Source: an optimization exercise on an open RTL-to-GDS flow (aim: a short achievable clock period and few clock cycles). Production flows keep margins and buffers that such runs may drop. In this exercise RTL edits were held to simulation tests only and were not proved equivalent to the original. Not every run is shown, and edits may drop behaviour that the tests do not exercise.

==> design/flow/design.v <==
    typedef enum logic [6:0] {
        OPCODE_RTYPE = 7'b0110011,
        OPCODE_ITYPE = 7'b0010011,
        OPCODE_BTYPE = 7'b1100011,
        OPCODE_JAL   = 7'b1101111,
        OPCODE_JALR  = 7'b1100111,
        OPCODE_STYPE = 7'b0100011,
        OPCODE_AUIPC = 7'b0010111,
        OPCODE_LUI   = 7'b0110111,
        OPCODE_LTYPE = 7'b0000011,
        OPCODE_ZICSR = 7'b1110011,
        OPCODE_FENCE = 7'b0001111,
        OPCODE_ZERO  = 7'b0000000
    } opcode_e;
    typedef enum logic [1:0] {
        NONE         = 0,
        STATIC       = 1,
        DYNAMIC_1bit = 2,
        GSHARE       = 3
    } bpu_type_e;
module PC (
    input  logic        clk,
    input  logic        rst_n,
    input  logic        keep_pc,
    input  logic        branch_op,
    input  logic [31:0] branch_target,
    output logic [31:0] pc_if,
    output logic [31:0] pc4_if
);
    assign pc4_if = pc_if + 4;
    always_ff @(posedge clk or negedge rst_n) begin
        if (!rst_n)         pc_if <= 32'h0000_0000;
        else if (branch_op) pc_if <= branch_target;
        else if (keep_pc)   pc_if <= pc_if;
        else                pc_if <= pc4_if;
    end
endmodule
module PR_IF_ID (
    input  logic        clk,
    input  logic        rst_n,
    input  logic        flush,
    input  logic        stall,
    input  logic [31:0] pc_if_i,
    input  logic [31:0] pc4_if_i,
    input  logic [31:0] instr_if_i,
    output logic [31:0] pc_id_o,
    output logic [31:0] pc4_id_o,
    output logic [31:0] instr_id_o,
    input  logic        instr_valid_if_i,
    output logic        instr_valid_id_o
);
    always_ff @(posedge clk or negedge rst_n) begin
        if (!rst_n) begin
            pc_id_o          <= 32'b0;
            pc4_id_o         <= 32'b0;
            instr_id_o       <= 32'b0;
            instr_valid_id_o <= 1'b0;
        end else if (flush) begin
            pc_id_o          <= 32'b0;
            pc4_id_o         <= 32'b0;
            instr_id_o       <= 32'b0;
            instr_valid_id_o <= 1'b0;   
        end else if (stall) begin
            pc_id_o          <= pc_id_o;
            pc4_id_o         <= pc4_id_o;
            instr_id_o       <= instr_id_o;
            instr_valid_id_o <= instr_valid_id_o;
        end else begin
            pc_id_o          <= pc_if_i;
            pc4_id_o         <= pc4_if_i;
            instr_id_o       <= instr_if_i;
            instr_valid_id_o <= instr_valid_if_i;
        end
    end
endmodule
module imm_extender (
    input  logic [31:0] instr,
    output logic [31:0] imm_out
);
    logic [6:0] opcode;
    assign opcode = opcode_e'(instr[6:0]);
    always_comb begin : imm_classifier
        unique case (opcode)
            OPCODE_ITYPE, OPCODE_LTYPE, OPCODE_JALR: begin   
                imm_out = {{20{instr[31]}}, instr[31:20]};
            end
            OPCODE_BTYPE: begin   
                imm_out = {{20{instr[31]}}, instr[7], instr[30:25], instr[11:8], 1'b0};
            end
            OPCODE_JAL: begin   
                imm_out = {{12{instr[31]}}, instr[19:12], instr[20], instr[30:21], 1'b0};
            end
            OPCODE_STYPE: begin   
                imm_out = {{20{instr[31]}}, instr[31:25], instr[11:7]};
            end
            OPCODE_AUIPC, OPCODE_LUI: begin   
                imm_out = {instr[31:12], 12'b0};
            end
            OPCODE_ZICSR: begin   
                imm_out = {27'b0, instr[19:15]};
            end
            default: begin
                imm_out = 32'b0;
            end
        endcase
    end
endmodule
module RegisterF (
    input  logic        clk,
    input  logic        rf_we,
    input  logic [ 4:0] rR1,
    input  logic [ 4:0] rR2,
    input  logic [ 4:0] wR,
    input  logic [31:0] wD,
    output logic [31:0] rD1,
    output logic [31:0] rD2,
    output logic [31:0] x7_o
);
    logic [31:0] rf_in[32];   
    always_ff @(posedge clk) begin
        if (rf_we && wR != 5'd0) begin
            rf_in[wR] <= wD;
        end
    end
    always_comb begin
        rD1 = (rR1 == 0) ? {32{1'b0}} : rf_in[rR1];   
        rD2 = (rR2 == 0) ? {32{1'b0}} : rf_in[rR2];
        x7_o = rf_in[7];
    end
endmodule
module Decoder (
    input  logic [31:0] instr,
    output logic [ 4:0] alu_op,
    output logic        is_auipc,
    output logic        alu_src,
    output logic        dram_we,           
    output logic        rf_we,
    output logic [ 2:0] wd_sel,
    output logic        is_branch_instr,
    output logic [ 2:0] branch_type,
    output logic [ 1:0] jump_type,
    output logic [ 3:0] sl_type,
    output logic        rs1_used,
    output logic        rs2_used,
    output logic        is_mul_instr,
    output logic [ 1:0] mul_op,
    output logic        is_csr_instr,      
    output logic [ 2:0] csr_op,            
    output logic [11:0] csr_addr,          
    output logic        is_ecall,          
    output logic        is_mret,           
    output logic        is_sret,           
    output logic        is_lpad_instr,     
    output logic        is_illegal_instr   
);
    logic [6:0] opcode;
    logic [2:0] funct3;
    logic [6:0] funct7;
    always_comb begin
        opcode = opcode_e'(instr[6:0]);
        funct3 = instr[14:12];
        funct7 = instr[31:25];
    end
    logic is_mul_funct3;
    assign is_mul_funct3 = (funct3 == 3'h0) || (funct3 == 3'h1) ||
        (funct3 == 3'h2) || (funct3 == 3'h3);
    logic is_lpad_internal;
    logic is_sspush_internal;
    logic is_sspopchk_internal;
    logic is_ssrdp_encoding;
    logic is_ssrdp_internal;
    assign is_lpad_internal = ((instr & 32'h0000_0FFF) == 32'h0000_0017);
    assign is_sspush_internal = ((instr & 32'hFE0F_FFFF) == 32'hCE00_4073);
    assign is_ssrdp_encoding = ((instr & 32'hFFFF_F07F) == 32'hCDC0_4073);
    assign is_ssrdp_internal = is_ssrdp_encoding && (instr[11:7] != 5'd0);
    assign
        is_sspopchk_internal = !is_ssrdp_encoding && ((instr & 32'hFFF0_7FFF) == 32'hCDC0_4073);
    assign is_lpad_instr = is_lpad_internal;
    logic is_mul_internal;
    assign is_mul_internal = (opcode == OPCODE_RTYPE) && (funct7 == 7'b0000001) && is_mul_funct3;
    always_comb begin
        case (opcode)
            OPCODE_JAL:  jump_type = 2'b01;
            OPCODE_JALR: jump_type = 2'b10;
            default:     jump_type = 2'b00;
        endcase
    end
    logic csr_use_imm;
    assign csr_use_imm = (opcode == OPCODE_ZICSR) &&
        (funct3[2] == 1'b1);   
    assign rs1_used = is_sspopchk_internal ?
        1'b1 : (is_lpad_internal || is_sspush_internal || is_ssrdp_encoding) ? 1'b0 :
        ~((opcode == OPCODE_LUI) || (opcode == OPCODE_AUIPC) || (opcode == OPCODE_JAL) ||
          (opcode == OPCODE_ZERO) || csr_use_imm || (
          (opcode == OPCODE_ZICSR) && (funct3 == 3'h0)));   
    assign rs2_used = is_sspush_internal || (opcode == OPCODE_RTYPE) || (opcode == OPCODE_BTYPE) ||
        (opcode == OPCODE_STYPE);
    assign is_auipc = (opcode == OPCODE_AUIPC) && !is_lpad_internal;
    always_comb begin : alu_src_selection
        unique case (opcode)
            OPCODE_RTYPE,
            OPCODE_BTYPE:  alu_src = 1'b0;   
            OPCODE_ITYPE,
            OPCODE_LTYPE,
            OPCODE_STYPE,
            OPCODE_AUIPC,
            OPCODE_JALR:
                            alu_src = 1'b1;   
            default:        alu_src = 1'b0;
        endcase
    end
    always_comb begin : wb_source_selection
        if (is_mul_internal) begin
            wd_sel = 3'd4;
        end else if (is_ssrdp_internal) begin
            wd_sel = 3'd6;
        end else if (is_lpad_internal) begin
            wd_sel = 3'b0;
        end else begin
            unique case (opcode)
                OPCODE_RTYPE,
                OPCODE_ITYPE:  wd_sel = 3'd0;
                OPCODE_LTYPE:  wd_sel = 3'd1;
                OPCODE_JAL,
                OPCODE_JALR:   wd_sel = 3'd2;
                OPCODE_LUI,
                OPCODE_AUIPC:  wd_sel = 3'd3;
                OPCODE_ZICSR:  wd_sel = (funct3 != 3'h0) ? 3'd5 : 3'b0;
                default:        wd_sel = 3'b0;
            endcase
        end
    end
    always_comb begin : rf_write_enable
        if (is_mul_internal) begin
            rf_we = 1'b0;   
        end else if (is_ssrdp_internal) begin
            rf_we = 1'b1;
        end else if (is_lpad_internal || is_sspush_internal || is_sspopchk_internal) begin
            rf_we = 1'b0;
        end else begin
            unique case (opcode)
                OPCODE_RTYPE,
                OPCODE_ITYPE,
                OPCODE_LTYPE,
                OPCODE_LUI,
                OPCODE_AUIPC,
                OPCODE_JAL,
                OPCODE_JALR:   rf_we = 1'b1;
                OPCODE_ZICSR:  rf_we = (funct3 != 3'h0) && (instr[11:7] != 5'b0);
                OPCODE_BTYPE,
                OPCODE_STYPE:  rf_we = 1'b0;
                default:        rf_we = 1'b0;   
            endcase
        end
    end
    assign dram_we = (opcode == OPCODE_STYPE) || is_sspush_internal;
    always_comb begin : ALUOp_selection
        alu_op          = 5'd0;
        branch_type     = 3'b000;
        is_branch_instr = 1'b0;
        unique case (opcode)
            OPCODE_RTYPE, OPCODE_ITYPE: begin
                unique case (funct3)
                    3'h0:
                        case (1'b1)
                            (opcode == OPCODE_RTYPE) &&         
                            (funct7 == 7'b0100000):
                                            alu_op = 5'd2;
                            (opcode == OPCODE_RTYPE):           
                                            alu_op = 5'd1;
                            default:                             
                                            alu_op = 5'd1;
                        endcase
                    3'h1:       alu_op = 5'd6;
                    3'h2:     alu_op = 5'd9;
                    3'h3:     alu_op = 5'd10;
                    3'h4:        alu_op = 5'd5;
                    3'h5:   alu_op = (funct7 == 7'b0100000) ?
                                                     5'd8 : 5'd7;
                    3'h6:         alu_op = 5'd3;
                    3'h7:       alu_op = 5'd4;
                    default:                alu_op = 5'd0;   
                endcase
            end
            OPCODE_BTYPE: begin
                alu_op = (funct3 == 3'h6 || funct3 == 3'h7) ? 5'd10 :
                    5'd2;   
                unique case (funct3)
                    3'h0:  branch_type = 3'b011;
                    3'h1:  branch_type = 3'b001;
                    3'h4:  branch_type = 3'b100;
                    3'h5:  branch_type = 3'b101;
                    3'h6: branch_type = 3'b110;
                    3'h7: branch_type = 3'b111;
                    default:      branch_type = 3'b000;
                endcase
                is_branch_instr = 1'b1;
            end
            OPCODE_JAL,
            OPCODE_LUI:            alu_op = 5'd11;   
            OPCODE_JALR,
            OPCODE_AUIPC:          alu_op = 5'd1;
            OPCODE_LTYPE: begin
                unique case (funct3)
                    3'h0:     alu_op = 5'd21;
                    3'h4:    alu_op = 5'd22;
                    3'h1:     alu_op = 5'd23;
                    3'h5:    alu_op = 5'd24;
                    3'h2:     alu_op = 5'd25;
                    default:        alu_op = 5'd0;
                endcase
            end
            OPCODE_STYPE: begin
                unique case (funct3)
                    3'h0:     alu_op = 5'd26;
                    3'h1:     alu_op = 5'd27;
                    3'h2:     alu_op = 5'd28;
                    default:        alu_op = 5'd0;
                endcase
            end
            default:                alu_op = 5'd0;   
        endcase
    end
    always_comb begin : sl_selection
        if (is_sspush_internal) begin
            sl_type = 4'b11_00;
        end else if (is_sspopchk_internal) begin
            sl_type = 4'b11_01;
        end else begin
            unique case (opcode)
                OPCODE_LTYPE: begin
                    case (funct3)
                        3'h0:     sl_type = 4'b00_01;
                        3'h4:    sl_type = 4'b01_01;
                        3'h1:     sl_type = 4'b00_10;
                        3'h5:    sl_type = 4'b01_10;
                        3'h2:     sl_type = 4'b00_11;
                        default:        sl_type = 4'b00_00;
                    endcase
                end
                OPCODE_STYPE:begin
                    case (funct3)
                        3'h0:     sl_type = 4'b10_01;
                        3'h1:     sl_type = 4'b10_10;
                        3'h2:     sl_type = 4'b10_11;
                        default:        sl_type = 4'b00_00;
                    endcase
                end
                default:                sl_type = 4'b00_00;
            endcase
        end
    end
    always_comb begin : mul_detection
        is_mul_instr = is_mul_internal;
        if (is_mul_internal) begin
            mul_op = funct3[1:0];   
        end else begin
            mul_op = 2'b00;   
        end
    end
    always_comb begin : csr_detection
        csr_addr = instr[31:20];
        csr_op   = funct3;
        if (is_sspush_internal || is_sspopchk_internal || is_ssrdp_encoding) begin
            is_csr_instr = 1'b0;
            is_ecall     = 1'b0;
            is_mret      = 1'b0;
            is_sret      = 1'b0;
        end else if (opcode == OPCODE_ZICSR) begin
            if (funct3 == 3'h0) begin
                is_csr_instr = 1'b0;
                is_ecall     = (instr[31:7] == 25'b0);
                is_mret      = (instr[31:7] == 25'b0011000000100000000000000);
                is_sret      = (instr[31:7] == 25'b0001000000100000000000000);
            end else begin
                is_csr_instr = 1'b1;
                is_ecall     = 1'b0;
                is_mret      = 1'b0;
                is_sret      = 1'b0;
            end
        end else begin
            is_csr_instr = 1'b0;
            is_ecall     = 1'b0;
            is_mret      = 1'b0;
            is_sret      = 1'b0;
        end
    end
    always_comb begin : illegal_instr_detection
        is_illegal_instr = 1'b0;
        case (opcode)
            OPCODE_LUI,
            OPCODE_AUIPC,
            OPCODE_JAL: begin
                is_illegal_instr = 1'b0;
            end
            OPCODE_JALR: begin
                is_illegal_instr = (funct3 != 3'b000);
            end
            OPCODE_BTYPE: begin
                is_illegal_instr = (funct3 == 3'b010) || (funct3 == 3'b011);
            end
            OPCODE_LTYPE: begin
                is_illegal_instr = (funct3 == 3'b011) || (funct3 == 3'b110) || (funct3 == 3'b111);
            end
            OPCODE_STYPE: begin
                is_illegal_instr = (funct3 == 3'b011) || (funct3 == 3'b100) || 
                                   (funct3 == 3'b101) || (funct3 == 3'b110) || (funct3 == 3'b111);
            end
            OPCODE_ITYPE: begin
                case (funct3)
                    3'h0,   
                    3'h2,    
                    3'h3,    
                    3'h4,       
                    3'h6,        
                    3'h7: begin  
                        is_illegal_instr = 1'b0;
                    end
                    3'h1: begin  
                        is_illegal_instr = (funct7 != 7'b0000000);
                    end
                    3'h5: begin  
                        is_illegal_instr = (funct7 != 7'b0000000) && (funct7 != 7'b0100000);
                    end
                    default: begin
                        is_illegal_instr = 1'b1;
                    end
                endcase
            end
            OPCODE_RTYPE: begin
                if (funct7 == 7'b0000001) begin
                    is_illegal_instr = !is_mul_funct3;
                end else begin
                    case (funct3)
                        3'h0: begin  
                            is_illegal_instr = (funct7 != 7'b0000000) && (funct7 != 7'b0100000);
                        end
                        3'h1: begin  
                            is_illegal_instr = (funct7 != 7'b0000000);
                        end
                        3'h2: begin  
                            is_illegal_instr = (funct7 != 7'b0000000);
                        end
                        3'h3: begin  
                            is_illegal_instr = (funct7 != 7'b0000000);
                        end
                        3'h4: begin  
                            is_illegal_instr = (funct7 != 7'b0000000);
                        end
                        3'h5: begin  
                            is_illegal_instr = (funct7 != 7'b0000000) && (funct7 != 7'b0100000);
                        end
                        3'h6: begin  
                            is_illegal_instr = (funct7 != 7'b0000000);
                        end
                        3'h7: begin  
                            is_illegal_instr = (funct7 != 7'b0000000);
                        end
                        default: begin
                            is_illegal_instr = 1'b1;
                        end
                    endcase
                end
            end
            OPCODE_ZICSR: begin
                if (is_sspush_internal || is_sspopchk_internal || is_ssrdp_internal) begin
                    is_illegal_instr = 1'b0;
                end else if (is_ssrdp_encoding) begin
                    is_illegal_instr = 1'b1;   
                end else if (funct3 == 3'h0) begin
                    is_illegal_instr = !((instr == 32'h00000073) ||   
                                         (instr == 32'h30200073) ||   
                                         (instr == 32'h10200073));    
                end else begin
                    is_illegal_instr = (funct3 == 3'b100);
                end
            end
            OPCODE_FENCE: begin
                is_illegal_instr = 1'b0;
            end
            OPCODE_ZERO: begin
                is_illegal_instr = 1'b1;
            end
            default: begin
                is_illegal_instr = 1'b1;
            end
        endcase
    end
endmodule
module Static_Predictor #(
    parameter int unsigned META_BITS = 8
) (
    input  logic                 clk,
    input  logic                 rst_n,
    input  logic                 valid_i,
    input  logic [         31:0] pc_i,
    input  logic                 is_branch_instr_i,
    input  logic [          1:0] jump_type_i,
    input  logic [         31:0] imm_i,
    input  logic [         31:0] branch_target_i,
    input  logic                 update_valid_i,
    input  logic [         31:0] update_pc_i,
    input  logic                 update_is_branch_i,
    input  logic                 update_taken_i,
    input  logic [META_BITS-1:0] update_meta_i,
    output logic                 predict_taken_o,
    output logic [         31:0] predict_target_o,
    output logic [META_BITS-1:0] predict_meta_o
);
    always_comb begin
        predict_taken_o  = 1'b0;
        predict_target_o = branch_target_i;
        if (valid_i) begin
            unique case (jump_type_i)
                2'b01:  predict_taken_o = 1'b1;
                2'b10: predict_taken_o = 1'b0;
                default: begin
                    if (is_branch_instr_i) begin
                        predict_taken_o = imm_i[31];
                    end
                end
            endcase
        end
    end
    assign predict_meta_o = '0;
    logic unused_signals;
    assign unused_signals = clk ^ rst_n ^ pc_i[0] ^ update_valid_i ^ update_pc_i[0] ^
        update_is_branch_i ^ update_taken_i ^ update_meta_i[0];
endmodule
module Dynamic_1bit_Predictor #(
    parameter int unsigned INDEX_BITS = 8,
    parameter int unsigned META_BITS  = 8
) (
    input  logic                 clk,
    input  logic                 rst_n,
    input  logic                 valid_i,
    input  logic [         31:0] pc_i,
    input  logic                 is_branch_instr_i,
    input  logic [          1:0] jump_type_i,
    input  logic [         31:0] imm_i,
    input  logic [         31:0] branch_target_i,
    input  logic                 update_valid_i,
    input  logic [         31:0] update_pc_i,
    input  logic                 update_is_branch_i,
    input  logic                 update_taken_i,
    input  logic [META_BITS-1:0] update_meta_i,
    output logic                 predict_taken_o,
    output logic [         31:0] predict_target_o,
    output logic [META_BITS-1:0] predict_meta_o
);
    localparam int unsigned BHT_ENTRIES = 1 << INDEX_BITS;
    logic   [BHT_ENTRIES-1:0] bht_table;
    logic   [ INDEX_BITS-1:0] predict_idx;
    logic   [ INDEX_BITS-1:0] update_idx;
    integer                   i;
    assign predict_idx = pc_i[INDEX_BITS+1:2];
    assign update_idx  = update_pc_i[INDEX_BITS+1:2];
    always_comb begin
        predict_taken_o  = 1'b0;
        predict_target_o = branch_target_i;
        predict_meta_o   = '0;
        if (valid_i) begin
            unique case (jump_type_i)
                2'b01:  predict_taken_o = 1'b1;
                2'b10: predict_taken_o = 1'b0;
                default: begin
                    if (is_branch_instr_i) begin
                        predict_taken_o = bht_table[predict_idx];
                    end
                end
            endcase
        end
    end
    always_ff @(posedge clk or negedge rst_n) begin
        if (!rst_n) begin
            for (i = 0; i < BHT_ENTRIES; i++) begin
                bht_table[i] <= 1'b0;
            end
        end else if (update_valid_i && update_is_branch_i) begin
            bht_table[update_idx] <= update_taken_i;
        end
    end
    logic unused_imm_bit;
    assign unused_imm_bit = imm_i[0] ^ update_meta_i[0];
endmodule
module Dynamic_Gshare_Predictor #(
    parameter int unsigned INDEX_BITS = 8,
    parameter int unsigned META_BITS  = 2
) (
    input  logic                 clk,
    input  logic                 rst_n,
    input  logic                 valid_i,
    input  logic [         31:0] pc_i,
    input  logic                 is_branch_instr_i,
    input  logic [          1:0] jump_type_i,
    input  logic [         31:0] imm_i,
    input  logic [         31:0] branch_target_i,
    input  logic                 update_valid_i,
    input  logic [         31:0] update_pc_i,
    input  logic                 update_is_branch_i,
    input  logic                 update_taken_i,
    input  logic [META_BITS-1:0] update_meta_i,
    output logic                 predict_taken_o,
    output logic [         31:0] predict_target_o,
    output logic [META_BITS-1:0] predict_meta_o
);
    localparam int unsigned PHT_ENTRIES = 1 << INDEX_BITS;
    localparam int unsigned HASH_BITS = (INDEX_BITS < META_BITS) ? INDEX_BITS : META_BITS;
    logic   [           1:0] pht_table   [0:PHT_ENTRIES-1];
    logic   [ META_BITS-1:0] ghr_q;
    logic   [INDEX_BITS-1:0] predict_idx;
    logic   [INDEX_BITS-1:0] update_idx;
    integer                  i;
    function automatic logic [INDEX_BITS-1:0] gshare_index(input logic [31:0] pc,
                                                           input logic [META_BITS-1:0] history);
        logic [INDEX_BITS-1:0] pc_idx;
        logic [INDEX_BITS-1:0] history_folded;
        begin
            pc_idx         = pc[INDEX_BITS+1:2];
            history_folded = '0;
            if (HASH_BITS > 0) begin
                history_folded[HASH_BITS-1:0] = history[HASH_BITS-1:0];
            end
            gshare_index = pc_idx ^ history_folded;
        end
    endfunction
    function automatic logic [1:0] next_counter(input logic [1:0] counter, input logic taken);
        begin
            if (taken) begin
                if (counter != 2'b11) begin
                    next_counter = counter + 2'b01;
                end else begin
                    next_counter = counter;
                end
            end else if (counter != 2'b00) begin
                next_counter = counter - 2'b01;
            end else begin
                next_counter = counter;
            end
        end
    endfunction
    assign predict_idx    = gshare_index(pc_i, ghr_q);
    assign update_idx     = gshare_index(update_pc_i, update_meta_i);
    assign predict_meta_o = ghr_q;
    always_comb begin
        predict_taken_o  = 1'b0;
        predict_target_o = branch_target_i;
        if (valid_i) begin
            unique case (jump_type_i)
                2'b01:  predict_taken_o = 1'b1;
                2'b10: predict_taken_o = 1'b0;
                default: begin
                    if (is_branch_instr_i) begin
                        predict_taken_o = pht_table[predict_idx][1];
                    end
                end
            endcase
        end
    end
    always_ff @(posedge clk or negedge rst_n) begin
        if (!rst_n) begin
            ghr_q <= '0;
            for (i = 0; i < PHT_ENTRIES; i++) begin
                pht_table[i] = 2'b01;
            end
        end else if (update_valid_i && update_is_branch_i) begin
            pht_table[update_idx] <= next_counter(pht_table[update_idx], update_taken_i);
            ghr_q                 <= {ghr_q[META_BITS-2:0], update_taken_i};
        end
    end
    logic unused_imm_bit;
    assign unused_imm_bit = imm_i[0];
endmodule
module BPU #(
    parameter logic [1:0]  BPU_TYPE   = 2'd1,   
    parameter int unsigned INDEX_BITS = 8,
    parameter int unsigned META_BITS  = 8
) (
    input  logic                 clk,
    input  logic                 rst_n,
    input  logic                 valid_i,
    input  logic [         31:0] pc_i,
    input  logic                 is_branch_instr_i,
    input  logic [          1:0] jump_type_i,
    input  logic [         31:0] imm_i,
    input  logic [         31:0] branch_target_i,
    input  logic                 update_valid_i,
    input  logic [         31:0] update_pc_i,
    input  logic                 update_is_branch_i,
    input  logic                 update_taken_i,
    input  logic [META_BITS-1:0] update_meta_i,
    output logic                 predict_taken_o,
    output logic [         31:0] predict_target_o,
    output logic [META_BITS-1:0] predict_meta_o
);
    generate
        if (BPU_TYPE == NONE) begin : gen_none
            assign predict_taken_o  = 1'b0;
            assign predict_target_o = branch_target_i;
            assign predict_meta_o   = '0;
        end else if (BPU_TYPE == STATIC) begin : gen_static
            Static_Predictor #(
                .META_BITS(META_BITS)
            ) u_bpu (
                .clk               (clk),
                .rst_n             (rst_n),
                .valid_i           (valid_i),
                .pc_i              (pc_i),
                .is_branch_instr_i (is_branch_instr_i),
                .jump_type_i       (jump_type_i),
                .imm_i             (imm_i),
                .branch_target_i   (branch_target_i),
                .update_valid_i    (update_valid_i),
                .update_pc_i       (update_pc_i),
                .update_is_branch_i(update_is_branch_i),
                .update_taken_i    (update_taken_i),
                .update_meta_i     (update_meta_i),
                .predict_taken_o   (predict_taken_o),
                .predict_target_o  (predict_target_o),
                .predict_meta_o    (predict_meta_o)
            );
        end else if (BPU_TYPE == DYNAMIC_1bit) begin : gen_dynamic_1bit
            Dynamic_1bit_Predictor #(
                .INDEX_BITS(INDEX_BITS),   
                .META_BITS (META_BITS)
            ) u_bpu (
                .clk               (clk),
                .rst_n             (rst_n),
                .valid_i           (valid_i),
                .pc_i              (pc_i),
                .is_branch_instr_i (is_branch_instr_i),
                .jump_type_i       (jump_type_i),
                .imm_i             (imm_i),
                .branch_target_i   (branch_target_i),
                .update_valid_i    (update_valid_i),
                .update_pc_i       (update_pc_i),
                .update_is_branch_i(update_is_branch_i),
                .update_taken_i    (update_taken_i),
                .update_meta_i     (update_meta_i),
                .predict_taken_o   (predict_taken_o),
                .predict_target_o  (predict_target_o),
                .predict_meta_o    (predict_meta_o)
            );
        end else if (BPU_TYPE == GSHARE) begin : gen_gshare
            Dynamic_Gshare_Predictor #(
                .INDEX_BITS(INDEX_BITS),
                .META_BITS (META_BITS)
            ) u_bpu (
                .clk               (clk),
                .rst_n             (rst_n),
                .valid_i           (valid_i),
                .pc_i              (pc_i),
                .is_branch_instr_i (is_branch_instr_i),
                .jump_type_i       (jump_type_i),
                .imm_i             (imm_i),
                .branch_target_i   (branch_target_i),
                .update_valid_i    (update_valid_i),
                .update_pc_i       (update_pc_i),
                .update_is_branch_i(update_is_branch_i),
                .update_taken_i    (update_taken_i),
                .update_meta_i     (update_meta_i),
                .predict_taken_o   (predict_taken_o),
                .predict_target_o  (predict_target_o),
                .predict_meta_o    (predict_meta_o)
            );
        end else begin : gen_default
            initial $fatal(1, "Invalid BPU_TYPE = %0d", BPU_TYPE);
        end
    endgenerate
endmodule
module PR_ID_EX #(
    parameter int unsigned PREDICT_META_BITS = 8
) (
    input  logic        clk,
    input  logic        rst_n,
    input  logic        flush,
    input  logic [31:0] pc_id_i,
    input  logic [31:0] pc4_id_i,
    input  logic [31:0] instr_id_i,
    output logic [31:0] pc_ex_o,
    output logic [31:0] pc4_ex_o,
    output logic [31:0] instr_ex_o,
    input  logic        instr_valid_id_i,
    output logic        instr_valid_ex_o,
    input  logic [31:0] rD1_i,
    output logic [31:0] rD1_o,
    input  logic [31:0] rD2_i,
    output logic [31:0] rD2_o,
    input  logic [                  4:0] alu_op_id_i,
    output logic [                  4:0] alu_op_ex_o,
    input  logic                         is_auipc_id_i,
    output logic                         is_auipc_ex_o,
    input  logic                         alu_src2_sel_id_i,
    output logic                         alu_src2_sel_ex_o,
    input  logic                         dram_we_id_i,
    output logic                         dram_we_ex_o,
    input  logic                         rf_we_id_i,
    output logic                         rf_we_ex_o,
    input  logic [                  2:0] wd_sel_id_i,
    output logic [                  2:0] wd_sel_ex_o,
    input  logic [                  4:0] wr_id_i,
    output logic [                  4:0] wr_ex_o,
    input  logic                         is_branch_instr_id_i,
    output logic                         is_branch_instr_ex_o,
    input  logic [                  2:0] branch_type_id_i,
    output logic [                  2:0] branch_type_ex_o,
    input  logic [                  1:0] jump_type_id_i,
    output logic [                  1:0] jump_type_ex_o,
    input  logic [                  3:0] sl_type_id_i,
    output logic [                  3:0] sl_type_ex_o,
    input  logic [                 31:0] imm_id_i,
    output logic [                 31:0] imm_ex_o,
    input  logic [                 31:0] pc_jump_id_i,
    output logic [                 31:0] pc_jump_ex_o,
    input  logic                         predicted_taken_id_i,
    output logic                         predicted_taken_ex_o,
    input  logic [                 31:0] predicted_target_id_i,
    output logic [                 31:0] predicted_target_ex_o,
    input  logic [PREDICT_META_BITS-1:0] predicted_meta_id_i,
    output logic [PREDICT_META_BITS-1:0] predicted_meta_ex_o,
    input                                fwd_rD1e_EX,
    input                                fwd_rD2e_EX,
    input  logic [                 31:0] fwd_rD1_EX,
    input  logic [                 31:0] fwd_rD2_EX,
    input  logic                         is_mul_instr_id_i,
    output logic                         is_mul_instr_ex_o,
    input  logic [                  1:0] mul_op_id_i,
    output logic [                  1:0] mul_op_ex_o,
    input  logic                         is_csr_instr_id_i,
    output logic                         is_csr_instr_ex_o,
    input  logic [                  2:0] csr_op_id_i,
    output logic [                  2:0] csr_op_ex_o,
    input  logic [                 11:0] csr_addr_id_i,
    output logic [                 11:0] csr_addr_ex_o,
    input  logic                         is_ecall_id_i,
    output logic                         is_ecall_ex_o,
    input  logic                         is_mret_id_i,
    output logic                         is_mret_ex_o,
    input  logic                         is_sret_id_i,
    output logic                         is_sret_ex_o,
    input  logic                         is_illegal_instr_id_i,
    output logic                         is_illegal_instr_ex_o
);
    logic [31:0] rD1_forwarded, rD2_forwarded;
    always_comb begin
        rD1_forwarded = fwd_rD1e_EX ? fwd_rD1_EX : rD1_i;
        rD2_forwarded = fwd_rD2e_EX ? fwd_rD2_EX : rD2_i;
    end
    always_ff @(posedge clk or negedge rst_n) begin
        if (!rst_n) begin
            rD1_o <= 32'b0;
            rD2_o <= 32'b0;
        end else begin
            rD1_o <= rD1_forwarded;
            rD2_o <= rD2_forwarded;
        end
    end
    always_ff @(posedge clk or negedge rst_n) begin
        if (!rst_n) begin
            is_branch_instr_ex_o <= 1'b0;
            branch_type_ex_o     <= 3'b0;
            jump_type_ex_o       <= 2'b0;
        end else if (flush) begin
            is_branch_instr_ex_o <= 1'b0;
            branch_type_ex_o     <= 3'b0;
            jump_type_ex_o       <= 2'b0;
        end else begin
            is_branch_instr_ex_o <= is_branch_instr_id_i;
            branch_type_ex_o     <= branch_type_id_i;
            jump_type_ex_o       <= jump_type_id_i;
        end
    end
    always_ff @(posedge clk or negedge rst_n) begin
        if (!rst_n) begin
            alu_op_ex_o       <= 5'b0;
            is_auipc_ex_o     <= 1'b0;
            alu_src2_sel_ex_o <= 1'b0;
            dram_we_ex_o      <= 1'b0;
            sl_type_ex_o      <= 4'b0;
            imm_ex_o          <= 32'b0;
        end else if (flush) begin
            alu_op_ex_o       <= 5'b0;
            is_auipc_ex_o     <= 1'b0;
            alu_src2_sel_ex_o <= 1'b0;
            dram_we_ex_o      <= 1'b0;
            sl_type_ex_o      <= sl_type_id_i;
            imm_ex_o          <= 32'b0;
        end else begin
            alu_op_ex_o       <= alu_op_id_i;
            is_auipc_ex_o     <= is_auipc_id_i;
            alu_src2_sel_ex_o <= alu_src2_sel_id_i;
            dram_we_ex_o      <= dram_we_id_i;
            sl_type_ex_o      <= sl_type_id_i;
            imm_ex_o          <= imm_id_i;
        end
    end
    always_ff @(posedge clk or negedge rst_n) begin
        if (!rst_n) begin
            pc_ex_o          <= 32'b0;
            pc4_ex_o         <= 32'b0;
            instr_ex_o       <= 32'b0;
            instr_valid_ex_o <= 1'b0;
            rf_we_ex_o       <= 1'b0;
            wd_sel_ex_o      <= 3'b0;
            pc_jump_ex_o     <= 32'b0;
        end else if (flush && pc_id_i) begin   
            pc_ex_o          <= 32'b0;
            pc4_ex_o         <= 32'b0;
            instr_ex_o       <= 32'b0;
            instr_valid_ex_o <= 1'b0;
            rf_we_ex_o       <= 1'b0;
            wd_sel_ex_o      <= 3'b0;
            pc_jump_ex_o     <= 32'b0;
        end else begin
            pc_ex_o          <= pc_id_i;
            pc4_ex_o         <= pc4_id_i;
            instr_ex_o       <= instr_id_i;
            instr_valid_ex_o <= instr_valid_id_i;
            rf_we_ex_o       <= rf_we_id_i;
            wd_sel_ex_o      <= wd_sel_id_i;
            pc_jump_ex_o     <= pc_jump_id_i;
        end
    end
    always_ff @(posedge clk or negedge rst_n) begin
        if (!rst_n) begin
            wr_ex_o <= 5'b0;
        end else if (flush) begin
            wr_ex_o <= 5'b0;
        end else begin
            wr_ex_o <= wr_id_i;
        end
    end
    always_ff @(posedge clk or negedge rst_n) begin
        if (!rst_n) begin
            predicted_taken_ex_o  <= 1'b0;
            predicted_target_ex_o <= 32'b0;
            predicted_meta_ex_o   <= '0;
        end else if (flush) begin
            predicted_taken_ex_o  <= 1'b0;
            predicted_target_ex_o <= 32'b0;
            predicted_meta_ex_o   <= '0;
        end else begin
            predicted_taken_ex_o  <= predicted_taken_id_i;
            predicted_target_ex_o <= predicted_target_id_i;
            predicted_meta_ex_o   <= predicted_meta_id_i;
        end
    end
    always_ff @(posedge clk or negedge rst_n) begin
        if (!rst_n) begin
            is_mul_instr_ex_o <= 1'b0;
            mul_op_ex_o       <= 2'b0;
        end else if (flush) begin
            is_mul_instr_ex_o <= 1'b0;
            mul_op_ex_o       <= 2'b0;
        end else begin
            is_mul_instr_ex_o <= is_mul_instr_id_i;
            mul_op_ex_o       <= mul_op_id_i;
        end
    end
    always_ff @(posedge clk or negedge rst_n) begin
        if (!rst_n) begin
            is_csr_instr_ex_o     <= 1'b0;
            csr_op_ex_o           <= 3'b0;
            csr_addr_ex_o         <= 12'b0;
            is_ecall_ex_o         <= 1'b0;
            is_mret_ex_o          <= 1'b0;
            is_sret_ex_o          <= 1'b0;
            is_illegal_instr_ex_o <= 1'b0;
        end else if (flush) begin
            is_csr_instr_ex_o     <= 1'b0;
            csr_op_ex_o           <= 3'b0;
            csr_addr_ex_o         <= 12'b0;
            is_ecall_ex_o         <= 1'b0;
            is_mret_ex_o          <= 1'b0;
            is_sret_ex_o          <= 1'b0;
            is_illegal_instr_ex_o <= 1'b0;
        end else begin
            is_csr_instr_ex_o     <= is_csr_instr_id_i;
            csr_op_ex_o           <= csr_op_id_i;
            csr_addr_ex_o         <= csr_addr_id_i;
            is_ecall_ex_o         <= is_ecall_id_i;
            is_mret_ex_o          <= is_mret_id_i;
            is_sret_ex_o          <= is_sret_id_i;
            is_illegal_instr_ex_o <= is_illegal_instr_id_i;
        end
    end
endmodule
module ALU (
    input  logic [ 4:0] alu_op,
    input  logic [31:0] src1,
    input  logic [31:0] src2,
    input  logic [31:0] imm,
    input  logic        alu_src2_sel,
    output logic [31:0] alu_result,
    output logic        zero,
    output logic        sign,
    output logic        alu_unsigned
);
    logic [31:0] src2_inner;
    assign src2_inner = (alu_src2_sel) ? imm : src2;
    always_comb begin : alu_operation
        case (alu_op)
            5'd1:   alu_result = src1 + src2_inner;
            5'd2:   alu_result = src1 - src2_inner;   
            5'd3:    alu_result = src1 | src2_inner;
            5'd4:   alu_result = src1 & src2_inner;
            5'd5:   alu_result = src1 ^ src2_inner;
            5'd6:   alu_result = src1 << src2_inner[4:0];
            5'd7:   alu_result = src1 >> src2_inner[4:0];
            5'd8:   alu_result = $signed(src1) >>> src2_inner[4:0];
            5'd9:   alu_result = ($signed(src1) < $signed(src2_inner)) ? 1 : 0;
            5'd10:  alu_result = (src1 < src2_inner) ? 1 : 0;
            5'd11: alu_result = src2_inner;   
            5'd21,
            5'd23,
            5'd25,
            5'd22,
            5'd24:   alu_result = src1 + src2_inner;   
            5'd26,
            5'd27,
            5'd28:    alu_result = src1 + src2_inner;   
            default:    alu_result = 0;
        endcase
    end
    always_comb begin
        zero         = (alu_result == 32'b0);
        sign         = alu_result[31];
        alu_unsigned = (src1 < src2_inner);
    end
endmodule
module MUL (
    input logic clk,
    input logic rst_n,
    input  logic             mul_valid_i,
    input  logic [ 1:0]      mul_op_i,
    input  logic [31:0]      mul_src1_i,
    input  logic [31:0]      mul_src2_i,
    input  logic [ 4:0]      mul_rd_i,
    input  logic             flush_i,
    input  logic [ 4:0]      cancel_rd_i,
    output logic             mul_valid_o,
    output logic [31:0]      mul_result_o,
    output logic [ 4:0]      mul_rd_o,
    output logic             mul_rf_we_o,
    output logic             mul_busy_o,         
    output logic [ 3:0]      mul_stage_busy_o,
    output logic [ 3:0][4:0] mul_rd_s_o          
);
    localparam MUL_OP_MUL    = 2'b00;   
    localparam MUL_OP_MULH   = 2'b01;   
    localparam MUL_OP_MULHSU = 2'b10;   
    localparam MUL_OP_MULHU  = 2'b11;   
    logic       s1_valid;
    logic [1:0] s1_op;
    logic [4:0] s1_rd;
    logic       s1_canceled;
    logic signed [16:0] s1_a_hi, s1_b_hi;   
    logic [15:0] s1_a_lo, s1_b_lo;   
    logic [31:0] s1_pp_ll;   
    logic        s2_valid;
    logic [ 1:0] s2_op;
    logic [ 4:0] s2_rd;
    logic        s2_canceled;
    logic signed [16:0] s2_a_hi, s2_b_hi;
    logic        [31:0] s2_pp_ll;
    logic signed [32:0] s2_pp_lh;   
    logic signed [32:0] s2_pp_hl;   
    logic               s3_valid;
    logic        [ 1:0] s3_op;
    logic        [ 4:0] s3_rd;
    logic               s3_canceled;
    logic        [31:0] s3_pp_ll;
    logic signed [33:0] s3_pp_mid;   
    logic signed [33:0] s3_pp_hh;   
    logic               s4_valid;
    logic        [ 1:0] s4_op;
    logic        [ 4:0] s4_rd;
    logic               s4_canceled;
    logic        [63:0] s4_product;   
    logic signed [32:0] src1_signed, src2_signed;
    logic [31:0] pp_ll_comb;
    always_comb begin
        case (mul_op_i)
            MUL_OP_MUL, MUL_OP_MULH: begin
                src1_signed = {mul_src1_i[31], mul_src1_i};   
                src2_signed = {mul_src2_i[31], mul_src2_i};   
            end
            MUL_OP_MULHSU: begin
                src1_signed = {mul_src1_i[31], mul_src1_i};   
                src2_signed = {1'b0, mul_src2_i};   
            end
            MUL_OP_MULHU: begin
                src1_signed = {1'b0, mul_src1_i};   
                src2_signed = {1'b0, mul_src2_i};   
            end
            default: begin
                src1_signed = 33'b0;
                src2_signed = 33'b0;
            end
        endcase
        pp_ll_comb = src1_signed[15:0] * src2_signed[15:0];
    end
    always_ff @(posedge clk or negedge rst_n) begin
        if (!rst_n) begin
            s1_valid    <= 1'b0;
            s1_op       <= 2'b0;
            s1_rd       <= 5'b0;
            s1_canceled <= 1'b0;
            s1_a_hi     <= 17'b0;
            s1_b_hi     <= 17'b0;
            s1_a_lo     <= 16'b0;
            s1_b_lo     <= 16'b0;
            s1_pp_ll    <= 32'b0;
        end else if (flush_i) begin
            s1_valid    <= 1'b0;
            s1_op       <= 2'b0;
            s1_rd       <= 5'b0;
            s1_canceled <= 1'b0;
            s1_a_hi     <= 17'b0;
            s1_b_hi     <= 17'b0;
            s1_a_lo     <= 16'b0;
            s1_b_lo     <= 16'b0;
            s1_pp_ll    <= 32'b0;
        end else begin
            s1_valid    <= mul_valid_i;
            s1_op       <= mul_op_i;
            s1_rd       <= mul_rd_i;
            s1_canceled <= (cancel_rd_i != 5'b0) && (cancel_rd_i == mul_rd_i) && mul_valid_i;
            s1_a_hi     <= src1_signed[32:16];
            s1_b_hi     <= src2_signed[32:16];
            s1_a_lo     <= src1_signed[15:0];
            s1_b_lo     <= src2_signed[15:0];
            s1_pp_ll    <= pp_ll_comb;
        end
    end
    logic signed [32:0] pp_lh_comb, pp_hl_comb;
    always_comb begin
        pp_lh_comb = $signed({1'b0, s1_a_lo}) * s1_b_hi;
        pp_hl_comb = s1_a_hi * $signed({1'b0, s1_b_lo});
    end
    always_ff @(posedge clk or negedge rst_n) begin
        if (!rst_n) begin
            s2_valid    <= 1'b0;
            s2_op       <= 2'b0;
            s2_rd       <= 5'b0;
            s2_canceled <= 1'b0;
            s2_a_hi     <= 17'b0;
            s2_b_hi     <= 17'b0;
            s2_pp_ll    <= 32'b0;
            s2_pp_lh    <= 33'b0;
            s2_pp_hl    <= 33'b0;
        end else if (flush_i) begin
            s2_valid    <= 1'b0;
            s2_op       <= 2'b0;
            s2_rd       <= 5'b0;
            s2_canceled <= 1'b0;
            s2_a_hi     <= 17'b0;
            s2_b_hi     <= 17'b0;
            s2_pp_ll    <= 32'b0;
            s2_pp_lh    <= 33'b0;
            s2_pp_hl    <= 33'b0;
        end else begin
            s2_valid <= s1_valid;
            s2_op <= s1_op;
            s2_rd <= s1_rd;
            s2_canceled <= s1_canceled ||
                ((cancel_rd_i != 5'b0) && (cancel_rd_i == s1_rd) && s1_valid);
            s2_a_hi <= s1_a_hi;
            s2_b_hi <= s1_b_hi;
            s2_pp_ll <= s1_pp_ll;
            s2_pp_lh <= pp_lh_comb;
            s2_pp_hl <= pp_hl_comb;
        end
    end
    logic signed [33:0] pp_hh_comb;
    logic signed [33:0] pp_mid_comb;
    always_comb begin
        pp_hh_comb  = s2_a_hi * s2_b_hi;
        pp_mid_comb = $signed(s2_pp_lh) + $signed(s2_pp_hl);
    end
    always_ff @(posedge clk or negedge rst_n) begin
        if (!rst_n) begin
            s3_valid    <= 1'b0;
            s3_op       <= 2'b0;
            s3_rd       <= 5'b0;
            s3_canceled <= 1'b0;
            s3_pp_ll    <= 32'b0;
            s3_pp_mid   <= 34'b0;
            s3_pp_hh    <= 34'b0;
        end else if (flush_i) begin
            s3_valid    <= 1'b0;
            s3_op       <= 2'b0;
            s3_rd       <= 5'b0;
            s3_canceled <= 1'b0;
            s3_pp_ll    <= 32'b0;
            s3_pp_mid   <= 34'b0;
            s3_pp_hh    <= 34'b0;
        end else begin
            s3_valid <= s2_valid;
            s3_op <= s2_op;
            s3_rd <= s2_rd;
            s3_canceled <= s2_canceled ||
                ((cancel_rd_i != 5'b0) && (cancel_rd_i == s2_rd) && s2_valid);
            s3_pp_ll <= s2_pp_ll;
            s3_pp_mid <= pp_mid_comb;
            s3_pp_hh <= pp_hh_comb;
        end
    end
    logic [63:0] product_comb;
    always_comb begin
        product_comb = {32'b0, s3_pp_ll} + ({{30{s3_pp_mid[33]}}, s3_pp_mid} << 16) +
            ({{30{s3_pp_hh[33]}}, s3_pp_hh} << 32);
    end
    always_ff @(posedge clk or negedge rst_n) begin
        if (!rst_n) begin
            s4_valid    <= 1'b0;
            s4_op       <= 2'b0;
            s4_rd       <= 5'b0;
            s4_canceled <= 1'b0;
            s4_product  <= 64'b0;
        end else if (flush_i) begin
            s4_valid    <= 1'b0;
            s4_op       <= 2'b0;
            s4_rd       <= 5'b0;
            s4_canceled <= 1'b0;
            s4_product  <= 64'b0;
        end else begin
            s4_valid <= s3_valid;
            s4_op <= s3_op;
            s4_rd <= s3_rd;
            s4_canceled <= s3_canceled ||
                ((cancel_rd_i != 5'b0) && (cancel_rd_i == s3_rd) && s3_valid);
            s4_product <= product_comb;
        end
    end
    always_comb begin
        case (s4_op)
            MUL_OP_MUL: mul_result_o = s4_product[31:0];   
            MUL_OP_MULH, MUL_OP_MULHSU, MUL_OP_MULHU:
            mul_result_o = s4_product[63:32];   
            default: mul_result_o = 32'b0;
        endcase
    end
    assign mul_valid_o = s4_valid && !s4_canceled;   
    assign mul_rd_o    = s4_rd;
    logic s4_cancel_current_cycle;
    assign s4_cancel_current_cycle = (cancel_rd_i != 5'b0) && (cancel_rd_i == s4_rd);
    assign mul_rf_we_o = s4_valid && !s4_canceled && !s4_cancel_current_cycle && (s4_rd != 5'b0);
    always_comb begin
        mul_stage_busy_o = {s4_valid, s3_valid, s2_valid, s1_valid};
        mul_busy_o       = |mul_stage_busy_o;
    end
    assign mul_rd_s_o = {s4_rd, s3_rd, s2_rd, s1_rd};
endmodule
module CSR (
    input logic clk,
    input logic rst_n,
    input  logic        csr_we,
    input  logic [11:0] csr_addr,
    input  logic [31:0] csr_wdata,
    input  logic [ 2:0] csr_op,
    output logic [31:0] csr_rdata,
    input logic        exception_valid,
    input logic [31:0] exception_pc,
    input logic [31:0] exception_cause,
    input logic [31:0] exception_tval,
    input logic mret_valid,
    input logic sret_valid,
    input logic        ssp_update_valid,
    input logic [31:0] ssp_update_data,
    input logic        elp_update_valid,
    input logic        elp_update_expected,
    output logic        trap_to_mmode,
    output logic [31:0] trap_target,
    output logic [31:0] xret_target,
    output logic [ 1:0] current_priv_mode,
    output logic        mstatus_tsr,
    output logic        mstatus_tvm,
    output logic        current_sse_enabled,
    output logic        current_lpe_enabled,
    output logic        elp_expected,
    output logic [31:0] ssp_value
);
    logic [31:0] mstatus;
    logic [31:0] mstatush;
    logic [31:0] mtvec;
    logic [31:0] mepc;
    logic [31:0] mcause;
    logic [31:0] mscratch;
    logic [31:0] mtval;
    logic [31:0] mie;
    logic [31:0] mip;
    logic [31:0] misa;
    logic [31:0] medeleg;
    logic [31:0] mideleg;
    logic [31:0] menvcfg;
    logic [31:0] mseccfg;
    logic [31:0] mcounteren;
    logic [31:0] mnstatus;
    logic [31:0] pmpcfg0;
    logic [31:0] pmpaddr0;
    logic [31:0] stvec;
    logic [31:0] sepc;
    logic [31:0] scause;
    logic [31:0] sscratch;
    logic [31:0] stval;
    logic [31:0] satp;
    logic [31:0] senvcfg;
    logic [31:0] scounteren;
    logic [31:0] ssp;
    logic        elp_state;
    logic [63:0] mcycle;
    logic [ 1:0] priv_mode;
    localparam integer SIE_BIT = 1;
    localparam integer MIE_BIT = 3;
    localparam integer SPIE_BIT = 5;
    localparam integer MPIE_BIT = 7;
    localparam integer SPP_BIT = 8;
    localparam integer MPP_LOW = 11;
    localparam integer MPP_HIGH = 12;
    localparam integer TVM_BIT = 20;
    localparam integer TSR_BIT = 22;
    localparam integer SPELP_BIT = 23;
    localparam integer MPELP_BIT = 9;
    localparam logic [31:0] MSTATUS_WRITABLE_MASK = 32'h00F0_19AA;
    localparam logic [31:0] MSTATUSH_WRITABLE_MASK = 32'h0000_0200;
    localparam logic [31:0] SSTATUS_MASK = 32'h0080_0122;
    localparam logic [31:0] MENVCFG_WRITABLE_MASK = 32'h0000_000C;
    localparam logic [31:0] SENVCFG_WRITABLE_MASK = 32'h0000_000C;
    localparam logic [31:0] MSECCFG_WRITABLE_MASK = 32'h0000_0400;
    function automatic [31:0] align_trap_vector(input logic [31:0] value);
        begin
            align_trap_vector = {value[31:2], 2'b00};
        end
    endfunction
    function automatic [31:0] align_epc(input logic [31:0] value);
        begin
            align_epc = {value[31:2], 2'b00};
        end
    endfunction
    function automatic [31:0] compose_sstatus(input logic [31:0] mstatus_value);
        begin
            compose_sstatus = mstatus_value & SSTATUS_MASK;
        end
    endfunction
    function automatic [31:0] compose_senvcfg(input logic [31:0] menvcfg_value,
                                              input logic [31:0] senvcfg_value);
        logic [31:0] view_value;
        begin
            view_value = senvcfg_value & SENVCFG_WRITABLE_MASK;
            if (!menvcfg_value[3]) begin
                view_value[3] = 1'b0;
            end
            compose_senvcfg = view_value;
        end
    endfunction
    function automatic [31:0] sanitize_mstatus(input logic [31:0] new_value);
        logic [31:0] sanitized;
        begin
            sanitized = new_value & MSTATUS_WRITABLE_MASK;
            if (sanitized[MPP_HIGH:MPP_LOW] == 2'b10) begin
                sanitized[MPP_HIGH:MPP_LOW] = 2'b00;
            end
            sanitize_mstatus = sanitized;
        end
    endfunction
    function automatic [31:0] sanitize_mstatush(input logic [31:0] new_value);
        begin
            sanitize_mstatush = new_value & MSTATUSH_WRITABLE_MASK;
        end
    endfunction
    function automatic [31:0] sanitize_menvcfg(input logic [31:0] new_value);
        begin
            sanitize_menvcfg = new_value & MENVCFG_WRITABLE_MASK;
        end
    endfunction
    function automatic [31:0] sanitize_senvcfg(input logic [31:0] new_value,
                                               input logic [31:0] menvcfg_value);
        logic [31:0] sanitized;
        begin
            sanitized = new_value & SENVCFG_WRITABLE_MASK;
            if (!menvcfg_value[3]) begin
                sanitized[3] = 1'b0;
            end
            sanitize_senvcfg = sanitized;
        end
    endfunction
    function automatic [31:0] sanitize_mseccfg(input logic [31:0] new_value);
        begin
            sanitize_mseccfg = new_value & MSECCFG_WRITABLE_MASK;
        end
    endfunction
    function automatic [31:0] update_sstatus_view(input logic [31:0] old_mstatus,
                                                  input logic [31:0] new_sstatus);
        logic [31:0] merged;
        begin
            merged              = old_mstatus;
            merged[SIE_BIT]     = new_sstatus[SIE_BIT];
            merged[SPIE_BIT]    = new_sstatus[SPIE_BIT];
            merged[SPP_BIT]     = new_sstatus[SPP_BIT];
            merged[SPELP_BIT]   = new_sstatus[SPELP_BIT];
            update_sstatus_view = merged;
        end
    endfunction
    function automatic logic shadow_stack_enabled(
        input logic [1:0] priv, input logic [31:0] menvcfg_value, input logic [31:0] senvcfg_value);
        begin
            unique case (priv)
                2'b01: shadow_stack_enabled = menvcfg_value[3];
                2'b00:
                shadow_stack_enabled = menvcfg_value[3] &&
                    senvcfg_value[3];
                default: shadow_stack_enabled = 1'b0;
            endcase
        end
    endfunction
    function automatic logic landing_pad_enabled(
        input logic [1:0] priv, input logic [31:0] menvcfg_value, input logic [31:0] senvcfg_value,
        input logic [31:0] mseccfg_value);
        begin
            unique case (priv)
                2'b11:  landing_pad_enabled = mseccfg_value[10];
                2'b01:  landing_pad_enabled = menvcfg_value[2];
                2'b00:  landing_pad_enabled = senvcfg_value[2];
                default: landing_pad_enabled = 1'b0;
            endcase
        end
    endfunction
    function automatic logic take_delegated_trap(input logic [1:0] priv, input logic [31:0] cause,
                                                 input logic [31:0] medeleg_value,
                                                 input logic [31:0] mideleg_value);
        begin
            if (priv == 2'b11) begin
                take_delegated_trap = 1'b0;
            end else if (cause[31]) begin
                take_delegated_trap = mideleg_value[cause[4:0]];
            end else begin
                take_delegated_trap = medeleg_value[cause[4:0]];
            end
        end
    endfunction
    logic [31:0] senvcfg_view;
    assign senvcfg_view = compose_senvcfg(menvcfg, senvcfg);
    always_comb begin
        case (csr_addr)
            12'h011:                  csr_rdata = ssp;
            12'h100:              csr_rdata = compose_sstatus(mstatus);
            12'h104:                  csr_rdata = mie & mideleg;
            12'h105:                csr_rdata = stvec;
            12'h106:           csr_rdata = scounteren;
            12'h10A:              csr_rdata = senvcfg_view;
            12'h140:             csr_rdata = sscratch;
            12'h141:                 csr_rdata = sepc;
            12'h142:               csr_rdata = scause;
            12'h143:                csr_rdata = stval;
            12'h144:                  csr_rdata = mip & mideleg;
            12'h180:                 csr_rdata = satp;
            12'h300:              csr_rdata = mstatus;
            12'h301:                 csr_rdata = misa;
            12'hF11:            csr_rdata = 32'b0;
            12'hF12:              csr_rdata = 32'b0;
            12'hF13:               csr_rdata = 32'b0;
            12'hF14:              csr_rdata = 32'b0;
            12'h302:              csr_rdata = medeleg;
            12'h303:              csr_rdata = mideleg;
            12'h304:                  csr_rdata = mie;
            12'h744:             csr_rdata = mnstatus;
            12'h305:                csr_rdata = mtvec;
            12'h310:             csr_rdata = mstatush;
            12'h30A:              csr_rdata = menvcfg;
            12'h306:           csr_rdata = mcounteren;
            12'h340:             csr_rdata = mscratch;
            12'h341:                 csr_rdata = mepc;
            12'h342:               csr_rdata = mcause;
            12'h343:                csr_rdata = mtval;
            12'h344:                  csr_rdata = mip;
            12'h747:              csr_rdata = mseccfg;
            12'h3A0:              csr_rdata = pmpcfg0;
            12'h3B0:             csr_rdata = pmpaddr0;
            12'hB00, 12'hC00:   csr_rdata = mcycle[31:0];
            12'hB80, 12'hC80: csr_rdata = mcycle[63:32];
            12'hC02:              csr_rdata = mcycle[31:0];
            12'hC82:             csr_rdata = mcycle[63:32];
            default:                   csr_rdata = 32'b0;
        endcase
    end
    logic [31:0] csr_new_value;
    always_comb begin
        case (csr_op)
            3'h1, 3'h5: csr_new_value = csr_wdata;
            3'h2, 3'h6: csr_new_value = csr_rdata | csr_wdata;
            3'h3, 3'h7: csr_new_value = csr_rdata & (~csr_wdata);
            default:                       csr_new_value = csr_rdata;
        endcase
    end
    logic delegated_exception;
    assign delegated_exception = exception_valid && take_delegated_trap(
        priv_mode, exception_cause, medeleg, mideleg
    );
    logic [1:0] mret_target_priv;
    logic [1:0] sret_target_priv;
    assign mret_target_priv = mstatus[MPP_HIGH:MPP_LOW];
    assign sret_target_priv = mstatus[SPP_BIT] ? 2'b01 : 2'b00;
    always_ff @(posedge clk or negedge rst_n) begin
        if (!rst_n) begin
            mstatus    <= 32'h0000_1800;
            mstatush   <= 32'h0000_0000;
            mtvec      <= 32'h0114_5140;
            mepc       <= 32'h0000_0000;
            mcause     <= 32'h0000_0000;
            mscratch   <= 32'h0000_0000;
            mtval      <= 32'h0000_0000;
            mie        <= 32'h0000_0000;
            mip        <= 32'h0000_0000;
            misa       <= 32'h4014_0100;   
            medeleg    <= 32'h0000_0000;
            mideleg    <= 32'h0000_0000;
            menvcfg    <= 32'h0000_0000;
            mseccfg    <= 32'h0000_0000;
            mcounteren <= 32'h0000_0000;
            mnstatus   <= 32'h0000_0000;
            pmpcfg0    <= 32'h0000_0000;
            pmpaddr0   <= 32'h0000_0000;
            stvec      <= 32'h0114_5140;
            scounteren <= 32'h0000_0000;
            senvcfg    <= 32'h0000_0000;
            sepc       <= 32'h0000_0000;
            scause     <= 32'h0000_0000;
            sscratch   <= 32'h0000_0000;
            stval      <= 32'h0000_0000;
            satp       <= 32'h0000_0000;
            ssp        <= 32'h0000_0000;
            elp_state  <= 1'b0;
            priv_mode  <= 2'b11;
        end else if (exception_valid) begin
            if (delegated_exception) begin
                sepc               <= align_epc(exception_pc);
                scause             <= exception_cause;
                stval              <= exception_tval;
                mstatus[SPIE_BIT]  <= mstatus[SIE_BIT];
                mstatus[SIE_BIT]   <= 1'b0;
                mstatus[SPP_BIT]   <= (priv_mode == 2'b01);
                mstatus[SPELP_BIT] <= elp_state;
                elp_state          <= 1'b0;
                priv_mode          <= 2'b01;
            end else begin
                mepc                      <= align_epc(exception_pc);
                mcause                    <= exception_cause;
                mtval                     <= exception_tval;
                mstatus[MPIE_BIT]         <= mstatus[MIE_BIT];
                mstatus[MIE_BIT]          <= 1'b0;
                mstatus[MPP_HIGH:MPP_LOW] <= priv_mode;
                mstatush[MPELP_BIT]       <= elp_state;
                elp_state                 <= 1'b0;
                priv_mode                 <= 2'b11;
            end
        end else if (mret_valid) begin
            priv_mode <= mret_target_priv;
            mstatus[MIE_BIT] <= mstatus[MPIE_BIT];
            mstatus[MPIE_BIT] <= 1'b1;
            mstatus[MPP_HIGH:MPP_LOW] <= 2'b00;
            elp_state <= landing_pad_enabled(
                mret_target_priv, menvcfg, senvcfg, mseccfg
            ) ? mstatush[MPELP_BIT] : 1'b0;
            mstatush[MPELP_BIT] <= 1'b0;
        end else if (sret_valid) begin
            priv_mode <= sret_target_priv;
            mstatus[SIE_BIT] <= mstatus[SPIE_BIT];
            mstatus[SPIE_BIT] <= 1'b1;
            mstatus[SPP_BIT] <= 1'b0;
            elp_state <= landing_pad_enabled(
                sret_target_priv, menvcfg, senvcfg, mseccfg
            ) ? mstatus[SPELP_BIT] : 1'b0;
            mstatus[SPELP_BIT] <= 1'b0;
        end else if (ssp_update_valid) begin
            ssp <= ssp_update_data;
        end else if (elp_update_valid) begin
            elp_state <= elp_update_expected;
        end else if (csr_we) begin
            case (csr_addr)
                12'h011:        ssp <= csr_new_value;
                12'h100:    mstatus <= update_sstatus_view(mstatus, csr_new_value);
                12'h104:        mie <= (mie & ~mideleg) | (csr_new_value & mideleg);
                12'h105:      stvec <= align_trap_vector(csr_new_value);
                12'h106: scounteren <= csr_new_value;
                12'h10A:    senvcfg <= sanitize_senvcfg(csr_new_value, menvcfg);
                12'h140:   sscratch <= csr_new_value;
                12'h141:       sepc <= align_epc(csr_new_value);
                12'h142:     scause <= csr_new_value;
                12'h143:      stval <= csr_new_value;
                12'h144:        mip <= (mip & ~mideleg) | (csr_new_value & mideleg);
                12'h180:       satp <= csr_new_value;
                12'h300:    mstatus <= sanitize_mstatus(csr_new_value);
                12'h302:    medeleg <= csr_new_value;
                12'h303:    mideleg <= csr_new_value;
                12'h304:        mie <= csr_new_value;
                12'h744:   mnstatus <= csr_new_value;
                12'h305:      mtvec <= align_trap_vector(csr_new_value);
                12'h310:   mstatush <= sanitize_mstatush(csr_new_value);
                12'h30A:    menvcfg <= sanitize_menvcfg(csr_new_value);
                12'h306: mcounteren <= csr_new_value;
                12'h340:   mscratch <= csr_new_value;
                12'h341:       mepc <= align_epc(csr_new_value);
                12'h342:     mcause <= csr_new_value;
                12'h343:      mtval <= csr_new_value;
                12'h344:        mip <= csr_new_value;
                12'h747:    mseccfg <= sanitize_mseccfg(csr_new_value);
                12'h3A0:    pmpcfg0 <= csr_new_value;
                12'h3B0:   pmpaddr0 <= csr_new_value;
                default:         ;
            endcase
        end
    end
    always_ff @(posedge clk or negedge rst_n) begin
        if (!rst_n) begin
            mcycle <= 64'h0;
        end else if (csr_we && csr_addr == 12'hB00) begin
            mcycle[31:0] <= csr_new_value;
        end else if (csr_we && csr_addr == 12'hB80) begin
            mcycle[63:32] <= csr_new_value;
        end else begin
            mcycle <= mcycle + 64'h1;
        end
    end
    assign trap_to_mmode = exception_valid && !delegated_exception;
    assign trap_target = delegated_exception ? align_trap_vector(stvec) : align_trap_vector(mtvec);
    assign xret_target = mret_valid ? mepc : sepc;
    assign current_priv_mode = priv_mode;
    assign mstatus_tsr = mstatus[TSR_BIT];
    assign mstatus_tvm = mstatus[TVM_BIT];
    assign current_sse_enabled = shadow_stack_enabled(priv_mode, menvcfg, senvcfg_view);
    assign current_lpe_enabled = landing_pad_enabled(priv_mode, menvcfg, senvcfg_view, mseccfg);
    assign elp_expected = elp_state;
    assign ssp_value = ssp;
endmodule
module NextPC_Generator (
    input  logic        is_branch_instr,
    input  logic [ 2:0] branch_type,
    input  logic [ 1:0] jump_type,
    input  logic [31:0] alu_result,
    input  logic [31:0] branch_target_i,
    input  logic        alu_zero,
    input  logic        alu_sign,
    input  logic        alu_unsigned,
    output logic        take_branch,
    output logic [31:0] branch_target_NextPC
);
    always_comb begin
        if (jump_type)        take_branch = 1'b1;
        else if (is_branch_instr) begin
            unique case (branch_type)
                3'b011:  take_branch = alu_zero;
                3'b001:  take_branch = ~alu_zero;
                3'b100:  take_branch = alu_sign;
                3'b101:  take_branch = ~alu_sign;
                3'b110: take_branch = alu_unsigned;
                3'b111: take_branch = ~alu_unsigned;
                default:      take_branch = 1'b0;
            endcase
        end else              take_branch = 1'b0;
    end
    assign branch_target_NextPC = (jump_type == 2'b10) ?
                                  {alu_result[31:1], 1'b0} : branch_target_i;
endmodule
module PR_EX_MEM (
    input  logic        clk,
    input  logic        rst_n,
    input  logic        flush,               
    input  logic [31:0] pc_ex_i,
    output logic [31:0] pc_mem_o,
    input  logic        instr_valid_ex_i,
    output logic        instr_valid_mem_o,
    input  logic        dram_we_ex_i,
    output logic        dram_we_mem_o,
    input  logic        rf_we_ex_i,
    output logic        rf_we_mem_o,
    input  logic [ 2:0] wd_sel_ex_i,
    output logic [ 2:0] wd_sel_mem_o,
    input  logic [ 4:0] wr_ex_i,
    output logic [ 4:0] wr_mem_o,
    input  logic [31:0] alu_result_ex_i,
    output logic [31:0] alu_result_mem_o,
    input  logic [31:0] wd_ex_i,
    output logic [31:0] wd_mem_o,
    input  logic [31:0] rD2_ex_i,
    output logic [31:0] rD2_mem_o,
    input  logic [ 3:0] sl_type_ex_i,
    output logic [ 3:0] sl_type_mem_o
);
    always_ff @(posedge clk or negedge rst_n) begin
        if (!rst_n) begin
            pc_mem_o          <= 32'b0;
            instr_valid_mem_o <= 1'b0;
            dram_we_mem_o     <= 1'b0;
            rf_we_mem_o       <= 1'b0;
            wd_sel_mem_o      <= 3'b0;
            alu_result_mem_o  <= 32'b0;
            wd_mem_o          <= 32'b0;
            rD2_mem_o         <= 32'b0;
            sl_type_mem_o     <= 4'b0;
        end else if (flush) begin
            pc_mem_o          <= 32'b0;
            instr_valid_mem_o <= 1'b0;
            dram_we_mem_o     <= 1'b0;
            rf_we_mem_o       <= 1'b0;
            wd_sel_mem_o      <= 3'b0;
            alu_result_mem_o  <= 32'b0;
            wd_mem_o          <= 32'b0;
            rD2_mem_o         <= 32'b0;
            sl_type_mem_o     <= 4'b0;
        end else begin
            pc_mem_o          <= pc_ex_i;
            instr_valid_mem_o <= instr_valid_ex_i;
            dram_we_mem_o     <= dram_we_ex_i;
            rf_we_mem_o       <= rf_we_ex_i;
            wd_sel_mem_o      <= wd_sel_ex_i;
            alu_result_mem_o  <= alu_result_ex_i;
            wd_mem_o          <= wd_ex_i;
            rD2_mem_o         <= rD2_ex_i;
            sl_type_mem_o     <= sl_type_ex_i;
        end
    end
    always_ff @(posedge clk or negedge rst_n) begin
        if (!rst_n) begin
            wr_mem_o <= 5'b0;
        end else if (flush) begin
            wr_mem_o <= 5'b0;
        end else begin
            wr_mem_o <= wr_ex_i;
        end
    end
endmodule
module StoreUnit (
    input  logic [ 3:0] sl_type,        
    input  logic [31:0] addr,           
    input  logic [31:0] store_data_i,   
    output logic [31:0] store_data_o,   
    input  logic        dram_we,        
    output logic [ 3:0] wstrb           
);
    always_comb begin
        wstrb        = 4'b0000;
        store_data_o = 32'b0;
        if (dram_we) begin
            if (sl_type == 4'b11_00) begin
                wstrb        = 4'b1111;
                store_data_o = store_data_i;
            end else begin
                unique case (sl_type[1:0])
                2'b01: begin   
                    logic [4:0] shift;
                    shift = {addr[1:0], 3'b000};   
                    unique case (addr[1:0])
                        2'b00:   wstrb = 4'b0001;
                        2'b01:   wstrb = 4'b0010;
                        2'b10:   wstrb = 4'b0100;
                        2'b11:   wstrb = 4'b1000;
                        default: wstrb = 4'b0000;
                    endcase
                    store_data_o = ({24'b0, store_data_i[7:0]} << shift);
                end
                2'b10: begin   
                    logic [4:0] shift;
                    shift = {addr[1], 4'b0000};   
                    unique case (addr[1])
                        1'b0:    wstrb = 4'b0011;
                        1'b1:    wstrb = 4'b1100;
                        default: wstrb = 4'b0000;
                    endcase
                    store_data_o = ({16'b0, store_data_i[15:0]} << shift);
                end
                2'b11: begin   
                    wstrb        = 4'b1111;
                    store_data_o = store_data_i;
                end
                default: begin
                    wstrb        = 4'b0000;
                    store_data_o = 32'b0;
                end
                endcase
            end
        end
    end
endmodule
module PR_MEM_WB (
    input  logic        clk,
    input  logic        rst_n,
    input  logic        flush,               
    input  logic [31:0] pc_mem_i,
    output logic [31:0] pc_wb_o,
    input  logic        instr_valid_mem_i,
    output logic        instr_valid_wb_o,
    input  logic        rf_we_mem_i,
    output logic        rf_we_wb_o,
    input  logic [ 4:0] wr_mem_i,
    output logic [ 4:0] wr_wb_o,
    input  logic [31:0] wd_mem_i,
    output logic [31:0] wd_wb_o,
    input  logic [ 2:0] wd_sel_mem_i,
    output logic [ 2:0] wd_sel_wb_o,
    input  logic [ 3:0] sl_type_mem_i,
    output logic [ 3:0] sl_type_wb_o,
    input  logic [31:0] alu_result_mem_i,
    output logic [31:0] alu_result_wb_o
);
    always_ff @(posedge clk or negedge rst_n) begin
        if (!rst_n) begin
            pc_wb_o          <= 32'b0;
            instr_valid_wb_o <= 1'b0;
            rf_we_wb_o       <= 1'b0;
            wr_wb_o          <= 5'b0;
            wd_wb_o          <= 32'b0;
            wd_sel_wb_o      <= 3'b0;
            sl_type_wb_o     <= 4'b0;
            alu_result_wb_o  <= 32'b0;
        end else if (flush) begin
            pc_wb_o          <= 32'b0;
            instr_valid_wb_o <= 1'b0;
            rf_we_wb_o       <= 1'b0;
            wr_wb_o          <= 5'b0;
            wd_wb_o          <= 32'b0;
            wd_sel_wb_o      <= 3'b0;
            sl_type_wb_o     <= 4'b0;
            alu_result_wb_o  <= 32'b0;
        end else begin
            pc_wb_o          <= pc_mem_i;
            instr_valid_wb_o <= instr_valid_mem_i;
            rf_we_wb_o       <= rf_we_mem_i;
            wr_wb_o          <= wr_mem_i;
            wd_wb_o          <= wd_mem_i;
            wd_sel_wb_o      <= wd_sel_mem_i;
            sl_type_wb_o     <= sl_type_mem_i;
            alu_result_wb_o  <= alu_result_mem_i;
        end
    end
endmodule
module LoadUnit (
    input  logic [ 3:0] sl_type,       
    input  logic [31:0] addr,          
    input  logic [31:0] load_data_i,   
    output logic [31:0] load_data_o    
);
    logic is_load_unsigned;
    assign is_load_unsigned = (sl_type[2] == 1'b1);
    always_comb begin
        logic [31:0] raw;
        raw         = 32'b0;
        load_data_o = 32'b0;
        if (sl_type == 4'b11_01) begin
            load_data_o = load_data_i;
        end else begin
            case (sl_type[1:0])
                2'b01: begin   
                    raw = (load_data_i >> (addr[1:0] * 8)) & 32'h000000FF;
                end
                2'b10: begin   
                    raw = (load_data_i >> (addr[1] * 16)) & 32'h0000FFFF;
                end
                2'b11: begin   
                    raw = load_data_i;
                end
                default: raw = 32'b0;
            endcase
            if (is_load_unsigned) begin
                load_data_o = raw;   
            end else begin
                case (sl_type[1:0])
                    2'b01:   load_data_o = {{24{raw[7]}}, raw[7:0]};   
                    2'b10:   load_data_o = {{16{raw[15]}}, raw[15:0]};   
                    2'b11:   load_data_o = raw;   
                    default: load_data_o = 32'b0;
                endcase
            end
        end
    end
endmodule
module HazardUnit (
    input  logic [ 2:0]      wd_sel_EX,
    input  logic [ 2:0]      wd_sel_MEM,
    input  logic             rs1_used_ID,
    input  logic             rs2_used_ID,
    input  logic [ 4:0]      rR1_ID,
    input  logic [ 4:0]      rR2_ID,
    input  logic [ 4:0]      wR_EX,
    input  logic [ 4:0]      wR_MEM,
    input  logic [ 4:0]      wR_WB,
    input  logic             rf_we_EX,
    input  logic             rf_we_MEM,
    input  logic             rf_we_WB,
    input  logic [31:0]      rf_wd_EX,
    input  logic [31:0]      rf_wd_MEM,
    input  logic [31:0]      rf_wd_WB,
    input  logic             take_branch_NextPC,
    input  logic             branch_predicted_i,
    input  logic [ 3:0]      mul_stage_busy,       
    input  logic [ 3:0][4:0] mul_rd_s,             
    input  logic             is_mul_instr_ID,      
    input  logic             is_mul_instr_EX,      
    input  logic [ 4:0]      wR_ID,                
    input  logic             rf_we_ID,             
    input  logic             shadow_serialize_EX,
    input  logic             shadow_serialize_MEM,
    input  logic             shadow_serialize_WB,
    output logic             keep_pc,
    output logic             stall_IF_ID,
    output logic             flush_IF_ID,
    output logic             flush_ID_EX,
    output logic             fwd_rD1e_EX,
    output logic             fwd_rD2e_EX,
    output logic [31:0]      fwd_rD1_EX,
    output logic [31:0]      fwd_rD2_EX,
    output logic [ 4:0]      mul_cancel_rd
);
    logic RAW_1_rD1, RAW_1_rD2;
    logic RAW_2_rD1, RAW_2_rD2;
    logic RAW_3_rD1, RAW_3_rD2;
    always_comb begin
        RAW_1_rD1 = (wR_EX ==  rR1_ID) &&  rf_we_EX && rs1_used_ID && (wR_EX != 5'b0);
        RAW_1_rD2 = (wR_EX ==  rR2_ID) &&  rf_we_EX && rs2_used_ID && (wR_EX != 5'b0);
        RAW_2_rD1 = (wR_MEM == rR1_ID) && rf_we_MEM && rs1_used_ID && (wR_MEM != 5'b0);
        RAW_2_rD2 = (wR_MEM == rR2_ID) && rf_we_MEM && rs2_used_ID && (wR_MEM != 5'b0);
        RAW_3_rD1 = (wR_WB ==  rR1_ID) &&  rf_we_WB && rs1_used_ID && (wR_WB != 5'b0);
        RAW_3_rD2 = (wR_WB ==  rR2_ID) &&  rf_we_WB && rs2_used_ID && (wR_WB != 5'b0);
    end
    always_comb begin
        fwd_rD1e_EX = RAW_1_rD1 || RAW_2_rD1 || RAW_3_rD1;
        fwd_rD2e_EX = RAW_1_rD2 || RAW_2_rD2 || RAW_3_rD2;
    end
    always_comb begin
        case (1'b1)
            RAW_1_rD1: fwd_rD1_EX = rf_wd_EX;   
            RAW_2_rD1: fwd_rD1_EX = rf_wd_MEM;  
            RAW_3_rD1: fwd_rD1_EX = rf_wd_WB;
            default:   fwd_rD1_EX = 32'b0;
        endcase
        case (1'b1)
            RAW_1_rD2: fwd_rD2_EX = rf_wd_EX;   
            RAW_2_rD2: fwd_rD2_EX = rf_wd_MEM;  
            RAW_3_rD2: fwd_rD2_EX = rf_wd_WB;
            default:   fwd_rD2_EX = 32'b0;
        endcase
    end
    logic load_use_hazard;
    logic load_use_hazard_ex;   
    logic load_use_hazard_mem;   
    assign load_use_hazard_ex  = (wd_sel_EX == 3'd1) && (RAW_1_rD1 || RAW_1_rD2);
    assign load_use_hazard_mem = (wd_sel_MEM == 3'd1) && (RAW_2_rD1 || RAW_2_rD2);
    assign load_use_hazard     = load_use_hazard_ex || load_use_hazard_mem;
    logic mul_use_hazard;
    logic mul_struct_hazard;
    logic mul_waw_hazard;
    logic mul_commit_serialize_hazard;
    assign mul_struct_hazard = is_mul_instr_ID && mul_stage_busy[0];
    logic [4:0][4:0] mul_rd_all;
    logic [4:0]      mul_vld_all;
    assign mul_rd_all  = {mul_rd_s, wR_EX};
    assign mul_vld_all = {mul_stage_busy, is_mul_instr_EX};
    logic [4:0] mul_raw_hit_r1;
    logic [4:0] mul_raw_hit_r2;
    logic [4:0] id_reads_mul_rd;
    logic [4:0] mul_waw_conflict;
    always_comb begin
        mul_raw_hit_r1   = '0;
        mul_raw_hit_r2   = '0;
        id_reads_mul_rd  = '0;
        mul_waw_conflict = '0;
        for (int i = 0; i < 5; i++) begin
            mul_raw_hit_r1[i] = mul_vld_all[i] && (mul_rd_all[i] != 5'd0) && rs1_used_ID &&
                (mul_rd_all[i] == rR1_ID);
            mul_raw_hit_r2[i] = mul_vld_all[i] && (mul_rd_all[i] != 5'd0) && rs2_used_ID &&
                (mul_rd_all[i] == rR2_ID);
            id_reads_mul_rd[i] = (mul_rd_all[i] != 5'd0) &&
                ((rs1_used_ID && (rR1_ID == mul_rd_all[i])) ||
                 (rs2_used_ID && (rR2_ID == mul_rd_all[i])));
            mul_waw_conflict[i] = mul_vld_all[i] && rf_we_ID && (wR_ID != 5'd0) &&
                (mul_rd_all[i] == wR_ID);
        end
        mul_use_hazard = (|mul_raw_hit_r1) || (|mul_raw_hit_r2);
        mul_waw_hazard = |(mul_waw_conflict & id_reads_mul_rd);
    end
    assign mul_commit_serialize_hazard = is_mul_instr_EX || (|mul_stage_busy);
    assign mul_cancel_rd = 5'd0;
    logic any_hazard;
    logic shadow_serialize_hazard;
    assign shadow_serialize_hazard = shadow_serialize_EX || shadow_serialize_MEM || shadow_serialize_WB;
    assign any_hazard = load_use_hazard || mul_use_hazard || mul_struct_hazard || mul_waw_hazard ||
                        mul_commit_serialize_hazard || shadow_serialize_hazard;
    always_comb begin
        keep_pc     = any_hazard;
        stall_IF_ID = any_hazard;
        flush_IF_ID = take_branch_NextPC || branch_predicted_i;
        flush_ID_EX = take_branch_NextPC || any_hazard;
    end
endmodule
module CPU_TOP #(
    parameter logic [1:0] BPU_TYPE = 2'd1  
) (
    input  logic        clk,
    input  logic        rst_n,
    input  logic [31:0] instr,
    output logic [13:0] pc,
    output logic [13:0] dmem_addr,
    output logic [ 3:0] dmem_we,
    output logic [31:0] dmem_wdata,
    input  logic [31:0] dmem_rdata
);
    localparam int unsigned XLEN           = 32;
    localparam int unsigned BPU_INDEX_BITS = 8;
    localparam int unsigned BPU_META_BITS  = 2;
    logic         valid_IF,  valid_ID,  valid_EX,  valid_MEM,  valid_WB;
    logic [31:0]     pc_IF,     pc_ID,     pc_EX,     pc_MEM,     pc_WB;
    logic [31:0]    pc4_IF,    pc4_ID,    pc4_EX,    pc4_MEM,    pc4_WB;
    logic [31:0]  instr_IF,  instr_ID,  instr_EX,  instr_MEM,  instr_WB;
    logic [31:0] load_data_WB;
    logic [31:0] rf_wd_WB_from_ALU;
    logic        rf_we_commit;
    logic [ 4:0] wR_commit;
    logic [31:0] rf_wd_commit;
    logic [4:0]             alu_op_ID, alu_op_EX;
    logic                  dram_we_ID,dram_we_EX,dram_we_MEM;
    logic                    rf_we_ID,  rf_we_EX,  rf_we_MEM,  rf_we_WB;
    logic [2:0]             wd_sel_ID, wd_sel_EX, wd_sel_MEM, wd_sel_WB;
    logic [4:0]                 wR_ID,     wR_EX,     wR_MEM,     wR_WB;
    logic [31:0]                        rf_wd_EX,  rf_wd_MEM,  rf_wd_WB;
    logic                 is_auipc_ID,is_auipc_EX;
    logic                  alu_src_ID, alu_src_EX;
    logic [31:0]            rf_rd1_ID, rf_rd1_EX;
    logic [31:0]            rf_rd2_ID, rf_rd2_EX,rf_rd2_MEM;
    logic          is_branch_instr_ID, is_branch_instr_EX;
    logic [2:0]        branch_type_ID,     branch_type_EX;
    logic [1:0]          jump_type_ID,       jump_type_EX;
    logic [3:0]            sl_type_ID,         sl_type_EX,         sl_type_MEM,         sl_type_WB;
    logic [31:0]               imm_ID,             imm_EX;
    logic [31:0]     branch_target_ID,   branch_target_EX;
    logic            branch_predicted_ID, branch_predicted_fire_ID, branch_predicted_EX;
    logic [31:0]     branch_predicted_target_ID, branch_predicted_target_EX;
    logic [BPU_META_BITS-1:0] branch_predict_meta_ID, branch_predict_meta_EX;
    logic            bpu_update_valid_EX;
    logic            take_branch_normal;
    logic            exception_valid_EX;
    logic [63:0]     mispredict_counter;
    logic [31:0]                            alu_result_EX,      alu_result_MEM,      alu_result_WB;
    logic                   is_mul_instr_ID, is_mul_instr_EX;
    logic [1:0]                mul_op_ID,       mul_op_EX;
    logic                   mul_valid_i;
    logic                   mul_valid_o;
    logic [31:0]            mul_result;
    logic [ 4:0]            mul_rd_o;
    logic                   mul_rf_we_o;
    logic                   mul_busy;
    logic [ 3:0]            mul_stage_busy;
    logic [ 3:0][4:0]       mul_rd_s;
    logic [ 4:0]            mul_cancel_rd;     
    logic flush_IF_ID, flush_ID_EX;
    logic keep_PC, stall_IF_ID;
    logic pc_redirect_op;
    logic [31:0] pc_redirect_target;
    logic        is_csr_instr_ID, is_csr_instr_EX;
    logic [ 2:0] csr_op_ID, csr_op_EX;
    logic [11:0] csr_addr_ID, csr_addr_EX;
    logic        is_ecall_ID, is_ecall_EX;
    logic        is_mret_ID, is_mret_EX;
    logic        is_sret_ID, is_sret_EX;
    logic        is_lpad_instr_ID;
    logic [31:0] csr_rdata_EX;
    logic [31:0] csr_wdata_EX;
    logic        csr_write_intent_ID, csr_write_intent_EX;
    logic [ 1:0] current_priv_mode;
    logic        mstatus_tsr;
    logic        mstatus_tvm;
    logic        current_sse_enabled;
    logic        current_lpe_enabled;
    logic        elp_expected;
    logic [31:0] ssp_value;
    logic        is_illegal_instr_ID, is_illegal_instr_EX;
    logic        privileged_illegal_instr_ID;
    logic        illegal_instr_exception_effective_ID;
    logic        software_check_exception_effective_ID;
    logic        flushes_id_exception_ID;
    logic        redirect_from_ex_stage;
    logic        csr_implemented_ID;
    logic        csr_implemented_EX;
    logic        exception_valid;
    logic [31:0] exception_pc;
    logic [31:0] exception_cause;
    logic [31:0] exception_tval;
    logic        trap_to_mmode;
    logic [31:0] trap_target;
    logic [31:0] xret_target;
    logic        illegal_instr_exception_ID;
    logic [31:0] illegal_instr_pc_ID;
    logic [31:0] illegal_instr_encoding_ID;
    logic [31:0] x7_rf_ID;
    logic [31:0] x7_effective_ID;
    logic        lpad_pass_ID;
    logic        software_check_exception_ID;
    logic [31:0] software_check_tval_ID;
    logic [ 3:0] sl_type_effective_EX;
    logic [31:0] shadow_addr_EX;
    logic        shadow_mem_active_EX;
    logic        mul_commit_serialize_active;
    logic        shadow_serialize_EX;
    logic        shadow_serialize_MEM;
    logic        shadow_serialize_WB;
    logic        shadow_access_fault_EX;
    logic        sspopchk_fault_WB;
    logic        sspopchk_success_WB;
    logic        ssp_update_valid;
    logic [31:0] ssp_update_data;
    logic        elp_update_valid;
    logic        elp_update_expected;
    function automatic logic csr_is_implemented(input logic [11:0] addr);
        begin
            unique case (addr)
                12'h011, 12'h100, 12'h104, 12'h105, 12'h106,
                12'h10A, 12'h140, 12'h141, 12'h142, 12'h143,
                12'h144, 12'h180, 12'h300, 12'h301, 12'hF11,
                12'hF12, 12'hF13, 12'hF14, 12'h302,
                12'h303, 12'h304, 12'h744, 12'h305,
                12'h310, 12'h3A0, 12'h3B0, 12'h30A,
                12'h306, 12'h340, 12'h341, 12'h342,
                12'h343, 12'h344, 12'h747, 12'hB00, 12'hC00,
                12'hB80, 12'hC80, 12'hC02, 12'hC82:
                    csr_is_implemented = 1'b1;
                default:
                    csr_is_implemented = 1'b0;
            endcase
        end
    endfunction
    assign instr_IF = instr;
    assign pc       = pc_IF[15:2];
    logic        take_branch_NextPC;
    logic [31:0] branch_target_NextPC;
    PC U_PC (
        .clk          (clk),
        .rst_n        (rst_n),
        .keep_pc      (keep_PC),
        .branch_op    (pc_redirect_op),
        .branch_target(pc_redirect_target),
        .pc_if        (pc_IF),
        .pc4_if       (pc4_IF)
    );
    assign valid_IF = 1'b1;   
    PR_IF_ID u_PR_IF_ID (
        .clk             (clk),
        .rst_n           (rst_n),
        .flush           (flush_IF_ID),
        .stall           (stall_IF_ID),
        .pc_if_i         (pc_IF),
        .pc4_if_i        (pc4_IF),
        .instr_if_i      (instr_IF),
        .pc_id_o         (pc_ID),
        .pc4_id_o        (pc4_ID),
        .instr_id_o      (instr_ID),
        .instr_valid_if_i(valid_IF),
        .instr_valid_id_o(valid_ID)
    );
    assign wR_ID = instr_ID[11:7];
    imm_extender u_imm_extender (
        .instr  (instr_ID),
        .imm_out(imm_ID)
    );
    assign branch_target_ID = pc_ID + imm_ID;
    logic [4:0] rR1, rR2;
    assign rR1 = instr_ID[19:15], rR2 = instr_ID[24:20];
    logic [31:0] rf_wd_WB_from_ALU_or_DRAM;
    RegisterF u_registerf (
        .clk   (clk),
        .rf_we (rf_we_commit),
        .wR    (wR_commit),
        .wD    (rf_wd_commit),
        .rR1   (rR1),
        .rR2   (rR2),
        .rD1   (rf_rd1_ID),
        .rD2   (rf_rd2_ID),
        .x7_o  (x7_rf_ID)
    );
    logic rs1_used_ID;
    logic rs2_used_ID;
    Decoder u_Decoder (
        .instr          (instr_ID),
        .alu_op         (alu_op_ID),
        .is_auipc       (is_auipc_ID),
        .alu_src        (alu_src_ID),
        .dram_we        (dram_we_ID),
        .rf_we          (rf_we_ID),
        .wd_sel         (wd_sel_ID),
        .is_branch_instr(is_branch_instr_ID),
        .branch_type    (branch_type_ID),
        .jump_type      (jump_type_ID),
        .sl_type        (sl_type_ID),
        .rs1_used       (rs1_used_ID),
        .rs2_used       (rs2_used_ID),
        .is_mul_instr   (is_mul_instr_ID),
        .mul_op         (mul_op_ID),
        .is_csr_instr   (is_csr_instr_ID),
        .csr_op         (csr_op_ID),
        .csr_addr       (csr_addr_ID),
        .is_ecall       (is_ecall_ID),
        .is_mret        (is_mret_ID),
        .is_sret        (is_sret_ID),
        .is_lpad_instr  (is_lpad_instr_ID),
        .is_illegal_instr(is_illegal_instr_ID)
    );
    BPU #(
        .BPU_TYPE  (BPU_TYPE),
        .INDEX_BITS(BPU_INDEX_BITS),
        .META_BITS (BPU_META_BITS)
    ) u_BPU (
        .clk               (clk),
        .rst_n             (rst_n),
        .valid_i           (valid_ID),
        .pc_i              (pc_ID),
        .is_branch_instr_i (is_branch_instr_ID),
        .jump_type_i       (jump_type_ID),
        .imm_i             (imm_ID),
        .branch_target_i   (branch_target_ID),
        .update_valid_i    (bpu_update_valid_EX),
        .update_pc_i       (pc_EX),
        .update_is_branch_i(is_branch_instr_EX),
        .update_taken_i    (take_branch_normal),
        .update_meta_i     (branch_predict_meta_EX),
        .predict_taken_o   (branch_predicted_ID),
        .predict_target_o  (branch_predicted_target_ID),
        .predict_meta_o    (branch_predict_meta_ID)
    );
    always_comb begin
        unique case (csr_op_ID)
            3'h1, 3'h5: csr_write_intent_ID = is_csr_instr_ID;
            3'h2, 3'h3, 3'h6, 3'h7:
                csr_write_intent_ID = is_csr_instr_ID && (instr_ID[19:15] != 5'b0);
            default: csr_write_intent_ID = 1'b0;
        endcase
    end
    always_comb begin
        x7_effective_ID = x7_rf_ID;
        if (rf_we_commit && (wR_commit == 5'd7)) begin
            x7_effective_ID = rf_wd_commit;
        end
        if (rf_we_MEM && (wR_MEM == 5'd7)) begin
            x7_effective_ID = rf_wd_MEM;
        end
        if (rf_we_EX && (wR_EX == 5'd7)) begin
            x7_effective_ID = rf_wd_EX;
        end
    end
    assign privileged_illegal_instr_ID =
        (is_csr_instr_ID && !csr_implemented_ID) ||
        (is_csr_instr_ID && (current_priv_mode < csr_addr_ID[9:8])) ||
        (is_csr_instr_ID && csr_write_intent_ID && (csr_addr_ID[11:10] == 2'b11)) ||
        (is_csr_instr_ID && (csr_addr_ID == 12'h011) &&
         (current_priv_mode != 2'b11) && !current_sse_enabled) ||
        (is_csr_instr_ID && (csr_addr_ID == 12'h180) &&
         (current_priv_mode == 2'b01) && mstatus_tvm) ||
        (is_mret_ID && (current_priv_mode != 2'b11)) ||
        (is_sret_ID &&
         ((current_priv_mode == 2'b00) ||
          ((current_priv_mode == 2'b01) && mstatus_tsr)));
    assign lpad_pass_ID = is_lpad_instr_ID &&
                          (pc_ID[1:0] == 2'b00) &&
                          ((instr_ID[31:12] == 20'b0) ||
                           (instr_ID[31:12] == x7_effective_ID[31:12]));
    assign software_check_exception_ID = valid_ID && current_lpe_enabled && elp_expected && !lpad_pass_ID;
    assign software_check_tval_ID = 32'd2;
    assign illegal_instr_exception_ID = (is_illegal_instr_ID || privileged_illegal_instr_ID) && valid_ID;
    assign illegal_instr_pc_ID = pc_ID;
    assign illegal_instr_encoding_ID = instr_ID;
    assign csr_implemented_ID = csr_is_implemented(csr_addr_ID);
    logic        fwd_rD1e_EX;
    logic        fwd_rD2e_EX;
    logic [31:0] fwd_rD1_EX;
    logic [31:0] fwd_rD2_EX;
    PR_ID_EX #(
        .PREDICT_META_BITS(BPU_META_BITS)
    ) u_PR_ID_EX (
        .clk                 (clk),
        .rst_n               (rst_n),
        .flush               (flush_ID_EX),
        .pc_id_i             (pc_ID),
        .pc4_id_i            (pc4_ID),
        .instr_id_i          (instr_ID),
        .pc_ex_o             (pc_EX),
        .pc4_ex_o            (pc4_EX),
        .instr_ex_o          (instr_EX),
        .instr_valid_id_i    (valid_ID),
        .instr_valid_ex_o    (valid_EX),
        .rD1_i               (rf_rd1_ID),
        .rD1_o               (rf_rd1_EX),
        .rD2_i               (rf_rd2_ID),
        .rD2_o               (rf_rd2_EX),
        .alu_op_id_i         (alu_op_ID),
        .alu_op_ex_o         (alu_op_EX),
        .is_auipc_id_i       (is_auipc_ID),
        .is_auipc_ex_o       (is_auipc_EX),
        .alu_src2_sel_id_i   (alu_src_ID),
        .alu_src2_sel_ex_o   (alu_src_EX),
        .dram_we_id_i        (dram_we_ID),
        .dram_we_ex_o        (dram_we_EX),
        .rf_we_id_i          (rf_we_ID),
        .rf_we_ex_o          (rf_we_EX),
        .wd_sel_id_i         (wd_sel_ID),
        .wd_sel_ex_o         (wd_sel_EX),
        .wr_id_i             (wR_ID),
        .wr_ex_o             (wR_EX),
        .is_branch_instr_id_i(is_branch_instr_ID),
        .is_branch_instr_ex_o(is_branch_instr_EX),
        .branch_type_id_i    (branch_type_ID),
        .branch_type_ex_o    (branch_type_EX),
        .jump_type_id_i      (jump_type_ID),
        .jump_type_ex_o      (jump_type_EX),
        .sl_type_id_i        (sl_type_ID),
        .sl_type_ex_o        (sl_type_EX),
        .imm_id_i            (imm_ID),
        .imm_ex_o            (imm_EX),
        .pc_jump_id_i        (branch_target_ID),
        .pc_jump_ex_o        (branch_target_EX),
        .predicted_taken_id_i(branch_predicted_fire_ID),
        .predicted_taken_ex_o(branch_predicted_EX),
        .predicted_target_id_i(branch_predicted_target_ID),
        .predicted_target_ex_o(branch_predicted_target_EX),
        .predicted_meta_id_i (branch_predict_meta_ID),
        .predicted_meta_ex_o (branch_predict_meta_EX),
        .fwd_rD1e_EX         (fwd_rD1e_EX),
        .fwd_rD2e_EX         (fwd_rD2e_EX),
        .fwd_rD1_EX          (fwd_rD1_EX),
        .fwd_rD2_EX          (fwd_rD2_EX),
        .is_mul_instr_id_i   (is_mul_instr_ID),
        .is_mul_instr_ex_o   (is_mul_instr_EX),
        .mul_op_id_i         (mul_op_ID),
        .mul_op_ex_o         (mul_op_EX),
        .is_csr_instr_id_i   (is_csr_instr_ID),
        .is_csr_instr_ex_o   (is_csr_instr_EX),
        .csr_op_id_i         (csr_op_ID),
        .csr_op_ex_o         (csr_op_EX),
        .csr_addr_id_i       (csr_addr_ID),
        .csr_addr_ex_o       (csr_addr_EX),
        .is_ecall_id_i       (is_ecall_ID),
        .is_ecall_ex_o       (is_ecall_EX),
        .is_mret_id_i        (is_mret_ID),
        .is_mret_ex_o        (is_mret_EX),
        .is_sret_id_i        (is_sret_ID),
        .is_sret_ex_o        (is_sret_EX),
        .is_illegal_instr_id_i(is_illegal_instr_ID || privileged_illegal_instr_ID),
        .is_illegal_instr_ex_o(is_illegal_instr_EX)
    );
    logic alu_zero;
    logic alu_sign;
    logic alu_unsigned;
    ALU u_ALU (
        .alu_op      (alu_op_EX),
        .src1        (rf_rd1_EX),
        .src2        (rf_rd2_EX),
        .imm         (imm_EX),
        .alu_src2_sel(alu_src_EX),
        .alu_result  (alu_result_EX),
        .zero        (alu_zero),
        .sign        (alu_sign),
        .alu_unsigned(alu_unsigned)
    );
    assign mul_valid_i = is_mul_instr_EX && valid_EX && !redirect_from_ex_stage;
    MUL u_MUL (
        .clk             (clk),
        .rst_n           (rst_n),
        .mul_valid_i     (mul_valid_i),
        .mul_op_i        (mul_op_EX),
        .mul_src1_i      (rf_rd1_EX),
        .mul_src2_i      (rf_rd2_EX),
        .mul_rd_i        (wR_EX),
        .flush_i         (redirect_from_ex_stage),   
        .cancel_rd_i     (mul_cancel_rd),        
        .mul_valid_o     (mul_valid_o),
        .mul_result_o    (mul_result),
        .mul_rd_o        (mul_rd_o),
        .mul_rf_we_o     (mul_rf_we_o),
        .mul_busy_o      (mul_busy),
        .mul_stage_busy_o(mul_stage_busy),
        .mul_rd_s_o      (mul_rd_s)
    );
    always_comb begin
        if (csr_op_EX[2]) begin
            csr_wdata_EX = {27'b0, imm_EX[4:0]};
        end else begin
            csr_wdata_EX = rf_rd1_EX;
        end
    end
    always_comb begin
        unique case (csr_op_EX)
            3'h1, 3'h5: csr_write_intent_EX = is_csr_instr_EX;
            3'h2, 3'h3, 3'h6, 3'h7:
                csr_write_intent_EX = is_csr_instr_EX && (instr_EX[19:15] != 5'b0);
            default: csr_write_intent_EX = 1'b0;
        endcase
    end
    assign shadow_mem_active_EX = valid_EX && current_sse_enabled &&
                                  ((sl_type_EX == 4'b11_00) || (sl_type_EX == 4'b11_01));
    assign csr_implemented_EX = csr_is_implemented(csr_addr_EX);
    assign sl_type_effective_EX =
        shadow_mem_active_EX ? sl_type_EX :
        (((sl_type_EX == 4'b11_00) || (sl_type_EX == 4'b11_01)) ? 4'b00_00 : sl_type_EX);
    assign shadow_addr_EX = (sl_type_EX == 4'b11_00) ? (ssp_value - 32'd4) : ssp_value;
    logic instr_misaligned_EX;
    logic [31:0] jalr_target_EX;
    logic [31:0] branch_target_normal;
    logic [31:0] instr_target_EX;
    logic branch_jal_target_misaligned_EX;
    logic normal_control_mispredict_EX;
    logic [31:0] normal_control_recover_target_EX;
    assign jalr_target_EX = {alu_result_EX[31:1], 1'b0};   
    assign branch_jal_target_misaligned_EX = take_branch_normal &&
                                             (jump_type_EX != 2'b10) &&
                                             (branch_target_normal[1] != 1'b0);
    assign instr_misaligned_EX = ((jump_type_EX == 2'b10) && (alu_result_EX[1] != 1'b0)) ||
                                 branch_jal_target_misaligned_EX;
    assign instr_target_EX = (jump_type_EX == 2'b10) ? jalr_target_EX : branch_target_normal;
    logic load_misaligned_EX;
    logic store_misaligned_EX;
    always_comb begin
        load_misaligned_EX = 1'b0;
        store_misaligned_EX = 1'b0;
        case (sl_type_effective_EX)
            4'b00_11:  load_misaligned_EX  = (alu_result_EX[1:0] != 2'b00);
            4'b00_10,
            4'b01_10: load_misaligned_EX  = (alu_result_EX[0] != 1'b0);
            4'b10_11:  store_misaligned_EX = (alu_result_EX[1:0] != 2'b00);
            4'b10_10:  store_misaligned_EX = (alu_result_EX[0] != 1'b0);
            default: begin
                load_misaligned_EX  = 1'b0;
                store_misaligned_EX = 1'b0;
            end
        endcase
    end
    assign shadow_access_fault_EX = shadow_mem_active_EX && (shadow_addr_EX[1:0] != 2'b00);
    assign exception_valid_EX = (instr_misaligned_EX || load_misaligned_EX ||
                                 store_misaligned_EX || shadow_access_fault_EX ||
                                 is_ecall_EX) && valid_EX;
    assign bpu_update_valid_EX = valid_EX && is_branch_instr_EX && !exception_valid_EX;
    assign mul_commit_serialize_active = is_mul_instr_EX || mul_busy;
    assign redirect_from_ex_stage = normal_control_mispredict_EX ||
                                    exception_valid_EX ||
                                    (is_mret_EX && valid_EX) ||
                                    (is_sret_EX && valid_EX);
    assign flushes_id_exception_ID = redirect_from_ex_stage || sspopchk_fault_WB ||
                                     mul_commit_serialize_active || shadow_serialize_EX ||
                                     shadow_serialize_MEM || shadow_serialize_WB;
    assign software_check_exception_effective_ID =
        software_check_exception_ID && !flushes_id_exception_ID;
    assign illegal_instr_exception_effective_ID =
        illegal_instr_exception_ID && !flushes_id_exception_ID && !software_check_exception_ID;
    assign exception_valid = sspopchk_fault_WB ||
                             exception_valid_EX ||
                             software_check_exception_effective_ID ||
                             illegal_instr_exception_effective_ID;
    always_comb begin
        if (sspopchk_fault_WB) begin
            exception_pc    = pc_WB;
            exception_cause = 32'd18;
            exception_tval  = 32'd3;
        end else if (instr_misaligned_EX && valid_EX) begin
            exception_pc    = pc_EX;
            exception_cause = 32'd0;   
            exception_tval  = instr_target_EX;
        end else if (load_misaligned_EX && valid_EX) begin
            exception_pc    = pc_EX;
            exception_cause = 32'd4;   
            exception_tval  = alu_result_EX;
        end else if (store_misaligned_EX && valid_EX) begin
            exception_pc    = pc_EX;
            exception_cause = 32'd6;
            exception_tval  = alu_result_EX;
        end else if (shadow_access_fault_EX && valid_EX) begin
            exception_pc    = pc_EX;
            exception_cause = 32'd7;
            exception_tval  = shadow_addr_EX;
        end else if (is_ecall_EX && valid_EX) begin
            exception_pc    = pc_EX;
            case (current_priv_mode)
                2'b00:  exception_cause = 32'd8;
                2'b01:  exception_cause = 32'd9;
                default: exception_cause = 32'd11;
            endcase
            exception_tval  = 32'b0;
        end else if (software_check_exception_effective_ID) begin
            exception_pc    = pc_ID;
            exception_cause = 32'd18;
            exception_tval  = software_check_tval_ID;
        end else if (illegal_instr_exception_effective_ID) begin
            exception_pc    = illegal_instr_pc_ID;
            exception_cause = 32'd2;
            exception_tval  = illegal_instr_encoding_ID;
        end else begin
            exception_pc    = pc_EX;
            exception_cause = 32'd0;
            exception_tval  = 32'b0;
        end
    end
    CSR u_CSR (
        .clk            (clk),
        .rst_n          (rst_n),
        .csr_we         (is_csr_instr_EX && valid_EX && csr_write_intent_EX && csr_implemented_EX),
        .csr_addr       (csr_addr_EX),
        .csr_wdata      (csr_wdata_EX),
        .csr_op         (csr_op_EX),
        .csr_rdata      (csr_rdata_EX),
        .exception_valid(exception_valid),
        .exception_pc   (exception_pc),
        .exception_cause(exception_cause),
        .exception_tval (exception_tval),
        .mret_valid     (is_mret_EX && valid_EX),
        .sret_valid     (is_sret_EX && valid_EX),
        .ssp_update_valid(ssp_update_valid),
        .ssp_update_data(ssp_update_data),
        .elp_update_valid(elp_update_valid),
        .elp_update_expected(elp_update_expected),
        .trap_to_mmode  (trap_to_mmode),
        .trap_target    (trap_target),
        .xret_target    (xret_target),
        .current_priv_mode(current_priv_mode),
        .mstatus_tsr    (mstatus_tsr),
        .mstatus_tvm    (mstatus_tvm),
        .current_sse_enabled(current_sse_enabled),
        .current_lpe_enabled(current_lpe_enabled),
        .elp_expected   (elp_expected),
        .ssp_value      (ssp_value)
    );
    assign sspopchk_fault_WB = valid_WB && (sl_type_WB == 4'b11_01) &&
                               (load_data_WB != rf_wd_WB_from_ALU);
    assign sspopchk_success_WB = valid_WB && (sl_type_WB == 4'b11_01) &&
                                 (load_data_WB == rf_wd_WB_from_ALU);
    assign ssp_update_valid = (shadow_mem_active_EX && (sl_type_EX == 4'b11_00) &&
                               !shadow_access_fault_EX) || sspopchk_success_WB;
    assign ssp_update_data = (shadow_mem_active_EX && (sl_type_EX == 4'b11_00)) ?
                             shadow_addr_EX : (ssp_value + 32'd4);
    assign elp_update_valid = (valid_EX && current_lpe_enabled &&
                               (jump_type_EX == 2'b10) &&
                               (instr_EX[19:15] != 5'd1) &&
                               (instr_EX[19:15] != 5'd5) &&
                               (instr_EX[19:15] != 5'd7) &&
                               !exception_valid_EX) ||
                              (lpad_pass_ID && valid_ID && !flushes_id_exception_ID);
    assign elp_update_expected = valid_EX && current_lpe_enabled &&
                                 (jump_type_EX == 2'b10) &&
                                 (instr_EX[19:15] != 5'd1) &&
                                 (instr_EX[19:15] != 5'd5) &&
                                 (instr_EX[19:15] != 5'd7) &&
                                 !exception_valid_EX;
    NextPC_Generator u_NextPC_Generator (
        .is_branch_instr     (is_branch_instr_EX),
        .branch_type         (branch_type_EX),
        .jump_type           (jump_type_EX),
        .alu_result          (alu_result_EX),
        .branch_target_i     (branch_target_EX),
        .alu_zero            (alu_zero),
        .alu_sign            (alu_sign),
        .alu_unsigned        (alu_unsigned),
        .take_branch         (take_branch_normal),
        .branch_target_NextPC(branch_target_normal)
    );
    assign normal_control_mispredict_EX =
        valid_EX && 
        ((branch_predicted_EX != take_branch_normal) ||
         (branch_predicted_EX && take_branch_normal &&
          (branch_predicted_target_EX != branch_target_normal)));
    assign normal_control_recover_target_EX = take_branch_normal ? branch_target_normal : pc4_EX;
    always_comb begin
        if (exception_valid) begin
            take_branch_NextPC    = 1'b1;
            branch_target_NextPC  = trap_target;
        end else if ((is_mret_EX || is_sret_EX) && valid_EX) begin
            take_branch_NextPC    = 1'b1;
            branch_target_NextPC  = xret_target;
        end else if (normal_control_mispredict_EX) begin
            take_branch_NextPC    = 1'b1;
            branch_target_NextPC  = normal_control_recover_target_EX;
        end else begin
            take_branch_NextPC    = 1'b0;
            branch_target_NextPC  = 32'b0;
        end
    end
    assign branch_predicted_fire_ID = (BPU_TYPE != 2'b00) && branch_predicted_ID && !keep_PC && !take_branch_NextPC;
    assign pc_redirect_op = take_branch_NextPC || branch_predicted_fire_ID;
    assign pc_redirect_target = take_branch_NextPC ? branch_target_NextPC : branch_predicted_target_ID;
    always_ff @(posedge clk or negedge rst_n) begin
        if (!rst_n) begin
            mispredict_counter <= 64'd0;
        end
        else if (BPU_TYPE == NONE) begin
            mispredict_counter <= 64'd0;
        end
        else if (normal_control_mispredict_EX)begin
            mispredict_counter <= mispredict_counter + 64'd1;
        end
    end
    logic [31:0] shadow_operand_EX;
    always_comb begin
        unique case (sl_type_EX)
            4'b11_00:   shadow_operand_EX = rf_rd2_EX;
            4'b11_01: shadow_operand_EX = rf_rd1_EX;
            default:       shadow_operand_EX = 32'b0;
        endcase
    end
    always_comb begin : wd_EX_MUX
        if (shadow_mem_active_EX &&
            ((sl_type_EX == 4'b11_00) || (sl_type_EX == 4'b11_01))) begin
            rf_wd_EX = shadow_operand_EX;
        end else begin
            case (wd_sel_EX)
                3'd0:  rf_wd_EX = alu_result_EX;
                3'd2:  rf_wd_EX = pc4_EX;
                3'd3: rf_wd_EX = (is_auipc_EX) ? branch_target_EX : imm_EX;
                3'd5:  rf_wd_EX = csr_rdata_EX;
                3'd6:  rf_wd_EX = current_sse_enabled ? ssp_value : 32'b0;
                default:           rf_wd_EX = 32'b0;
            endcase
        end
    end
    logic flush_EX_MEM;
    logic flush_MEM_WB;
    assign flush_EX_MEM = exception_valid_EX || sspopchk_fault_WB;
    assign flush_MEM_WB = sspopchk_fault_WB;
    PR_EX_MEM u_PR_EX_MEM (
        .clk              (clk),
        .rst_n            (rst_n),
        .flush            (flush_EX_MEM),
        .pc_ex_i          (pc_EX),
        .pc_mem_o         (pc_MEM),
        .instr_valid_ex_i (valid_EX),
        .instr_valid_mem_o(valid_MEM),
        .dram_we_ex_i     (dram_we_EX),
        .dram_we_mem_o    (dram_we_MEM),
        .rf_we_ex_i       (rf_we_EX),
        .rf_we_mem_o      (rf_we_MEM),
        .wd_sel_ex_i      (wd_sel_EX),
        .wd_sel_mem_o     (wd_sel_MEM),
        .wr_ex_i          (wR_EX),
        .wr_mem_o         (wR_MEM),
        .alu_result_ex_i  (shadow_mem_active_EX ? shadow_addr_EX : alu_result_EX),
        .alu_result_mem_o (alu_result_MEM),
        .wd_ex_i          (rf_wd_EX),
        .wd_mem_o         (rf_wd_MEM),
        .rD2_ex_i         (rf_rd2_EX),
        .rD2_mem_o        (rf_rd2_MEM),
        .sl_type_ex_i     (sl_type_effective_EX),
        .sl_type_mem_o    (sl_type_MEM)
    );
    logic [31:0] DRAM_input_data;   
    logic [ 3:0] dram_we_MEM_strbe;
    StoreUnit u_StoreUnit_MEM (
        .sl_type      (sl_type_MEM),
        .addr         (alu_result_MEM),
        .store_data_i ((sl_type_MEM == 4'b11_00) ? rf_wd_MEM : rf_rd2_MEM),
        .store_data_o (DRAM_input_data),
        .dram_we      (dram_we_MEM),
        .wstrb        (dram_we_MEM_strbe)
    );
    logic [31:0] DRAM_output_data;   
    assign dmem_addr        = alu_result_MEM[15:2];
    assign dmem_we          = dram_we_MEM_strbe;
    assign dmem_wdata       = DRAM_input_data;
    assign DRAM_output_data = dmem_rdata;
    PR_MEM_WB u_PR_MEM_WB (
        .clk              (clk),
        .rst_n            (rst_n),
        .flush            (flush_MEM_WB),
        .pc_mem_i         (pc_MEM),
        .pc_wb_o          (pc_WB),
        .instr_valid_mem_i(valid_MEM),
        .instr_valid_wb_o (valid_WB),
        .rf_we_mem_i      (rf_we_MEM),
        .rf_we_wb_o       (rf_we_WB),
        .wr_mem_i         (wR_MEM),
        .wr_wb_o          (wR_WB),
        .wd_mem_i         (rf_wd_MEM),
        .wd_wb_o          (rf_wd_WB_from_ALU),
        .wd_sel_mem_i     (wd_sel_MEM),
        .wd_sel_wb_o      (wd_sel_WB),
        .sl_type_mem_i    (sl_type_MEM),
        .sl_type_wb_o     (sl_type_WB),
        .alu_result_mem_i (alu_result_MEM),
        .alu_result_wb_o  (alu_result_WB)
    );
    LoadUnit u_LoadUnit_WB (
        .sl_type    (sl_type_WB),
        .addr       (alu_result_WB),
        .load_data_i(DRAM_output_data),
        .load_data_o(load_data_WB)
    );
    assign shadow_serialize_EX = shadow_mem_active_EX;
    assign shadow_serialize_MEM = valid_MEM &&
                                  ((sl_type_MEM == 4'b11_00) || (sl_type_MEM == 4'b11_01));
    assign shadow_serialize_WB = valid_WB &&
                                 ((sl_type_WB == 4'b11_00) || (sl_type_WB == 4'b11_01));
    always_comb begin
        if (wd_sel_WB == 3'd1) begin
            rf_wd_WB_from_ALU_or_DRAM = load_data_WB;
        end else begin
            rf_wd_WB_from_ALU_or_DRAM = rf_wd_WB_from_ALU;
        end
    end
    always_comb begin
        rf_we_commit = 1'b0;
        wR_commit    = 5'b0;
        rf_wd_commit = 32'b0;
        if (rf_we_WB) begin
            rf_we_commit = 1'b1;
            wR_commit    = wR_WB;
            rf_wd_commit = rf_wd_WB_from_ALU_or_DRAM;
        end else if (mul_rf_we_o) begin
            rf_we_commit = 1'b1;
            wR_commit    = mul_rd_o;
            rf_wd_commit = mul_result;
        end
    end
    assign rf_wd_WB = rf_wd_WB_from_ALU_or_DRAM;
    HazardUnit u_HazardUnit (
        .wd_sel_EX         (wd_sel_EX),
        .wd_sel_MEM        (wd_sel_MEM),
        .rs1_used_ID       (rs1_used_ID),
        .rs2_used_ID       (rs2_used_ID),
        .rR1_ID            (rR1),
        .rR2_ID            (rR2),
        .wR_EX             (wR_EX),
        .wR_MEM            (wR_MEM),
        .wR_WB             (wR_WB),
        .rf_we_EX          (rf_we_EX),
        .rf_we_MEM         (rf_we_MEM),
        .rf_we_WB          (rf_we_WB),
        .rf_wd_EX          (rf_wd_EX),
        .rf_wd_MEM         (rf_wd_MEM),
        .rf_wd_WB          (rf_wd_WB),
        .take_branch_NextPC(take_branch_NextPC),
        .branch_predicted_i(branch_predicted_fire_ID),
        .mul_stage_busy    (mul_stage_busy),
        .mul_rd_s          (mul_rd_s),
        .is_mul_instr_ID   (is_mul_instr_ID),
        .is_mul_instr_EX   (is_mul_instr_EX),
        .wR_ID             (wR_ID),
        .rf_we_ID          (rf_we_ID),
        .shadow_serialize_EX(shadow_serialize_EX),
        .shadow_serialize_MEM(shadow_serialize_MEM),
        .shadow_serialize_WB(shadow_serialize_WB),
        .keep_pc           (keep_PC),
        .stall_IF_ID       (stall_IF_ID),
        .flush_IF_ID       (flush_IF_ID),
        .flush_ID_EX       (flush_ID_EX),
        .fwd_rD1e_EX       (fwd_rD1e_EX),
        .fwd_rD2e_EX       (fwd_rD2e_EX),
        .fwd_rD1_EX        (fwd_rD1_EX),
        .fwd_rD2_EX        (fwd_rD2_EX),
        .mul_cancel_rd     (mul_cancel_rd)
    );
endmodule
==> design/flow/run.sh <==
#!/bin/bash
# synth_recipe.tcl (not shown) runs the flow's synth.tcl, then flattens the netlist and writes it again
# the make line also repeats each setting of config.mk as NAME=value (left out here)
make -C /OpenROAD-flow-scripts/flow DESIGN_CONFIG=/design/flow/config.mk WORK_HOME=/design/flow/orfs CLKGATE_MAP_FILE= SYNTH_SCRIPT=/design/flow/synth_recipe.tcl finish
==> design/flow/config.mk <==
export PLATFORM = sky130hd
export DESIGN_NAME = CPU_TOP
export DESIGN_NICKNAME = CPU_TOP
export VERILOG_FILES = /design/flow/design.v
export SDC_FILE = /design/flow/constraint.sdc
export NUM_CORES = 4
export LEC_CHECK = 0
export CAP_MARGIN = 20
export CORE_MARGIN = 2
export CORE_UTILIZATION = 40
export SLEW_MARGIN = 20
==> design/flow/constraint.sdc <==
create_clock -name core_clock -period 15.0 [get_ports {clk}]
set_input_delay 3.0000 -clock core_clock [delete_from_list [all_inputs] [get_ports {clk}]]
set_output_delay 3.0000 -clock core_clock [all_outputs]
set_load 0.01 [all_outputs]
==> notes.md, run 1 <==
status = no timing/DRC/antenna violations
Final min period = 13.40 ns
Clock Pin Slew Worst Setup and Hold Paths = 0.06 ns
clk sinks = 2804
synth cell count leaders = dfrtp_1 (1762), nand2_1 (1535), inv_1 (1346)
initial antenna violation count = 111
Post-DP HPWL = 616000 um
PortBufs = 129
routed vias = 149000
DP Worst Slack = 1.93 ns
Core Footprint = 0.464 mm^2
Root Buffer = clkbuf_16
Hold WC Path Type = reg -> reg
most frequent cells in the layout = dfrtp_1 (1743), nand2_1 (1525), inv_1 (1345)
met1 WL = 335000 um
fin cells = 23300
max-cap viol count = 0
CTS Buf Count = 322
Placed Area = 0.197 mm^2
Bufs and invs on worst path = 5
CTS tree = yes
number of flops mapped to enable cells by yosys = 1024
Overflow after GRT = 0
Crit Path Category = reg -> reg
final instance area = 0.208 mm^2
cts repair resizes = 0
Mean Syn Cell Area = 11.0 um^2
post-layout util = 44.8%
Tcrit/Tclk final = 89.3%
Core Rows = 250
io pins = 130
synthesis-stage register bit count = 2804
crit path DAT = 14.20 ns
DRT antenna net count = 0
critical path's top delay family = compound AO/OA/AOI/OAI gates
CP max FO = 35
proportion of netlist area held by the largest area contributor = 23.6%
Global Route Usage Sum = 35.1%
Slew @ Worst Pin = 1.39 ns
Most Frequent Cell on Critical Path = buf_4
final setup fails = 0
clock skew = 0.128 ns
CTS max path bufs = 4
top sig layer = met5
worst endpoint required time = 15.80 ns
Die Area = 0.472 mm^2
met1 Use GR = 47.8%
Pre-Repair DR Iteration Count = 10
metal2 WL = 351000 um
postcts setup bufs = 0
synthesized area = 0.187 mm^2
Starting Density = 40.2%
Vias/cell = 6.40
fmax = 74.6 MHz
final-layout fill cell count = 43100
share of layout cells above drive strength 1 = 15.9%
routing usage on met3 = 10.5%
Setup TNS = 0 ns
global-route wire length before repair = 1170000 um
most common cell after layout, fill and taps aside = dfrtp_1
count leader, synth = dfrtp_1
met3 wire length = 101000 um
post-synthesis sequential area ratio = 40.3%
gpl congestion = 1.08
Nets = 18400
Syn Inst Count = 16900
type of origin of the critical path = flip-flop
Warnings, synthesis = 17
Die Width = 687 um
largest net degree at the start of global routing = 188
cell taking the most area after synthesis = dfrtp_1
placed cell count = 22600
Setup crit end kind = flip-flop
final worst slack = 1.60 ns
post-synth cell types = 114
Testbench counts for the RTL of run 1, summed over its fixed seeds: cycles 424,352.
[run 1: worst paths after layout]
check                                              from                     end  slack (ns)  cells past startpoint
max reg2reg                u_PR_ID_EX.alu_src2_sel_ex_o          u_CSR.sepc[29]        1.60                     35
min                                      u_MUL.s3_rd[4]          u_MUL.s4_rd[4]        0.43                      1
min in group asynchronous                         rst_n      u_MUL.s2_pp_hl[30]        1.93                      1
max in group asynchronous                         rst_n  u_PR_IF_ID.pc_id_o[27]        9.94                      5
max                        u_PR_ID_EX.alu_src2_sel_ex_o          u_CSR.sepc[29]        1.60                     35
min reg2reg                              u_MUL.s3_rd[4]          u_MUL.s4_rd[4]        0.43                      1
[run 1: final cells by class]
class / instances / area, um^2 / area share (%)
Inverter: 1357 / 5100 / 2.45
Clock inverter: 156 / 1740 / 0.836
Antenna cell: 80 / 200 / 0.0962
Tap cell: 6174 / 7720 / 3.71
Sequential cell: 2804 / 75400 / 36.2
Clock buffer: 427 / 9040 / 4.35
Timing Repair Buffer: 713 / 5970 / 2.87
Multi-Input combinational cell: 11600 / 103000 / 49.5
[run 1: worst register-to-register path: cells and delay by family, from the launching register on]
| family | cells | cell delay (ns) |
|---|---|---|
| AO/OA/AOI/OAI | 15 | 5.38 |
| buffers and inverters | 5 | 1.88 |
| flip-flops | 1 | 0.64 |
| adder cells (fa/ha/maj) | 2 | 0.95 |
| multiplexers | 2 | 0.94 |
| AND/OR/NAND/NOR | 11 | 3.47 |
[run 1: sequential cells by signal (all words and copies together) (netlist names), 33 cells and up, named ones only]
| name | flops |
|---|---|
| u_MUL.s4_product | 64 |
| u_registerf.rf_in | 1024 |
| u_CSR.mcycle | 64 |
| u_MUL.s3_pp_mid | 34 |
| u_MUL.s2_pp_lh | 33 |
| u_MUL.s2_pp_hl | 33 |
[run 1: cell families (layout without fill, tap and decap cells)]
kind of cell / after synthesis / after routing / synth area share, %
flops: 2804 / 2804 / 40.3
buf+inv: 2559 / 2653 / 5.30
compound gates: 3030 / 3030 / 11.2
mux: 1667 / 1667 / 14.1
other cells: 1 / 112 / 0.00201
simple gates: 4863 / 4863 / 12.8
xor+xnor: 425 / 425 / 1.99
fa+ha+maj: 1574 / 1574 / 14.4
**Run 1: pin placement**

Scale bar: 200 um. Pins as bars across the die edge, other pins in grey.
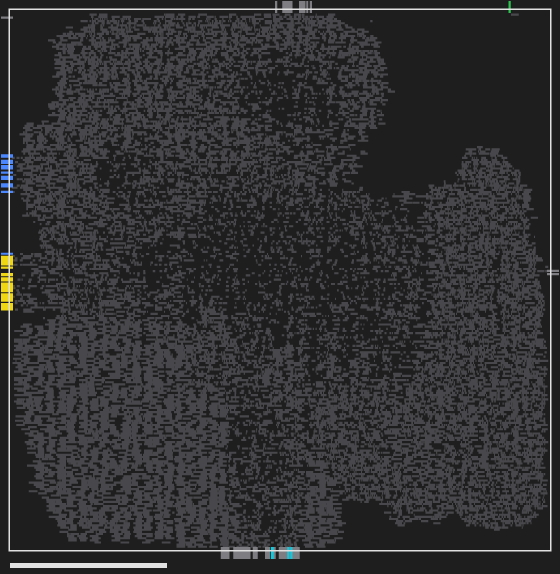
| port | colour | pins | direction | edge |
|---|---|---|---|---|
| pc | blue | 14 | output | left |
| rst_n | green | 1 | input | top |
| instr | yellow | 32 | input | left |
| dmem_we | cyan | 4 | output | bottom |

**Run 1: cells coloured by class**

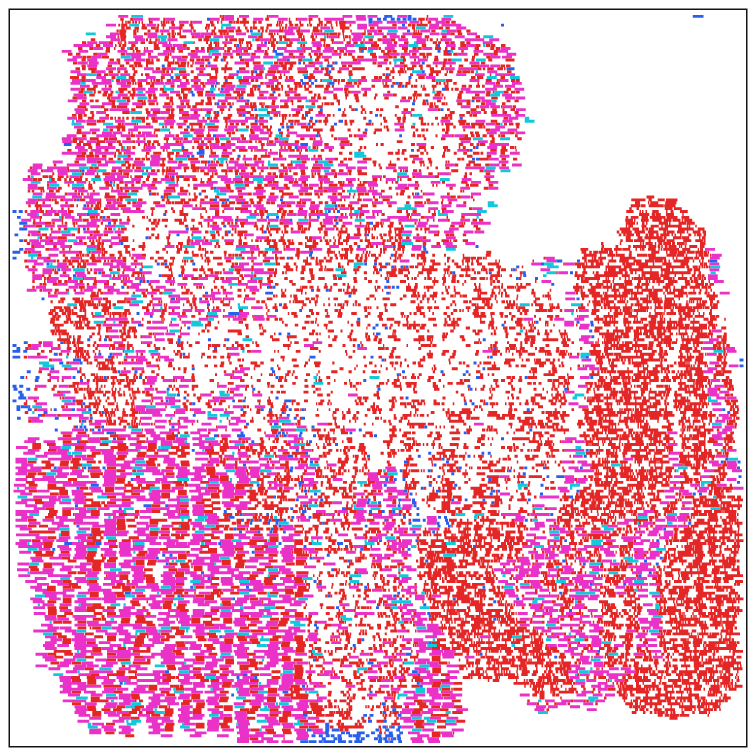
| class | colour | cells |
|---|---|---|
| registers | magenta | 2804 |
| remaining buffers and delay cells | blue | 713 |
| remaining logic cells | red | 12948 |
| clock drivers and dummy loads | cyan | 583 |

**Run 1: metal 1**

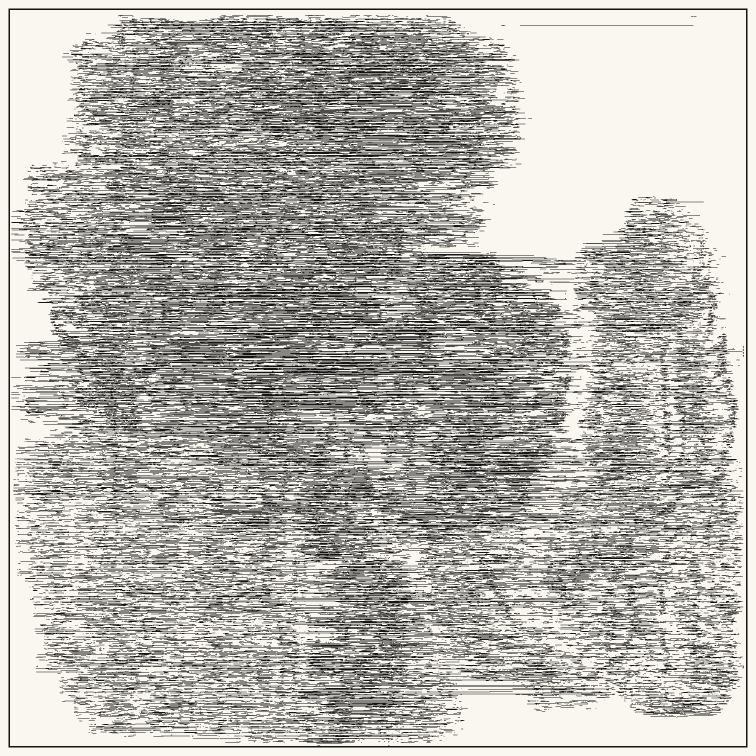
longest straight run: 279 um
main direction: horizontal

**Run 1: the whole layout, all layers**

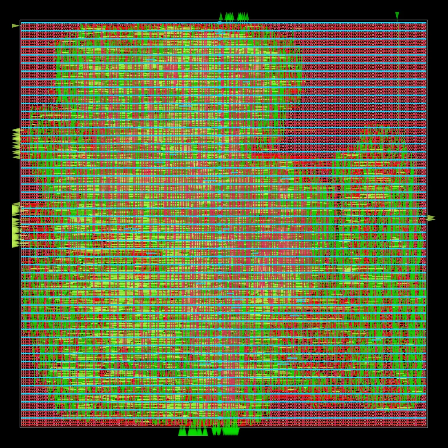

--- run 2: outline of the changes from run 1 ---
design/flow/design.v: 2751 -> 2577 lines; modules unchanged: 17
  MUL_S1: new, 60 lines
  MUL_S2: new, 18 lines
  CSR: edited, 381 -> 383 lines
  CPU_TOP: edited, 757 -> 727 lines
  removed: MUL
==> module MUL_S1 as of run 2 <==
module MUL_S1 (
    input  logic [ 1:0] mul_op,       
    input  logic [31:0] src1,
    input  logic [31:0] src2,
    output logic [63:0] row0,
    output logic [63:0] row1,
    output logic [63:0] row2,
    output logic [63:0] row3
);
    logic [33:0] a, b;    
    always_comb begin
        case (mul_op)
            2'b11:   begin a = {2'b00, src1};            b = {2'b00, src2}; end
            2'b10:   begin a = {{2{src1[31]}}, src1};    b = {2'b00, src2}; end
            default: begin a = {{2{src1[31]}}, src1};    b = {{2{src2[31]}}, src2}; end
        endcase
    end
    function automatic [127:0] csa(input [63:0] x, input [63:0] y, input [63:0] z);
        logic [63:0] s, c;
        begin
            s   = x ^ y ^ z;
            c   = ((x & y) | (x & z) | (y & z)) << 1;
            csa = {c, s};
        end
    endfunction
    logic [63:0] aext;
    assign aext = {{30{a[33]}}, a};
    logic [63:0] pp [18];
    always_comb begin
        logic [63:0] corr;
        corr = 64'b0;
        for (int i = 0; i < 17; i++) begin
            logic b_hi, b_mid, b_lo;
            logic neg, one, two;
            logic [63:0] mag;
            b_hi  = b[2*i+1];
            b_mid = b[2*i];
            b_lo  = (i == 0) ? 1'b0 : b[2*i-1];
            neg   = b_hi;
            one   = b_mid ^ b_lo;
            two   = (b_hi & ~b_mid & ~b_lo) | (~b_hi & b_mid & b_lo);
            mag   = two ? (aext << 1) : (one ? aext : 64'b0);
            pp[i] = (neg ? ~mag : mag) << (2 * i);
            corr[2*i] = neg;
        end
        pp[17] = corr;
    end
    logic [63:0] l1 [12];
    logic [63:0] l2 [8];
    logic [63:0] l3 [6];
    always_comb begin
        for (int i = 0; i < 6; i++) {l1[2*i+1], l1[2*i]} = csa(pp[3*i], pp[3*i+1], pp[3*i+2]);
        for (int i = 0; i < 4; i++) {l2[2*i+1], l2[2*i]} = csa(l1[3*i], l1[3*i+1], l1[3*i+2]);
        for (int i = 0; i < 2; i++) {l3[2*i+1], l3[2*i]} = csa(l2[3*i], l2[3*i+1], l2[3*i+2]);
        l3[4] = l2[6];
        l3[5] = l2[7];
        {row1, row0} = csa(l3[0], l3[1], l3[2]);
        {row3, row2} = csa(l3[3], l3[4], l3[5]);
    end
endmodule
==> module MUL_S2 as of run 2 <==
module MUL_S2 (
    input  logic        hi,
    input  logic [63:0] row0,
    input  logic [63:0] row1,
    input  logic [63:0] row2,
    input  logic [63:0] row3,
    output logic [31:0] result
);
    logic [63:0] s1, c1, s2, c2, p;
    always_comb begin
        s1 = row0 ^ row1 ^ row2;
        c1 = ((row0 & row1) | (row0 & row2) | (row1 & row2)) << 1;
        s2 = s1 ^ c1 ^ row3;
        c2 = ((s1 & c1) | (s1 & row3) | (c1 & row3)) << 1;
        p  = s2 + c2;
    end
    assign result = hi ? p[63:32] : p[31:0];
endmodule
==> module CSR as of run 2 <==
module CSR (
    input logic clk,
    input logic rst_n,
    input  logic        csr_we,
    input  logic [11:0] csr_addr,
    input  logic [11:0] csr_raddr,      
    input  logic [31:0] csr_rdata_q,    
    input  logic [31:0] csr_wdata,
    input  logic [ 2:0] csr_op,
    output logic [31:0] csr_rdata,
    input logic        exception_valid,
    input logic [31:0] exception_pc,
    input logic [31:0] exception_cause,
    input logic [31:0] exception_tval,
    input logic mret_valid,
    input logic sret_valid,
    input logic        ssp_update_valid,
    input logic [31:0] ssp_update_data,
    input logic        elp_update_valid,
    input logic        elp_update_expected,
    output logic        trap_to_mmode,
    output logic [31:0] trap_target,
    output logic [31:0] xret_target,
    output logic [ 1:0] current_priv_mode,
    output logic        mstatus_tsr,
    output logic        mstatus_tvm,
    output logic        current_sse_enabled,
    output logic        current_lpe_enabled,
    output logic        elp_expected,
    output logic [31:0] ssp_value
);
    logic [31:0] mstatus;
    logic [31:0] mstatush;
    logic [31:0] mtvec;
    logic [31:0] mepc;
    logic [31:0] mcause;
    logic [31:0] mscratch;
    logic [31:0] mtval;
    logic [31:0] mie;
    logic [31:0] mip;
    logic [31:0] misa;
    logic [31:0] medeleg;
    logic [31:0] mideleg;
    logic [31:0] menvcfg;
    logic [31:0] mseccfg;
    logic [31:0] mcounteren;
    logic [31:0] mnstatus;
    logic [31:0] pmpcfg0;
    logic [31:0] pmpaddr0;
    logic [31:0] stvec;
    logic [31:0] sepc;
    logic [31:0] scause;
    logic [31:0] sscratch;
    logic [31:0] stval;
    logic [31:0] satp;
    logic [31:0] senvcfg;
    logic [31:0] scounteren;
    logic [31:0] ssp;
    logic        elp_state;
    logic [63:0] mcycle;
    logic [ 1:0] priv_mode;
    localparam integer SIE_BIT = 1;
    localparam integer MIE_BIT = 3;
    localparam integer SPIE_BIT = 5;
    localparam integer MPIE_BIT = 7;
    localparam integer SPP_BIT = 8;
    localparam integer MPP_LOW = 11;
    localparam integer MPP_HIGH = 12;
    localparam integer TVM_BIT = 20;
    localparam integer TSR_BIT = 22;
    localparam integer SPELP_BIT = 23;
    localparam integer MPELP_BIT = 9;
    localparam logic [31:0] MSTATUS_WRITABLE_MASK = 32'h00F0_19AA;
    localparam logic [31:0] MSTATUSH_WRITABLE_MASK = 32'h0000_0200;
    localparam logic [31:0] SSTATUS_MASK = 32'h0080_0122;
    localparam logic [31:0] MENVCFG_WRITABLE_MASK = 32'h0000_000C;
    localparam logic [31:0] SENVCFG_WRITABLE_MASK = 32'h0000_000C;
    localparam logic [31:0] MSECCFG_WRITABLE_MASK = 32'h0000_0400;
    function automatic [31:0] align_trap_vector(input logic [31:0] value);
        begin
            align_trap_vector = {value[31:2], 2'b00};
        end
    endfunction
    function automatic [31:0] align_epc(input logic [31:0] value);
        begin
            align_epc = {value[31:2], 2'b00};
        end
    endfunction
    function automatic [31:0] compose_sstatus(input logic [31:0] mstatus_value);
        begin
            compose_sstatus = mstatus_value & SSTATUS_MASK;
        end
    endfunction
    function automatic [31:0] compose_senvcfg(input logic [31:0] menvcfg_value,
                                              input logic [31:0] senvcfg_value);
        logic [31:0] view_value;
        begin
            view_value = senvcfg_value & SENVCFG_WRITABLE_MASK;
            if (!menvcfg_value[3]) begin
                view_value[3] = 1'b0;
            end
            compose_senvcfg = view_value;
        end
    endfunction
    function automatic [31:0] sanitize_mstatus(input logic [31:0] new_value);
        logic [31:0] sanitized;
        begin
            sanitized = new_value & MSTATUS_WRITABLE_MASK;
            if (sanitized[MPP_HIGH:MPP_LOW] == 2'b10) begin
                sanitized[MPP_HIGH:MPP_LOW] = 2'b00;
            end
            sanitize_mstatus = sanitized;
        end
    endfunction
    function automatic [31:0] sanitize_mstatush(input logic [31:0] new_value);
        begin
            sanitize_mstatush = new_value & MSTATUSH_WRITABLE_MASK;
        end
    endfunction
    function automatic [31:0] sanitize_menvcfg(input logic [31:0] new_value);
        begin
            sanitize_menvcfg = new_value & MENVCFG_WRITABLE_MASK;
        end
    endfunction
    function automatic [31:0] sanitize_senvcfg(input logic [31:0] new_value,
                                               input logic [31:0] menvcfg_value);
        logic [31:0] sanitized;
        begin
            sanitized = new_value & SENVCFG_WRITABLE_MASK;
            if (!menvcfg_value[3]) begin
                sanitized[3] = 1'b0;
            end
            sanitize_senvcfg = sanitized;
        end
    endfunction
    function automatic [31:0] sanitize_mseccfg(input logic [31:0] new_value);
        begin
            sanitize_mseccfg = new_value & MSECCFG_WRITABLE_MASK;
        end
    endfunction
    function automatic [31:0] update_sstatus_view(input logic [31:0] old_mstatus,
                                                  input logic [31:0] new_sstatus);
        logic [31:0] merged;
        begin
            merged              = old_mstatus;
            merged[SIE_BIT]     = new_sstatus[SIE_BIT];
            merged[SPIE_BIT]    = new_sstatus[SPIE_BIT];
            merged[SPP_BIT]     = new_sstatus[SPP_BIT];
            merged[SPELP_BIT]   = new_sstatus[SPELP_BIT];
            update_sstatus_view = merged;
        end
    endfunction
    function automatic logic shadow_stack_enabled(
        input logic [1:0] priv, input logic [31:0] menvcfg_value, input logic [31:0] senvcfg_value);
        begin
            unique case (priv)
                2'b01: shadow_stack_enabled = menvcfg_value[3];
                2'b00:
                shadow_stack_enabled = menvcfg_value[3] &&
                    senvcfg_value[3];
                default: shadow_stack_enabled = 1'b0;
            endcase
        end
    endfunction
    function automatic logic landing_pad_enabled(
        input logic [1:0] priv, input logic [31:0] menvcfg_value, input logic [31:0] senvcfg_value,
        input logic [31:0] mseccfg_value);
        begin
            unique case (priv)
                2'b11:  landing_pad_enabled = mseccfg_value[10];
                2'b01:  landing_pad_enabled = menvcfg_value[2];
                2'b00:  landing_pad_enabled = senvcfg_value[2];
                default: landing_pad_enabled = 1'b0;
            endcase
        end
    endfunction
    function automatic logic take_delegated_trap(input logic [1:0] priv, input logic [31:0] cause,
                                                 input logic [31:0] medeleg_value,
                                                 input logic [31:0] mideleg_value);
        begin
            if (priv == 2'b11) begin
                take_delegated_trap = 1'b0;
            end else if (cause[31]) begin
                take_delegated_trap = mideleg_value[cause[4:0]];
            end else begin
                take_delegated_trap = medeleg_value[cause[4:0]];
            end
        end
    endfunction
    logic [31:0] senvcfg_view;
    assign senvcfg_view = compose_senvcfg(menvcfg, senvcfg);
    always_comb begin
        case (csr_raddr)
            12'h011:                  csr_rdata = ssp;
            12'h100:              csr_rdata = compose_sstatus(mstatus);
            12'h104:                  csr_rdata = mie & mideleg;
            12'h105:                csr_rdata = stvec;
            12'h106:           csr_rdata = scounteren;
            12'h10A:              csr_rdata = senvcfg_view;
            12'h140:             csr_rdata = sscratch;
            12'h141:                 csr_rdata = sepc;
            12'h142:               csr_rdata = scause;
            12'h143:                csr_rdata = stval;
            12'h144:                  csr_rdata = mip & mideleg;
            12'h180:                 csr_rdata = satp;
            12'h300:              csr_rdata = mstatus;
            12'h301:                 csr_rdata = misa;
            12'hF11:            csr_rdata = 32'b0;
            12'hF12:              csr_rdata = 32'b0;
            12'hF13:               csr_rdata = 32'b0;
            12'hF14:              csr_rdata = 32'b0;
            12'h302:              csr_rdata = medeleg;
            12'h303:              csr_rdata = mideleg;
            12'h304:                  csr_rdata = mie;
            12'h744:             csr_rdata = mnstatus;
            12'h305:                csr_rdata = mtvec;
            12'h310:             csr_rdata = mstatush;
            12'h30A:              csr_rdata = menvcfg;
            12'h306:           csr_rdata = mcounteren;
            12'h340:             csr_rdata = mscratch;
            12'h341:                 csr_rdata = mepc;
            12'h342:               csr_rdata = mcause;
            12'h343:                csr_rdata = mtval;
            12'h344:                  csr_rdata = mip;
            12'h747:              csr_rdata = mseccfg;
            12'h3A0:              csr_rdata = pmpcfg0;
            12'h3B0:             csr_rdata = pmpaddr0;
            12'hB00, 12'hC00:   csr_rdata = mcycle[31:0];
            12'hB80, 12'hC80: csr_rdata = mcycle[63:32];
            12'hC02:              csr_rdata = mcycle[31:0];
            12'hC82:             csr_rdata = mcycle[63:32];
            default:                   csr_rdata = 32'b0;
        endcase
    end
    logic [31:0] csr_new_value;
    always_comb begin
        case (csr_op)
            3'h1, 3'h5: csr_new_value = csr_wdata;
            3'h2, 3'h6: csr_new_value = csr_rdata_q | csr_wdata;
            3'h3, 3'h7: csr_new_value = csr_rdata_q & (~csr_wdata);
            default:                       csr_new_value = csr_rdata_q;
        endcase
    end
    logic delegated_exception;
    assign delegated_exception = exception_valid && take_delegated_trap(
        priv_mode, exception_cause, medeleg, mideleg
    );
    logic [1:0] mret_target_priv;
    logic [1:0] sret_target_priv;
    assign mret_target_priv = mstatus[MPP_HIGH:MPP_LOW];
    assign sret_target_priv = mstatus[SPP_BIT] ? 2'b01 : 2'b00;
    always_ff @(posedge clk or negedge rst_n) begin
        if (!rst_n) begin
            mstatus    <= 32'h0000_1800;
            mstatush   <= 32'h0000_0000;
            mtvec      <= 32'h0114_5140;
            mepc       <= 32'h0000_0000;
            mcause     <= 32'h0000_0000;
            mscratch   <= 32'h0000_0000;
            mtval      <= 32'h0000_0000;
            mie        <= 32'h0000_0000;
            mip        <= 32'h0000_0000;
            misa       <= 32'h4014_0100;   
            medeleg    <= 32'h0000_0000;
            mideleg    <= 32'h0000_0000;
            menvcfg    <= 32'h0000_0000;
            mseccfg    <= 32'h0000_0000;
            mcounteren <= 32'h0000_0000;
            mnstatus   <= 32'h0000_0000;
            pmpcfg0    <= 32'h0000_0000;
            pmpaddr0   <= 32'h0000_0000;
            stvec      <= 32'h0114_5140;
            scounteren <= 32'h0000_0000;
            senvcfg    <= 32'h0000_0000;
            sepc       <= 32'h0000_0000;
            scause     <= 32'h0000_0000;
            sscratch   <= 32'h0000_0000;
            stval      <= 32'h0000_0000;
            satp       <= 32'h0000_0000;
            ssp        <= 32'h0000_0000;
            elp_state  <= 1'b0;
            priv_mode  <= 2'b11;
        end else if (exception_valid) begin
            if (delegated_exception) begin
                sepc               <= align_epc(exception_pc);
                scause             <= exception_cause;
                stval              <= exception_tval;
                mstatus[SPIE_BIT]  <= mstatus[SIE_BIT];
                mstatus[SIE_BIT]   <= 1'b0;
                mstatus[SPP_BIT]   <= (priv_mode == 2'b01);
                mstatus[SPELP_BIT] <= elp_state;
                elp_state          <= 1'b0;
                priv_mode          <= 2'b01;
            end else begin
                mepc                      <= align_epc(exception_pc);
                mcause                    <= exception_cause;
                mtval                     <= exception_tval;
                mstatus[MPIE_BIT]         <= mstatus[MIE_BIT];
                mstatus[MIE_BIT]          <= 1'b0;
                mstatus[MPP_HIGH:MPP_LOW] <= priv_mode;
                mstatush[MPELP_BIT]       <= elp_state;
                elp_state                 <= 1'b0;
                priv_mode                 <= 2'b11;
            end
        end else if (mret_valid) begin
            priv_mode <= mret_target_priv;
            mstatus[MIE_BIT] <= mstatus[MPIE_BIT];
            mstatus[MPIE_BIT] <= 1'b1;
            mstatus[MPP_HIGH:MPP_LOW] <= 2'b00;
            elp_state <= landing_pad_enabled(
                mret_target_priv, menvcfg, senvcfg, mseccfg
            ) ? mstatush[MPELP_BIT] : 1'b0;
            mstatush[MPELP_BIT] <= 1'b0;
        end else if (sret_valid) begin
            priv_mode <= sret_target_priv;
            mstatus[SIE_BIT] <= mstatus[SPIE_BIT];
            mstatus[SPIE_BIT] <= 1'b1;
            mstatus[SPP_BIT] <= 1'b0;
            elp_state <= landing_pad_enabled(
                sret_target_priv, menvcfg, senvcfg, mseccfg
            ) ? mstatus[SPELP_BIT] : 1'b0;
            mstatus[SPELP_BIT] <= 1'b0;
        end else if (ssp_update_valid) begin
            ssp <= ssp_update_data;
        end else if (elp_update_valid) begin
            elp_state <= elp_update_expected;
        end else if (csr_we) begin
            case (csr_addr)
                12'h011:        ssp <= csr_new_value;
                12'h100:    mstatus <= update_sstatus_view(mstatus, csr_new_value);
                12'h104:        mie <= (mie & ~mideleg) | (csr_new_value & mideleg);
                12'h105:      stvec <= align_trap_vector(csr_new_value);
                12'h106: scounteren <= csr_new_value;
                12'h10A:    senvcfg <= sanitize_senvcfg(csr_new_value, menvcfg);
                12'h140:   sscratch <= csr_new_value;
                12'h141:       sepc <= align_epc(csr_new_value);
                12'h142:     scause <= csr_new_value;
                12'h143:      stval <= csr_new_value;
                12'h144:        mip <= (mip & ~mideleg) | (csr_new_value & mideleg);
                12'h180:       satp <= csr_new_value;
                12'h300:    mstatus <= sanitize_mstatus(csr_new_value);
                12'h302:    medeleg <= csr_new_value;
                12'h303:    mideleg <= csr_new_value;
                12'h304:        mie <= csr_new_value;
                12'h744:   mnstatus <= csr_new_value;
                12'h305:      mtvec <= align_trap_vector(csr_new_value);
                12'h310:   mstatush <= sanitize_mstatush(csr_new_value);
                12'h30A:    menvcfg <= sanitize_menvcfg(csr_new_value);
                12'h306: mcounteren <= csr_new_value;
                12'h340:   mscratch <= csr_new_value;
                12'h341:       mepc <= align_epc(csr_new_value);
                12'h342:     mcause <= csr_new_value;
                12'h343:      mtval <= csr_new_value;
                12'h344:        mip <= csr_new_value;
                12'h747:    mseccfg <= sanitize_mseccfg(csr_new_value);
                12'h3A0:    pmpcfg0 <= csr_new_value;
                12'h3B0:   pmpaddr0 <= csr_new_value;
                default:         ;
            endcase
        end
    end
    always_ff @(posedge clk or negedge rst_n) begin
        if (!rst_n) begin
            mcycle <= 64'h0;
        end else if (csr_we && csr_addr == 12'hB00) begin
            mcycle[31:0] <= csr_new_value;
        end else if (csr_we && csr_addr == 12'hB80) begin
            mcycle[63:32] <= csr_new_value;
        end else begin
            mcycle <= mcycle + 64'h1;
        end
    end
    assign trap_to_mmode = exception_valid && !delegated_exception;
    assign trap_target = delegated_exception ? align_trap_vector(stvec) : align_trap_vector(mtvec);
    assign xret_target = mret_valid ? mepc : sepc;
    assign current_priv_mode = priv_mode;
    assign mstatus_tsr = mstatus[TSR_BIT];
    assign mstatus_tvm = mstatus[TVM_BIT];
    assign current_sse_enabled = shadow_stack_enabled(priv_mode, menvcfg, senvcfg_view);
    assign current_lpe_enabled = landing_pad_enabled(priv_mode, menvcfg, senvcfg_view, mseccfg);
    assign elp_expected = elp_state;
    assign ssp_value = ssp;
endmodule
==> design/flow/flow/run.sh (new file) <==
#!/bin/bash
# The standard layout (standard.sh: standard synthesis, ORFS floorplan to final
# route) with a larger setup repair margin, so that the resizer keeps improving paths
# until they meet a clock well below the design's period. The SDC is unchanged.
set -euo pipefail
MARGIN=${SETUP_MARGIN_NS:-9.5}
bash standard.sh SETUP_SLACK_MARGIN=$MARGIN finish > standard_flow.log 2>&1
==> design/flow/standard.sh (new file) <==
#!/bin/bash
# synth_recipe.tcl (not shown) runs the flow's synth.tcl, then flattens the netlist and writes it again
# the make line also repeats each setting of config.mk as NAME=value (left out here)
make -C /OpenROAD-flow-scripts/flow DESIGN_CONFIG=/design/flow/config.mk WORK_HOME=/design/flow/orfs CLKGATE_MAP_FILE= SYNTH_SCRIPT=/design/flow/synth_recipe.tcl "${@:-finish}"
--- a/design/flow/config.mk
+++ b/design/flow/config.mk
@@ -6,6 +6,8 @@
 export NUM_CORES = 4
 export LEC_CHECK = 0
+export ABC_CLOCK_PERIOD_IN_PS = 4000
 export CAP_MARGIN = 20
 export CORE_MARGIN = 2
 export CORE_UTILIZATION = 40
+export SETUP_SLACK_MARGIN = 5
 export SLEW_MARGIN = 20
removed: design/flow/run.sh
**Run 2: the whole layout, all layers**

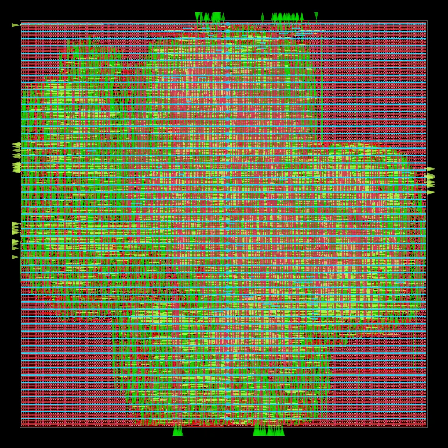
final instance area: 0.256 mm^2
fin cells: 26300
Die Area: 0.574 mm^2
post-layout util: 45.3%

**Run 2: pin placement**

Scale bar: 200 um. Pins as bars across the die edge, other pins in grey.
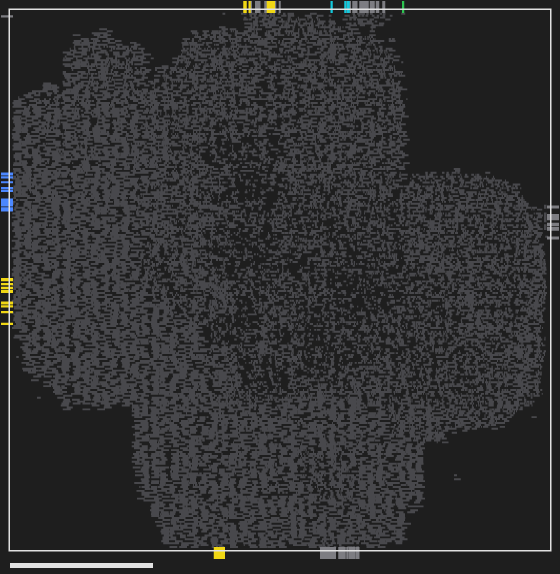
PortBufs: 129
Die Height: 757 um

**Run 2: metal 1**

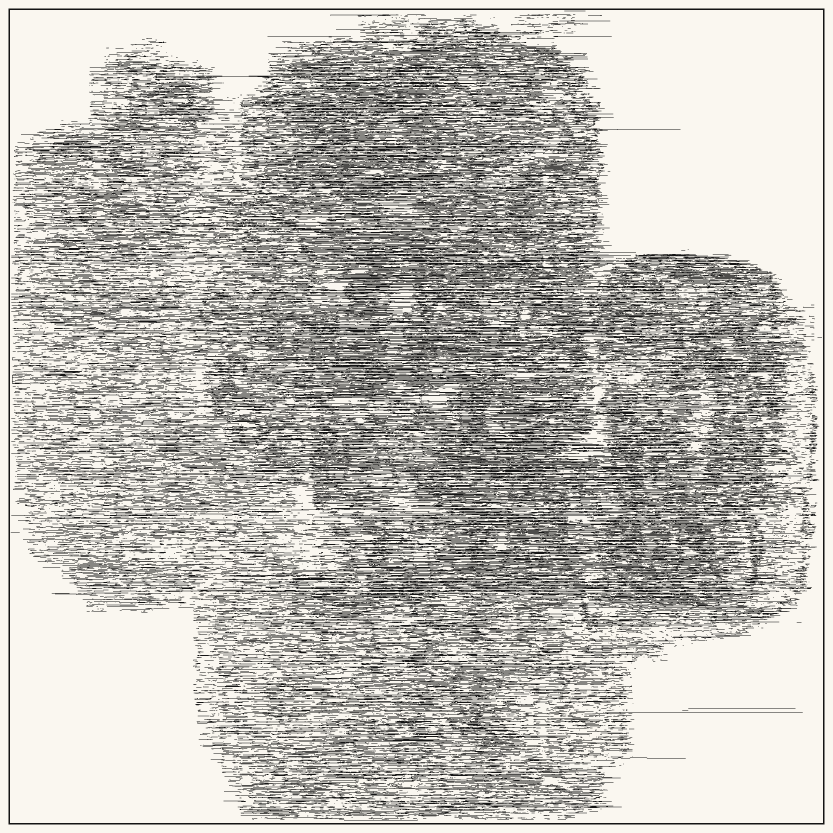
wire length on this layer: 355 mm
longest straight run: 185 um

==> notes.md, run 2 <==
status = no timing/DRC/antenna violations
synth cell count leaders = edfxtp_1 (2527), nor2_1 (1504), o21ai_0 (1322)
register-to-register setup slack = 9.38 ns
Nets = 19300
Setup crit end kind = flip-flop
global-route wire length before repair = 1360000 um
most frequent cells in the layout = edfxtp_1 (2527), nor2_1 (1415), o21ai_0 (1291)
synthesis-stage register bit count = 4312
routed vias = 178000
Max-slew headroom = 7.60%
number of flops mapped to enable cells by yosys = 2527
Global Route Usage Sum = 33.6%
DP Worst Slack = 7.06 ns
Tcrit/Tclk final = 37.4%
multi-input logic area = 0.105 mm^2
most common cell after layout, fill and taps aside = edfxtp_1
Syn Inst Count = 18600
Starting Density = 40.2%
Bufs and invs on worst path = 4
initial antenna violation count = 150
post-synthesis sequential area ratio = 51.0%
most area-consuming cells after synthesis = edfxtp_1 (33%), mux4_2 (12%), dfrtp_1 (8.9%)
worst endpoint required time = 15.97 ns
Hold WC Path Type = reg -> reg
final-layout fill cell count = 50700
Die Width = 757 um
final setup fails = 0
Core Rows = 276
fmax = 178 MHz
Slew @ Worst Pin = 1.38 ns
Pre-Repair DR Iteration Count = 10
Post-DP HPWL = 654000 um
share of layout cells above drive strength 1 = 18.2%
Setup TNS = 0 ns
Placed Area = 0.237 mm^2
Vias/cell = 6.77
CTS tree = yes
synthesized area = 0.227 mm^2
DRT antenna net count = 0
Clock Pin Slew Worst Setup and Hold Paths = 0.06 ns
register area = 0.116 mm^2
max-cap viol count = 0
io pins = 130
Core Footprint = 0.565 mm^2
Mean Syn Cell Area = 12.2 um^2
Root Buffer = clkbuf_16
Overflow after GRT = 0
clock skew = 0.204 ns
Fin Hold WS = 0.293 ns
vias in the first global route = 166000
Crit Path Category = reg -> reg
Largest regs = btb_tgt x1024, u_registerf.rf_in x1024, btb_tag x288
CP max FO = 29
RSZ-0062 raised after global routing = yes
type of origin of the critical path = flip-flop
CTS max path bufs = 4
Warnings, synthesis = 13
clk sinks = 4312
CTS Buf Count = 449
proportion of netlist area held by the largest area contributor = 33.4%
gpl congestion = 1.06
final worst slack = 9.38 ns
cell taking the most area after synthesis = edfxtp_1
Final min period = 5.62 ns
placed cell count = 25200
critical path's top delay family = compound AO/OA/AOI/OAI gates
crit path DAT = 6.59 ns
post-synth cell types = 104
largest net degree at the start of global routing = 157
count leader, synth = edfxtp_1
Testbench counts for the RTL of run 2, summed over its fixed seeds: cycles 365,840.
run 2: final timing paths:
check,start,to,cells after the start
min,pc_WB[22],pc_WB2[22],0
min in group asynchronous,rst_n,u_CSR.mcycle[57],1
min reg2reg,pc_WB[22],pc_WB2[22],0
max,rs1v_EX[8],op2_EX[26],18
max in group asynchronous,rst_n,btb_v[10],4
max reg2reg,rs1v_EX[8],op2_EX[26],18
run 2: cell type report:
| class | instances | share of cell area (%) |
|---|---|---|
| Timing Repair inverter | 2 | 0.00538 |
| Inverter | 702 | 1.05 |
| Antenna cell | 108 | 0.106 |
| Clock buffer | 626 | 5.00 |
| Multi-Input combinational cell | 12000 | 40.9 |
| Sequential cell | 4312 | 45.3 |
| Tap cell | 7506 | 3.67 |
| Clock inverter | 223 | 0.895 |
| Timing Repair Buffer | 852 | 3.03 |
run 2: cell families after synthesis:
| family | synth area share (%) |
|---|---|
| adders and majority gates | 7.09 |
| muxes | 13.9 |
| AOI/OAI and AO/OA | 14.9 |
| other | 0.00165 |
| xor gates and xnor gates | 1.43 |
| and+or+nand+nor | 7.65 |
| buffers and inverters | 3.99 |
| DFF | 51.0 |
run 2: routing by layer:
metal	share of wire, %	GRT usage [%]	wire, um
met5	0.051	0.0167	504
met4	8.9	23.4	88600
met3	14	11.8	136000
met2	42	48.3	417000
met1	36	42.5	355000
run 2: timing repair:
action / CTS / global route
pin swaps: 27 / 45
hold endpoints to repair: 0 / 0
endpoints found under the setup margin: 2321 / 1346
setup buffers: 56 / 56
resized for setup: 226 / 173
gates cloned: 21 / 13

==> afterwards: timing with drivers on the ports <==
The flow's constraints put no driver on any port. The routed layouts listed below were extracted and timed again, unchanged, in two steps.
Step 1 assumes that a clkbuf_16 drives the clock port and a buf_2 every other input.
Step 2, shift: input delay + t, output delay - t, t = (earliest + latest rising clock arrival at the registers) / 2. This alone moves slack from input paths to output paths.
Three values: ideal ports, drivers, drivers and shift; two values: the first two.
run	t (ns)	setup slack, ns	clock arrival spread, ns	worst data-port slew with drivers (ns)	cell pins on the clock port's net
run 1	1.087	1.600 / 1.600 / 1.600	0.131 / 0.131	0.08	1
run 2	1.219	9.383 / 9.360 / 8.307	0.218 / 0.218	0.28	1
After both steps setup and hold are still met in every run listed. The setup slack of run 2, which loses most, moves by -0.023 ns with the drivers and by -1.076 ns with both steps.
